From an optimization exercise on the open Yosys and OpenROAD flow, aimed at small area and a short achievable clock period; shortcuts taken in it are not production practice.
At most, simulation tests tie the RTL to the original design; equivalence was not proved.
The series may have gaps, and a smaller design here may also do less where the tests do not look.
Function not checked in run 1: the RTL went through the layout flow alone.

[design.v]
module c_dff
  (clk, reset, active, d, q);
   parameter width = 32;
   parameter offset = 0;
   parameter reset_type = 0;
   parameter [offset:(offset+width)-1] reset_value = {width{1'b0}};
   input clk;
   wire  clk;
   input reset;
   wire  reset;
   input active;
   wire  active;   
   input [offset:(offset+width)-1] d;
   output [offset:(offset+width)-1] q;
   reg [offset:(offset+width)-1] q;
  generate
      case(reset_type)
	0:
	  always @(posedge clk, posedge reset)
	    if(reset)
	      q <= reset_value;
	    else if(active)
	      q <= d;
	1:
	  always @(posedge clk)
	    if(reset)
	      q <= reset_value;
	    else if(active)
	      q <= d;
      endcase 
  endgenerate
endmodule
module STDPmodel_4PWL
(reset, clk, A_pre, A_post, start_replay_phase, W_previous, W_new);
	input reset;
	input clk;
	input A_pre;
	input A_post;
	input start_replay_phase;
	input  [31:0] W_previous;
	output [31:0] W_new;
	reg    [31:0] W_new;
	localparam [31:0] W_MAX = 32'h0020_0000;
	reg [2:0] Count_pre, Count_post;
	always @(posedge clk)
	  if (reset)              Count_pre <= 3'd0;
	  else if (A_pre)         Count_pre <= 3'd6;
	  else if (Count_pre!=0)  Count_pre <= Count_pre - 3'd1;
	always @(posedge clk)
	  if (reset)              Count_post <= 3'd0;
	  else if (A_post)        Count_post <= 3'd6;
	  else if (Count_post!=0) Count_post <= Count_post - 3'd1;
	wire nz_next = !reset && (A_pre || Count_pre > 3'd1) && (A_post || Count_post > 3'd1);
	reg nz;
	always @(posedge clk) nz <= nz_next;
	wire AdaptW = nz && !reset;
	wire [2:0] Delta_Count = Count_post - Count_pre;
	wire d2 = Delta_Count[2];
	wire [2:0] abs_dc = d2 ? (3'd0 - Delta_Count) : Delta_Count;
	reg AdaptW_2, AdaptW_3, AdaptW_4;
	reg sign_dt_hold, sign_dt_q2, sign_dt_q3, sign_dt_q4;
	wire sign_dt_s1 = AdaptW ? d2 : (AdaptW_4 ? sign_dt_hold : 1'b0);
	always @(posedge clk)
	  if (reset) begin
	    AdaptW_2 <= 1'b0; AdaptW_3 <= 1'b0; AdaptW_4 <= 1'b0;
	    sign_dt_hold <= 1'b0;
	    sign_dt_q2 <= 1'b0; sign_dt_q3 <= 1'b0; sign_dt_q4 <= 1'b0;
	  end else begin
	    AdaptW_2 <= AdaptW; AdaptW_3 <= AdaptW_2; AdaptW_4 <= AdaptW_3;
	    sign_dt_hold <= sign_dt_s1;
	    sign_dt_q2 <= sign_dt_s1; sign_dt_q3 <= sign_dt_q2; sign_dt_q4 <= sign_dt_q3;
	  end
	wire [31:0] ws_in = d2 ? W_previous : (W_MAX - W_previous);
	reg  [31:0] Ws_q1, W_previous_q2, base_q;
	reg  g1, v1, v2;
	wire [31:0] w_q1 = g1 ? Ws_q1 : (W_MAX - Ws_q1);
	always @(posedge clk)
	  if (nz) begin
	    Ws_q1 <= ws_in;  g1 <= d2;
	    W_previous_q2 <= w_q1;
	  end
	always @(posedge clk)
	  if (reset) begin
	    v1 <= 1'b0; v2 <= 1'b0;
	  end else if (nz) begin
	    v1 <= 1'b1; v2 <= v1;
	  end
	wire [31:0] q2_next = nz ? w_q1 : W_previous_q2;
	wire        v2_next = nz ? v1 : v2;
	always @(posedge clk)
	  if (reset)
	    base_q <= 32'd0;
	  else if (nz_next)
	    base_q <= v2_next ? q2_next : 32'd0;
	wire [3:0]  codeT = {d2, abs_dc};
	reg         sgn2;
	always @(posedge clk) sgn2 <= d2;
	wire [31:0] ws = Ws_q1;
	reg [6:0] seg;
	always @(posedge clk)
	  case (codeT)
	    4'b1001: seg <= 7'b0000001;
	    4'b1010: seg <= 7'b0000010;
	    4'b1011: seg <= 7'b0000100;
	    4'b1100: seg <= 7'b0001000;
	    4'b0001: seg <= 7'b0010000;
	    4'b0010: seg <= 7'b0100000;
	    4'b0011: seg <= 7'b1000000;
	    default: seg <= 7'b0;
	  endcase
	wire z5_6_1 = (ws[5] & ~ws[6]);
	wire z5_6_2 = (~ws[5] & ws[6]);
	wire z5_6_3 = (ws[5] & ws[6]);
	wire z7_8_1 = (ws[7] & ~ws[8]);
	wire z7_8_2 = (~ws[7] & ws[8]);
	wire z7_8_3 = (ws[7] & ws[8]);
	wire z9_10_11_1 = (ws[9] & ~ws[10] & ~ws[11]);
	wire z9_10_11_2 = (~ws[9] & ws[10] & ~ws[11]);
	wire z9_10_11_3 = (ws[9] & ws[10] & ~ws[11]);
	wire z9_10_11_4 = (~ws[9] & ~ws[10] & ws[11]);
	wire z9_10_11_5 = (ws[9] & ~ws[10] & ws[11]);
	wire z9_10_11_6 = (~ws[9] & ws[10] & ws[11]);
	wire z9_10_11_7 = (ws[9] & ws[10] & ws[11]);
	wire z12_13_1 = (ws[12] & ~ws[13]);
	wire z12_13_2 = (~ws[12] & ws[13]);
	wire z12_13_3 = (ws[12] & ws[13]);
	wire z14_15_1 = (ws[14] & ~ws[15]);
	wire z14_15_2 = (~ws[14] & ws[15]);
	wire z14_15_3 = (ws[14] & ws[15]);
	wire z16_17_1 = (ws[16] & ~ws[17]);
	wire z16_17_2 = (~ws[16] & ws[17]);
	wire z16_17_3 = (ws[16] & ws[17]);
	wire z18_19_1 = (ws[18] & ~ws[19]);
	wire z18_19_2 = (~ws[18] & ws[19]);
	wire z18_19_3 = (ws[18] & ws[19]);
	wire z20_21_22_1 = (ws[20] & ~ws[21] & ~ws[22]);
	wire z20_21_22_2 = (~ws[20] & ws[21] & ~ws[22]);
	wire z20_21_22_3 = (ws[20] & ws[21] & ~ws[22]);
	wire z20_21_22_4 = (~ws[20] & ~ws[21] & ws[22]);
	wire z20_21_22_5 = (ws[20] & ~ws[21] & ws[22]);
	wire z20_21_22_6 = (~ws[20] & ws[21] & ws[22]);
	wire z20_21_22_7 = (ws[20] & ws[21] & ws[22]);
	wire z23_24_1 = (ws[23] & ~ws[24]);
	wire z23_24_2 = (~ws[23] & ws[24]);
	wire z23_24_3 = (ws[23] & ws[24]);
	wire z25_26_1 = (ws[25] & ~ws[26]);
	wire z25_26_2 = (~ws[25] & ws[26]);
	wire z25_26_3 = (ws[25] & ws[26]);
	wire z27_28_1 = (ws[27] & ~ws[28]);
	wire z27_28_2 = (~ws[27] & ws[28]);
	wire z27_28_3 = (ws[27] & ws[28]);
	wire z29_30_1 = (ws[29] & ~ws[30]);
	wire z29_30_2 = (~ws[29] & ws[30]);
	wire z29_30_3 = (ws[29] & ws[30]);
	wire z31_1 = ws[31];
	wire k0 = seg[4] | seg[5] | seg[6];
	wire k1 = seg[0] | seg[1] | seg[2] | seg[4] | seg[5] | seg[6];
	wire k2 = seg[0] | seg[1] | seg[2];
	wire k3 = seg[3] | seg[4];
	wire k4 = seg[3] | seg[5];
	wire k5 = seg[4] | seg[5];
	wire k6 = seg[0] | seg[1] | seg[2] | seg[5] | seg[6];
	wire k7 = seg[0] | seg[1] | seg[2] | seg[3] | seg[4];
	wire k8 = seg[0] | seg[3] | seg[6];
	wire k9 = seg[1] | seg[3] | seg[5];
	wire k10 = seg[0] | seg[1] | seg[5] | seg[6];
	wire k11 = seg[0] | seg[1] | seg[2] | seg[3] | seg[4] | seg[5] | seg[6];
	wire k12 = seg[1] | seg[2] | seg[4] | seg[5];
	wire k13 = seg[0] | seg[2] | seg[4] | seg[6];
	wire k14 = seg[2] | seg[3] | seg[4];
	wire k15 = seg[0] | seg[3] | seg[5] | seg[6];
	wire k16 = seg[0] | seg[1] | seg[3] | seg[6];
	wire k17 = seg[5];
	wire k18 = seg[3] | seg[4] | seg[5];
	wire k19 = seg[0] | seg[3] | seg[4] | seg[5] | seg[6];
	wire k20 = seg[1] | seg[3] | seg[4];
	wire k21 = seg[0] | seg[1] | seg[2] | seg[4] | seg[6];
	wire k22 = seg[1] | seg[2] | seg[5];
	wire k23 = seg[6];
	wire k24 = seg[0] | seg[1] | seg[2] | seg[6];
	wire k25 = seg[1] | seg[2] | seg[3] | seg[5] | seg[6];
	wire k26 = seg[0] | seg[1] | seg[2] | seg[3] | seg[6];
	wire k27 = seg[0] | seg[1] | seg[2] | seg[3] | seg[4] | seg[5];
	wire k28 = seg[0] | seg[4];
	wire k29 = seg[1] | seg[3];
	wire k30 = seg[0] | seg[3] | seg[4] | seg[6];
	wire k31 = seg[0] | seg[1] | seg[4] | seg[6];
	wire k32 = seg[0] | seg[2];
	wire k33 = seg[1] | seg[2] | seg[4] | seg[6];
	wire k34 = seg[0] | seg[2] | seg[3] | seg[5] | seg[6];
	wire k35 = seg[1] | seg[3] | seg[4] | seg[5];
	wire k36 = seg[3] | seg[5] | seg[6];
	wire k37 = seg[0] | seg[3] | seg[5];
	wire k38 = seg[0] | seg[1] | seg[2] | seg[4];
	wire k39 = seg[1] | seg[3] | seg[5] | seg[6];
	wire k40 = seg[2] | seg[3] | seg[4] | seg[6];
	wire k41 = seg[0] | seg[2] | seg[3] | seg[4] | seg[5] | seg[6];
	wire k42 = seg[0] | seg[1] | seg[3] | seg[4] | seg[5] | seg[6];
	wire pp5_6_0 = (z5_6_1 & k0) | (z5_6_2 & k1) | (z5_6_3 & k2);
	wire pp5_6_1 = (z5_6_2 & k0);
	wire pp5_6_2 = (z5_6_3 & k0);
	wire pp7_8_0 = (z7_8_1 & k3) | (z7_8_2 & k4) | (z7_8_3 & k5);
	wire pp7_8_1 = (z7_8_1 & k1) | (z7_8_2 & k3) | (z7_8_3 & k6);
	wire pp7_8_2 = (z7_8_1 & k0) | (z7_8_2 & k1) | (z7_8_3 & k7);
	wire pp7_8_3 = (z7_8_2 & k0);
	wire pp7_8_4 = (z7_8_3 & k0);
	wire pp9_10_11_0 = (z9_10_11_1 & k8) | (z9_10_11_2 & k9) | (z9_10_11_3 & k10) | (z9_10_11_4 & k11) | (z9_10_11_5 & k12) | (z9_10_11_6 & k13) | (z9_10_11_7 & k14);
	wire pp9_10_11_1 = (z9_10_11_1 & k4) | (z9_10_11_2 & k8) | (z9_10_11_3 & k15) | (z9_10_11_4 & k9) | (z9_10_11_5 & k16) | (z9_10_11_6 & k8) | (z9_10_11_7 & k17);
	wire pp9_10_11_2 = (z9_10_11_1 & k3) | (z9_10_11_2 & k4) | (z9_10_11_3 & k18) | (z9_10_11_4 & k8) | (z9_10_11_5 & k19) | (z9_10_11_6 & k16) | (z9_10_11_7 & k20);
	wire pp9_10_11_3 = (z9_10_11_1 & k1) | (z9_10_11_2 & k3) | (z9_10_11_3 & k6) | (z9_10_11_4 & k4) | (z9_10_11_5 & k21) | (z9_10_11_6 & k3) | (z9_10_11_7 & k22);
	wire pp9_10_11_4 = (z9_10_11_1 & k0) | (z9_10_11_2 & k1) | (z9_10_11_3 & k7) | (z9_10_11_4 & k3) | (z9_10_11_5 & k23) | (z9_10_11_6 & k24) | (z9_10_11_7 & k25);
	wire pp9_10_11_5 = (z9_10_11_2 & k0) | (z9_10_11_4 & k1) | (z9_10_11_5 & k26) | (z9_10_11_6 & k27) | (z9_10_11_7 & k25);
	wire pp9_10_11_6 = (z9_10_11_3 & k0) | (z9_10_11_4 & k0) | (z9_10_11_5 & k23) | (z9_10_11_7 & k28);
	wire pp9_10_11_7 = (z9_10_11_5 & k5) | (z9_10_11_6 & k0) | (z9_10_11_7 & k0);
	wire pp12_13_0 = (z12_13_1 & k11) | (z12_13_2 & k27) | (z12_13_3 & k23);
	wire pp12_13_1 = (z12_13_1 & k11) | (z12_13_2 & k11) | (z12_13_3 & k27);
	wire pp12_13_2 = (z12_13_1 & k9) | (z12_13_2 & k11) | (z12_13_3 & k9);
	wire pp12_13_3 = (z12_13_1 & k8) | (z12_13_2 & k9) | (z12_13_3 & k14);
	wire pp12_13_4 = (z12_13_1 & k4) | (z12_13_2 & k8) | (z12_13_3 & k29);
	wire pp12_13_5 = (z12_13_1 & k3) | (z12_13_2 & k4) | (z12_13_3 & k30);
	wire pp12_13_6 = (z12_13_1 & k1) | (z12_13_2 & k3) | (z12_13_3 & k24);
	wire pp12_13_7 = (z12_13_1 & k0) | (z12_13_2 & k1) | (z12_13_3 & k27);
	wire pp12_13_8 = (z12_13_2 & k0);
	wire pp12_13_9 = (z12_13_3 & k0);
	wire pp14_15_0 = (z14_15_1 & k31) | (z14_15_2 & k32) | (z14_15_3 & k33);
	wire pp14_15_1 = (z14_15_1 & k27) | (z14_15_2 & k31) | (z14_15_3 & k34);
	wire pp14_15_2 = (z14_15_1 & k11) | (z14_15_2 & k27) | (z14_15_3 & k31);
	wire pp14_15_3 = (z14_15_1 & k11) | (z14_15_2 & k11) | (z14_15_3 & k27);
	wire pp14_15_4 = (z14_15_1 & k9) | (z14_15_2 & k11) | (z14_15_3 & k9);
	wire pp14_15_5 = (z14_15_1 & k8) | (z14_15_2 & k9) | (z14_15_3 & k14);
	wire pp14_15_6 = (z14_15_1 & k4) | (z14_15_2 & k8) | (z14_15_3 & k29);
	wire pp14_15_7 = (z14_15_1 & k3) | (z14_15_2 & k4) | (z14_15_3 & k30);
	wire pp14_15_8 = (z14_15_1 & k1) | (z14_15_2 & k3) | (z14_15_3 & k24);
	wire pp14_15_9 = (z14_15_1 & k0) | (z14_15_2 & k1) | (z14_15_3 & k27);
	wire pp14_15_10 = (z14_15_2 & k0);
	wire pp14_15_11 = (z14_15_3 & k0);
	wire pp16_17_1 = (z16_17_1 & k32) | (z16_17_3 & k32);
	wire pp16_17_2 = (z16_17_1 & k31) | (z16_17_2 & k32) | (z16_17_3 & k33);
	wire pp16_17_3 = (z16_17_1 & k27) | (z16_17_2 & k31) | (z16_17_3 & k34);
	wire pp16_17_4 = (z16_17_1 & k11) | (z16_17_2 & k27) | (z16_17_3 & k31);
	wire pp16_17_5 = (z16_17_1 & k11) | (z16_17_2 & k11) | (z16_17_3 & k27);
	wire pp16_17_6 = (z16_17_1 & k9) | (z16_17_2 & k11) | (z16_17_3 & k9);
	wire pp16_17_7 = (z16_17_1 & k8) | (z16_17_2 & k9) | (z16_17_3 & k14);
	wire pp16_17_8 = (z16_17_1 & k4) | (z16_17_2 & k8) | (z16_17_3 & k29);
	wire pp16_17_9 = (z16_17_1 & k3) | (z16_17_2 & k4) | (z16_17_3 & k30);
	wire pp16_17_10 = (z16_17_1 & k1) | (z16_17_2 & k3) | (z16_17_3 & k24);
	wire pp16_17_11 = (z16_17_1 & k0) | (z16_17_2 & k1) | (z16_17_3 & k27);
	wire pp16_17_12 = (z16_17_2 & k0);
	wire pp16_17_13 = (z16_17_3 & k0);
	wire pp18_19_3 = (z18_19_1 & k32) | (z18_19_3 & k32);
	wire pp18_19_4 = (z18_19_1 & k31) | (z18_19_2 & k32) | (z18_19_3 & k33);
	wire pp18_19_5 = (z18_19_1 & k27) | (z18_19_2 & k31) | (z18_19_3 & k34);
	wire pp18_19_6 = (z18_19_1 & k11) | (z18_19_2 & k27) | (z18_19_3 & k31);
	wire pp18_19_7 = (z18_19_1 & k11) | (z18_19_2 & k11) | (z18_19_3 & k27);
	wire pp18_19_8 = (z18_19_1 & k9) | (z18_19_2 & k11) | (z18_19_3 & k9);
	wire pp18_19_9 = (z18_19_1 & k8) | (z18_19_2 & k9) | (z18_19_3 & k14);
	wire pp18_19_10 = (z18_19_1 & k4) | (z18_19_2 & k8) | (z18_19_3 & k29);
	wire pp18_19_11 = (z18_19_1 & k3) | (z18_19_2 & k4) | (z18_19_3 & k30);
	wire pp18_19_12 = (z18_19_1 & k1) | (z18_19_2 & k3) | (z18_19_3 & k24);
	wire pp18_19_13 = (z18_19_1 & k0) | (z18_19_2 & k1) | (z18_19_3 & k27);
	wire pp18_19_14 = (z18_19_2 & k0);
	wire pp18_19_15 = (z18_19_3 & k0);
	wire pp20_21_22_5 = (z20_21_22_1 & k32) | (z20_21_22_3 & k32) | (z20_21_22_5 & k32) | (z20_21_22_7 & k32);
	wire pp20_21_22_6 = (z20_21_22_1 & k31) | (z20_21_22_2 & k32) | (z20_21_22_3 & k33) | (z20_21_22_5 & k31) | (z20_21_22_6 & k32) | (z20_21_22_7 & k33);
	wire pp20_21_22_7 = (z20_21_22_1 & k27) | (z20_21_22_2 & k31) | (z20_21_22_3 & k34) | (z20_21_22_4 & k32) | (z20_21_22_5 & k35) | (z20_21_22_6 & k33) | (z20_21_22_7 & k36);
	wire pp20_21_22_8 = (z20_21_22_1 & k11) | (z20_21_22_2 & k27) | (z20_21_22_3 & k31) | (z20_21_22_4 & k31) | (z20_21_22_5 & k37) | (z20_21_22_6 & k34) | (z20_21_22_7 & k32);
	wire pp20_21_22_9 = (z20_21_22_1 & k11) | (z20_21_22_2 & k11) | (z20_21_22_3 & k27) | (z20_21_22_4 & k27) | (z20_21_22_5 & k38) | (z20_21_22_6 & k31) | (z20_21_22_7 & k31);
	wire pp20_21_22_10 = (z20_21_22_1 & k9) | (z20_21_22_2 & k11) | (z20_21_22_3 & k9) | (z20_21_22_4 & k11) | (z20_21_22_5 & k9) | (z20_21_22_6 & k27) | (z20_21_22_7 & k39);
	wire pp20_21_22_11 = (z20_21_22_1 & k8) | (z20_21_22_2 & k9) | (z20_21_22_3 & k14) | (z20_21_22_4 & k11) | (z20_21_22_5 & k8) | (z20_21_22_6 & k9) | (z20_21_22_7 & k40);
	wire pp20_21_22_12 = (z20_21_22_1 & k4) | (z20_21_22_2 & k8) | (z20_21_22_3 & k29) | (z20_21_22_4 & k9) | (z20_21_22_5 & k41) | (z20_21_22_6 & k14) | (z20_21_22_7 & k7);
	wire pp20_21_22_13 = (z20_21_22_1 & k3) | (z20_21_22_2 & k4) | (z20_21_22_3 & k30) | (z20_21_22_4 & k8) | (z20_21_22_5 & k42) | (z20_21_22_6 & k29) | (z20_21_22_7 & k35);
	wire pp20_21_22_14 = (z20_21_22_1 & k1) | (z20_21_22_2 & k3) | (z20_21_22_3 & k24) | (z20_21_22_4 & k4) | (z20_21_22_5 & k21) | (z20_21_22_6 & k30) | (z20_21_22_7 & k22);
	wire pp20_21_22_15 = (z20_21_22_1 & k0) | (z20_21_22_2 & k1) | (z20_21_22_3 & k27) | (z20_21_22_4 & k3) | (z20_21_22_5 & k23) | (z20_21_22_6 & k24) | (z20_21_22_7 & k25);
	wire pp20_21_22_16 = (z20_21_22_2 & k0) | (z20_21_22_4 & k1) | (z20_21_22_5 & k26) | (z20_21_22_6 & k27) | (z20_21_22_7 & k25);
	wire pp20_21_22_17 = (z20_21_22_3 & k0) | (z20_21_22_4 & k0) | (z20_21_22_5 & k23) | (z20_21_22_7 & k28);
	wire pp20_21_22_18 = (z20_21_22_5 & k5) | (z20_21_22_6 & k0) | (z20_21_22_7 & k0);
	wire pp23_24_8 = (z23_24_1 & k32) | (z23_24_3 & k32);
	wire pp23_24_9 = (z23_24_1 & k31) | (z23_24_2 & k32) | (z23_24_3 & k33);
	wire pp23_24_10 = (z23_24_1 & k27) | (z23_24_2 & k31) | (z23_24_3 & k34);
	wire pp23_24_11 = (z23_24_1 & k11) | (z23_24_2 & k27) | (z23_24_3 & k31);
	wire pp23_24_12 = (z23_24_1 & k11) | (z23_24_2 & k11) | (z23_24_3 & k27);
	wire pp23_24_13 = (z23_24_1 & k9) | (z23_24_2 & k11) | (z23_24_3 & k9);
	wire pp23_24_14 = (z23_24_1 & k8) | (z23_24_2 & k9) | (z23_24_3 & k14);
	wire pp23_24_15 = (z23_24_1 & k4) | (z23_24_2 & k8) | (z23_24_3 & k29);
	wire pp23_24_16 = (z23_24_1 & k3) | (z23_24_2 & k4) | (z23_24_3 & k30);
	wire pp23_24_17 = (z23_24_1 & k1) | (z23_24_2 & k3) | (z23_24_3 & k24);
	wire pp23_24_18 = (z23_24_1 & k0) | (z23_24_2 & k1) | (z23_24_3 & k27);
	wire pp23_24_19 = (z23_24_2 & k0);
	wire pp23_24_20 = (z23_24_3 & k0);
	wire pp25_26_10 = (z25_26_1 & k32) | (z25_26_3 & k32);
	wire pp25_26_11 = (z25_26_1 & k31) | (z25_26_2 & k32) | (z25_26_3 & k33);
	wire pp25_26_12 = (z25_26_1 & k27) | (z25_26_2 & k31) | (z25_26_3 & k34);
	wire pp25_26_13 = (z25_26_1 & k11) | (z25_26_2 & k27) | (z25_26_3 & k31);
	wire pp25_26_14 = (z25_26_1 & k11) | (z25_26_2 & k11) | (z25_26_3 & k27);
	wire pp25_26_15 = (z25_26_1 & k9) | (z25_26_2 & k11) | (z25_26_3 & k9);
	wire pp25_26_16 = (z25_26_1 & k8) | (z25_26_2 & k9) | (z25_26_3 & k14);
	wire pp25_26_17 = (z25_26_1 & k4) | (z25_26_2 & k8) | (z25_26_3 & k29);
	wire pp25_26_18 = (z25_26_1 & k3) | (z25_26_2 & k4) | (z25_26_3 & k30);
	wire pp25_26_19 = (z25_26_1 & k1) | (z25_26_2 & k3) | (z25_26_3 & k24);
	wire pp25_26_20 = (z25_26_1 & k0) | (z25_26_2 & k1) | (z25_26_3 & k27);
	wire pp25_26_21 = (z25_26_2 & k0);
	wire pp25_26_22 = (z25_26_3 & k0);
	wire pp27_28_12 = (z27_28_1 & k32) | (z27_28_3 & k32);
	wire pp27_28_13 = (z27_28_1 & k31) | (z27_28_2 & k32) | (z27_28_3 & k33);
	wire pp27_28_14 = (z27_28_1 & k27) | (z27_28_2 & k31) | (z27_28_3 & k34);
	wire pp27_28_15 = (z27_28_1 & k11) | (z27_28_2 & k27) | (z27_28_3 & k31);
	wire pp27_28_16 = (z27_28_1 & k11) | (z27_28_2 & k11) | (z27_28_3 & k27);
	wire pp27_28_17 = (z27_28_1 & k9) | (z27_28_2 & k11) | (z27_28_3 & k9);
	wire pp27_28_18 = (z27_28_1 & k8) | (z27_28_2 & k9) | (z27_28_3 & k14);
	wire pp27_28_19 = (z27_28_1 & k4) | (z27_28_2 & k8) | (z27_28_3 & k29);
	wire pp27_28_20 = (z27_28_1 & k3) | (z27_28_2 & k4) | (z27_28_3 & k30);
	wire pp27_28_21 = (z27_28_1 & k1) | (z27_28_2 & k3) | (z27_28_3 & k24);
	wire pp27_28_22 = (z27_28_1 & k0) | (z27_28_2 & k1) | (z27_28_3 & k27);
	wire pp27_28_23 = (z27_28_2 & k0);
	wire pp27_28_24 = (z27_28_3 & k0);
	wire pp29_30_14 = (z29_30_1 & k32) | (z29_30_3 & k32);
	wire pp29_30_15 = (z29_30_1 & k31) | (z29_30_2 & k32) | (z29_30_3 & k33);
	wire pp29_30_16 = (z29_30_1 & k27) | (z29_30_2 & k31) | (z29_30_3 & k34);
	wire pp29_30_17 = (z29_30_1 & k11) | (z29_30_2 & k27) | (z29_30_3 & k31);
	wire pp29_30_18 = (z29_30_1 & k11) | (z29_30_2 & k11) | (z29_30_3 & k27);
	wire pp29_30_19 = (z29_30_1 & k9) | (z29_30_2 & k11) | (z29_30_3 & k9);
	wire pp29_30_20 = (z29_30_1 & k8) | (z29_30_2 & k9) | (z29_30_3 & k14);
	wire pp29_30_21 = (z29_30_1 & k4) | (z29_30_2 & k8) | (z29_30_3 & k29);
	wire pp29_30_22 = (z29_30_1 & k3) | (z29_30_2 & k4) | (z29_30_3 & k30);
	wire pp29_30_23 = (z29_30_1 & k1) | (z29_30_2 & k3) | (z29_30_3 & k24);
	wire pp29_30_24 = (z29_30_1 & k0) | (z29_30_2 & k1) | (z29_30_3 & k27);
	wire pp29_30_25 = (z29_30_2 & k0);
	wire pp29_30_26 = (z29_30_3 & k0);
	wire pp31_16 = (z31_1 & k32);
	wire pp31_17 = (z31_1 & k31);
	wire pp31_18 = (z31_1 & k27);
	wire pp31_19 = (z31_1 & k11);
	wire pp31_20 = (z31_1 & k11);
	wire pp31_21 = (z31_1 & k9);
	wire pp31_22 = (z31_1 & k8);
	wire pp31_23 = (z31_1 & k4);
	wire pp31_24 = (z31_1 & k3);
	wire pp31_25 = (z31_1 & k1);
	wire pp31_26 = (z31_1 & k0);
	wire m_s0 = pp5_6_0 ^ pp7_8_0;
	wire m_c0 = pp5_6_0 & pp7_8_0;
	wire m_s1 = pp5_6_1 ^ pp7_8_1 ^ pp9_10_11_1;
	wire m_c1 = (pp5_6_1 & pp7_8_1) | (pp5_6_1 & pp9_10_11_1) | (pp7_8_1 & pp9_10_11_1);
	wire m_s2 = pp12_13_1 ^ pp14_15_1;
	wire m_c2 = pp12_13_1 & pp14_15_1;
	wire m_s3 = pp5_6_2 ^ pp7_8_2 ^ pp9_10_11_2;
	wire m_c3 = (pp5_6_2 & pp7_8_2) | (pp5_6_2 & pp9_10_11_2) | (pp7_8_2 & pp9_10_11_2);
	wire m_s4 = pp12_13_2 ^ pp14_15_2 ^ pp16_17_2;
	wire m_c4 = (pp12_13_2 & pp14_15_2) | (pp12_13_2 & pp16_17_2) | (pp14_15_2 & pp16_17_2);
	wire m_s5 = pp7_8_3 ^ pp9_10_11_3 ^ pp12_13_3;
	wire m_c5 = (pp7_8_3 & pp9_10_11_3) | (pp7_8_3 & pp12_13_3) | (pp9_10_11_3 & pp12_13_3);
	wire m_s6 = pp14_15_3 ^ pp16_17_3 ^ pp18_19_3;
	wire m_c6 = (pp14_15_3 & pp16_17_3) | (pp14_15_3 & pp18_19_3) | (pp16_17_3 & pp18_19_3);
	wire m_s7 = pp7_8_4 ^ pp9_10_11_4 ^ pp12_13_4;
	wire m_c7 = (pp7_8_4 & pp9_10_11_4) | (pp7_8_4 & pp12_13_4) | (pp9_10_11_4 & pp12_13_4);
	wire m_s8 = pp14_15_4 ^ pp16_17_4 ^ pp18_19_4;
	wire m_c8 = (pp14_15_4 & pp16_17_4) | (pp14_15_4 & pp18_19_4) | (pp16_17_4 & pp18_19_4);
	wire m_s9 = pp9_10_11_5 ^ pp12_13_5 ^ pp14_15_5;
	wire m_c9 = (pp9_10_11_5 & pp12_13_5) | (pp9_10_11_5 & pp14_15_5) | (pp12_13_5 & pp14_15_5);
	wire m_s10 = pp16_17_5 ^ pp18_19_5 ^ pp20_21_22_5;
	wire m_c10 = (pp16_17_5 & pp18_19_5) | (pp16_17_5 & pp20_21_22_5) | (pp18_19_5 & pp20_21_22_5);
	wire m_s11 = pp9_10_11_6 ^ pp12_13_6 ^ pp14_15_6;
	wire m_c11 = (pp9_10_11_6 & pp12_13_6) | (pp9_10_11_6 & pp14_15_6) | (pp12_13_6 & pp14_15_6);
	wire m_s12 = pp16_17_6 ^ pp18_19_6 ^ pp20_21_22_6;
	wire m_c12 = (pp16_17_6 & pp18_19_6) | (pp16_17_6 & pp20_21_22_6) | (pp18_19_6 & pp20_21_22_6);
	wire m_s13 = pp9_10_11_7 ^ pp12_13_7 ^ pp14_15_7;
	wire m_c13 = (pp9_10_11_7 & pp12_13_7) | (pp9_10_11_7 & pp14_15_7) | (pp12_13_7 & pp14_15_7);
	wire m_s14 = pp16_17_7 ^ pp18_19_7 ^ pp20_21_22_7;
	wire m_c14 = (pp16_17_7 & pp18_19_7) | (pp16_17_7 & pp20_21_22_7) | (pp18_19_7 & pp20_21_22_7);
	wire m_s15 = pp12_13_8 ^ pp14_15_8 ^ pp16_17_8;
	wire m_c15 = (pp12_13_8 & pp14_15_8) | (pp12_13_8 & pp16_17_8) | (pp14_15_8 & pp16_17_8);
	wire m_s16 = pp18_19_8 ^ pp20_21_22_8 ^ pp23_24_8;
	wire m_c16 = (pp18_19_8 & pp20_21_22_8) | (pp18_19_8 & pp23_24_8) | (pp20_21_22_8 & pp23_24_8);
	wire m_s17 = pp12_13_9 ^ pp14_15_9 ^ pp16_17_9;
	wire m_c17 = (pp12_13_9 & pp14_15_9) | (pp12_13_9 & pp16_17_9) | (pp14_15_9 & pp16_17_9);
	wire m_s18 = pp18_19_9 ^ pp20_21_22_9 ^ pp23_24_9;
	wire m_c18 = (pp18_19_9 & pp20_21_22_9) | (pp18_19_9 & pp23_24_9) | (pp20_21_22_9 & pp23_24_9);
	wire m_s19 = pp14_15_10 ^ pp16_17_10 ^ pp18_19_10;
	wire m_c19 = (pp14_15_10 & pp16_17_10) | (pp14_15_10 & pp18_19_10) | (pp16_17_10 & pp18_19_10);
	wire m_s20 = pp20_21_22_10 ^ pp23_24_10 ^ pp25_26_10;
	wire m_c20 = (pp20_21_22_10 & pp23_24_10) | (pp20_21_22_10 & pp25_26_10) | (pp23_24_10 & pp25_26_10);
	wire m_s21 = pp14_15_11 ^ pp16_17_11 ^ pp18_19_11;
	wire m_c21 = (pp14_15_11 & pp16_17_11) | (pp14_15_11 & pp18_19_11) | (pp16_17_11 & pp18_19_11);
	wire m_s22 = pp20_21_22_11 ^ pp23_24_11 ^ pp25_26_11;
	wire m_c22 = (pp20_21_22_11 & pp23_24_11) | (pp20_21_22_11 & pp25_26_11) | (pp23_24_11 & pp25_26_11);
	wire m_s23 = pp16_17_12 ^ pp18_19_12 ^ pp20_21_22_12;
	wire m_c23 = (pp16_17_12 & pp18_19_12) | (pp16_17_12 & pp20_21_22_12) | (pp18_19_12 & pp20_21_22_12);
	wire m_s24 = pp23_24_12 ^ pp25_26_12 ^ pp27_28_12;
	wire m_c24 = (pp23_24_12 & pp25_26_12) | (pp23_24_12 & pp27_28_12) | (pp25_26_12 & pp27_28_12);
	wire m_s25 = pp16_17_13 ^ pp18_19_13 ^ pp20_21_22_13;
	wire m_c25 = (pp16_17_13 & pp18_19_13) | (pp16_17_13 & pp20_21_22_13) | (pp18_19_13 & pp20_21_22_13);
	wire m_s26 = pp23_24_13 ^ pp25_26_13 ^ pp27_28_13;
	wire m_c26 = (pp23_24_13 & pp25_26_13) | (pp23_24_13 & pp27_28_13) | (pp25_26_13 & pp27_28_13);
	wire m_s27 = pp18_19_14 ^ pp20_21_22_14 ^ pp23_24_14;
	wire m_c27 = (pp18_19_14 & pp20_21_22_14) | (pp18_19_14 & pp23_24_14) | (pp20_21_22_14 & pp23_24_14);
	wire m_s28 = pp25_26_14 ^ pp27_28_14 ^ pp29_30_14;
	wire m_c28 = (pp25_26_14 & pp27_28_14) | (pp25_26_14 & pp29_30_14) | (pp27_28_14 & pp29_30_14);
	wire m_s29 = pp18_19_15 ^ pp20_21_22_15 ^ pp23_24_15;
	wire m_c29 = (pp18_19_15 & pp20_21_22_15) | (pp18_19_15 & pp23_24_15) | (pp20_21_22_15 & pp23_24_15);
	wire m_s30 = pp25_26_15 ^ pp27_28_15 ^ pp29_30_15;
	wire m_c30 = (pp25_26_15 & pp27_28_15) | (pp25_26_15 & pp29_30_15) | (pp27_28_15 & pp29_30_15);
	wire m_s31 = pp20_21_22_16 ^ pp23_24_16 ^ pp25_26_16;
	wire m_c31 = (pp20_21_22_16 & pp23_24_16) | (pp20_21_22_16 & pp25_26_16) | (pp23_24_16 & pp25_26_16);
	wire m_s32 = pp27_28_16 ^ pp29_30_16 ^ pp31_16;
	wire m_c32 = (pp27_28_16 & pp29_30_16) | (pp27_28_16 & pp31_16) | (pp29_30_16 & pp31_16);
	wire m_s33 = pp20_21_22_17 ^ pp23_24_17 ^ pp25_26_17;
	wire m_c33 = (pp20_21_22_17 & pp23_24_17) | (pp20_21_22_17 & pp25_26_17) | (pp23_24_17 & pp25_26_17);
	wire m_s34 = pp27_28_17 ^ pp29_30_17 ^ pp31_17;
	wire m_c34 = (pp27_28_17 & pp29_30_17) | (pp27_28_17 & pp31_17) | (pp29_30_17 & pp31_17);
	wire m_s35 = pp20_21_22_18 ^ pp23_24_18 ^ pp25_26_18;
	wire m_c35 = (pp20_21_22_18 & pp23_24_18) | (pp20_21_22_18 & pp25_26_18) | (pp23_24_18 & pp25_26_18);
	wire m_s36 = pp27_28_18 ^ pp29_30_18 ^ pp31_18;
	wire m_c36 = (pp27_28_18 & pp29_30_18) | (pp27_28_18 & pp31_18) | (pp29_30_18 & pp31_18);
	wire m_s37 = pp23_24_19 ^ pp25_26_19 ^ pp27_28_19;
	wire m_c37 = (pp23_24_19 & pp25_26_19) | (pp23_24_19 & pp27_28_19) | (pp25_26_19 & pp27_28_19);
	wire m_s38 = pp29_30_19 ^ pp31_19;
	wire m_c38 = pp29_30_19 & pp31_19;
	wire m_s39 = pp23_24_20 ^ pp25_26_20 ^ pp27_28_20;
	wire m_c39 = (pp23_24_20 & pp25_26_20) | (pp23_24_20 & pp27_28_20) | (pp25_26_20 & pp27_28_20);
	wire m_s40 = pp29_30_20 ^ pp31_20;
	wire m_c40 = pp29_30_20 & pp31_20;
	wire m_s41 = pp25_26_21 ^ pp27_28_21 ^ pp29_30_21;
	wire m_c41 = (pp25_26_21 & pp27_28_21) | (pp25_26_21 & pp29_30_21) | (pp27_28_21 & pp29_30_21);
	wire m_s42 = pp25_26_22 ^ pp27_28_22;
	wire m_c42 = pp25_26_22 & pp27_28_22;
	wire m_s43 = m_s0 ^ pp9_10_11_0;
	wire m_c43 = m_s0 & pp9_10_11_0;
	wire m_s44 = m_s1 ^ m_s2 ^ pp16_17_1;
	wire m_c44 = (m_s1 & m_s2) | (m_s1 & pp16_17_1) | (m_s2 & pp16_17_1);
	wire m_s45 = m_s3 ^ m_s4 ^ m_c1;
	wire m_c45 = (m_s3 & m_s4) | (m_s3 & m_c1) | (m_s4 & m_c1);
	wire m_s46 = m_s5 ^ m_s6 ^ m_c3;
	wire m_c46 = (m_s5 & m_s6) | (m_s5 & m_c3) | (m_s6 & m_c3);
	wire m_s47 = m_s7 ^ m_s8 ^ m_c5;
	wire m_c47 = (m_s7 & m_s8) | (m_s7 & m_c5) | (m_s8 & m_c5);
	wire m_s48 = m_s9 ^ m_s10 ^ m_c7;
	wire m_c48 = (m_s9 & m_s10) | (m_s9 & m_c7) | (m_s10 & m_c7);
	wire m_s49 = m_s11 ^ m_s12 ^ m_c9;
	wire m_c49 = (m_s11 & m_s12) | (m_s11 & m_c9) | (m_s12 & m_c9);
	wire m_s50 = m_s13 ^ m_s14 ^ m_c11;
	wire m_c50 = (m_s13 & m_s14) | (m_s13 & m_c11) | (m_s14 & m_c11);
	wire m_s51 = m_s15 ^ m_s16 ^ m_c13;
	wire m_c51 = (m_s15 & m_s16) | (m_s15 & m_c13) | (m_s16 & m_c13);
	wire m_s52 = m_s17 ^ m_s18 ^ m_c15;
	wire m_c52 = (m_s17 & m_s18) | (m_s17 & m_c15) | (m_s18 & m_c15);
	wire m_s53 = m_s19 ^ m_s20 ^ m_c17;
	wire m_c53 = (m_s19 & m_s20) | (m_s19 & m_c17) | (m_s20 & m_c17);
	wire m_s54 = m_s21 ^ m_s22 ^ m_c19;
	wire m_c54 = (m_s21 & m_s22) | (m_s21 & m_c19) | (m_s22 & m_c19);
	wire m_s55 = m_s23 ^ m_s24 ^ m_c21;
	wire m_c55 = (m_s23 & m_s24) | (m_s23 & m_c21) | (m_s24 & m_c21);
	wire m_s56 = m_s25 ^ m_s26 ^ m_c23;
	wire m_c56 = (m_s25 & m_s26) | (m_s25 & m_c23) | (m_s26 & m_c23);
	wire m_s57 = m_s27 ^ m_s28 ^ m_c25;
	wire m_c57 = (m_s27 & m_s28) | (m_s27 & m_c25) | (m_s28 & m_c25);
	wire m_s58 = m_s29 ^ m_s30 ^ m_c27;
	wire m_c58 = (m_s29 & m_s30) | (m_s29 & m_c27) | (m_s30 & m_c27);
	wire m_s59 = m_s31 ^ m_s32 ^ m_c29;
	wire m_c59 = (m_s31 & m_s32) | (m_s31 & m_c29) | (m_s32 & m_c29);
	wire m_s60 = m_s33 ^ m_s34 ^ m_c31;
	wire m_c60 = (m_s33 & m_s34) | (m_s33 & m_c31) | (m_s34 & m_c31);
	wire m_s61 = m_s35 ^ m_s36 ^ m_c33;
	wire m_c61 = (m_s35 & m_s36) | (m_s35 & m_c33) | (m_s36 & m_c33);
	wire m_s62 = m_s37 ^ m_s38 ^ m_c35;
	wire m_c62 = (m_s37 & m_s38) | (m_s37 & m_c35) | (m_s38 & m_c35);
	wire m_s63 = m_s39 ^ m_s40 ^ m_c37;
	wire m_c63 = (m_s39 & m_s40) | (m_s39 & m_c37) | (m_s40 & m_c37);
	wire m_s64 = m_s41 ^ pp31_21 ^ m_c39;
	wire m_c64 = (m_s41 & pp31_21) | (m_s41 & m_c39) | (pp31_21 & m_c39);
	wire m_s65 = m_s42 ^ pp29_30_22 ^ pp31_22;
	wire m_c65 = (m_s42 & pp29_30_22) | (m_s42 & pp31_22) | (pp29_30_22 & pp31_22);
	wire m_s66 = pp27_28_23 ^ pp29_30_23 ^ pp31_23;
	wire m_c66 = (pp27_28_23 & pp29_30_23) | (pp27_28_23 & pp31_23) | (pp29_30_23 & pp31_23);
	wire m_s67 = pp27_28_24 ^ pp29_30_24;
	wire m_c67 = pp27_28_24 & pp29_30_24;
	wire m_s68 = m_s43 ^ pp12_13_0;
	wire m_c68 = m_s43 & pp12_13_0;
	wire m_s69 = m_s44 ^ m_c0 ^ m_c43;
	wire m_c69 = (m_s44 & m_c0) | (m_s44 & m_c43) | (m_c0 & m_c43);
	wire m_s70 = m_s45 ^ m_c2 ^ m_c44;
	wire m_c70 = (m_s45 & m_c2) | (m_s45 & m_c44) | (m_c2 & m_c44);
	wire m_s71 = m_s46 ^ m_c4 ^ m_c45;
	wire m_c71 = (m_s46 & m_c4) | (m_s46 & m_c45) | (m_c4 & m_c45);
	wire m_s72 = m_s47 ^ m_c6 ^ m_c46;
	wire m_c72 = (m_s47 & m_c6) | (m_s47 & m_c46) | (m_c6 & m_c46);
	wire m_s73 = m_s48 ^ m_c8 ^ m_c47;
	wire m_c73 = (m_s48 & m_c8) | (m_s48 & m_c47) | (m_c8 & m_c47);
	wire m_s74 = m_s49 ^ m_c10 ^ m_c48;
	wire m_c74 = (m_s49 & m_c10) | (m_s49 & m_c48) | (m_c10 & m_c48);
	wire m_s75 = m_s50 ^ m_c12 ^ m_c49;
	wire m_c75 = (m_s50 & m_c12) | (m_s50 & m_c49) | (m_c12 & m_c49);
	wire m_s76 = m_s51 ^ m_c14 ^ m_c50;
	wire m_c76 = (m_s51 & m_c14) | (m_s51 & m_c50) | (m_c14 & m_c50);
	wire m_s77 = m_s52 ^ m_c16 ^ m_c51;
	wire m_c77 = (m_s52 & m_c16) | (m_s52 & m_c51) | (m_c16 & m_c51);
	wire m_s78 = m_s53 ^ m_c18 ^ m_c52;
	wire m_c78 = (m_s53 & m_c18) | (m_s53 & m_c52) | (m_c18 & m_c52);
	wire m_s79 = m_s54 ^ m_c20 ^ m_c53;
	wire m_c79 = (m_s54 & m_c20) | (m_s54 & m_c53) | (m_c20 & m_c53);
	wire m_s80 = m_s55 ^ m_c22 ^ m_c54;
	wire m_c80 = (m_s55 & m_c22) | (m_s55 & m_c54) | (m_c22 & m_c54);
	wire m_s81 = m_s56 ^ m_c24 ^ m_c55;
	wire m_c81 = (m_s56 & m_c24) | (m_s56 & m_c55) | (m_c24 & m_c55);
	wire m_s82 = m_s57 ^ m_c26 ^ m_c56;
	wire m_c82 = (m_s57 & m_c26) | (m_s57 & m_c56) | (m_c26 & m_c56);
	wire m_s83 = m_s58 ^ m_c28 ^ m_c57;
	wire m_c83 = (m_s58 & m_c28) | (m_s58 & m_c57) | (m_c28 & m_c57);
	wire m_s84 = m_s59 ^ m_c30 ^ m_c58;
	wire m_c84 = (m_s59 & m_c30) | (m_s59 & m_c58) | (m_c30 & m_c58);
	wire m_s85 = m_s60 ^ m_c32 ^ m_c59;
	wire m_c85 = (m_s60 & m_c32) | (m_s60 & m_c59) | (m_c32 & m_c59);
	wire m_s86 = m_s61 ^ m_c34 ^ m_c60;
	wire m_c86 = (m_s61 & m_c34) | (m_s61 & m_c60) | (m_c34 & m_c60);
	wire m_s87 = m_s62 ^ m_c36 ^ m_c61;
	wire m_c87 = (m_s62 & m_c36) | (m_s62 & m_c61) | (m_c36 & m_c61);
	wire m_s88 = m_s63 ^ m_c38 ^ m_c62;
	wire m_c88 = (m_s63 & m_c38) | (m_s63 & m_c62) | (m_c38 & m_c62);
	wire m_s89 = m_s64 ^ m_c40 ^ m_c63;
	wire m_c89 = (m_s64 & m_c40) | (m_s64 & m_c63) | (m_c40 & m_c63);
	wire m_s90 = m_s65 ^ m_c41 ^ m_c64;
	wire m_c90 = (m_s65 & m_c41) | (m_s65 & m_c64) | (m_c41 & m_c64);
	wire m_s91 = m_s66 ^ m_c42 ^ m_c65;
	wire m_c91 = (m_s66 & m_c42) | (m_s66 & m_c65) | (m_c42 & m_c65);
	wire m_s92 = m_s67 ^ pp31_24 ^ m_c66;
	wire m_c92 = (m_s67 & pp31_24) | (m_s67 & m_c66) | (pp31_24 & m_c66);
	wire m_s93 = pp29_30_25 ^ pp31_25 ^ m_c67;
	wire m_c93 = (pp29_30_25 & pp31_25) | (pp29_30_25 & m_c67) | (pp31_25 & m_c67);
	wire m_s94 = pp29_30_26 ^ pp31_26;
	wire m_c94 = pp29_30_26 & pp31_26;
	wire [27:0] prod_a = {m_c94, m_s94, m_s93, m_s92, m_s91, m_s90, m_s89, m_s88, m_s87, m_s86, m_s85, m_s84, m_s83, m_s82, m_s81, m_s80, m_s79, m_s78, m_s77, m_s76, m_s75, m_s74, m_s73, m_s72, m_s71, m_s70, m_s69, m_s68};
	wire [27:0] prod_b = {1'b0, m_c93, m_c92, m_c91, m_c90, m_c89, m_c88, m_c87, m_c86, m_c85, m_c84, m_c83, m_c82, m_c81, m_c80, m_c79, m_c78, m_c77, m_c76, m_c75, m_c74, m_c73, m_c72, m_c71, m_c70, m_c69, m_c68, pp14_15_0};
	reg [27:0] P3a, P3b;
	reg        sgn3;
	always @(posedge clk) begin
	  P3a  <= prod_a;
	  P3b  <= prod_b;
	  sgn3 <= sgn2;
	end
	wire [31:0] bx = base_q ^ {32{sgn3}};
	wire [27:0] cs_s = bx[27:0] ^ P3a ^ P3b;
	wire [27:0] cs_c = (bx[27:0] & P3a) | (bx[27:0] & P3b) | (P3a & P3b);
	wire [31:0] r = {bx[31:28], cs_s} + {3'd0, cs_c, 1'b0};
	reg  [31:0] WB4;
	always @(posedge clk)
	  WB4 <= r ^ {32{sgn3}};
	wire [31:0] w_clip = sign_dt_q4 ? 32'd0 : W_MAX;
	wire [31:0] w_sel  = AdaptW_4 ? (WB4[31] ? w_clip : WB4) : w_clip;
	wire        take   = start_replay_phase &&
	                     (AdaptW_4 || (nz && !reset && W_previous[31]));
	always @(posedge clk)
	  W_new <= take ? w_sel : W_previous;
endmodule
[run.sh]
#!/bin/bash
# synth_recipe.tcl (not shown) runs the flow's synth.tcl, then flattens the netlist and writes it again
# the make line also repeats each setting of config.mk as NAME=value (left out here)
make -C /OpenROAD-flow-scripts/flow DESIGN_CONFIG=/design/flow/config.mk WORK_HOME=/design/flow/orfs CLKGATE_MAP_FILE= SYNTH_SCRIPT=/design/flow/synth_recipe.tcl finish
[constraint.sdc]
create_clock -name core_clock -period 7.5 [get_ports {clk}]
set_input_delay 1.5000 -clock core_clock [delete_from_list [all_inputs] [get_ports {clk}]]
set_output_delay 1.5000 -clock core_clock [all_outputs]
set_load 0.01 [all_outputs]
[config.mk]
export PLATFORM = sky130hd
export DESIGN_NAME = STDPmodel_4PWL
export DESIGN_NICKNAME = STDPmodel_4PWL
export VERILOG_FILES = /design/flow/design.v
export SDC_FILE = /design/flow/constraint.sdc
export NUM_CORES = 4
export LEC_CHECK = 0
export CAP_MARGIN = 20
export CORE_MARGIN = 2
export CORE_UTILIZATION = 40
export SETUP_SLACK_MARGIN = 4
export SLEW_MARGIN = 20
==> run notes, run 1 <==
WP data arrival = 4.05 ns
critical path's most frequent cell = fa_1
most frequent cell after synthesis = dfxtp_1
Max Cap Violations = 0
combinational family with the most area after synthesis = compound AO/OA/AOI/OAI gates
status = finished clean
Worst setup EP type = register
CTS hold repair buffers = 0
type of the worst min-delay path = register to register
Clock Tree Root = clkbuf_16
GRT Residual Overflow = 0
Worst-Margin Slew = 1.10 ns
Area Growth Syn to Fin = 20.9%
multi-input combinational area share = 52.6%
Synth Area in Simple Gates = 15.1%
vias in the first global route = 13466
Clock Latency Late Sink = 0.55 ns
final setup slack of the worst path = 3.94 ns
placed cells = 2417
Max-slew headroom = 26.9%
Synth Area in XOR/XNOR = 8.13%
Synth Register Bits = 240
Tap Count = 525
largest net degree at the start of global routing = 75
TritonCTS buffer count = 26
most frequent cells after synthesis = dfxtp_1, inv_1, nand2_1
RSZ-0062 raised after global routing = true
Worst Hold End = sgn3
Max Buffers Root-to-Sink = 3
compound-cell area share of the yosys netlist = 18.3%
Non-clock inverters = 206
final hold vios = 0
die height = 205 um
met2 wire length = 23.8 mm
R2R depth = 12
Yosys top cell area share = 25.7%
Resized cells post-CTS = 102
CTS tree = yes
CP max-delay cell = fa_1
Final Max Tran Viols = 0
most common cell after layout, fill and taps aside = dfxtp_1
fillers = 3770
Adder-Cell Fraction of Synth Area = 17.8%
**Run 1: routing view**

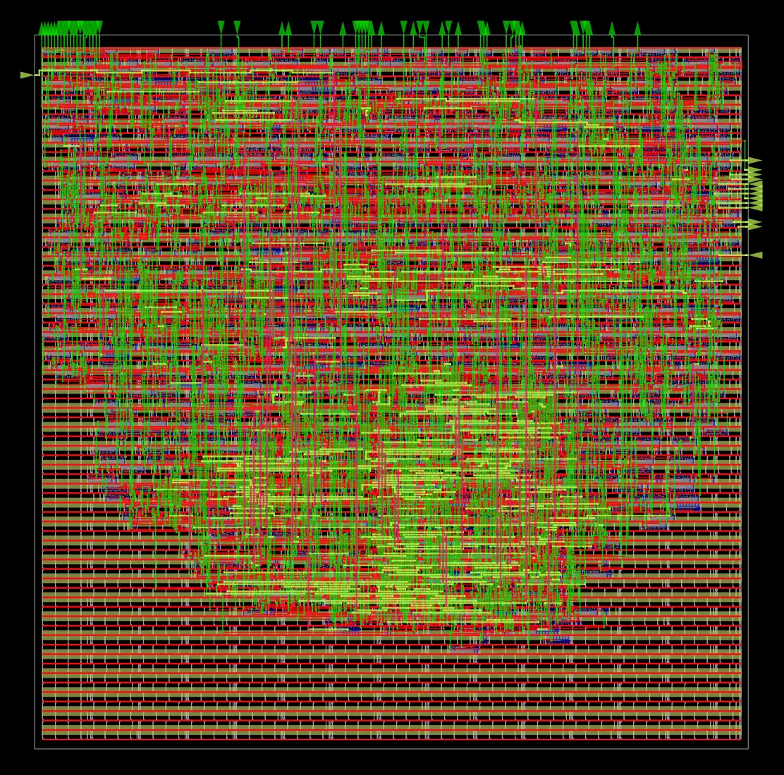
highest routed layer: met4
WL met1: 21.0 mm
met3 wire len: 4.19 mm

**Run 1: routed metal, one colour a layer**

Scale bar: 50 um.
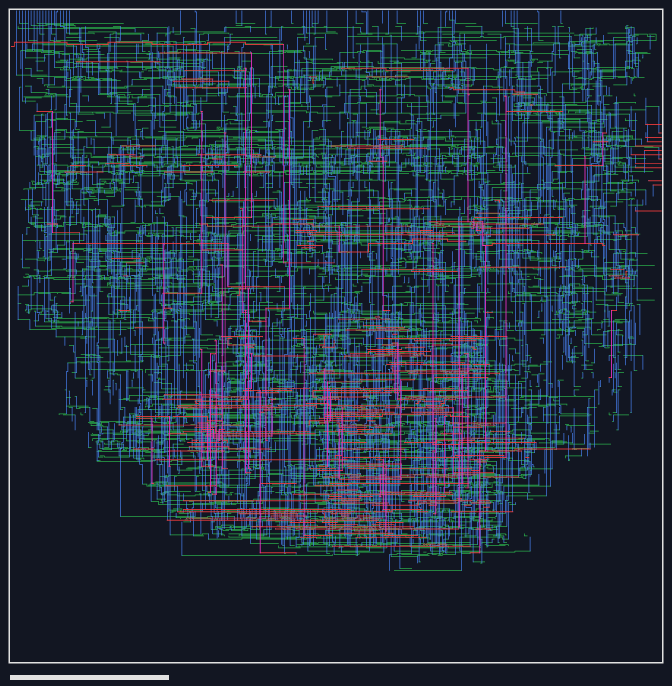
legend:
  met3:
    colour: red
    wire_length: 4190 um
  met4:
    colour: magenta
    wire_length: 1970 um
  met2:
    colour: blue
    wire_length: 23.8 mm
  met1:
    colour: green
    wire_length: 21.0 mm
GRT Overall Usage: 23.3%
via count: 14288
WL final: 51.0 mm
per-cell routed wire length: 20.0 um

**Run 1: cell density map**

20 x 20 tiles, from dark blue (low) to red (high), 0 to 100% covered.
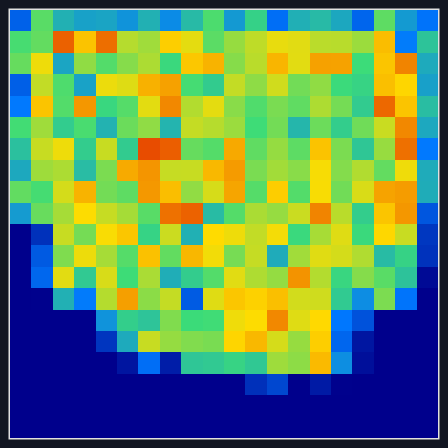
mean over tiles: 45%
emptiest ninth of the die: lower left
tiles over 75% full: 15%
fullest tile: 91%
nearly empty tiles: 21%
Util after Layout: 49.0%
core footprint: 39800 um2

## Run 2: what changed since run 1
--- a/design.v
+++ b/design.v
@@ -71,6 +71,7 @@
 	    sign_dt_q2 <= sign_dt_s1; sign_dt_q3 <= sign_dt_q2; sign_dt_q4 <= sign_dt_q3;
 	  end
+	reg sgn2, sgn3;    
 	wire [31:0] ws_in = d2 ? W_previous : (W_MAX - W_previous);
-	reg  [31:0] Ws_q1, W_previous_q2, base_q;
+	reg  [31:0] Ws_q1, W_previous_q2;
 	reg  g1, v1, v2;
 	wire [31:0] w_q1 = g1 ? Ws_q1 : (W_MAX - Ws_q1);
@@ -88,11 +89,11 @@
 	wire [31:0] q2_next = nz ? w_q1 : W_previous_q2;
 	wire        v2_next = nz ? v1 : v2;
+	reg  [31:0] base_x;
+	wire [31:0] base_d = reset   ? 32'd0 :
+	                     nz_next ? (v2_next ? q2_next : 32'd0) :
+	                               (base_x ^ {32{sgn3}});
 	always @(posedge clk)
-	  if (reset)
-	    base_q <= 32'd0;
-	  else if (nz_next)
-	    base_q <= v2_next ? q2_next : 32'd0;
+	  base_x <= base_d ^ {32{sgn2}};
 	wire [3:0]  codeT = {d2, abs_dc};
-	reg         sgn2;
 	always @(posedge clk) sgn2 <= d2;
 	wire [31:0] ws = Ws_q1;
@@ -531,5 +532,4 @@
 	wire [27:0] prod_b = {1'b0, m_c93, m_c92, m_c91, m_c90, m_c89, m_c88, m_c87, m_c86, m_c85, m_c84, m_c83, m_c82, m_c81, m_c80, m_c79, m_c78, m_c77, m_c76, m_c75, m_c74, m_c73, m_c72, m_c71, m_c70, m_c69, m_c68, pp14_15_0};
 	reg [27:0] P3a, P3b;
-	reg        sgn3;
 	always @(posedge clk) begin
 	  P3a  <= prod_a;
@@ -537,13 +537,12 @@
 	  sgn3 <= sgn2;
 	end
-	wire [31:0] bx = base_q ^ {32{sgn3}};
-	wire [27:0] cs_s = bx[27:0] ^ P3a ^ P3b;
-	wire [27:0] cs_c = (bx[27:0] & P3a) | (bx[27:0] & P3b) | (P3a & P3b);
-	wire [31:0] r = {bx[31:28], cs_s} + {3'd0, cs_c, 1'b0};
+	wire [27:0] cs_s = base_x[27:0] ^ P3a ^ P3b;
+	wire [27:0] cs_c = (base_x[27:0] & P3a) | (base_x[27:0] & P3b) | (P3a & P3b);
 	reg  [31:0] WB4;
 	always @(posedge clk)
-	  WB4 <= r ^ {32{sgn3}};
+	  WB4 <= {base_x[31:28], cs_s} + {3'd0, cs_c, 1'b0};
 	wire [31:0] w_clip = sign_dt_q4 ? 32'd0 : W_MAX;
-	wire [31:0] w_sel  = AdaptW_4 ? (WB4[31] ? w_clip : WB4) : w_clip;
+	wire [31:0] W_B    = WB4 ^ {32{sign_dt_q4}};
+	wire [31:0] w_sel  = AdaptW_4 ? (W_B[31] ? w_clip : W_B) : w_clip;
 	wire        take   = start_replay_phase &&
 	                     (AdaptW_4 || (nz && !reset && W_previous[31]));
--- a/config.mk
+++ b/config.mk
@@ -9,4 +9,4 @@
 export CORE_MARGIN = 2
 export CORE_UTILIZATION = 40
-export SETUP_SLACK_MARGIN = 4
+export SETUP_SLACK_MARGIN = 4.4
 export SLEW_MARGIN = 20
**Run 2: congestion heat map**

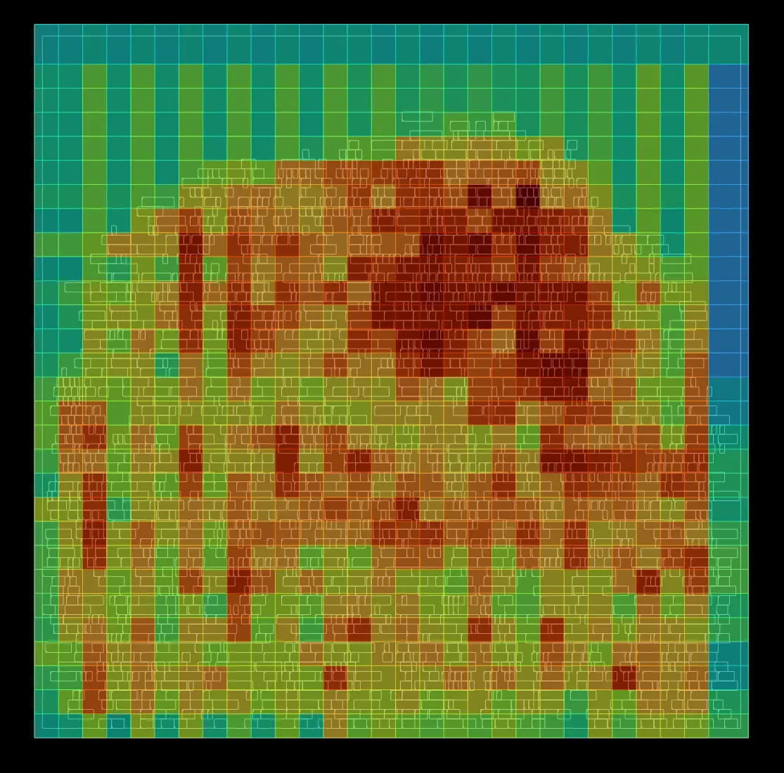
GRT Overall Usage: 25.6%
GRT met1 Usage: 33.3%

**Run 2: cell density map**

20 x 20 tiles, from dark blue (low) to red (high), 0 to 100% covered.
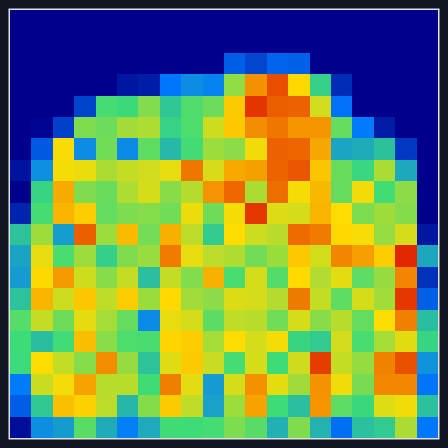
emptiest ninth of the die: upper left
fullest tile: 96%
tiles over 75% full: 19%
densest ninth of the die: centre

==> run notes, run 2 <==
Critical Path Stages = 9
CP max-delay cell = fa_2
Util after Layout = 52.0%
vias in the first global route = 14446
nature of the critical path startpoint = register
met2 wire length = 25.3 mm
most frequent cell after synthesis = dfxtp_1
GPL Wtd Cong = 0.929
layout cells sized above 1 = 23.0%
most frequent cells after synthesis = dfxtp_1, a21oi_1, nor2_1
per-cell routed wire length = 21.7 um
crit path cell chain = or3_4, or3_4, buf_12, nor2_4, a31oi_4, mux4_2, fa_1, fa_2, fa_2
final hold vios = 0
R2R depth = 9
highest routed layer = met4
CTS tree = yes
WP data arrival = 3.98 ns
Worst R2R Start = seg[0]
Pre-antenna DRT Iters = 6
Clock Latency Late Sink = 0.57 ns
r2r setup slk = 3.96 ns
register area = 5170 um2
RSZ-0062 raised after global routing = true
nonclk buf count = 233
Non-clock inverters = 106
Clock Tree Root = clkbuf_16
Synth Register Bits = 240
die height = 205 um
core footprint = 39700 um2
Max-slew headroom = 24.9%
H-Tree Depth = 1
CTS hold repair buffers = 0
DRC Markers = 0
Final Max Tran Viols = 0
FMAX = 282 MHz
Worst-Margin Slew = 1.13 ns
Hold Crit Depth = 1
combinational family with the most area after synthesis = compound AO/OA/AOI/OAI gates
initial antenna violation count = 0
CP Max Fanout = 5
WL final = 54.6 mm
placed cell area = 17300 um2
Top FF cell, synth = dfxtp_1
largest net degree at the start of global routing = 58
Die W = 205 um
via count = 14711
Area Growth Syn to Fin = 28.3%
Synth Area in XOR/XNOR = 8.54%
Crit path largest cell delay = 0.57 ns
Post-DP HPWL = 35.2 mm
asr flop ratio synth = 0%
WP buf/inv = 1
type of the worst min-delay path = register to register
final setup slack of the worst path = 3.96 ns
number of inserted diodes = 0
Nets = 2163
top post-synthesis cells by area = dfxtp_1, fa_1, edfxtp_1
GRT Residual Overflow = 0
compound-cell area share of the yosys netlist = 20.7%
seq_cells = 240
final worst path period need = 3.54 ns
Clock Skew = 0.0310 ns
Worst setup EP type = register
Max Cap Violations = 0
most common cell after layout, fill and taps aside = dfxtp_1
period utilization = 47.2%
Post-Synthesis Cells = 1841
met3 wire len = 4.68 mm
GRT met2 Usage = 40.9%
Yosys top cell area share = 25.7%
WL met1 = 21.9 mm
CP Capture Point = P3a[9]
Max Buffers Root-to-Sink = 3
Mean Syn Cell Area = 8.74 um2
DR iter-0 viols = 1767
Setup TNS = 0 ns
Worst Hold End = AdaptW_3
Tap Count = 525
fillers = 3559
Resized cells post-CTS = 242
placed cells = 2321
multi-input combinational area share = 54.1%
via/cell ratio = 5.86
TritonCTS buffer count = 27
Synth Area in Simple Gates = 14.3%
status = finished clean
Adder-Cell Fraction of Synth Area = 17.9%
**Run 2: register map, names as in the netlist**

Other sequential cells in the stronger grey, the rest of the logic in the fainter grey.
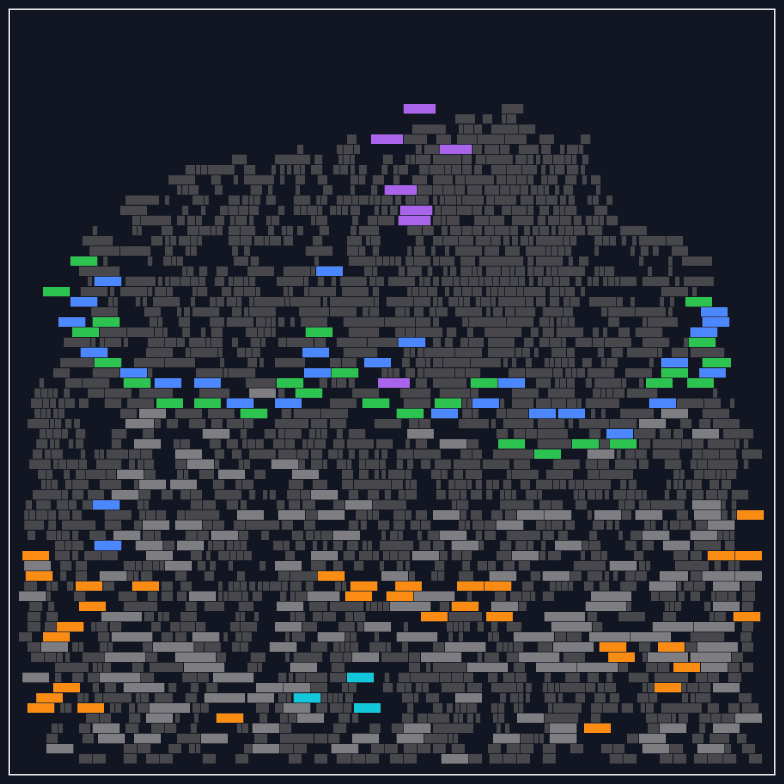
legend:
  `seg`:
    colour: purple
    flops: 7
    where: top centre
  `P3b`:
    colour: green
    flops: 27
  `Count_pre`:
    colour: cyan
    flops: 3
  `P3a`:
    colour: blue
    flops: 28
  `WB4`:
    colour: orange
    flops: 32
    where: a horizontal strip, bottom
not coloured: 143

## Run 3: what changed since run 2
--- a/config.mk
+++ b/config.mk
@@ -9,4 +9,4 @@
 export CORE_MARGIN = 2
 export CORE_UTILIZATION = 40
-export SETUP_SLACK_MARGIN = 4.4
+export SETUP_SLACK_MARGIN = 4
 export SLEW_MARGIN = 20
**Run 3: cell density map**

20 x 20 tiles, from dark blue (low) to red (high), 0 to 100% covered.
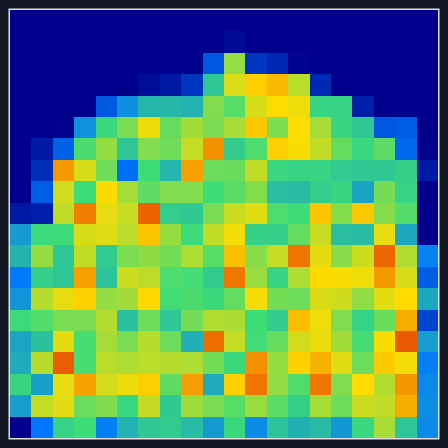
mean over tiles: 43%
tiles over 75% full: 11%
emptiest ninth of the die: upper left
fullest tile: 90%

**Run 3: register map, names as in the netlist**

Other sequential cells in the stronger grey, the rest of the logic in the fainter grey.
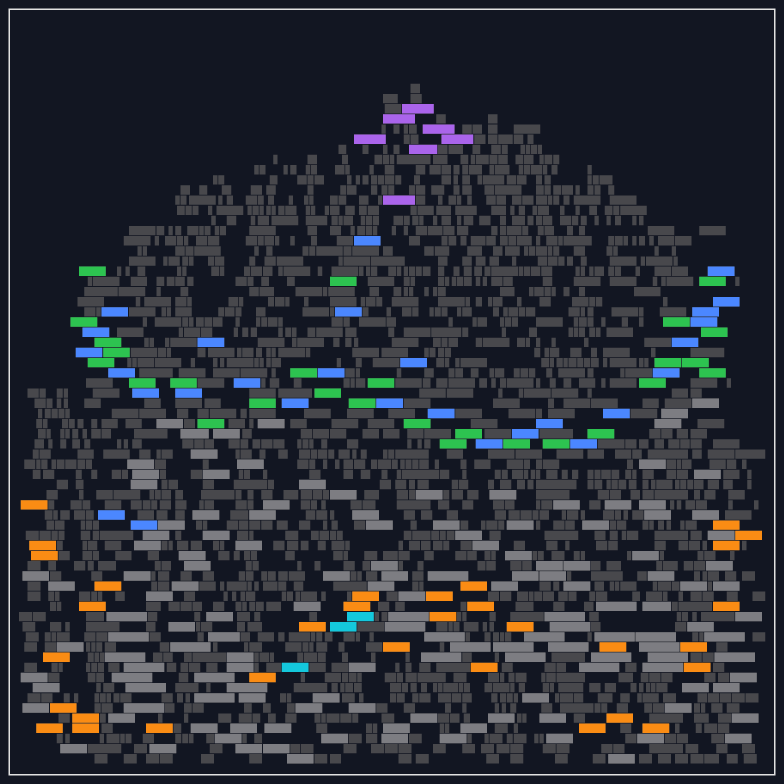
legend:
  `seg`:
    colour: purple
    flops: 7
    where: top centre
  `Count_pre`:
    colour: cyan
    flops: 3
  `WB4`:
    colour: orange
    flops: 32
    where: a horizontal strip, bottom
  `P3a`:
    colour: blue
    flops: 28
  `P3b`:
    colour: green
    flops: 27
not coloured: 143

==> run notes, run 3 <==
status = finished clean
CTS hold repair buffers = 0
Critical Path Stages = 8
Final setup viols = 0
Top FF cell, synth = dfxtp_1
DR iter-0 viols = 1477
period utilization = 47.1%
fin cells = 2414
Mean Syn Cell Area = 8.74 um2
nature of the critical path startpoint = register
post-CTS setup buffer count = 19
Worst Hold End = AdaptW_4
Die W = 205 um
largest net degree at the start of global routing = 87
Clock Tree Root = clkbuf_16
per-cell routed wire length = 20.6 um
layout cells sized above 1 = 11.4%
Clock Skew = 0.00916 ns
Resized cells post-CTS = 73
Post-Synthesis Cells = 1841
Worst-Margin Slew = 1.16 ns
Yosys top cell area share = 25.7%
GRT met1 Usage = 31.1%
Post-DP HPWL = 34.5 mm
die height = 205 um
Max Cap Violations = 0
number of inserted diodes = 0
most frequent cells after synthesis = dfxtp_1, a21oi_1, nor2_1
nonclk buf count = 139
RSZ-0062 raised after global routing = true
Area Growth Syn to Fin = 17.1%
Rows = 73
Synth Register Bits = 240
top post-synthesis cells by area = dfxtp_1, fa_1, edfxtp_1
GPL Wtd Cong = 0.889
r2r setup slk = 3.97 ns
CP Capture Point = P3a[9]
fillers = 3713
Hold WS = 0.444 ns
Util after Layout = 47.4%
CP Max Fanout = 6
via count = 14021
met2 wire length = 23.4 mm
most frequent cell after synthesis = dfxtp_1
Adder-Cell Fraction of Synth Area = 17.9%
CTS tree = yes
initial antenna violation count = 0
CP startpoint = seg[1]
WL final = 49.7 mm
Max-slew headroom = 22.7%
placed cells = 2318
compound-cell area share of the yosys netlist = 20.7%
vias in the first global route = 13172
multi-input combinational area share = 55.3%
WL met1 = 20.7 mm
FMAX = 283 MHz
R2R depth = 8
WP data arrival = 3.96 ns
Setup TNS = 0 ns
Nets = 2068
GRT met2 Usage = 37.8%
highest routed layer = met4
seq_cells = 240
area of the multi-input gates = 10400 um2
Non-clock inverters = 106
Worst setup EP type = register
Routed Antenna Nets = 0
DRC Markers = 0
CP max-delay cell = fa_1
setup slack at placement = 3.01 ns
final setup slack of the worst path = 3.97 ns
H-Tree Depth = 1
GRT Residual Overflow = 0
asr flop ratio synth = 0%
Pre-antenna DRT Iters = 6
Tap Count = 525
via/cell ratio = 5.81
Synth Area in Simple Gates = 14.3%
final hold vios = 0
most common cell after layout, fill and taps aside = dfxtp_1
TritonCTS buffer count = 27
distinct cell type count of the synthesized netlist = 69
crit path cell chain = or3_4, or3_4, nand2_1, o21ai_0, mux4_2, fa_1, fa_1, fa_1
Clock Latency Late Sink = 0.55 ns
WP buf/inv = 0
final worst path period need = 3.53 ns
Hold Crit Depth = 1
GRT Overall Usage = 23.1%
met3 wire len = 3.49 mm
Max Buffers Root-to-Sink = 3
Crit path largest cell delay = 0.51 ns
register area = 5160 um2
critical path's most frequent cell = fa_1
Final Max Tran Viols = 0
placed cell area = 17100 um2
Synth Area in XOR/XNOR = 8.54%
type of the worst min-delay path = register to register
quantity of I/O buffers inserted on ports = 68
Worst R2R Start = seg[1]
combinational family with the most area after synthesis = compound AO/OA/AOI/OAI gates
**Run 3: supply network**

Scale bar: 50 um. Pins as bars on the die edge. Tap cells in grey.
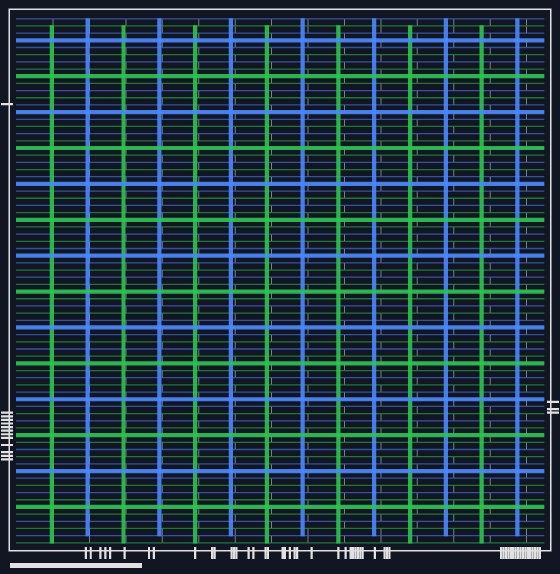
legend:
  VSS:
    colour: green
  VDD:
    colour: blue
met1 rails: 74
met4 straps: 14
tap cells: 525
rows: 73
met5 straps: 14
core footprint: 39700 um2

## Run 4: what changed since run 3
--- a/config.mk
+++ b/config.mk
@@ -9,4 +9,5 @@
 export CORE_MARGIN = 2
 export CORE_UTILIZATION = 40
+export CTS_BUF_LIST = sky130_fd_sc_hd__clkbuf_4 sky130_fd_sc_hd__clkbuf_8
 export SETUP_SLACK_MARGIN = 4
 export SLEW_MARGIN = 20
==> run notes, run 4 <==
status = finished clean
placed cell area = 17100 um2
FMAX = 285 MHz
per-cell routed wire length = 20.3 um
area of the multi-input gates = 10400 um2
vias in the first global route = 13353
DR iter-0 viols = 1397
Max Buffers Root-to-Sink = 3
die height = 205 um
Max-slew headroom = 22.0%
critical path's most frequent cell = fa_1
most common cell after layout, fill and taps aside = dfxtp_1
via/cell ratio = 5.75
GRT Overall Usage = 23.2%
asr flop ratio synth = 0%
GRT met1 Usage = 30.8%
final setup slack of the worst path = 3.99 ns
Clock Skew = 0.0388 ns
layout cells sized above 1 = 12.5%
Critical Path Stages = 9
Nets = 2073
Rows = 73
core footprint = 39700 um2
CP Max Fanout = 9
GPL Wtd Cong = 0.889
RSZ-0062 raised after global routing = true
CP startpoint = seg[2]
Synth Area in XOR/XNOR = 8.54%
distinct cell type count of the synthesized netlist = 69
post-CTS setup buffer count = 16
Final setup viols = 0
most frequent cell after synthesis = dfxtp_1
Pre-antenna DRT Iters = 6
Routed Antenna Nets = 0
CP Capture Point = P3a[15]
TritonCTS buffer count = 43
final hold vios = 0
Crit path largest cell delay = 0.62 ns
number of inserted diodes = 0
Synth Register Bits = 240
R2R depth = 9
multi-input combinational area share = 55.4%
Area Growth Syn to Fin = 16.6%
most frequent cells after synthesis = dfxtp_1, a21oi_1, nor2_1
WP data arrival = 3.93 ns
nonclk buf count = 129
WP buf/inv = 2
Worst setup EP type = register
Worst Hold End = AdaptW_4
setup slack at placement = 3.01 ns
final worst path period need = 3.51 ns
CTS hold repair buffers = 0
met2 wire length = 23.7 mm
Die W = 205 um
DRC Markers = 0
r2r setup slk = 3.99 ns
quantity of I/O buffers inserted on ports = 68
Yosys top cell area share = 25.7%
period utilization = 46.8%
crit path cell chain = or3_4, nor3_2, o21ai_0, a22o_1, fa_1, inv_1, fa_1, inv_1, fa_1
Worst-Margin Slew = 1.17 ns
Max Cap Violations = 0
Non-clock inverters = 106
GRT Residual Overflow = 0
combinational family with the most area after synthesis = compound AO/OA/AOI/OAI gates
compound-cell area share of the yosys netlist = 20.7%
Clock Latency Late Sink = 0.58 ns
Clock Tree Root = clkbuf_8
highest routed layer = met4
top post-synthesis cells by area = dfxtp_1, fa_1, edfxtp_1
fillers = 3764
initial antenna violation count = 0
WL met1 = 20.8 mm
CTS tree = yes
**Run 4: congestion heat map**

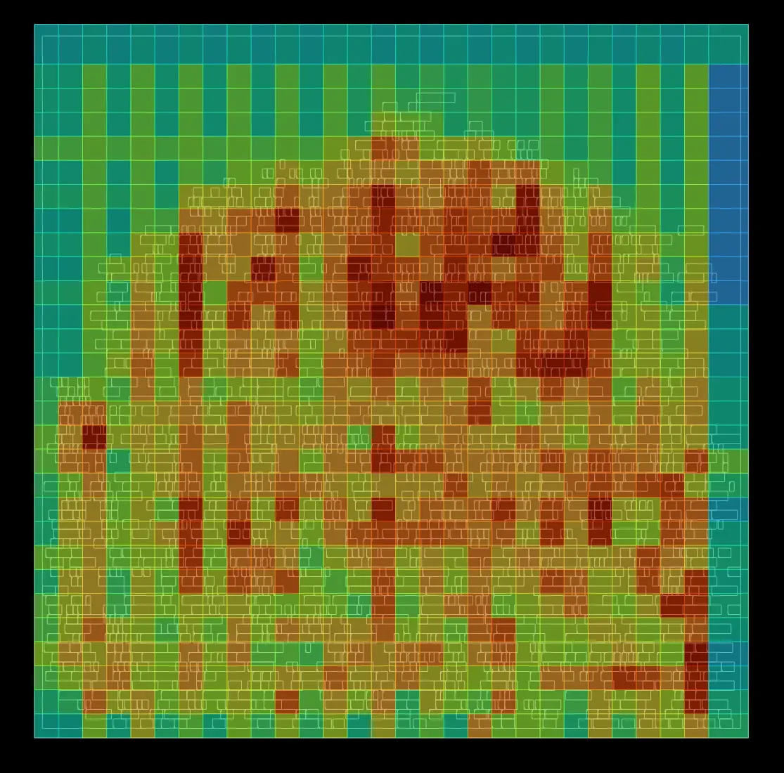
Most Used Layer, Global Route: met2
GRT met2 Usage: 37.4%
GRT met3 Usage: 3.67%

**Run 4: routing view**

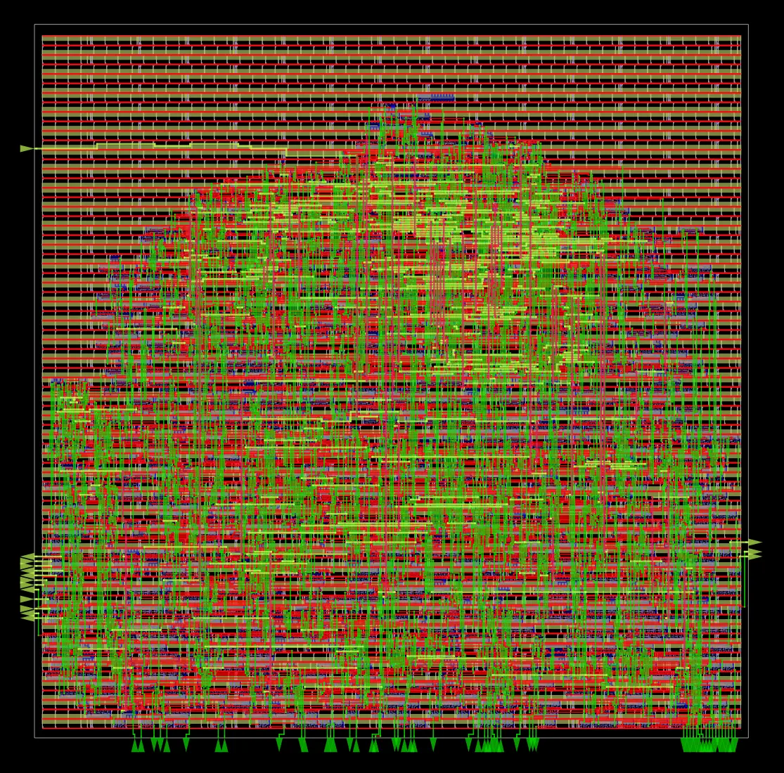
met3 wire len: 3.36 mm
WL final: 49.5 mm
via count: 13987

**Run 4: register map, names as in the netlist**

Other sequential cells in the stronger grey, the rest of the logic in the fainter grey.
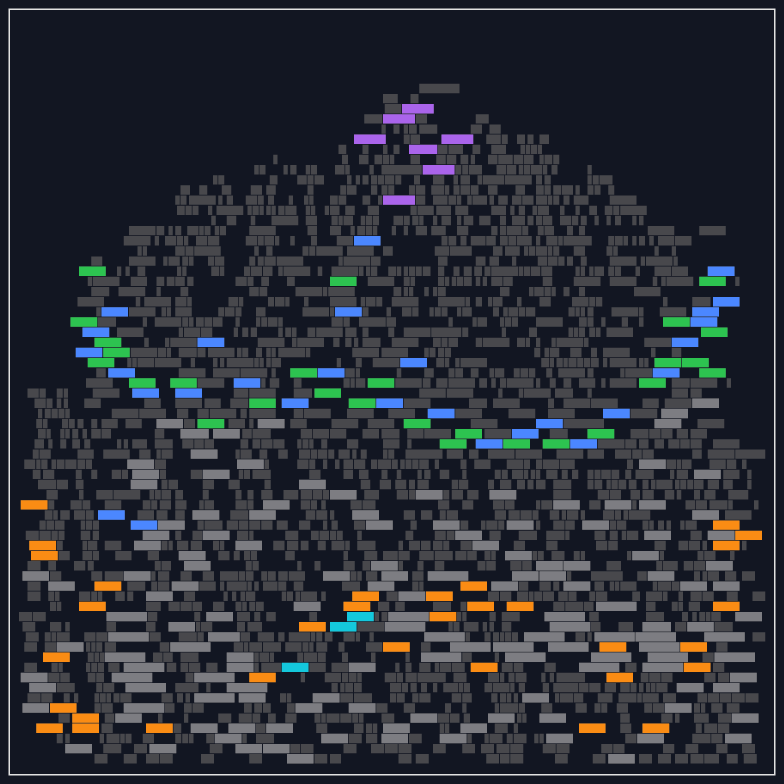
legend:
  `seg`:
    colour: purple
    flops: 7
    where: top centre
  `P3b`:
    colour: green
    flops: 27
  `P3a`:
    colour: blue
    flops: 28
  `WB4`:
    colour: orange
    flops: 32
    where: a horizontal strip, bottom
  `Count_pre`:
    colour: cyan
    flops: 3
not coloured: 143
Util after Layout: 47.2%
register area: 5160 um2
sequential cell area share: 27.5%

**Run 4: cell density map**

20 x 20 tiles, from dark blue (low) to red (high), 0 to 100% covered.
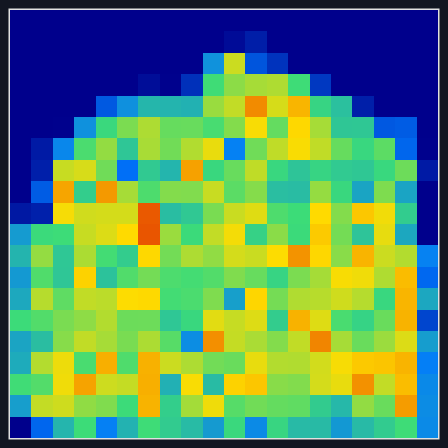

## Run 5: what changed since run 4
--- a/config.mk
+++ b/config.mk
@@ -9,5 +9,6 @@
 export CORE_MARGIN = 2
 export CORE_UTILIZATION = 40
-export CTS_BUF_LIST = sky130_fd_sc_hd__clkbuf_4 sky130_fd_sc_hd__clkbuf_8
+export CTS_BUF_LIST = sky130_fd_sc_hd__clkbuf_8
+export CTS_CLUSTER_SIZE = 30
 export SETUP_SLACK_MARGIN = 4
 export SLEW_MARGIN = 20
**Run 5: cell density map**

20 x 20 tiles, from dark blue (low) to red (high), 0 to 100% covered.
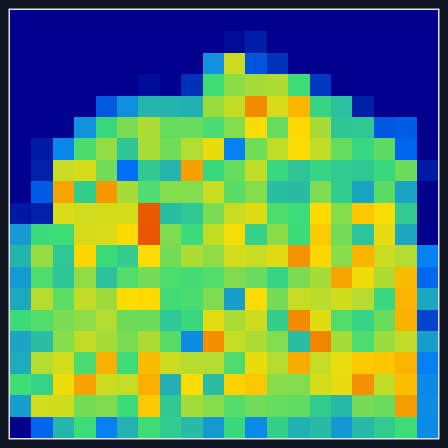
emptiest ninth of the die: upper left
fullest tile: 90%
nearly empty tiles: 21%
mean over tiles: 43%
Starting Density: 40.5%
Util after Layout: 47.0%

**Run 5: register map, names as in the netlist**

Other sequential cells in the stronger grey, the rest of the logic in the fainter grey.
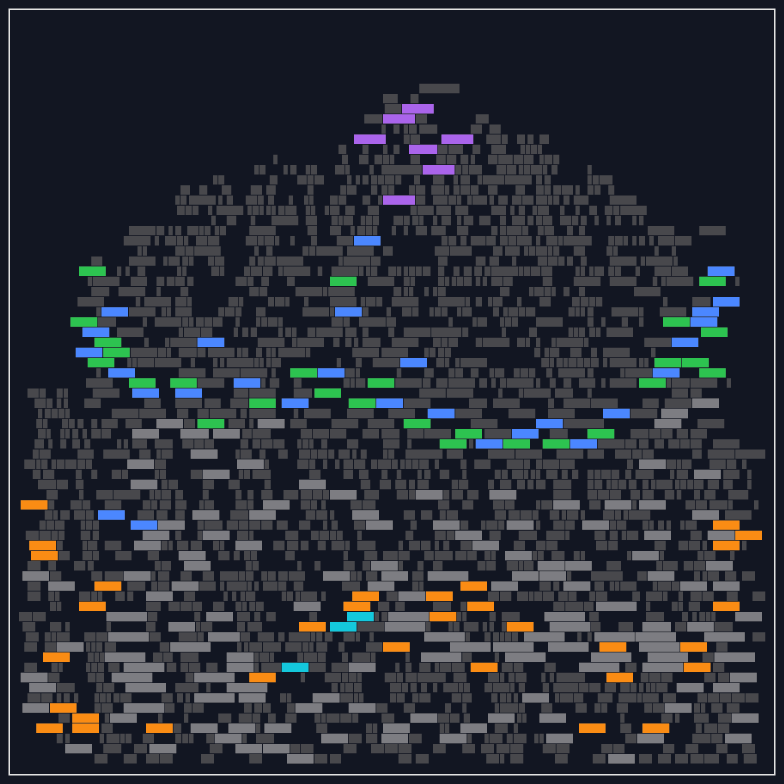
legend:
  `P3a`:
    colour: blue
    flops: 28
  `Count_pre`:
    colour: cyan
    flops: 3
  `seg`:
    colour: purple
    flops: 7
    where: top centre
  `WB4`:
    colour: orange
    flops: 32
    where: a horizontal strip, bottom
  `P3b`:
    colour: green
    flops: 27
not coloured: 143
sequential cell area share: 27.6%

==> run notes, run 5 <==
Clock Skew = 0.0370 ns
GRT Overall Usage = 23.2%
Post-DP HPWL = 34.5 mm
GRT Residual Overflow = 0
Critical Path Stages = 9
Routed Antenna Nets = 0
crit path cell chain = or3_4, nor3_2, o21ai_0, a22o_1, fa_1, inv_1, fa_1, inv_1, fa_1
Mean Syn Cell Area = 8.74 um2
register area = 5160 um2
CP max-delay cell = nor3_2
nature of the critical path startpoint = register
per-cell routed wire length = 20.3 um
largest net degree at the start of global routing = 87
GRT met3 Usage = 3.71%
Top FF cell, synth = dfxtp_1
number of inserted diodes = 0
vias in the first global route = 13357
combinational family with the most area after synthesis = compound AO/OA/AOI/OAI gates
Yosys top cell area share = 25.7%
top post-synthesis cells by area = dfxtp_1, fa_1, edfxtp_1
placed cells = 2318
Final Max Tran Viols = 0
die height = 205 um
Max Buffers Root-to-Sink = 3
Clock Tree Root = clkbuf_8
Pre-antenna DRT Iters = 6
Crit Path Class = register to register
CTS tree = yes
compound-cell area share of the yosys netlist = 20.7%
Setup TNS = 0 ns
Resized cells post-CTS = 66
Final setup viols = 0
initial antenna violation count = 0
Die W = 205 um
WL final = 49.5 mm
placed cell area = 17100 um2
Synth Area in Simple Gates = 14.3%
Most Used Layer, Global Route = met2
critical path's most frequent cell = fa_1
CP startpoint = seg[0]
Max Cap Violations = 0
core footprint = 39700 um2
TritonCTS buffer count = 43
WP buf/inv = 2
Rows = 73
H-Tree Depth = 2
Tap Count = 525
period utilization = 46.8%
final hold vios = 0
WP data arrival = 3.93 ns
status = finished clean
via count = 14019
r2r setup slk = 3.99 ns
Synth Register Bits = 240
Nets = 2075
CTS hold repair buffers = 0
multi-input combinational area share = 55.6%
syn nets = 2039
Max-slew headroom = 22.0%
Worst R2R Start = seg[0]
Crit path largest cell delay = 0.61 ns
Post-Synthesis Cells = 1841
area of the multi-input gates = 10400 um2
most frequent cells after synthesis = dfxtp_1, a21oi_1, nor2_1
Hold WS = 0.441 ns
most frequent cell after synthesis = dfxtp_1
DRC Markers = 0
asr flop ratio synth = 0%
distinct cell type count of the synthesized netlist = 69
CP Max Fanout = 9
Hold Crit Depth = 1
seq_cells = 240
Adder-Cell Fraction of Synth Area = 17.9%
most common cell after layout, fill and taps aside = dfxtp_1
fin cells = 2436
Worst Hold End = AdaptW_4
Clock Latency Late Sink = 0.57 ns
Worst-Margin Slew = 1.17 ns
met3 wire len = 3.43 mm
highest routed layer = met4
post-CTS setup buffer count = 16
R2R depth = 9
GRT met2 Usage = 37.5%
GRT met1 Usage = 30.7%
layout cells sized above 1 = 11.5%
setup slack at placement = 3.01 ns
Area Growth Syn to Fin = 16.1%
Non-clock inverters = 106
nonclk buf count = 131
**Run 5: routed metal, one colour a layer**

Scale bar: 50 um.
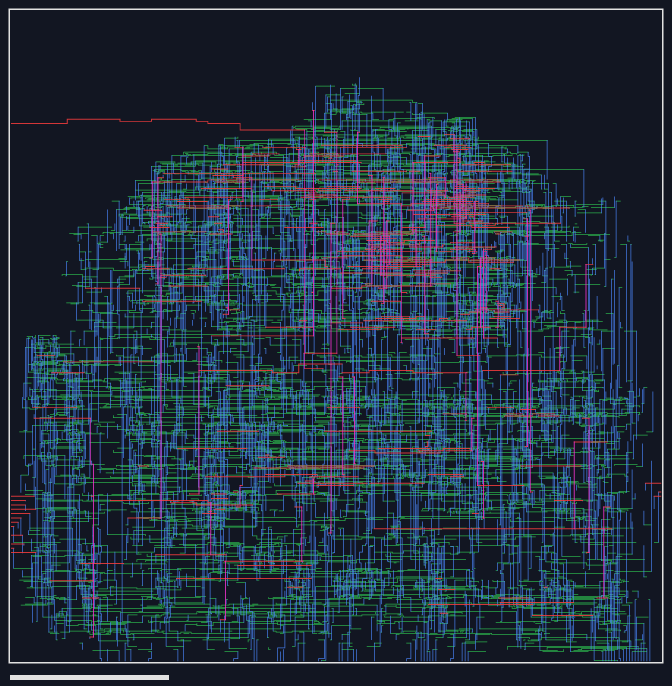
legend:
  met2:
    colour: blue
    wire_length: 23.5 mm
  met3:
    colour: red
    wire_length: 3430 um
  met4:
    colour: magenta
    wire_length: 1790 um
  met1:
    colour: green
    wire_length: 20.7 mm

**Run 5: routing view**

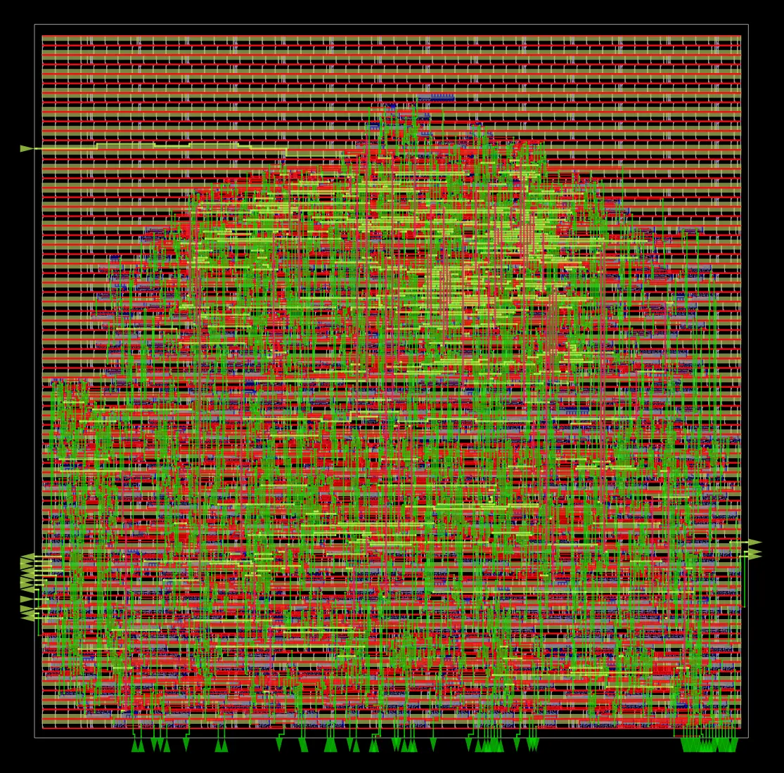

## Run 6: what changed since run 5
==> flow/run.sh (new file) <==
#!/bin/bash
# The standard layout (standard.sh, standard synthesis included),
# except that the port buffers are buf_2 cells rather than the resizer's
# default pick.  Every port still gets its buffer.
set -euo pipefail
export BUFFER_PORTS_ARGS="-buffer_cell sky130_fd_sc_hd__buf_2"
bash standard.sh > standard.log 2>&1
==> standard.sh (new file) <==
#!/bin/bash
# synth_recipe.tcl (not shown) runs the flow's synth.tcl, then flattens the netlist and writes it again
# the make line also repeats each setting of config.mk as NAME=value (left out here)
make -C /OpenROAD-flow-scripts/flow DESIGN_CONFIG=/design/flow/config.mk WORK_HOME=/design/flow/orfs CLKGATE_MAP_FILE= SYNTH_SCRIPT=/design/flow/synth_recipe.tcl "${@:-finish}"
removed: run.sh
**Run 6: routing view**

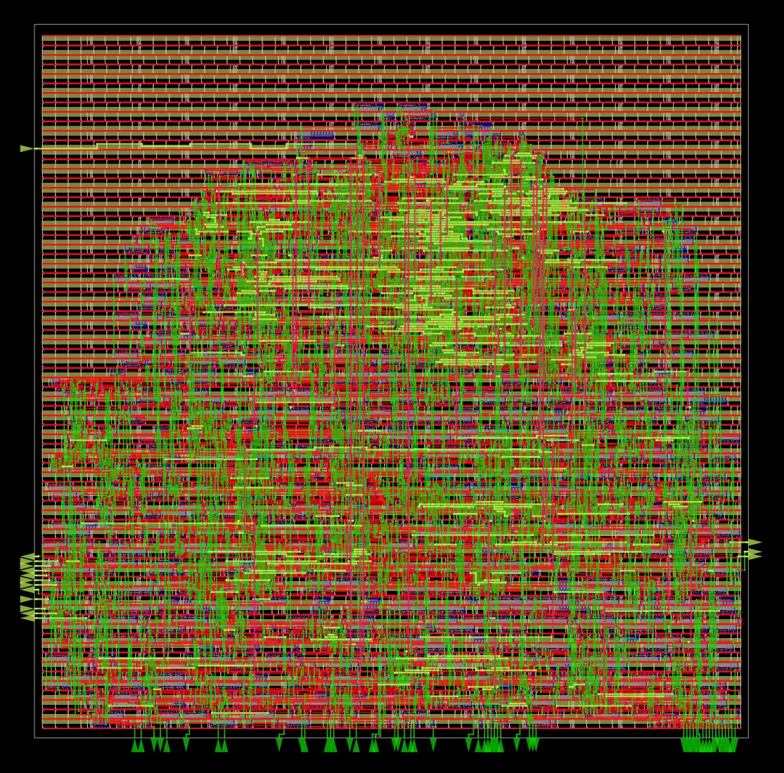
WL final: 50.6 mm
WL met1: 21.0 mm
GRT Overall Usage: 23.5%

**Run 6: register map, names as in the netlist**

Other sequential cells in the stronger grey, the rest of the logic in the fainter grey.
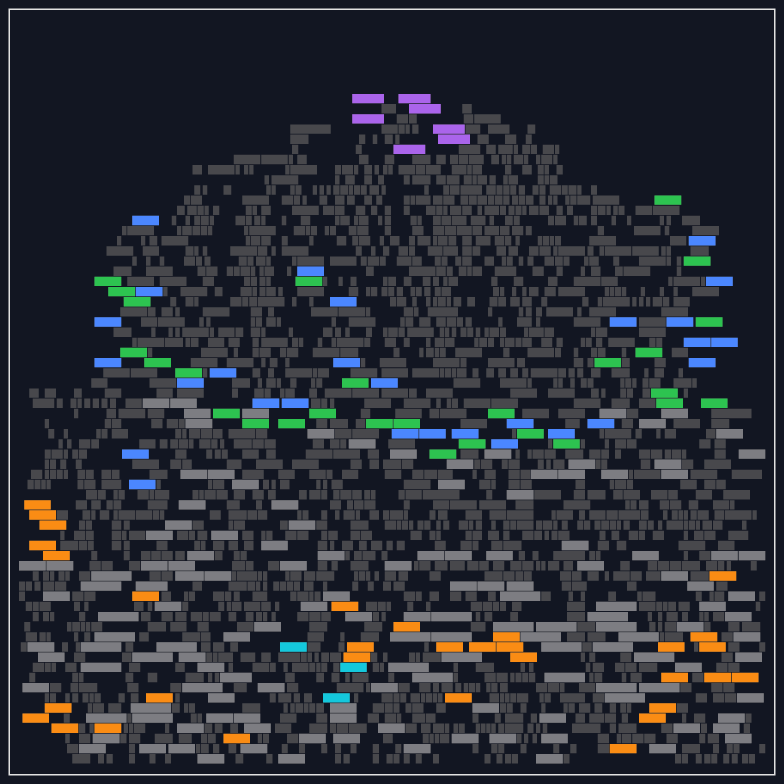
legend:
  `Count_pre`:
    colour: cyan
    flops: 3
  `P3b`:
    colour: green
    flops: 27
  `WB4`:
    colour: orange
    flops: 32
    where: a horizontal strip, bottom
  `P3a`:
    colour: blue
    flops: 28
  `seg`:
    colour: purple
    flops: 7
    where: top centre
not coloured: 143
register area: 5170 um2
sequential cell area share: 27.9%
Util after Layout: 46.6%

==> run notes, run 6 <==
vias in the first global route = 13320
placed cells = 2320
Mean Syn Cell Area = 8.74 um2
Setup TNS = 0 ns
WP buf/inv = 1
Worst-Margin Slew = 1.16 ns
Synth Register Bits = 240
Max-slew headroom = 22.7%
fillers = 3812
Hold Crit Depth = 1
DRC Markers = 0
Post-DP HPWL = 34.5 mm
RSZ-0062 raised after global routing = true
via/cell ratio = 5.73
Area Growth Syn to Fin = 15.1%
r2r setup slk = 4.00 ns
status = finished clean
Rows = 73
Synth Area in XOR/XNOR = 8.54%
area of the multi-input gates = 10400 um2
Synth Area in Simple Gates = 14.3%
CP max-delay cell = nor3_1
nonclk buf count = 146
met3 wire len = 3.65 mm
syn nets = 2039
combinational family with the most area after synthesis = compound AO/OA/AOI/OAI gates
Tap Count = 525
placed cell area = 16800 um2
Critical Path Stages = 8
CP Max Fanout = 13
Crit Path Class = register to register
final hold vios = 0
Crit path largest cell delay = 0.65 ns
GRT Residual Overflow = 0
nature of the critical path startpoint = register
distinct cell type count of the synthesized netlist = 69
Hold WS = 0.435 ns
Worst R2R Start = Ws_q1[9]
CTS tree = yes
DR iter-0 viols = 1541
post-CTS setup buffer count = 17
top post-synthesis cells by area = dfxtp_1, fa_1, edfxtp_1
CP startpoint = Ws_q1[9]
FMAX = 286 MHz
largest net degree at the start of global routing = 82
H-Tree Depth = 2
CTS hold repair buffers = 0
Clock Tree Root = clkbuf_8
crit path cell chain = clkbuf_8, or4_4, nor3_1, a41o_1, a21oi_1, xnor2_1, o21ai_0, xor2_1
Yosys top cell area share = 25.7%
**Run 6: congestion heat map**

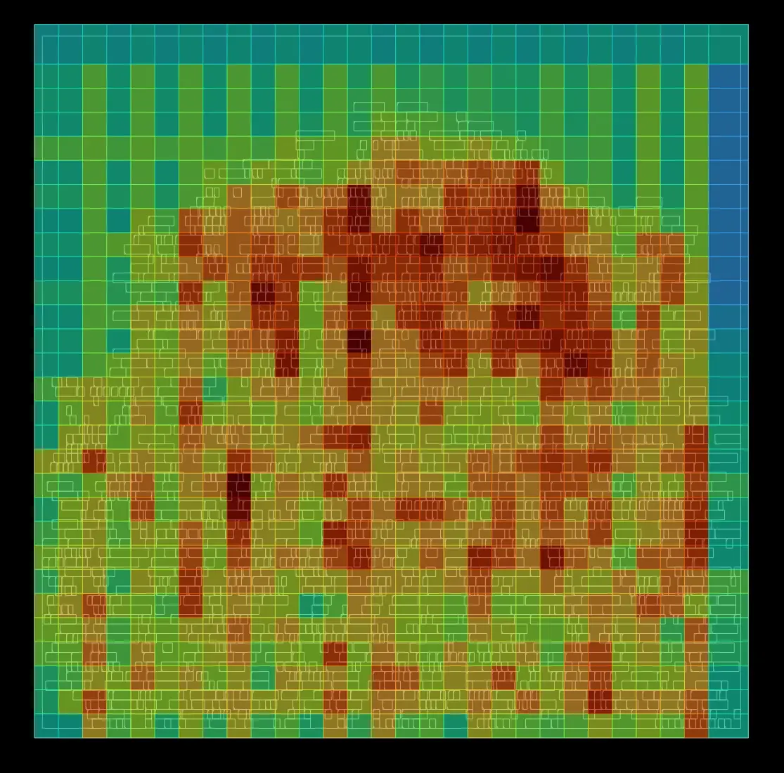
GRT met2 Usage: 38.3%
per-cell routed wire length: 20.6 um
GRT met1 Usage: 31.6%
GRT met3 Usage: 3.26%

## Run 7: what changed since run 6
--- a/design.v
+++ b/design.v
@@ -98,15 +98,15 @@
 	always @(posedge clk) sgn2 <= d2;
 	wire [31:0] ws = Ws_q1;
-	reg [6:0] seg;
+	reg [42:0] kc;
 	always @(posedge clk)
 	  case (codeT)
-	    4'b1001: seg <= 7'b0000001;
-	    4'b1010: seg <= 7'b0000010;
-	    4'b1011: seg <= 7'b0000100;
-	    4'b1100: seg <= 7'b0001000;
-	    4'b0001: seg <= 7'b0010000;
-	    4'b0010: seg <= 7'b0100000;
-	    4'b0011: seg <= 7'b1000000;
-	    default: seg <= 7'b0;
+	    4'b1001: kc <= 43'b1100110010111011101001010011010110111000110;
+	    4'b1010: kc <= 43'b1001100101010101111011100010001111011000110;
+	    4'b1011: kc <= 43'b0110100011100001111011000000111100011000110;
+	    4'b1100: kc <= 43'b1111011110001101110000111011100101110011000;
+	    4'b0001: kc <= 43'b1110100101011011000001111000111100010101011;
+	    4'b0010: kc <= 43'b1101011110000001010010011101001111001110011;
+	    4'b0011: kc <= 43'b1111001011011000111101010011010110101000011;
+	    default: kc <= 43'b0;
 	  endcase
 	wire z5_6_1 = (ws[5] & ~ws[6]);
@@ -155,47 +155,47 @@
 	wire z29_30_3 = (ws[29] & ws[30]);
 	wire z31_1 = ws[31];
-	wire k0 = seg[4] | seg[5] | seg[6];
-	wire k1 = seg[0] | seg[1] | seg[2] | seg[4] | seg[5] | seg[6];
-	wire k2 = seg[0] | seg[1] | seg[2];
-	wire k3 = seg[3] | seg[4];
-	wire k4 = seg[3] | seg[5];
-	wire k5 = seg[4] | seg[5];
-	wire k6 = seg[0] | seg[1] | seg[2] | seg[5] | seg[6];
-	wire k7 = seg[0] | seg[1] | seg[2] | seg[3] | seg[4];
-	wire k8 = seg[0] | seg[3] | seg[6];
-	wire k9 = seg[1] | seg[3] | seg[5];
-	wire k10 = seg[0] | seg[1] | seg[5] | seg[6];
-	wire k11 = seg[0] | seg[1] | seg[2] | seg[3] | seg[4] | seg[5] | seg[6];
-	wire k12 = seg[1] | seg[2] | seg[4] | seg[5];
-	wire k13 = seg[0] | seg[2] | seg[4] | seg[6];
-	wire k14 = seg[2] | seg[3] | seg[4];
-	wire k15 = seg[0] | seg[3] | seg[5] | seg[6];
-	wire k16 = seg[0] | seg[1] | seg[3] | seg[6];
-	wire k17 = seg[5];
-	wire k18 = seg[3] | seg[4] | seg[5];
-	wire k19 = seg[0] | seg[3] | seg[4] | seg[5] | seg[6];
-	wire k20 = seg[1] | seg[3] | seg[4];
-	wire k21 = seg[0] | seg[1] | seg[2] | seg[4] | seg[6];
-	wire k22 = seg[1] | seg[2] | seg[5];
-	wire k23 = seg[6];
-	wire k24 = seg[0] | seg[1] | seg[2] | seg[6];
-	wire k25 = seg[1] | seg[2] | seg[3] | seg[5] | seg[6];
-	wire k26 = seg[0] | seg[1] | seg[2] | seg[3] | seg[6];
-	wire k27 = seg[0] | seg[1] | seg[2] | seg[3] | seg[4] | seg[5];
-	wire k28 = seg[0] | seg[4];
-	wire k29 = seg[1] | seg[3];
-	wire k30 = seg[0] | seg[3] | seg[4] | seg[6];
-	wire k31 = seg[0] | seg[1] | seg[4] | seg[6];
-	wire k32 = seg[0] | seg[2];
-	wire k33 = seg[1] | seg[2] | seg[4] | seg[6];
-	wire k34 = seg[0] | seg[2] | seg[3] | seg[5] | seg[6];
-	wire k35 = seg[1] | seg[3] | seg[4] | seg[5];
-	wire k36 = seg[3] | seg[5] | seg[6];
-	wire k37 = seg[0] | seg[3] | seg[5];
-	wire k38 = seg[0] | seg[1] | seg[2] | seg[4];
-	wire k39 = seg[1] | seg[3] | seg[5] | seg[6];
-	wire k40 = seg[2] | seg[3] | seg[4] | seg[6];
-	wire k41 = seg[0] | seg[2] | seg[3] | seg[4] | seg[5] | seg[6];
-	wire k42 = seg[0] | seg[1] | seg[3] | seg[4] | seg[5] | seg[6];
+	wire k0 = kc[0];
+	wire k1 = kc[1];
+	wire k2 = kc[2];
+	wire k3 = kc[3];
+	wire k4 = kc[4];
+	wire k5 = kc[5];
+	wire k6 = kc[6];
+	wire k7 = kc[7];
+	wire k8 = kc[8];
+	wire k9 = kc[9];
+	wire k10 = kc[10];
+	wire k11 = kc[11];
+	wire k12 = kc[12];
+	wire k13 = kc[13];
+	wire k14 = kc[14];
+	wire k15 = kc[15];
+	wire k16 = kc[16];
+	wire k17 = kc[17];
+	wire k18 = kc[18];
+	wire k19 = kc[19];
+	wire k20 = kc[20];
+	wire k21 = kc[21];
+	wire k22 = kc[22];
+	wire k23 = kc[23];
+	wire k24 = kc[24];
+	wire k25 = kc[25];
+	wire k26 = kc[26];
+	wire k27 = kc[27];
+	wire k28 = kc[28];
+	wire k29 = kc[29];
+	wire k30 = kc[30];
+	wire k31 = kc[31];
+	wire k32 = kc[32];
+	wire k33 = kc[33];
+	wire k34 = kc[34];
+	wire k35 = kc[35];
+	wire k36 = kc[36];
+	wire k37 = kc[37];
+	wire k38 = kc[38];
+	wire k39 = kc[39];
+	wire k40 = kc[40];
+	wire k41 = kc[41];
+	wire k42 = kc[42];
 	wire pp5_6_0 = (z5_6_1 & k0) | (z5_6_2 & k1) | (z5_6_3 & k2);
 	wire pp5_6_1 = (z5_6_2 & k0);
==> run.sh (new file) <==
#!/bin/bash
# synth_recipe.tcl (not shown) runs the flow's synth.tcl, then flattens the netlist and writes it again
# the make line also repeats each setting of config.mk as NAME=value (left out here)
make -C /OpenROAD-flow-scripts/flow DESIGN_CONFIG=/design/flow/config.mk WORK_HOME=/design/flow/orfs CLKGATE_MAP_FILE= SYNTH_SCRIPT=/design/flow/synth_recipe.tcl finish
--- a/config.mk
+++ b/config.mk
@@ -9,6 +9,4 @@
 export CORE_MARGIN = 2
 export CORE_UTILIZATION = 40
-export CTS_BUF_LIST = sky130_fd_sc_hd__clkbuf_8
-export CTS_CLUSTER_SIZE = 30
 export SETUP_SLACK_MARGIN = 4
 export SLEW_MARGIN = 20
removed: flow/run.sh
removed: standard.sh
**Run 7: routing view**

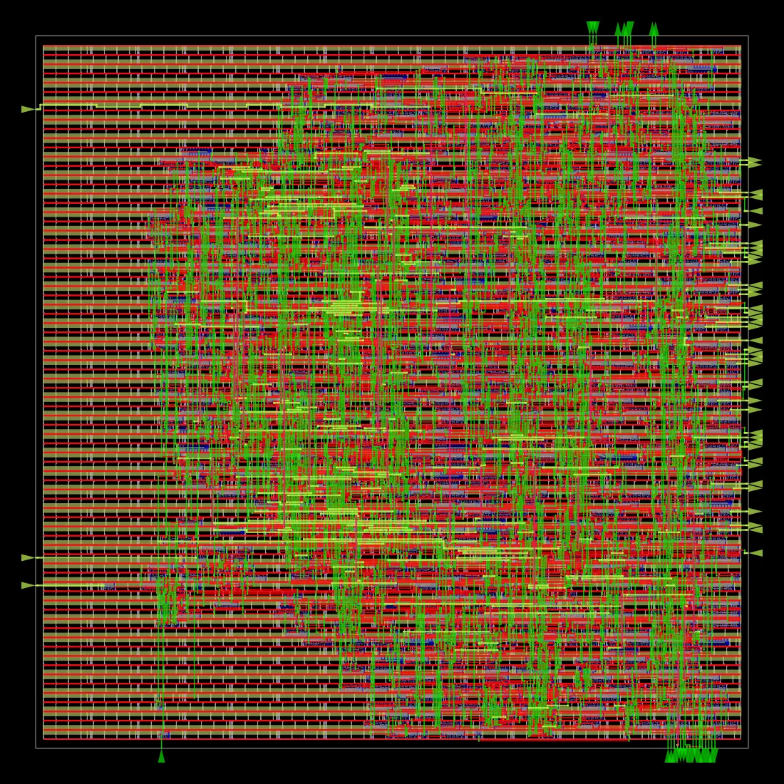
via count: 12775
per-cell routed wire length: 19.1 um
WL final: 44.9 mm
GRT Overall Usage: 20.4%

**Run 7: supply network**

Scale bar: 50 um. Pins as bars on the die edge. Tap cells in grey.
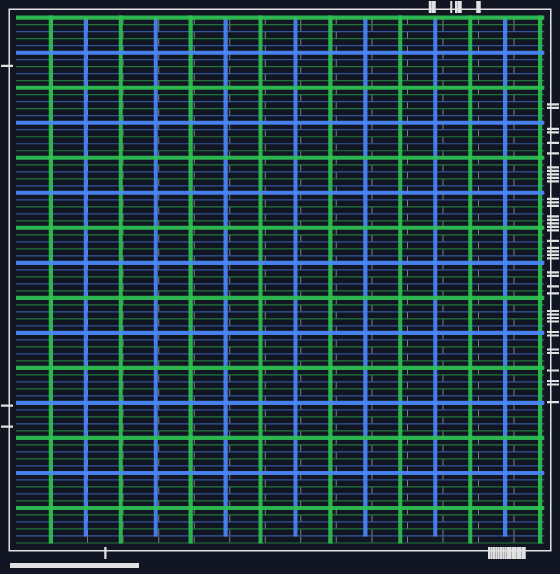
legend:
  VDD:
    colour: blue
  VSS:
    colour: green
tap cells: 539
rows: 75
signal pins: 69
met5 straps: 15
Die W: 210 um
die height: 210 um
core footprint: 41900 um2

==> run notes, run 7 <==
status = finished clean
top post-synthesis cells by area = dfxtp_1, fa_1, edfxtp_1
Nets = 1981
number of inserted diodes = 0
H-Tree Depth = 1
Clock Latency Late Sink = 0.56 ns
register area = 5870 um2
R2R depth = 10
nonclk buf count = 111
Max Cap Violations = 0
most common cell after layout, fill and taps aside = dfxtp_1
fin cells = 2344
Starting Density = 40.4%
via/cell ratio = 5.45
Area Growth Syn to Fin = 13.1%
final worst path period need = 3.46 ns
Final Max Tran Viols = 0
type of the worst min-delay path = register to register
placed cells = 2269
CP Max Fanout = 5
Max Buffers Root-to-Sink = 3
seq_cells = 276
Clock Skew = 0.0164 ns
Routed Antenna Nets = 0
Synth Area in XOR/XNOR = 8.54%
Max-slew headroom = 25.1%
CP max-delay cell = clkdlybuf4s50_1
setup slack at placement = 2.93 ns
most frequent cell after synthesis = dfxtp_1
GPL Wtd Cong = 0.850
fillers = 3992
RSZ-0062 raised after global routing = true
multi-input combinational area share = 53.6%
met3 wire len = 2.65 mm
Post-Synthesis Cells = 1777
Worst-Margin Slew = 1.12 ns
Pre-antenna DRT Iters = 5
asr flop ratio synth = 0%
Non-clock inverters = 105
DR iter-0 viols = 1076
initial antenna violation count = 0
FMAX = 289 MHz
Adder-Cell Fraction of Synth Area = 17.0%
quantity of I/O buffers inserted on ports = 68
crit path cell chain = clkdlybuf4s50_1, nor3_2, nand3_2, nor4_4, nand2b_1, and2_1, nor3_1, a21oi_1, xor2_1
Hold WS = 0.433 ns
Mean Syn Cell Area = 9.52 um2
final setup slack of the worst path = 4.04 ns
Final setup viols = 0
**Run 7: congestion heat map**

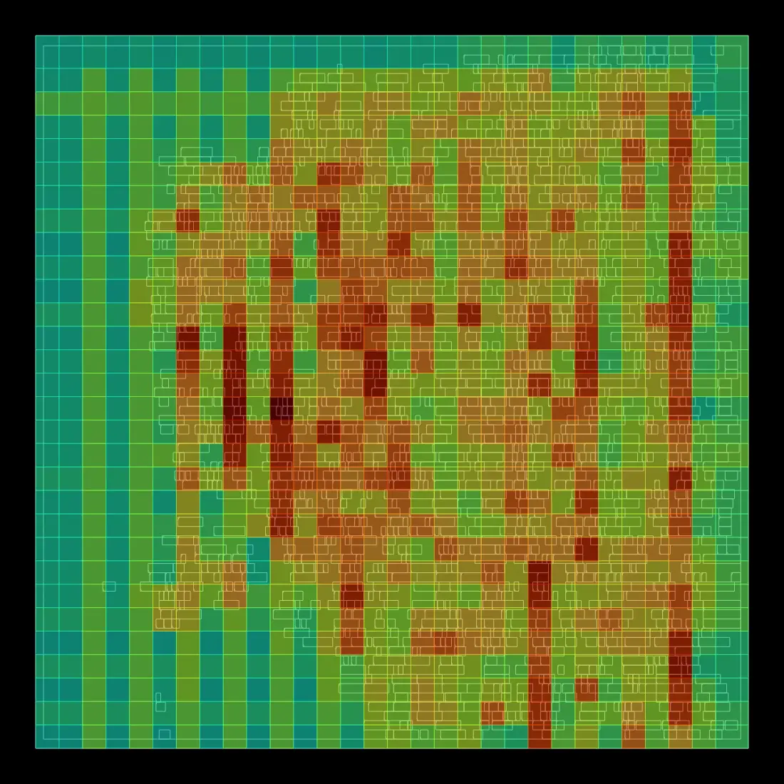
Util after Layout: 45.7%
GRT met3 Usage: 3.19%
GRT met1 Usage: 28.5%
GRT met2 Usage: 32.6%

## Run 8: what changed since run 7
--- a/config.mk
+++ b/config.mk
@@ -9,4 +9,6 @@
 export CORE_MARGIN = 2
 export CORE_UTILIZATION = 40
-export SETUP_SLACK_MARGIN = 4
+export CTS_BUF_LIST = sky130_fd_sc_hd__clkbuf_8
+export CTS_CLUSTER_SIZE = 30
+export SETUP_SLACK_MARGIN = 4.4
 export SLEW_MARGIN = 20
**Run 8: register map, names as in the netlist**

Other sequential cells in the stronger grey, the rest of the logic in the fainter grey.
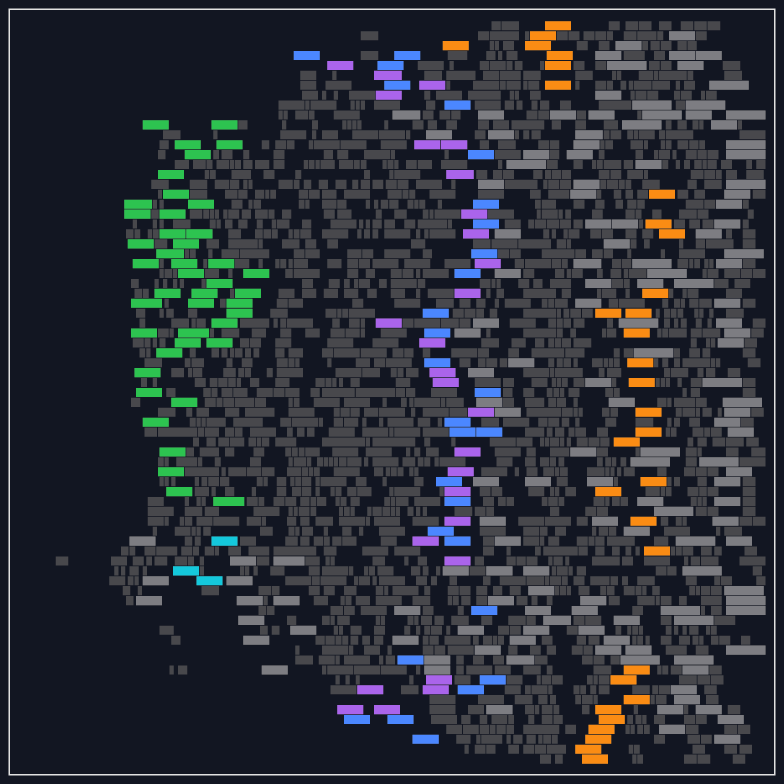
legend:
  `P3a`:
    colour: blue
    flops: 28
  `Count_pre`:
    colour: cyan
    flops: 3
  `WB4`:
    colour: orange
    flops: 32
    where: a column on the right
  `P3b`:
    colour: purple
    flops: 27
  `kc`:
    colour: green
    flops: 43

**Run 8: routed metal, one colour a layer**

Scale bar: 50 um.
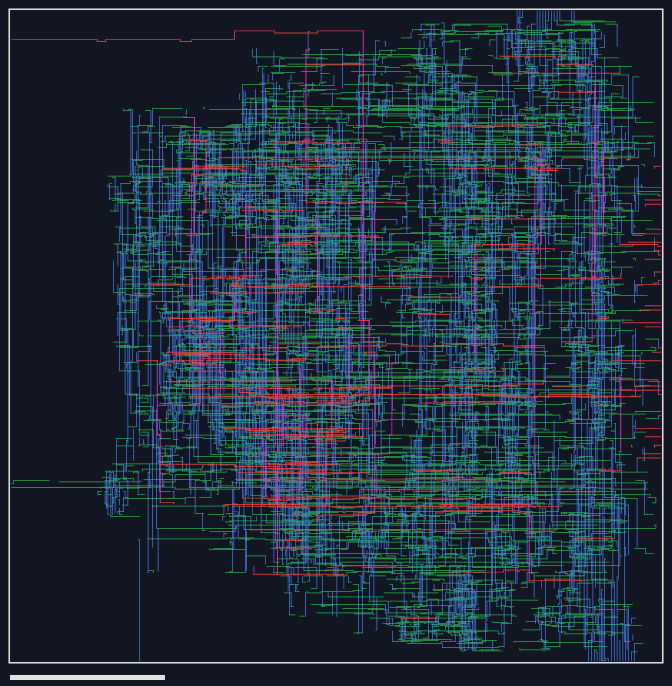
legend:
  met2:
    colour: blue
    wire_length: 21.9 mm
  met1:
    colour: green
    wire_length: 22.1 mm
  met4:
    colour: magenta
    wire_length: 1180 um
  met3:
    colour: red
    wire_length: 4060 um
WL final: 49.3 mm
via count: 13354

==> run notes, run 8 <==
status = finished clean
GRT met2 Usage = 34.8%
CP startpoint = P3b[1]
fin cells = 2445
Most Used Layer, Global Route = met2
most frequent cell after synthesis = dfxtp_1
fillers = 3831
Final Max Tran Viols = 0
Clock Tree Root = clkbuf_8
area of the multi-input gates = 10800 um2
WL met1 = 22.1 mm
setup slack at placement = 3.47 ns
Util after Layout = 48.9%
Hold Crit Depth = 1
Nets = 2067
Starting Density = 40.4%
Worst setup EP type = register
Post-DP HPWL = 31.6 mm
syn nets = 1975
r2r setup slk = 4.37 ns
highest routed layer = met4
most frequent cells after synthesis = dfxtp_1, nor2_1, a21oi_1
Die W = 210 um
post-CTS setup buffer count = 57
Critical Path Stages = 12
layout cells sized above 1 = 20.1%
per-cell routed wire length = 20.2 um
Post-Synthesis Cells = 1777
CTS tree = yes
Routed Antenna Nets = 0
Clock Latency Late Sink = 0.63 ns
Crit Path Class = register to register
CTS hold repair buffers = 0
top post-synthesis cells by area = dfxtp_1, fa_1, edfxtp_1
CP max-delay cell = fa_1
H-Tree Depth = 2
**Run 8: congestion heat map**

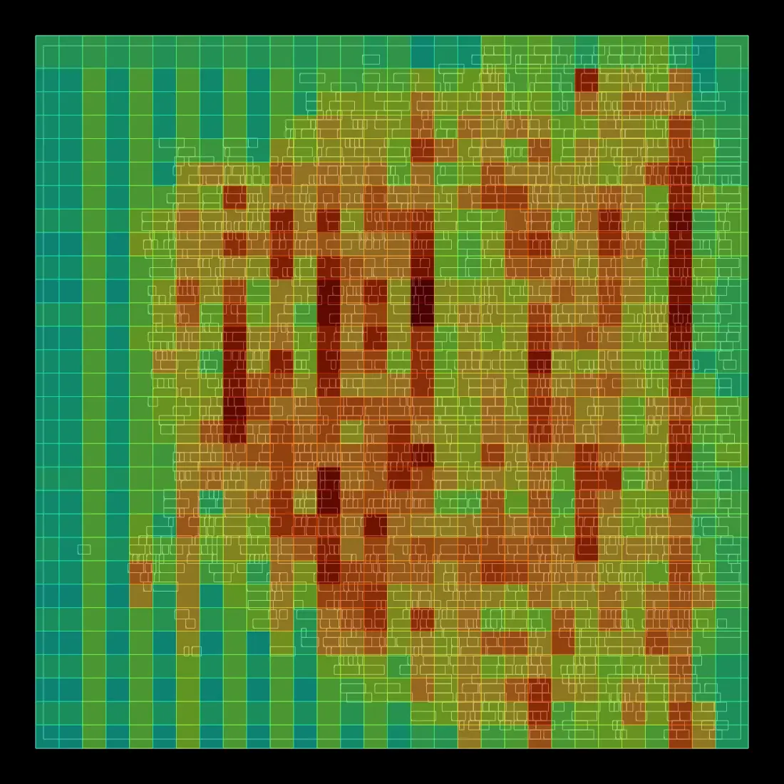
GRT Overall Usage: 22.1%
GRT met1 Usage: 29.6%

## Run 9: what changed since run 8
--- a/config.mk
+++ b/config.mk
@@ -11,4 +11,5 @@
 export CTS_BUF_LIST = sky130_fd_sc_hd__clkbuf_8
 export CTS_CLUSTER_SIZE = 30
-export SETUP_SLACK_MARGIN = 4.4
+export PLACE_DENSITY = 0.7
+export SETUP_SLACK_MARGIN = 4.2
 export SLEW_MARGIN = 20
==> run notes, run 9 <==
quantity of I/O buffers inserted on ports = 68
Hold Crit Depth = 1
fin cells = 2399
Worst Hold End = AdaptW_4
period utilization = 43.2%
GRT met2 Usage = 31.7%
syn nets = 1975
sequential cell area share = 30.1%
Post-Synthesis Cells = 1777
final setup slack of the worst path = 4.26 ns
type of the worst min-delay path = register to register
Worst R2R Start = base_x[9]
placed cell area = 17900 um2
most frequent cells after synthesis = dfxtp_1, nor2_1, a21oi_1
Area Growth Syn to Fin = 15.3%
via/cell ratio = 5.50
WP buf/inv = 2
Adder-Cell Fraction of Synth Area = 17.0%
CP max-delay cell = clkdlybuf4s50_1
status = finished clean
crit path cell chain = clkdlybuf4s50_1, nor3_1, nor4_2, buf_4, nor2b_1, a22oi_1, o21ai_0, xor2_1
distinct cell type count of the synthesized netlist = 67
Non-clock inverters = 105
FMAX = 309 MHz
CP Max Fanout = 30
RSZ-0062 raised after global routing = true
Die W = 210 um
Synth Area in Simple Gates = 11.8%
Crit Path Class = input pin to register
Top FF cell, synth = dfxtp_1
Pre-antenna DRT Iters = 5
Rows = 75
Nets = 2021
Resized cells post-CTS = 35
met2 wire length = 20.1 mm
vias in the first global route = 12897
final hold vios = 0
met3 wire len = 3.33 mm
DRC Markers = 0
largest net degree at the start of global routing = 84
asr flop ratio synth = 0%
GRT Residual Overflow = 0
Mapped Area = 16900 um2
H-Tree Depth = 2
nonclk buf count = 137
TritonCTS buffer count = 45
post-CTS setup buffer count = 24
Tap Count = 539
final worst path period need = 3.24 ns
Worst-Margin Slew = 1.09 ns
Synth Register Bits = 276
R2R depth = 11
initial antenna violation count = 1
Mean Syn Cell Area = 9.52 um2
DR iter-0 viols = 1223
Starting Density = 40.4%
CP Capture Point = base_x[23]
Hold WS = 0.438 ns
Routed Antenna Nets = 0
CTS hold repair buffers = 0
core footprint = 41900 um2
Post-DP HPWL = 30.3 mm
Clock Tree Root = clkbuf_8
Most Used Layer, Global Route = met2
multi-input combinational area share = 53.2%
most frequent cell after synthesis = dfxtp_1
CTS tree = yes
Final setup viols = 0
Crit path largest cell delay = 0.54 ns
number of inserted diodes = 0
GPL Wtd Cong = 0.891
Max Cap Violations = 0
Max-slew headroom = 27.4%
combinational family with the most area after synthesis = adder cells
highest routed layer = met5
Synth Area in XOR/XNOR = 8.54%
Yosys top cell area share = 28.7%
Setup TNS = 0 ns
setup slack at placement = 3.11 ns
compound-cell area share of the yosys netlist = 16.5%
Clock Skew = 0.0269 ns
nature of the critical path startpoint = input pin
CP startpoint = A_post
most common cell after layout, fill and taps aside = dfxtp_1
WP data arrival = 3.66 ns
Max Buffers Root-to-Sink = 3
Clock Latency Late Sink = 0.59 ns
GRT met1 Usage = 26.3%
area of the multi-input gates = 10400 um2
Worst setup EP type = register
EDFF count, synth = 33
**Run 9: congestion heat map**

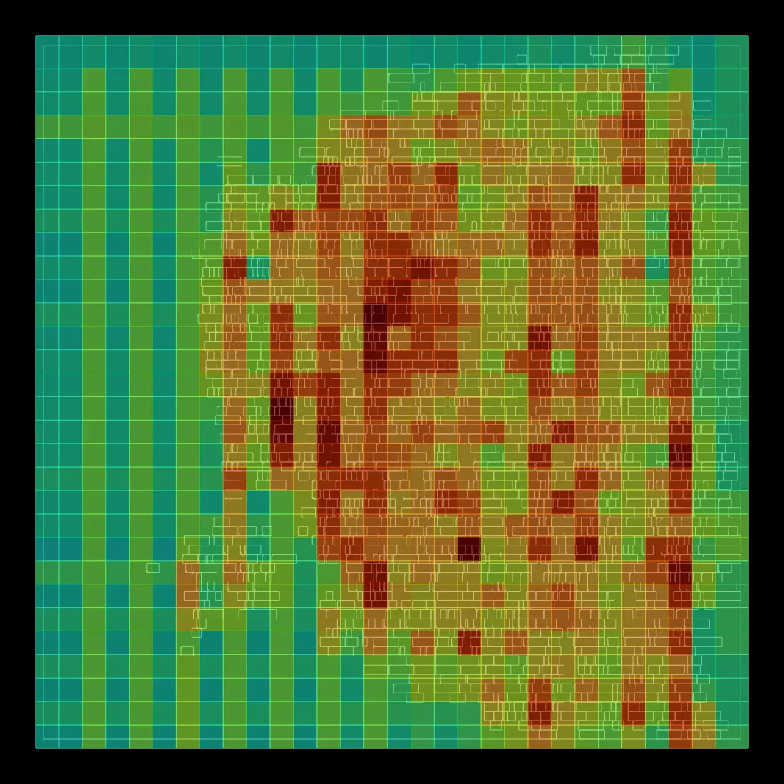
Util after Layout: 46.6%
GRT met3 Usage: 3.28%
GRT Overall Usage: 19.6%

**Run 9: supply network**

Scale bar: 50 um. Pins as bars on the die edge. Tap cells in grey.
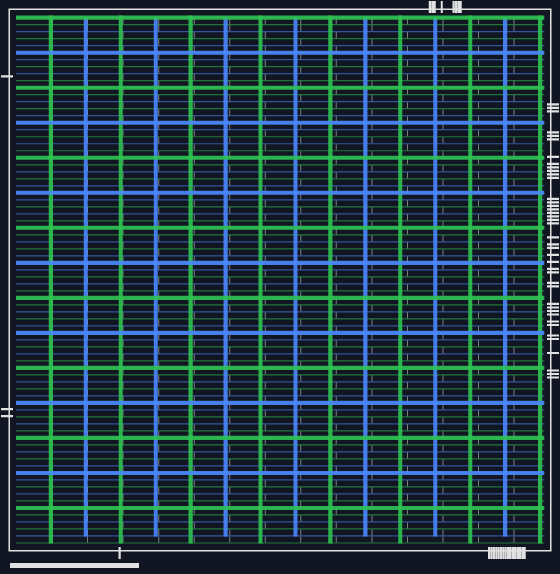
legend:
  VDD:
    colour: blue
  VSS:
    colour: green
met1 rails: 76
signal pins: 69
met4 straps: 15

**Run 9: routing view**

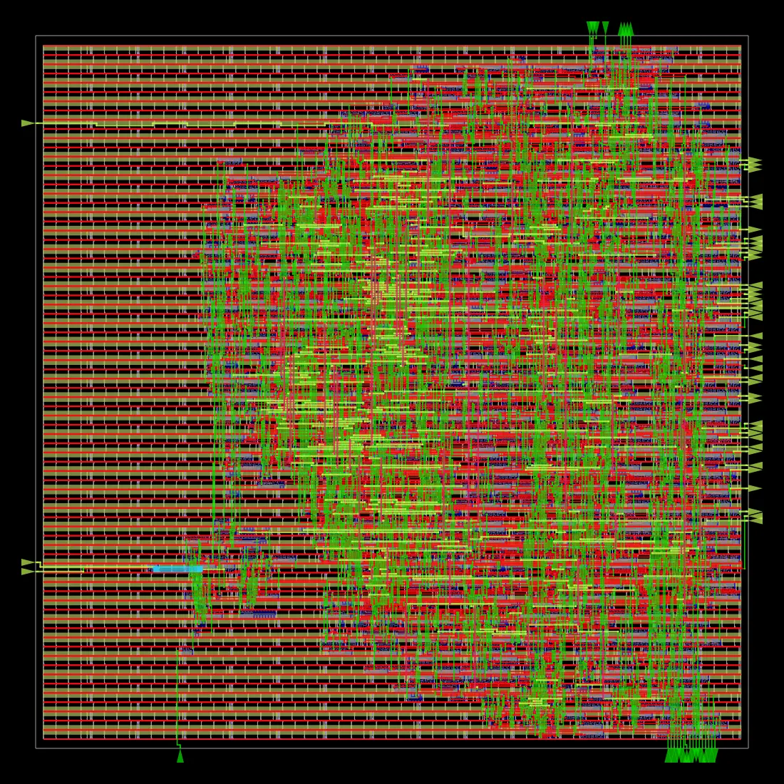
WL met1: 19.4 mm
via count: 13186
per-cell routed wire length: 18.4 um

## Run 10: what changed since run 9
--- a/config.mk
+++ b/config.mk
@@ -11,5 +11,4 @@
 export CTS_BUF_LIST = sky130_fd_sc_hd__clkbuf_8
 export CTS_CLUSTER_SIZE = 30
-export PLACE_DENSITY = 0.7
 export SETUP_SLACK_MARGIN = 4.2
 export SLEW_MARGIN = 20
==> run notes, run 10 <==
Clock Tree Root = clkbuf_8
Crit path largest cell delay = 0.52 ns
Max-slew headroom = 25.5%
Routed Antenna Nets = 0
CP Max Fanout = 36
most frequent cell after synthesis = dfxtp_1
period utilization = 43.6%
Worst R2R Start = Ws_q1[20]
syn nets = 1975
highest routed layer = met4
Mean Syn Cell Area = 9.52 um2
final setup slack of the worst path = 4.23 ns
distinct cell type count of the synthesized netlist = 67
FMAX = 306 MHz
via/cell ratio = 5.40
type of the worst min-delay path = register to register
die height = 210 um
Synth Area in Simple Gates = 11.8%
Non-clock inverters = 105
seq_cells = 276
quantity of I/O buffers inserted on ports = 68
Clock Skew = 0.0407 ns
most common cell after layout, fill and taps aside = dfxtp_1
Setup TNS = 0 ns
Post-DP HPWL = 31.1 mm
register area = 5880 um2
core footprint = 41900 um2
fillers = 3879
CP startpoint = Ws_q1[20]
Pre-antenna DRT Iters = 7
Worst setup EP type = register
combinational family with the most area after synthesis = adder cells
multi-input combinational area share = 52.9%
R2R depth = 7
number of inserted diodes = 0
Top FF cell, synth = dfxtp_1
Most Used Layer, Global Route = met2
Worst Hold End = AdaptW_3
Crit Path Class = register to register
asr flop ratio synth = 0%
Starting Density = 40.4%
compound-cell area share of the yosys netlist = 16.5%
WP data arrival = 3.75 ns
sequential cell area share = 30.0%
Worst-Margin Slew = 1.12 ns
Post-Synthesis Cells = 1777
nonclk buf count = 139
setup slack at placement = 3.13 ns
status = finished clean
Final setup viols = 0
initial antenna violation count = 0
final worst path period need = 3.27 ns
top post-synthesis cells by area = dfxtp_1, fa_1, edfxtp_1
largest net degree at the start of global routing = 69
Util after Layout = 46.9%
post-CTS setup buffer count = 25
Hold WS = 0.441 ns
GRT met1 Usage = 28.5%
RSZ-0062 raised after global routing = true
Max Cap Violations = 0
GRT met2 Usage = 31.4%
**Run 10: routing view**

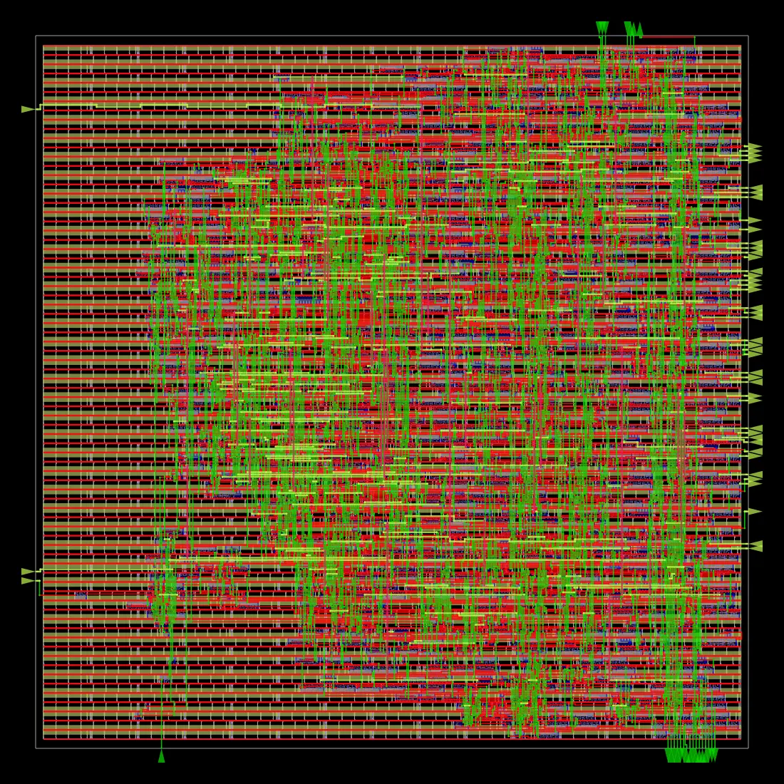
GRT Overall Usage: 20.4%
met3 wire len: 3.13 mm
met2 wire length: 20.3 mm
WL final: 46.0 mm
per-cell routed wire length: 19.2 um

**Run 10: cell density map**

21 x 21 tiles, from dark blue (low) to red (high), 0 to 100% covered.
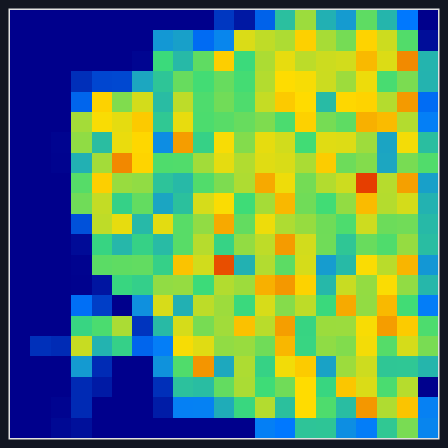
emptiest ninth of the die: lower left
fullest tile: 93%
tiles over 75% full: 11%
mean over tiles: 43%
nearly empty tiles: 22%

**Run 10: supply network**

Scale bar: 50 um. Pins as bars on the die edge. Tap cells in grey.
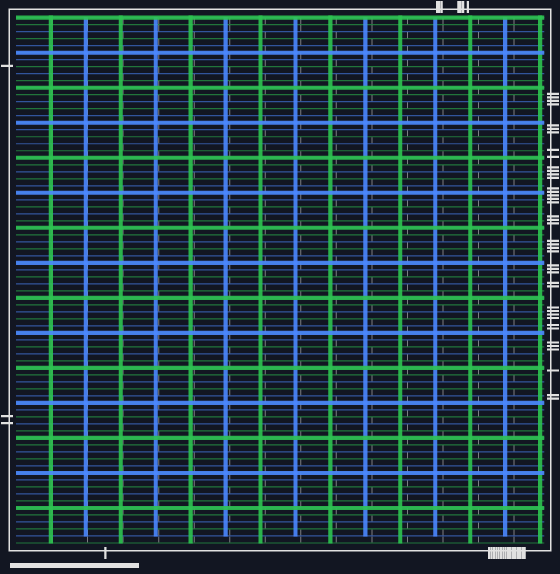
legend:
  VDD:
    colour: blue
  VSS:
    colour: green
rows: 75
signal pins: 69

## Run 11: what changed since run 10
--- a/config.mk
+++ b/config.mk
@@ -8,5 +8,5 @@
 export CAP_MARGIN = 20
 export CORE_MARGIN = 2
-export CORE_UTILIZATION = 40
+export CORE_UTILIZATION = 50
 export CTS_BUF_LIST = sky130_fd_sc_hd__clkbuf_8
 export CTS_CLUSTER_SIZE = 30
**Run 11: routed metal, one colour a layer**

Scale bar: 50 um.
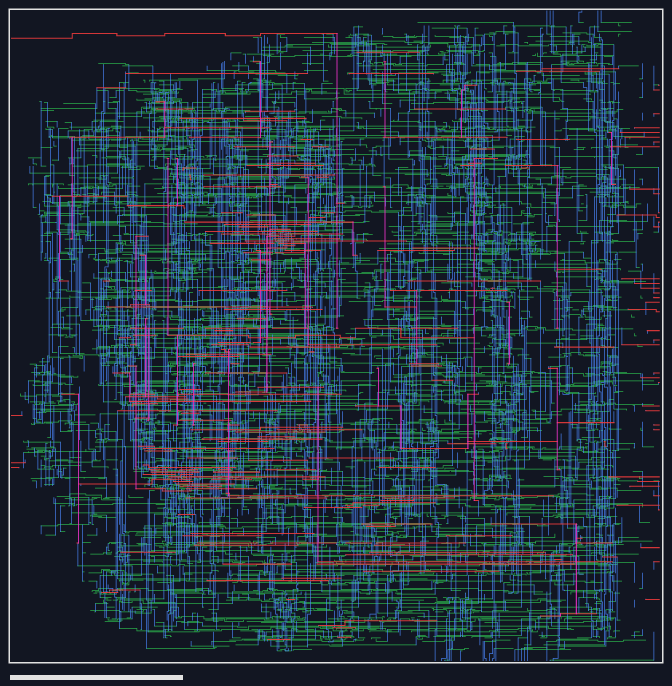
legend:
  met4:
    colour: magenta
    wire_length: 1120 um
  met2:
    colour: blue
    wire_length: 20.6 mm
  met1:
    colour: green
    wire_length: 22.0 mm
  met3:
    colour: red
    wire_length: 3740 um
WL final: 47.4 mm
GRT Overall Usage: 26.3%

**Run 11: congestion heat map**

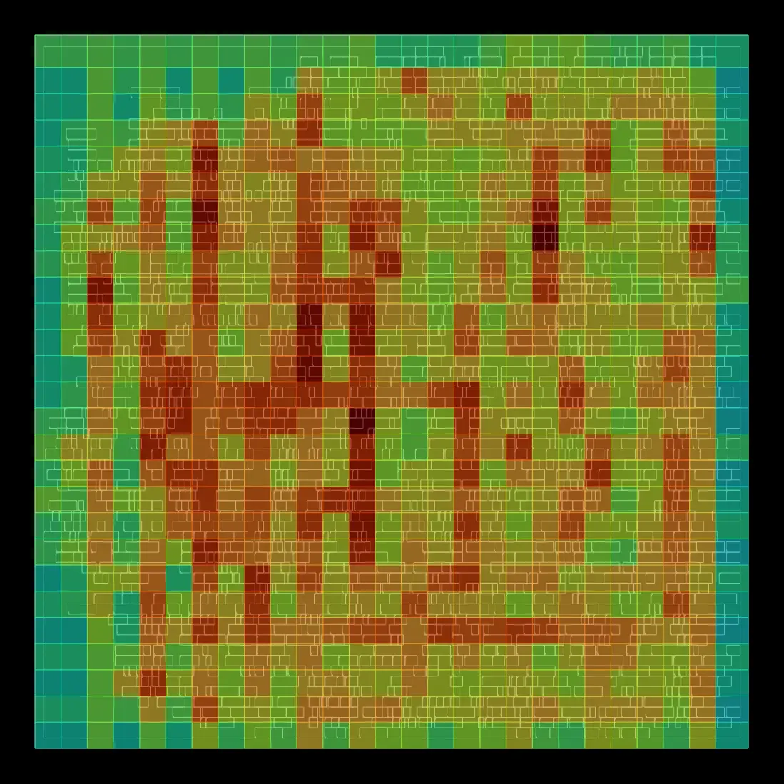
GRT met3 Usage: 5.28%
GRT met1 Usage: 37.5%
Util after Layout: 58.3%
per-cell routed wire length: 20.5 um

==> run notes, run 11 <==
most common cell after layout, fill and taps aside = dfxtp_1
Final setup viols = 0
Critical Path Stages = 11
DRC Markers = 0
type of the worst min-delay path = register to register
Post-DP HPWL = 31.4 mm
Resized cells post-CTS = 47
Routed Antenna Nets = 0
Synth Area in Simple Gates = 11.8%
Rows = 67
RSZ-0062 raised after global routing = true
Area Growth Syn to Fin = 15.2%
post-CTS setup buffer count = 32
Pre-antenna DRT Iters = 5
CP max-delay cell = fa_1
combinational family with the most area after synthesis = adder cells
GPL Wtd Cong = 0.858
H-Tree Depth = 2
Adder-Cell Fraction of Synth Area = 17.0%
Clock Tree Root = clkbuf_8
Clock Skew = 0.0342 ns
final worst path period need = 3.29 ns
quantity of I/O buffers inserted on ports = 68
final setup slack of the worst path = 4.21 ns
highest routed layer = met4
Starting Density = 50.6%
initial antenna violation count = 0
multi-input combinational area share = 53.4%
Post-Synthesis Cells = 1777
Max Buffers Root-to-Sink = 3
GRT Residual Overflow = 0
Synth Area in XOR/XNOR = 8.54%
nonclk buf count = 137
die height = 188 um
Crit Path Class = register to register
fillers = 2893
core footprint = 33400 um2
FMAX = 304 MHz
Clock Latency Late Sink = 0.63 ns
top post-synthesis cells by area = dfxtp_1, fa_1, edfxtp_1
Die W = 188 um
status = finished clean
period utilization = 43.9%
Top FF cell, synth = dfxtp_1
Mapped Area = 16900 um2
Worst R2R Start = P3b[6]
compound-cell area share of the yosys netlist = 16.5%
Worst setup EP type = register
R2R depth = 11
Yosys top cell area share = 28.7%
CP startpoint = P3b[6]
asr flop ratio synth = 0%
Crit path largest cell delay = 0.58 ns
Tap Count = 448
Worst-Margin Slew = 1.14 ns
area of the multi-input gates = 10400 um2
CTS hold repair buffers = 0
most frequent cells after synthesis = dfxtp_1, nor2_1, a21oi_1
syn nets = 1975
r2r setup slk = 4.21 ns
fin cells = 2314
GRT met2 Usage = 39.7%
TritonCTS buffer count = 47
**Run 11: routing view**

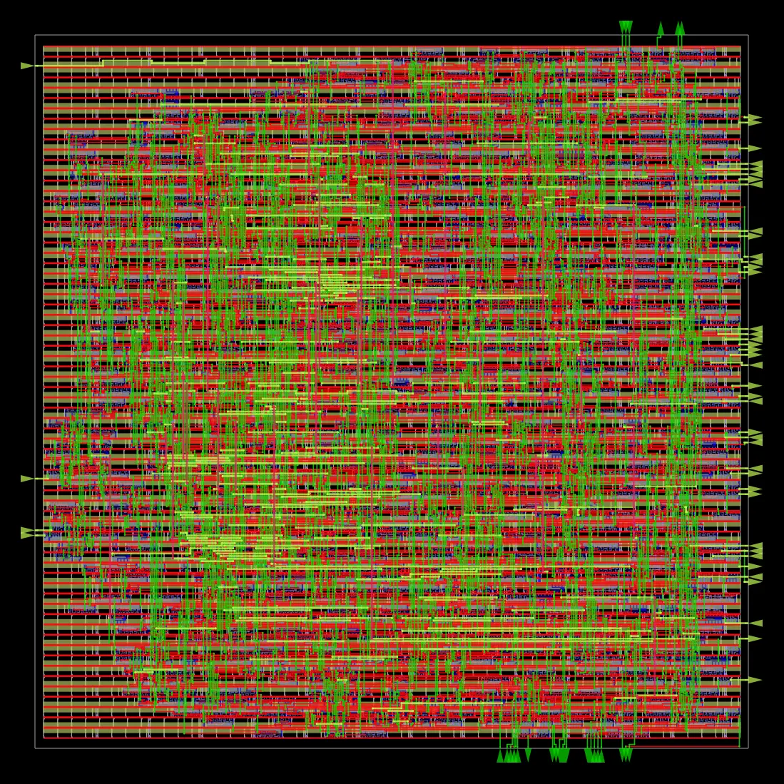
met2 wire length: 20.6 mm
via count: 13075
met3 wire len: 3.74 mm
WL met1: 22.0 mm

## Run 12: what changed since run 11
==> flow/run.sh (new file) <==
#!/bin/bash
# The standard layout (standard.sh, standard synthesis included),
# with two changes that only save cells: the port buffers are buf_1 cells
# rather than the resizer's default pick (every port still gets its
# buffer), and clock tree synthesis adds no dummy load cells.
set -euo pipefail
export BUFFER_PORTS_ARGS="-buffer_cell sky130_fd_sc_hd__buf_1"
export CTS_ARGS="-sink_clustering_enable -repair_clock_nets -sink_clustering_size 30 -buf_list sky130_fd_sc_hd__clkbuf_8 -dont_use_dummy_load"
bash standard.sh > standard.log 2>&1
==> standard.sh (new file) <==
#!/bin/bash
# synth_recipe.tcl (not shown) runs the flow's synth.tcl, then flattens the netlist and writes it again
# the make line also repeats each setting of config.mk as NAME=value (left out here)
make -C /OpenROAD-flow-scripts/flow DESIGN_CONFIG=/design/flow/config.mk WORK_HOME=/design/flow/orfs CLKGATE_MAP_FILE= SYNTH_SCRIPT=/design/flow/synth_recipe.tcl "${@:-finish}"
--- a/config.mk
+++ b/config.mk
@@ -8,5 +8,5 @@
 export CAP_MARGIN = 20
 export CORE_MARGIN = 2
-export CORE_UTILIZATION = 50
+export CORE_UTILIZATION = 40
 export CTS_BUF_LIST = sky130_fd_sc_hd__clkbuf_8
 export CTS_CLUSTER_SIZE = 30
removed: run.sh
**Run 12: congestion heat map**

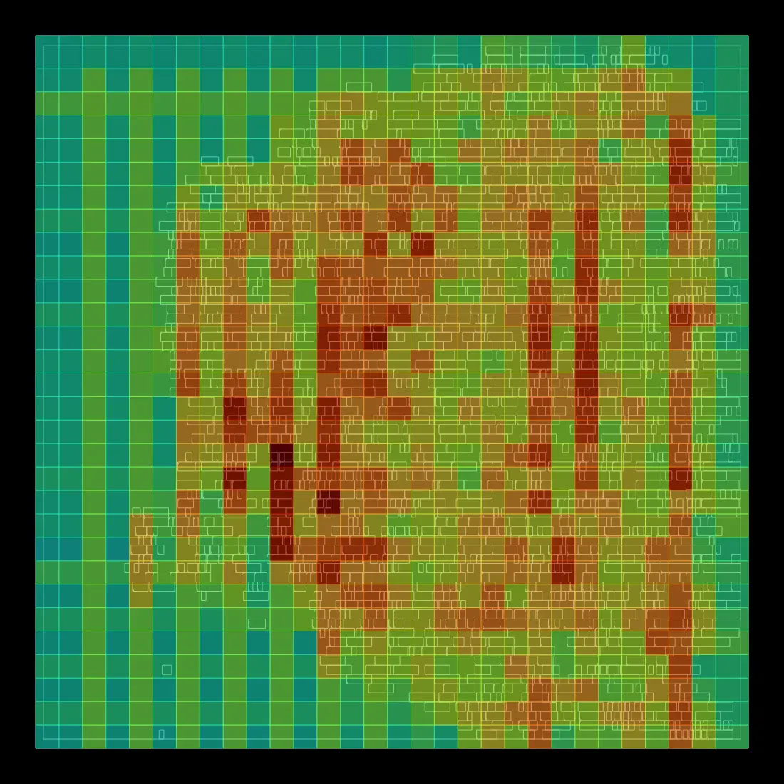
GRT met2 Usage: 31.8%
GRT Overall Usage: 20.2%

**Run 12: routing view**

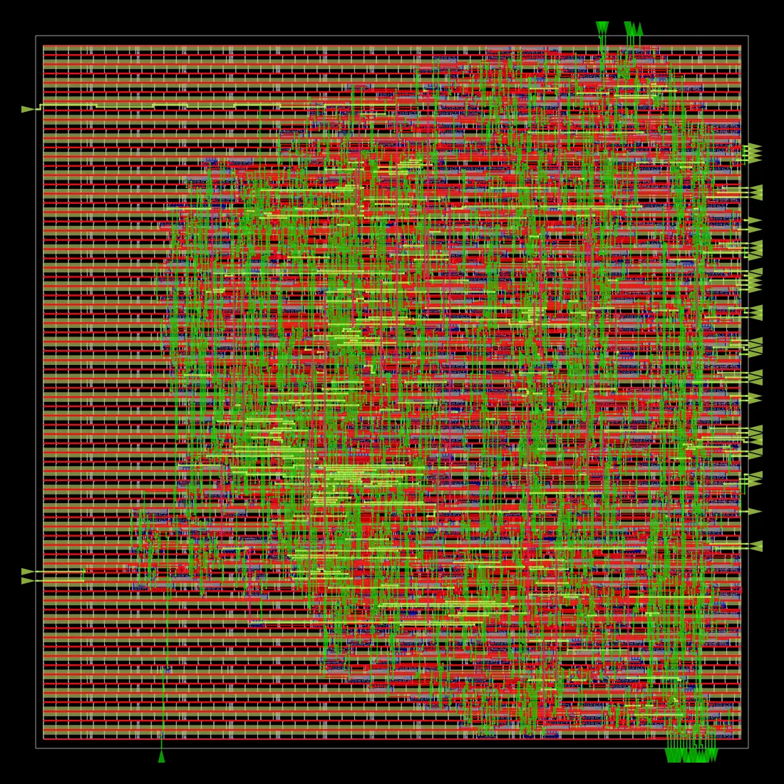
per-cell routed wire length: 19.0 um
met2 wire length: 19.9 mm
met3 wire len: 2.88 mm
WL final: 44.9 mm
via count: 12929

==> run notes, run 12 <==
status = finished clean
EDFF count, synth = 33
Resized cells post-CTS = 24
Mean Syn Cell Area = 9.52 um2
CP Capture Point = P3a[16]
Max-slew headroom = 22.5%
Mapped Area = 16900 um2
multi-input combinational area share = 55.1%
die height = 210 um
post-CTS setup buffer count = 24
Synth Area in Simple Gates = 11.8%
R2R depth = 9
Max Cap Violations = 0
Crit Path Class = register to register
Clock Tree Root = clkbuf_8
Setup TNS = 0 ns
highest routed layer = met4
Final setup viols = 0
asr flop ratio synth = 0%
vias in the first global route = 12771
Nets = 2021
largest net degree at the start of global routing = 76
CTS hold repair buffers = 0
Worst-Margin Slew = 1.16 ns
Routed Antenna Nets = 0
CP max-delay cell = fa_1
layout cells sized above 1 = 13.0%
r2r setup slk = 4.25 ns
GRT met1 Usage = 28.6%
DR iter-0 viols = 1320
seq_cells = 276
FMAX = 308 MHz
Clock Latency Late Sink = 0.57 ns
register area = 5870 um2
number of inserted diodes = 0
Post-Synthesis Cells = 1777
Post-DP HPWL = 31.2 mm
**Run 12: cell density map**

21 x 21 tiles, from dark blue (low) to red (high), 0 to 100% covered.
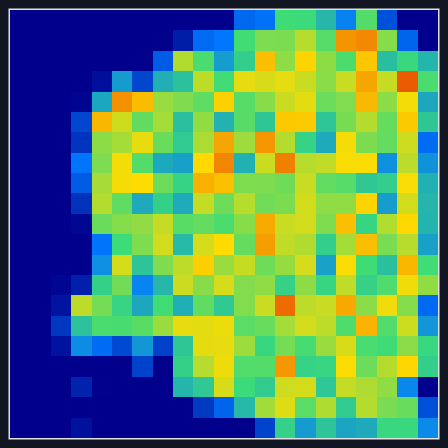
mean over tiles: 41%
emptiest ninth of the die: lower left
fullest tile: 90%
nearly empty tiles: 25%
tiles over 75% full: 8.2%
Util after Layout: 44.8%
Starting Density: 40.4%

## Run 13: what changed since run 12
==> flow/run.sh (replaced) <==
#!/bin/bash
# The standard layout (standard.sh, standard synthesis included),
# with two changes that only save cells: the port buffers are buf_2 cells
# rather than the resizer's default pick (every port still gets its
# buffer), and clock tree synthesis adds no dummy load cells.
set -euo pipefail
export BUFFER_PORTS_ARGS="-buffer_cell sky130_fd_sc_hd__buf_2"
export CTS_ARGS="-sink_clustering_enable -repair_clock_nets -sink_clustering_size 30 -buf_list sky130_fd_sc_hd__clkbuf_8 -dont_use_dummy_load"
bash standard.sh > standard.log 2>&1
**Run 13: routed metal, one colour a layer**

Scale bar: 50 um.
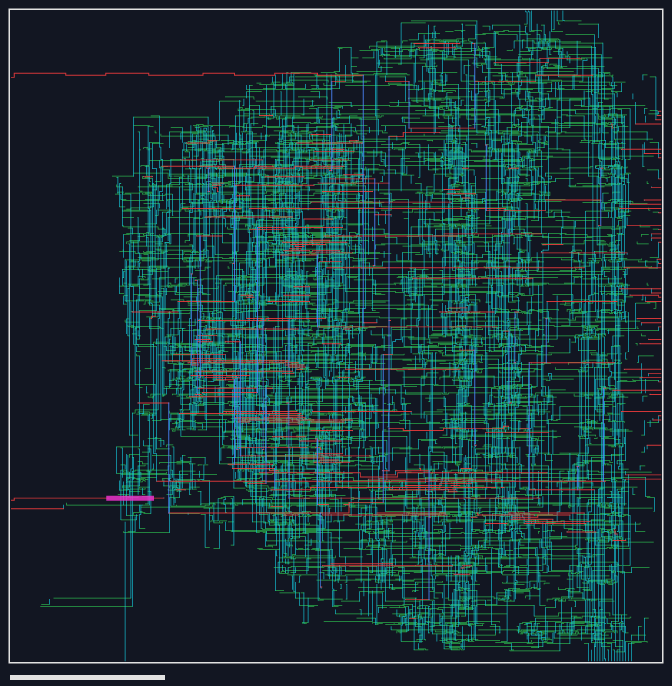
legend:
  met1:
    colour: green
    wire_length: 20.7 mm
  met3:
    colour: red
    wire_length: 3420 um
  met5:
    colour: magenta
    wire_length: 13.8 um
  met2:
    colour: cyan
    wire_length: 20.5 mm
  met4:
    colour: blue
    wire_length: 1130 um
WL final: 45.8 mm
via count: 12958

**Run 13: cell density map**

21 x 21 tiles, from dark blue (low) to red (high), 0 to 100% covered.
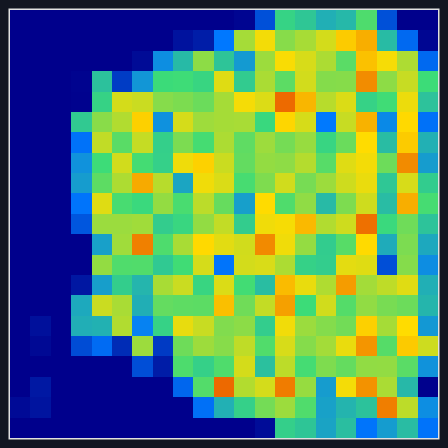
nearly empty tiles: 24%
fullest tile: 88%
tiles over 75% full: 7.5%
mean over tiles: 41%
emptiest ninth of the die: lower left
Util after Layout: 45.1%

**Run 13: routing view**

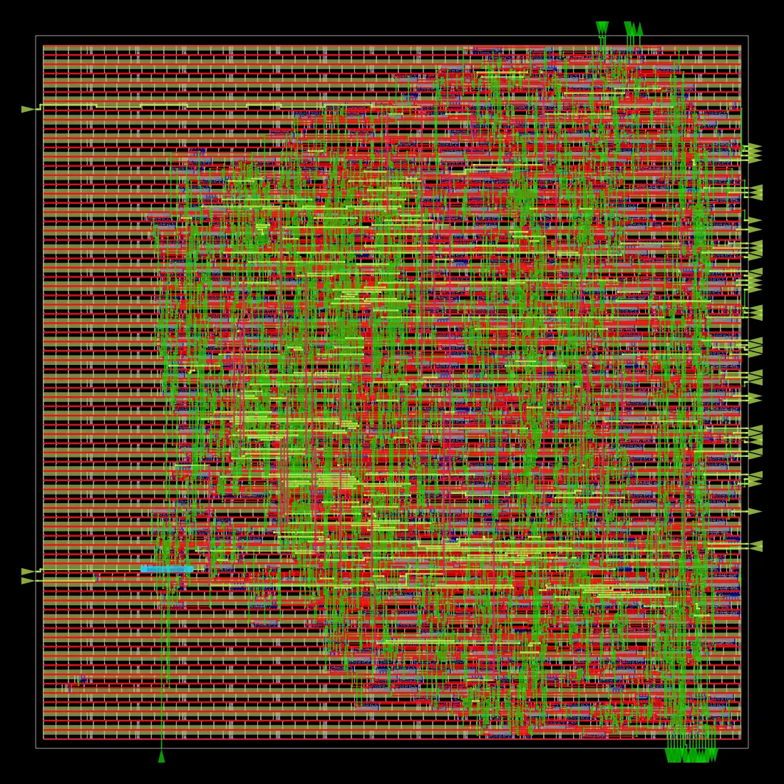
GRT Overall Usage: 20.4%
WL met1: 20.7 mm
met2 wire length: 20.5 mm
highest routed layer: met5

==> run notes, run 13 <==
status = finished clean
layout cells sized above 1 = 16.3%
WP buf/inv = 3
Pre-antenna DRT Iters = 7
seq_cells = 276
Final Max Tran Viols = 0
Post-DP HPWL = 31.6 mm
fin cells = 2364
critical path's most frequent cell = fa_1
Synth Register Bits = 276
Worst setup EP type = register
nature of the critical path startpoint = register
Clock Tree Root = clkbuf_8
Routed Antenna Nets = 0
placed cells = 2272
die height = 210 um
CTS hold repair buffers = 0
r2r setup slk = 4.20 ns
compound-cell area share of the yosys netlist = 16.5%
Post-Synthesis Cells = 1777
Starting Density = 40.4%
R2R depth = 10
sequential cell area share = 31.1%
Top FF cell, synth = dfxtp_1
CP Max Fanout = 5
initial antenna violation count = 1
final worst path period need = 3.30 ns
Hold WS = 0.425 ns
Most Used Layer, Global Route = met2
vias in the first global route = 12837
Mean Syn Cell Area = 9.52 um2
core footprint = 41900 um2
Worst R2R Start = Ws_q1[22]
setup slack at placement = 3.39 ns
met3 wire len = 3.42 mm
Area Growth Syn to Fin = 11.4%
CP Capture Point = P3a[14]
Critical Path Stages = 10
TritonCTS buffer count = 45
Setup TNS = 0 ns
Synth Area in XOR/XNOR = 8.54%
register area = 5870 um2
placed cell area = 17600 um2
Worst Hold End = sign_dt_q4
DR iter-0 viols = 1376
multi-input combinational area share = 54.6%
fillers = 4005
## Run 14: what changed since run 13
--- a/flow/run.sh
+++ b/flow/run.sh
@@ -6,4 +6,4 @@
 set -euo pipefail
 export BUFFER_PORTS_ARGS="-buffer_cell sky130_fd_sc_hd__buf_2"
-export CTS_ARGS="-sink_clustering_enable -repair_clock_nets -sink_clustering_size 30 -buf_list sky130_fd_sc_hd__clkbuf_8 -dont_use_dummy_load"
+export CTS_ARGS='-sink_clustering_enable -repair_clock_nets -sink_clustering_size 30 -buf_list {sky130_fd_sc_hd__clkbuf_4 sky130_fd_sc_hd__clkbuf_8} -dont_use_dummy_load'
 bash standard.sh > standard.log 2>&1
--- a/config.mk
+++ b/config.mk
@@ -11,4 +11,4 @@
 export CTS_BUF_LIST = sky130_fd_sc_hd__clkbuf_8
 export CTS_CLUSTER_SIZE = 30
-export SETUP_SLACK_MARGIN = 4.2
+export SETUP_SLACK_MARGIN = 4.3
 export SLEW_MARGIN = 20
**Run 14: routed metal, one colour a layer**

Scale bar: 50 um.
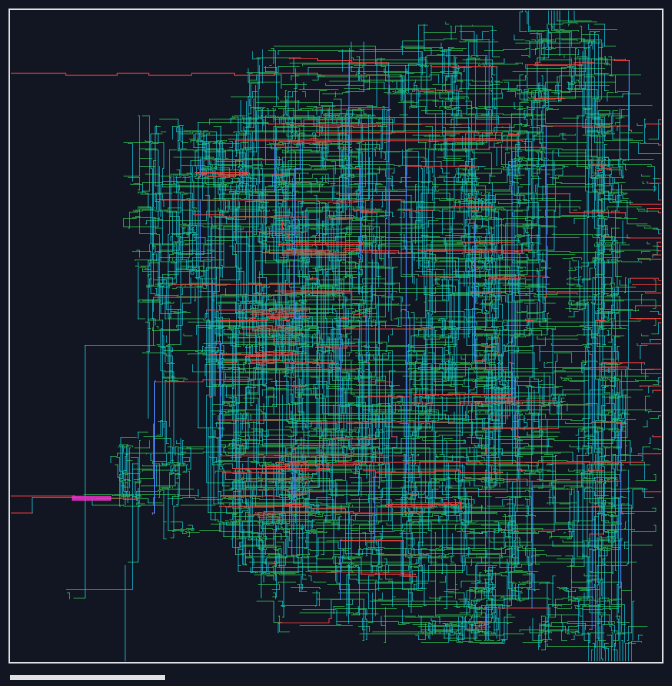
legend:
  met1:
    colour: green
    wire_length: 21.3 mm
  met5:
    colour: magenta
    wire_length: 11.0 um
  met3:
    colour: red
    wire_length: 3610 um
  met2:
    colour: cyan
    wire_length: 20.8 mm
  met4:
    colour: blue
    wire_length: 1270 um

**Run 14: congestion heat map**

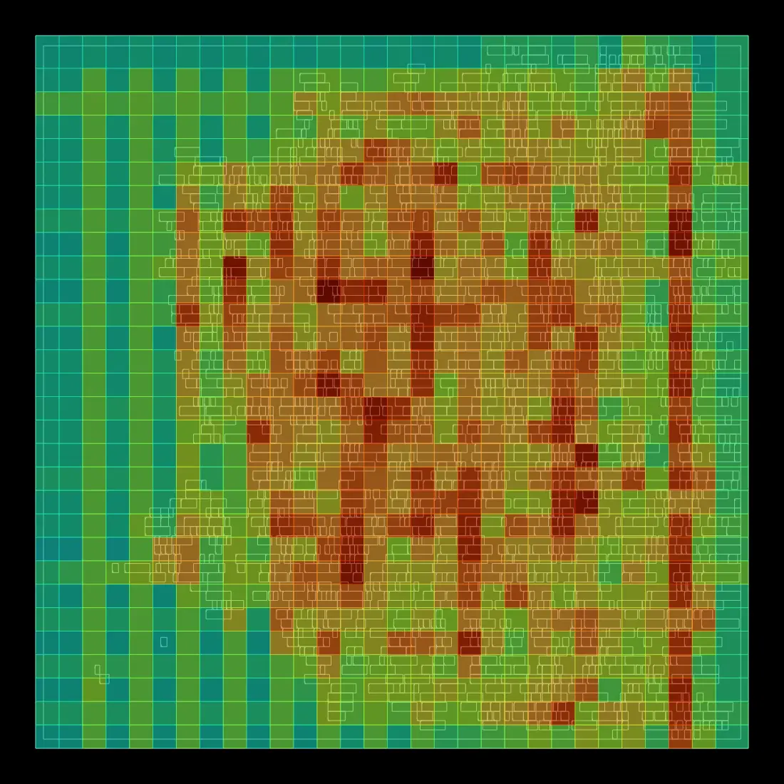
Util after Layout: 45.3%
GRT met1 Usage: 28.9%

**Run 14: register map, names as in the netlist**

Other sequential cells in the stronger grey, the rest of the logic in the fainter grey.
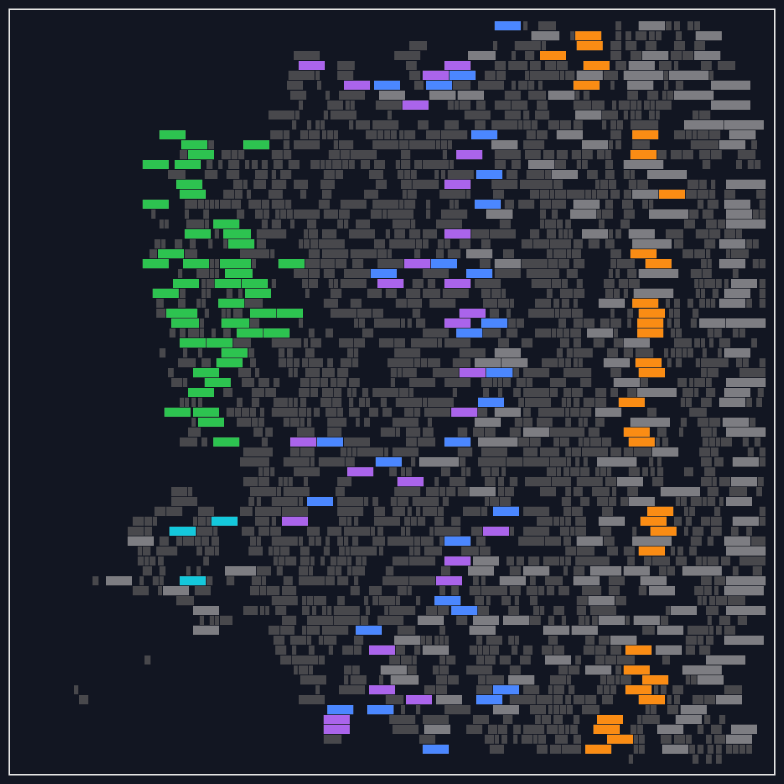
legend:
  `P3b`:
    colour: purple
    flops: 27
  `kc`:
    colour: green
    flops: 43
  `P3a`:
    colour: blue
    flops: 28
  `WB4`:
    colour: orange
    flops: 32
    where: a column on the right
  `Count_pre`:
    colour: cyan
    flops: 3
not coloured: 143
register area: 5880 um2

==> run notes, run 14 <==
Area Growth Syn to Fin = 12.0%
vias in the first global route = 13207
area of the multi-input gates = 10300 um2
via/cell ratio = 5.49
highest routed layer = met5
nature of the critical path startpoint = register
Post-DP HPWL = 32.0 mm
Most Used Layer, Global Route = met2
Crit path largest cell delay = 0.57 ns
status = finished clean
per-cell routed wire length = 19.9 um
GRT met3 Usage = 4.17%
setup slack at placement = 3.73 ns
Synth Register Bits = 276
DR iter-0 viols = 1008
initial antenna violation count = 1
CP Capture Point = WB4[27]
Synth Area in Simple Gates = 11.8%
Pre-antenna DRT Iters = 5
nonclk buf count = 143
syn nets = 1975
GPL Wtd Cong = 0.884
CP startpoint = P3b[6]
GRT Overall Usage = 21.3%
Post-Synthesis Cells = 1777
number of inserted diodes = 0
Non-clock inverters = 105
final hold vios = 0
Worst-Margin Slew = 1.12 ns
Hold WS = 0.451 ns
Adder-Cell Fraction of Synth Area = 17.0%
Worst Hold End = AdaptW_3
most common cell after layout, fill and taps aside = dfxtp_1
Mapped Area = 16900 um2
RSZ-0062 raised after global routing = true
Top FF cell, synth = dfxtp_1
period utilization = 42.1%
compound-cell area share of the yosys netlist = 16.5%
Clock Skew = 0.0444 ns
CP Max Fanout = 4
Nets = 2030
combinational family with the most area after synthesis = adder cells
Max Buffers Root-to-Sink = 3
sequential cell area share = 31.0%
Final setup viols = 0
crit path cell chain = fa_1, ha_4, a21o_1, or3_4, o21ai_4, o31ai_4, o221a_4, a21o_1, buf_4, and4_1, or3_1
H-Tree Depth = 2
Clock Tree Root = clkbuf_8
post-CTS setup buffer count = 46
fin cells = 2369
Starting Density = 40.4%
TritonCTS buffer count = 48
R2R depth = 11
die height = 210 um
fillers = 3973
WP buf/inv = 1
Routed Antenna Nets = 0
layout cells sized above 1 = 17.3%
Synth Area in XOR/XNOR = 8.54%
Max Cap Violations = 0
via count = 13008
largest net degree at the start of global routing = 66
final worst path period need = 3.16 ns
Hold Crit Depth = 1
CTS hold repair buffers = 0
Worst R2R Start = P3b[6]
met3 wire len = 3.61 mm
WL final = 47.1 mm
Rows = 75
most frequent cells after synthesis = dfxtp_1, nor2_1, a21oi_1
placed cell area = 17500 um2
asr flop ratio synth = 0%
Clock Latency Late Sink = 0.57 ns
GRT Residual Overflow = 0
WL met1 = 21.3 mm
critical path's most frequent cell = a21o_1
Mean Syn Cell Area = 9.52 um2
type of the worst min-delay path = register to register
seq_cells = 276
**Run 14: cell density map**

21 x 21 tiles, from dark blue (low) to red (high), 0 to 100% covered.
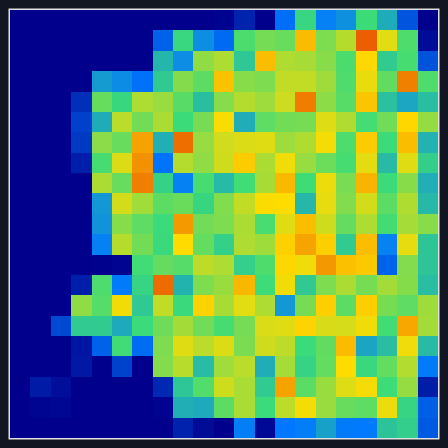

## Run 15: what changed since run 14
--- a/flow/run.sh
+++ b/flow/run.sh
@@ -5,5 +5,5 @@
 # buffer), and clock tree synthesis adds no dummy load cells.
 set -euo pipefail
-export BUFFER_PORTS_ARGS="-buffer_cell sky130_fd_sc_hd__buf_2"
+export BUFFER_PORTS_ARGS="-buffer_cell sky130_fd_sc_hd__buf_1"
 export CTS_ARGS='-sink_clustering_enable -repair_clock_nets -sink_clustering_size 30 -buf_list {sky130_fd_sc_hd__clkbuf_4 sky130_fd_sc_hd__clkbuf_8} -dont_use_dummy_load'
 bash standard.sh > standard.log 2>&1
**Run 15: cell density map**

21 x 21 tiles, from dark blue (low) to red (high), 0 to 100% covered.
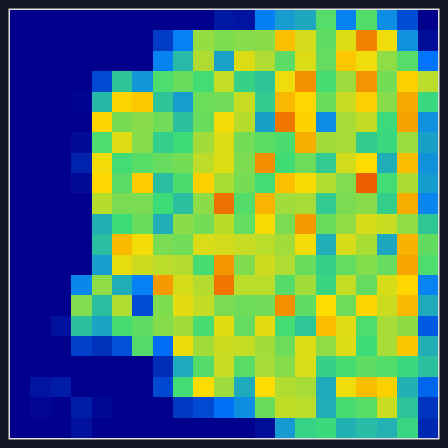
emptiest ninth of the die: lower left
tiles over 75% full: 9.5%
mean over tiles: 42%
nearly empty tiles: 23%
fullest tile: 90%

**Run 15: routed metal, one colour a layer**

Scale bar: 50 um.
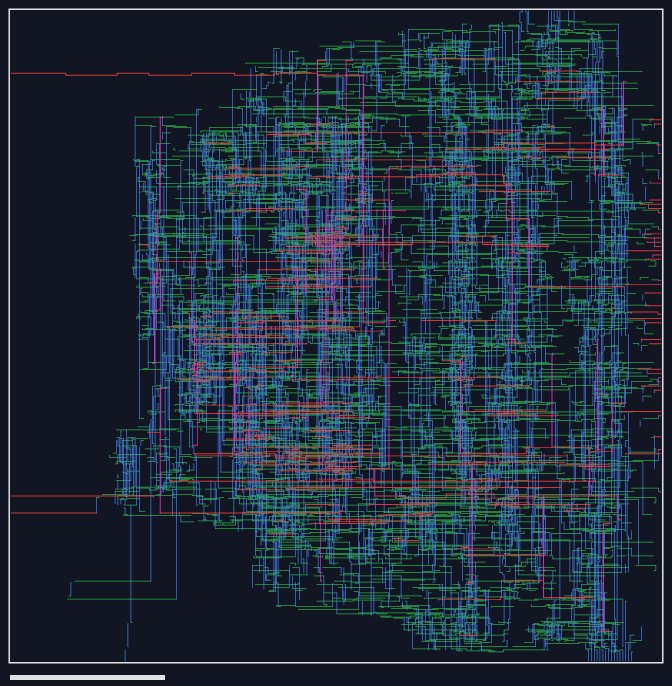
legend:
  met4:
    colour: magenta
    wire_length: 1230 um
  met3:
    colour: red
    wire_length: 3750 um
  met2:
    colour: blue
    wire_length: 20.8 mm
  met1:
    colour: green
    wire_length: 20.6 mm

**Run 15: register map, names as in the netlist**

Other sequential cells in the stronger grey, the rest of the logic in the fainter grey.
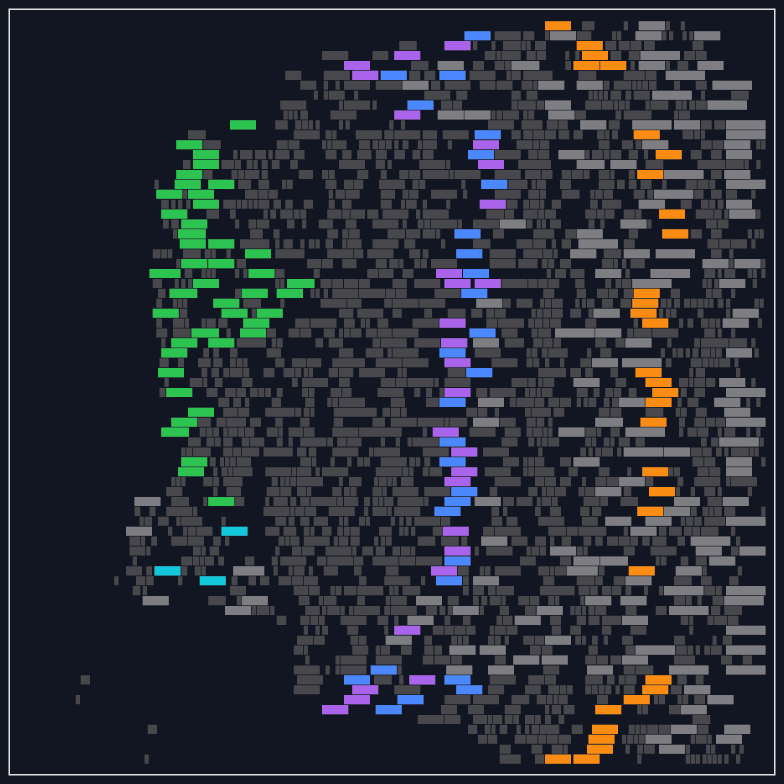
legend:
  `Count_pre`:
    colour: cyan
    flops: 3
  `WB4`:
    colour: orange
    flops: 32
    where: a column on the right
  `kc`:
    colour: green
    flops: 43
  `P3a`:
    colour: blue
    flops: 28
  `P3b`:
    colour: purple
    flops: 27
Util after Layout: 45.4%
register area: 5880 um2
sequential cell area share: 30.9%

==> run notes, run 15 <==
status = finished clean
Yosys top cell area share = 28.7%
die height = 210 um
Hold Crit Depth = 1
nonclk buf count = 151
final hold vios = 0
critical path's most frequent cell = fa_1
Rows = 75
GRT met1 Usage = 28.3%
Worst Hold End = AdaptW_4
Max Buffers Root-to-Sink = 3
GRT Overall Usage = 20.8%
post-CTS setup buffer count = 27
crit path cell chain = buf_6, bufbuf_16, a22o_1, a22o_1, fa_1, inv_1, fa_1, inv_1, fa_1
vias in the first global route = 12869
TritonCTS buffer count = 47
Synth Area in XOR/XNOR = 8.54%
highest routed layer = met4
quantity of I/O buffers inserted on ports = 68
Worst-Margin Slew = 1.11 ns
CP Max Fanout = 17
WL final = 46.4 mm
GRT met3 Usage = 4.44%
r2r setup slk = 4.32 ns
most frequent cell after synthesis = dfxtp_1
H-Tree Depth = 2
most common cell after layout, fill and taps aside = dfxtp_1
DRC Markers = 0
CP Capture Point = P3a[17]
Synth Area in Simple Gates = 11.8%
via count = 13145
largest net degree at the start of global routing = 79
R2R depth = 9
Worst R2R Start = Ws_q1[21]
WP buf/inv = 4
placed cell area = 17500 um2
nature of the critical path startpoint = register
per-cell routed wire length = 19.5 um
CTS tree = yes
Final Max Tran Viols = 0
Setup TNS = 0 ns
Area Growth Syn to Fin = 12.4%
Post-Synthesis Cells = 1777
Top FF cell, synth = dfxtp_1
Pre-antenna DRT Iters = 6
Mean Syn Cell Area = 9.52 um2
WP data arrival = 3.65 ns
layout cells sized above 1 = 14.8%
Final setup viols = 0
Crit Path Class = register to register
syn nets = 1975
asr flop ratio synth = 0%
GRT met2 Usage = 33.0%
EDFF count, synth = 33
period utilization = 42.4%
placed cells = 2273
Starting Density = 40.4%
fin cells = 2376
Non-clock inverters = 105
Clock Skew = 0.0823 ns
setup slack at placement = 3.74 ns
combinational family with the most area after synthesis = adder cells
Mapped Area = 16900 um2
compound-cell area share of the yosys netlist = 16.5%
Post-DP HPWL = 31.4 mm
Critical Path Stages = 9
DR iter-0 viols = 1270
top post-synthesis cells by area = dfxtp_1, fa_1, edfxtp_1
fillers = 3953
Synth Register Bits = 276
WL met1 = 20.6 mm
Adder-Cell Fraction of Synth Area = 17.0%
Tap Count = 539
type of the worst min-delay path = register to register
Die W = 210 um
FMAX = 315 MHz

==> gallery <==
Cell density map.
image #1
19 x 19 tiles, from dark blue (low) to red (high), 0 to 100% covered.
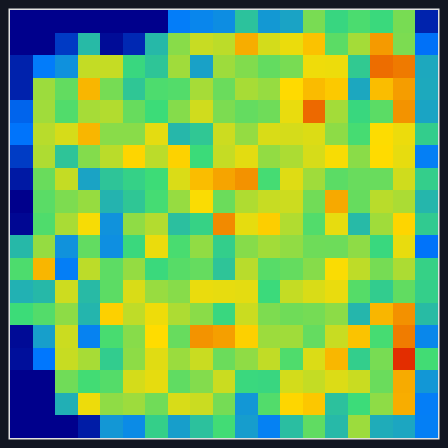
image #2
21 x 21 tiles, from dark blue (low) to red (high), 0 to 100% covered.
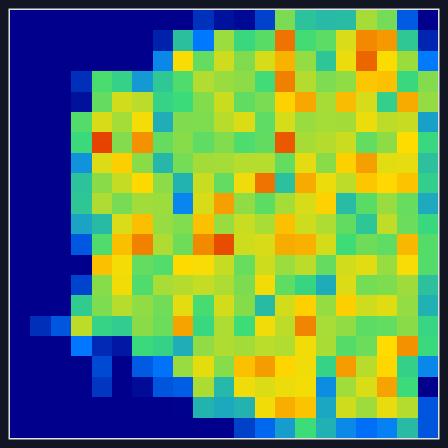
image #3
20 x 20 tiles, from dark blue (low) to red (high), 0 to 100% covered.
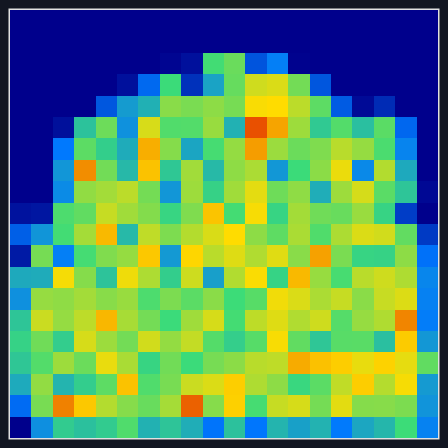
image #4
21 x 21 tiles, from dark blue (low) to red (high), 0 to 100% covered.
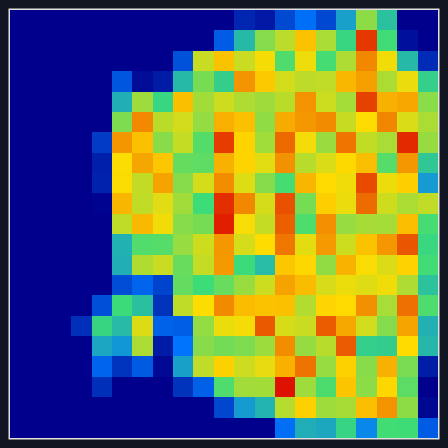
| from | picture |
|---|---|
| run 8 | image #2 |
| run 9 | image #4 |
| run 6 | image #3 |
| run 11 | image #1 |
- highest utilization: image #1


## Gallery

Routed metal, one colour a layer.
Scale bar: 50 um.
Plate I
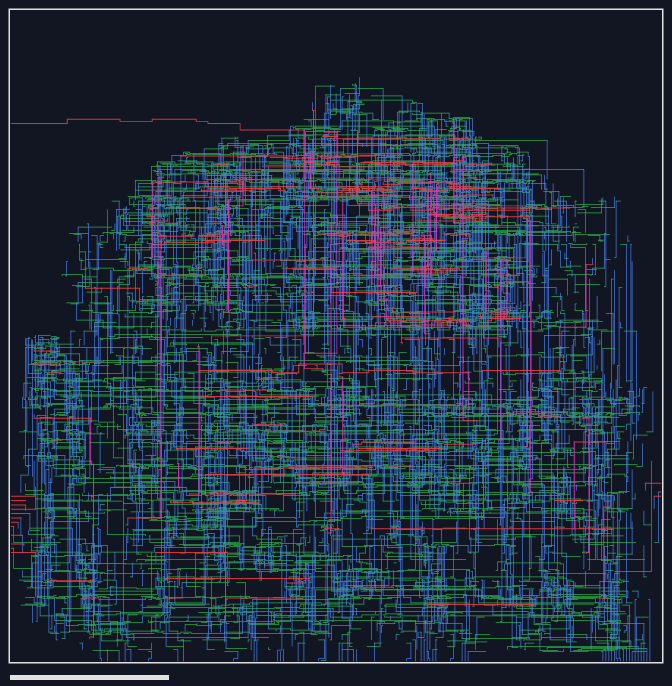
Plate II
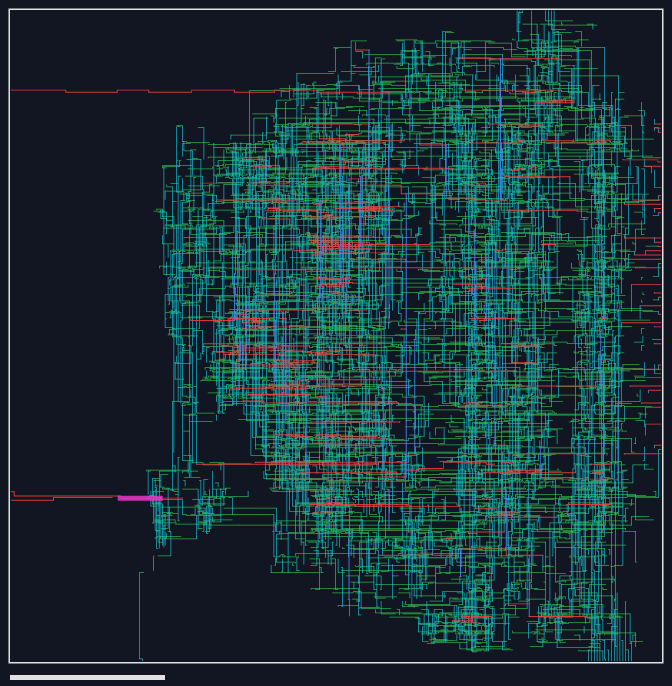
Plate III
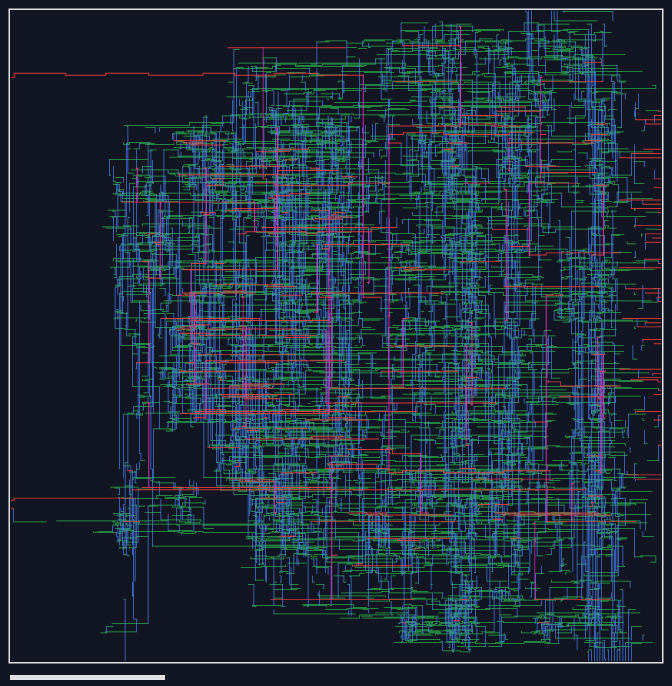
Plate II is run 9.
Plate I is run 4.
Plate III is run 10.

Key to Plate I:
legend:
  met4:
    colour: magenta
    wire_length: 1730 um
  met3:
    colour: red
    wire_length: 3360 um
  met1:
    colour: green
    wire_length: 20.8 mm
  met2:
    colour: blue
    wire_length: 23.7 mm

-- re-timing with driven ports --
No port has a modelled driver above. Below, the same layouts with a new extraction and two added sets of constraints. Step 1 assumes that a clkbuf_16 drives the clock port and a buf_2 every other input. Step 2 times the ports against the registers' clock, not the clock port: input delays grow and output delays shrink by t, the midpoint of the rising clock arrivals with the driver on. Slacks: ideal / step 1 / step 2; pairs: ideal / step 1.
run | t, ns | setup WS [ns] | latest minus earliest clock arrival (ns) | worst register clock-pin slew, ns
run 1 | 0.599 | 3.935 / 3.935 / 3.483 | 0.021 / 0.021 | 0.07 / 0.07
run 2 | 0.601 | 3.959 / 3.959 / 3.607 | 0.033 / 0.034 | 0.07 / 0.07
run 3 | 0.599 | 3.967 / 3.967 / 3.540 | 0.009 / 0.009 | 0.06 / 0.06
run 4 | 0.607 | 3.992 / 3.992 / 3.524 | 0.042 / 0.043 | 0.07 / 0.07
run 5 | 0.605 | 3.992 / 3.992 / 3.526 | 0.039 / 0.040 | 0.07 / 0.07
run 6 | 0.621 | 4.004 / 4.004 / 3.471 | 0.035 / 0.036 | 0.07 / 0.07
run 7 | 0.603 | 4.037 / 4.059 / 3.455 | 0.017 / 0.017 | 0.06 / 0.06
run 8 | 0.668 | 4.373 / 4.373 / 3.836 | 0.037 / 0.038 | 0.07 / 0.07
run 9 | 0.625 | 4.264 / 4.273 / 3.648 | 0.027 / 0.027 | 0.07 / 0.07
run 10 | 0.645 | 4.227 / 4.227 / 3.672 | 0.040 / 0.041 | 0.07 / 0.07
run 11 | 0.662 | 4.205 / 4.205 / 3.693 | 0.035 / 0.034 | 0.07 / 0.07
run 12 | 0.594 | 4.252 / 4.252 / 3.840 | 0.062 / 0.062 | 0.06 / 0.06
run 13 | 0.595 | 4.200 / 4.200 / 3.760 | 0.035 / 0.035 | 0.07 / 0.07
run 14 | 0.599 | 4.341 / 4.341 / 3.895 | 0.044 / 0.045 | 0.06 / 0.06
run 15 | 0.609 | 4.321 / 4.321 / 3.879 | 0.082 / 0.082 | 0.07 / 0.07
After both steps setup and hold are still met in every run listed. For run 9, which loses most, drivers alone change the setup slack by +0.009 ns; drivers and shift together by -0.616 ns.
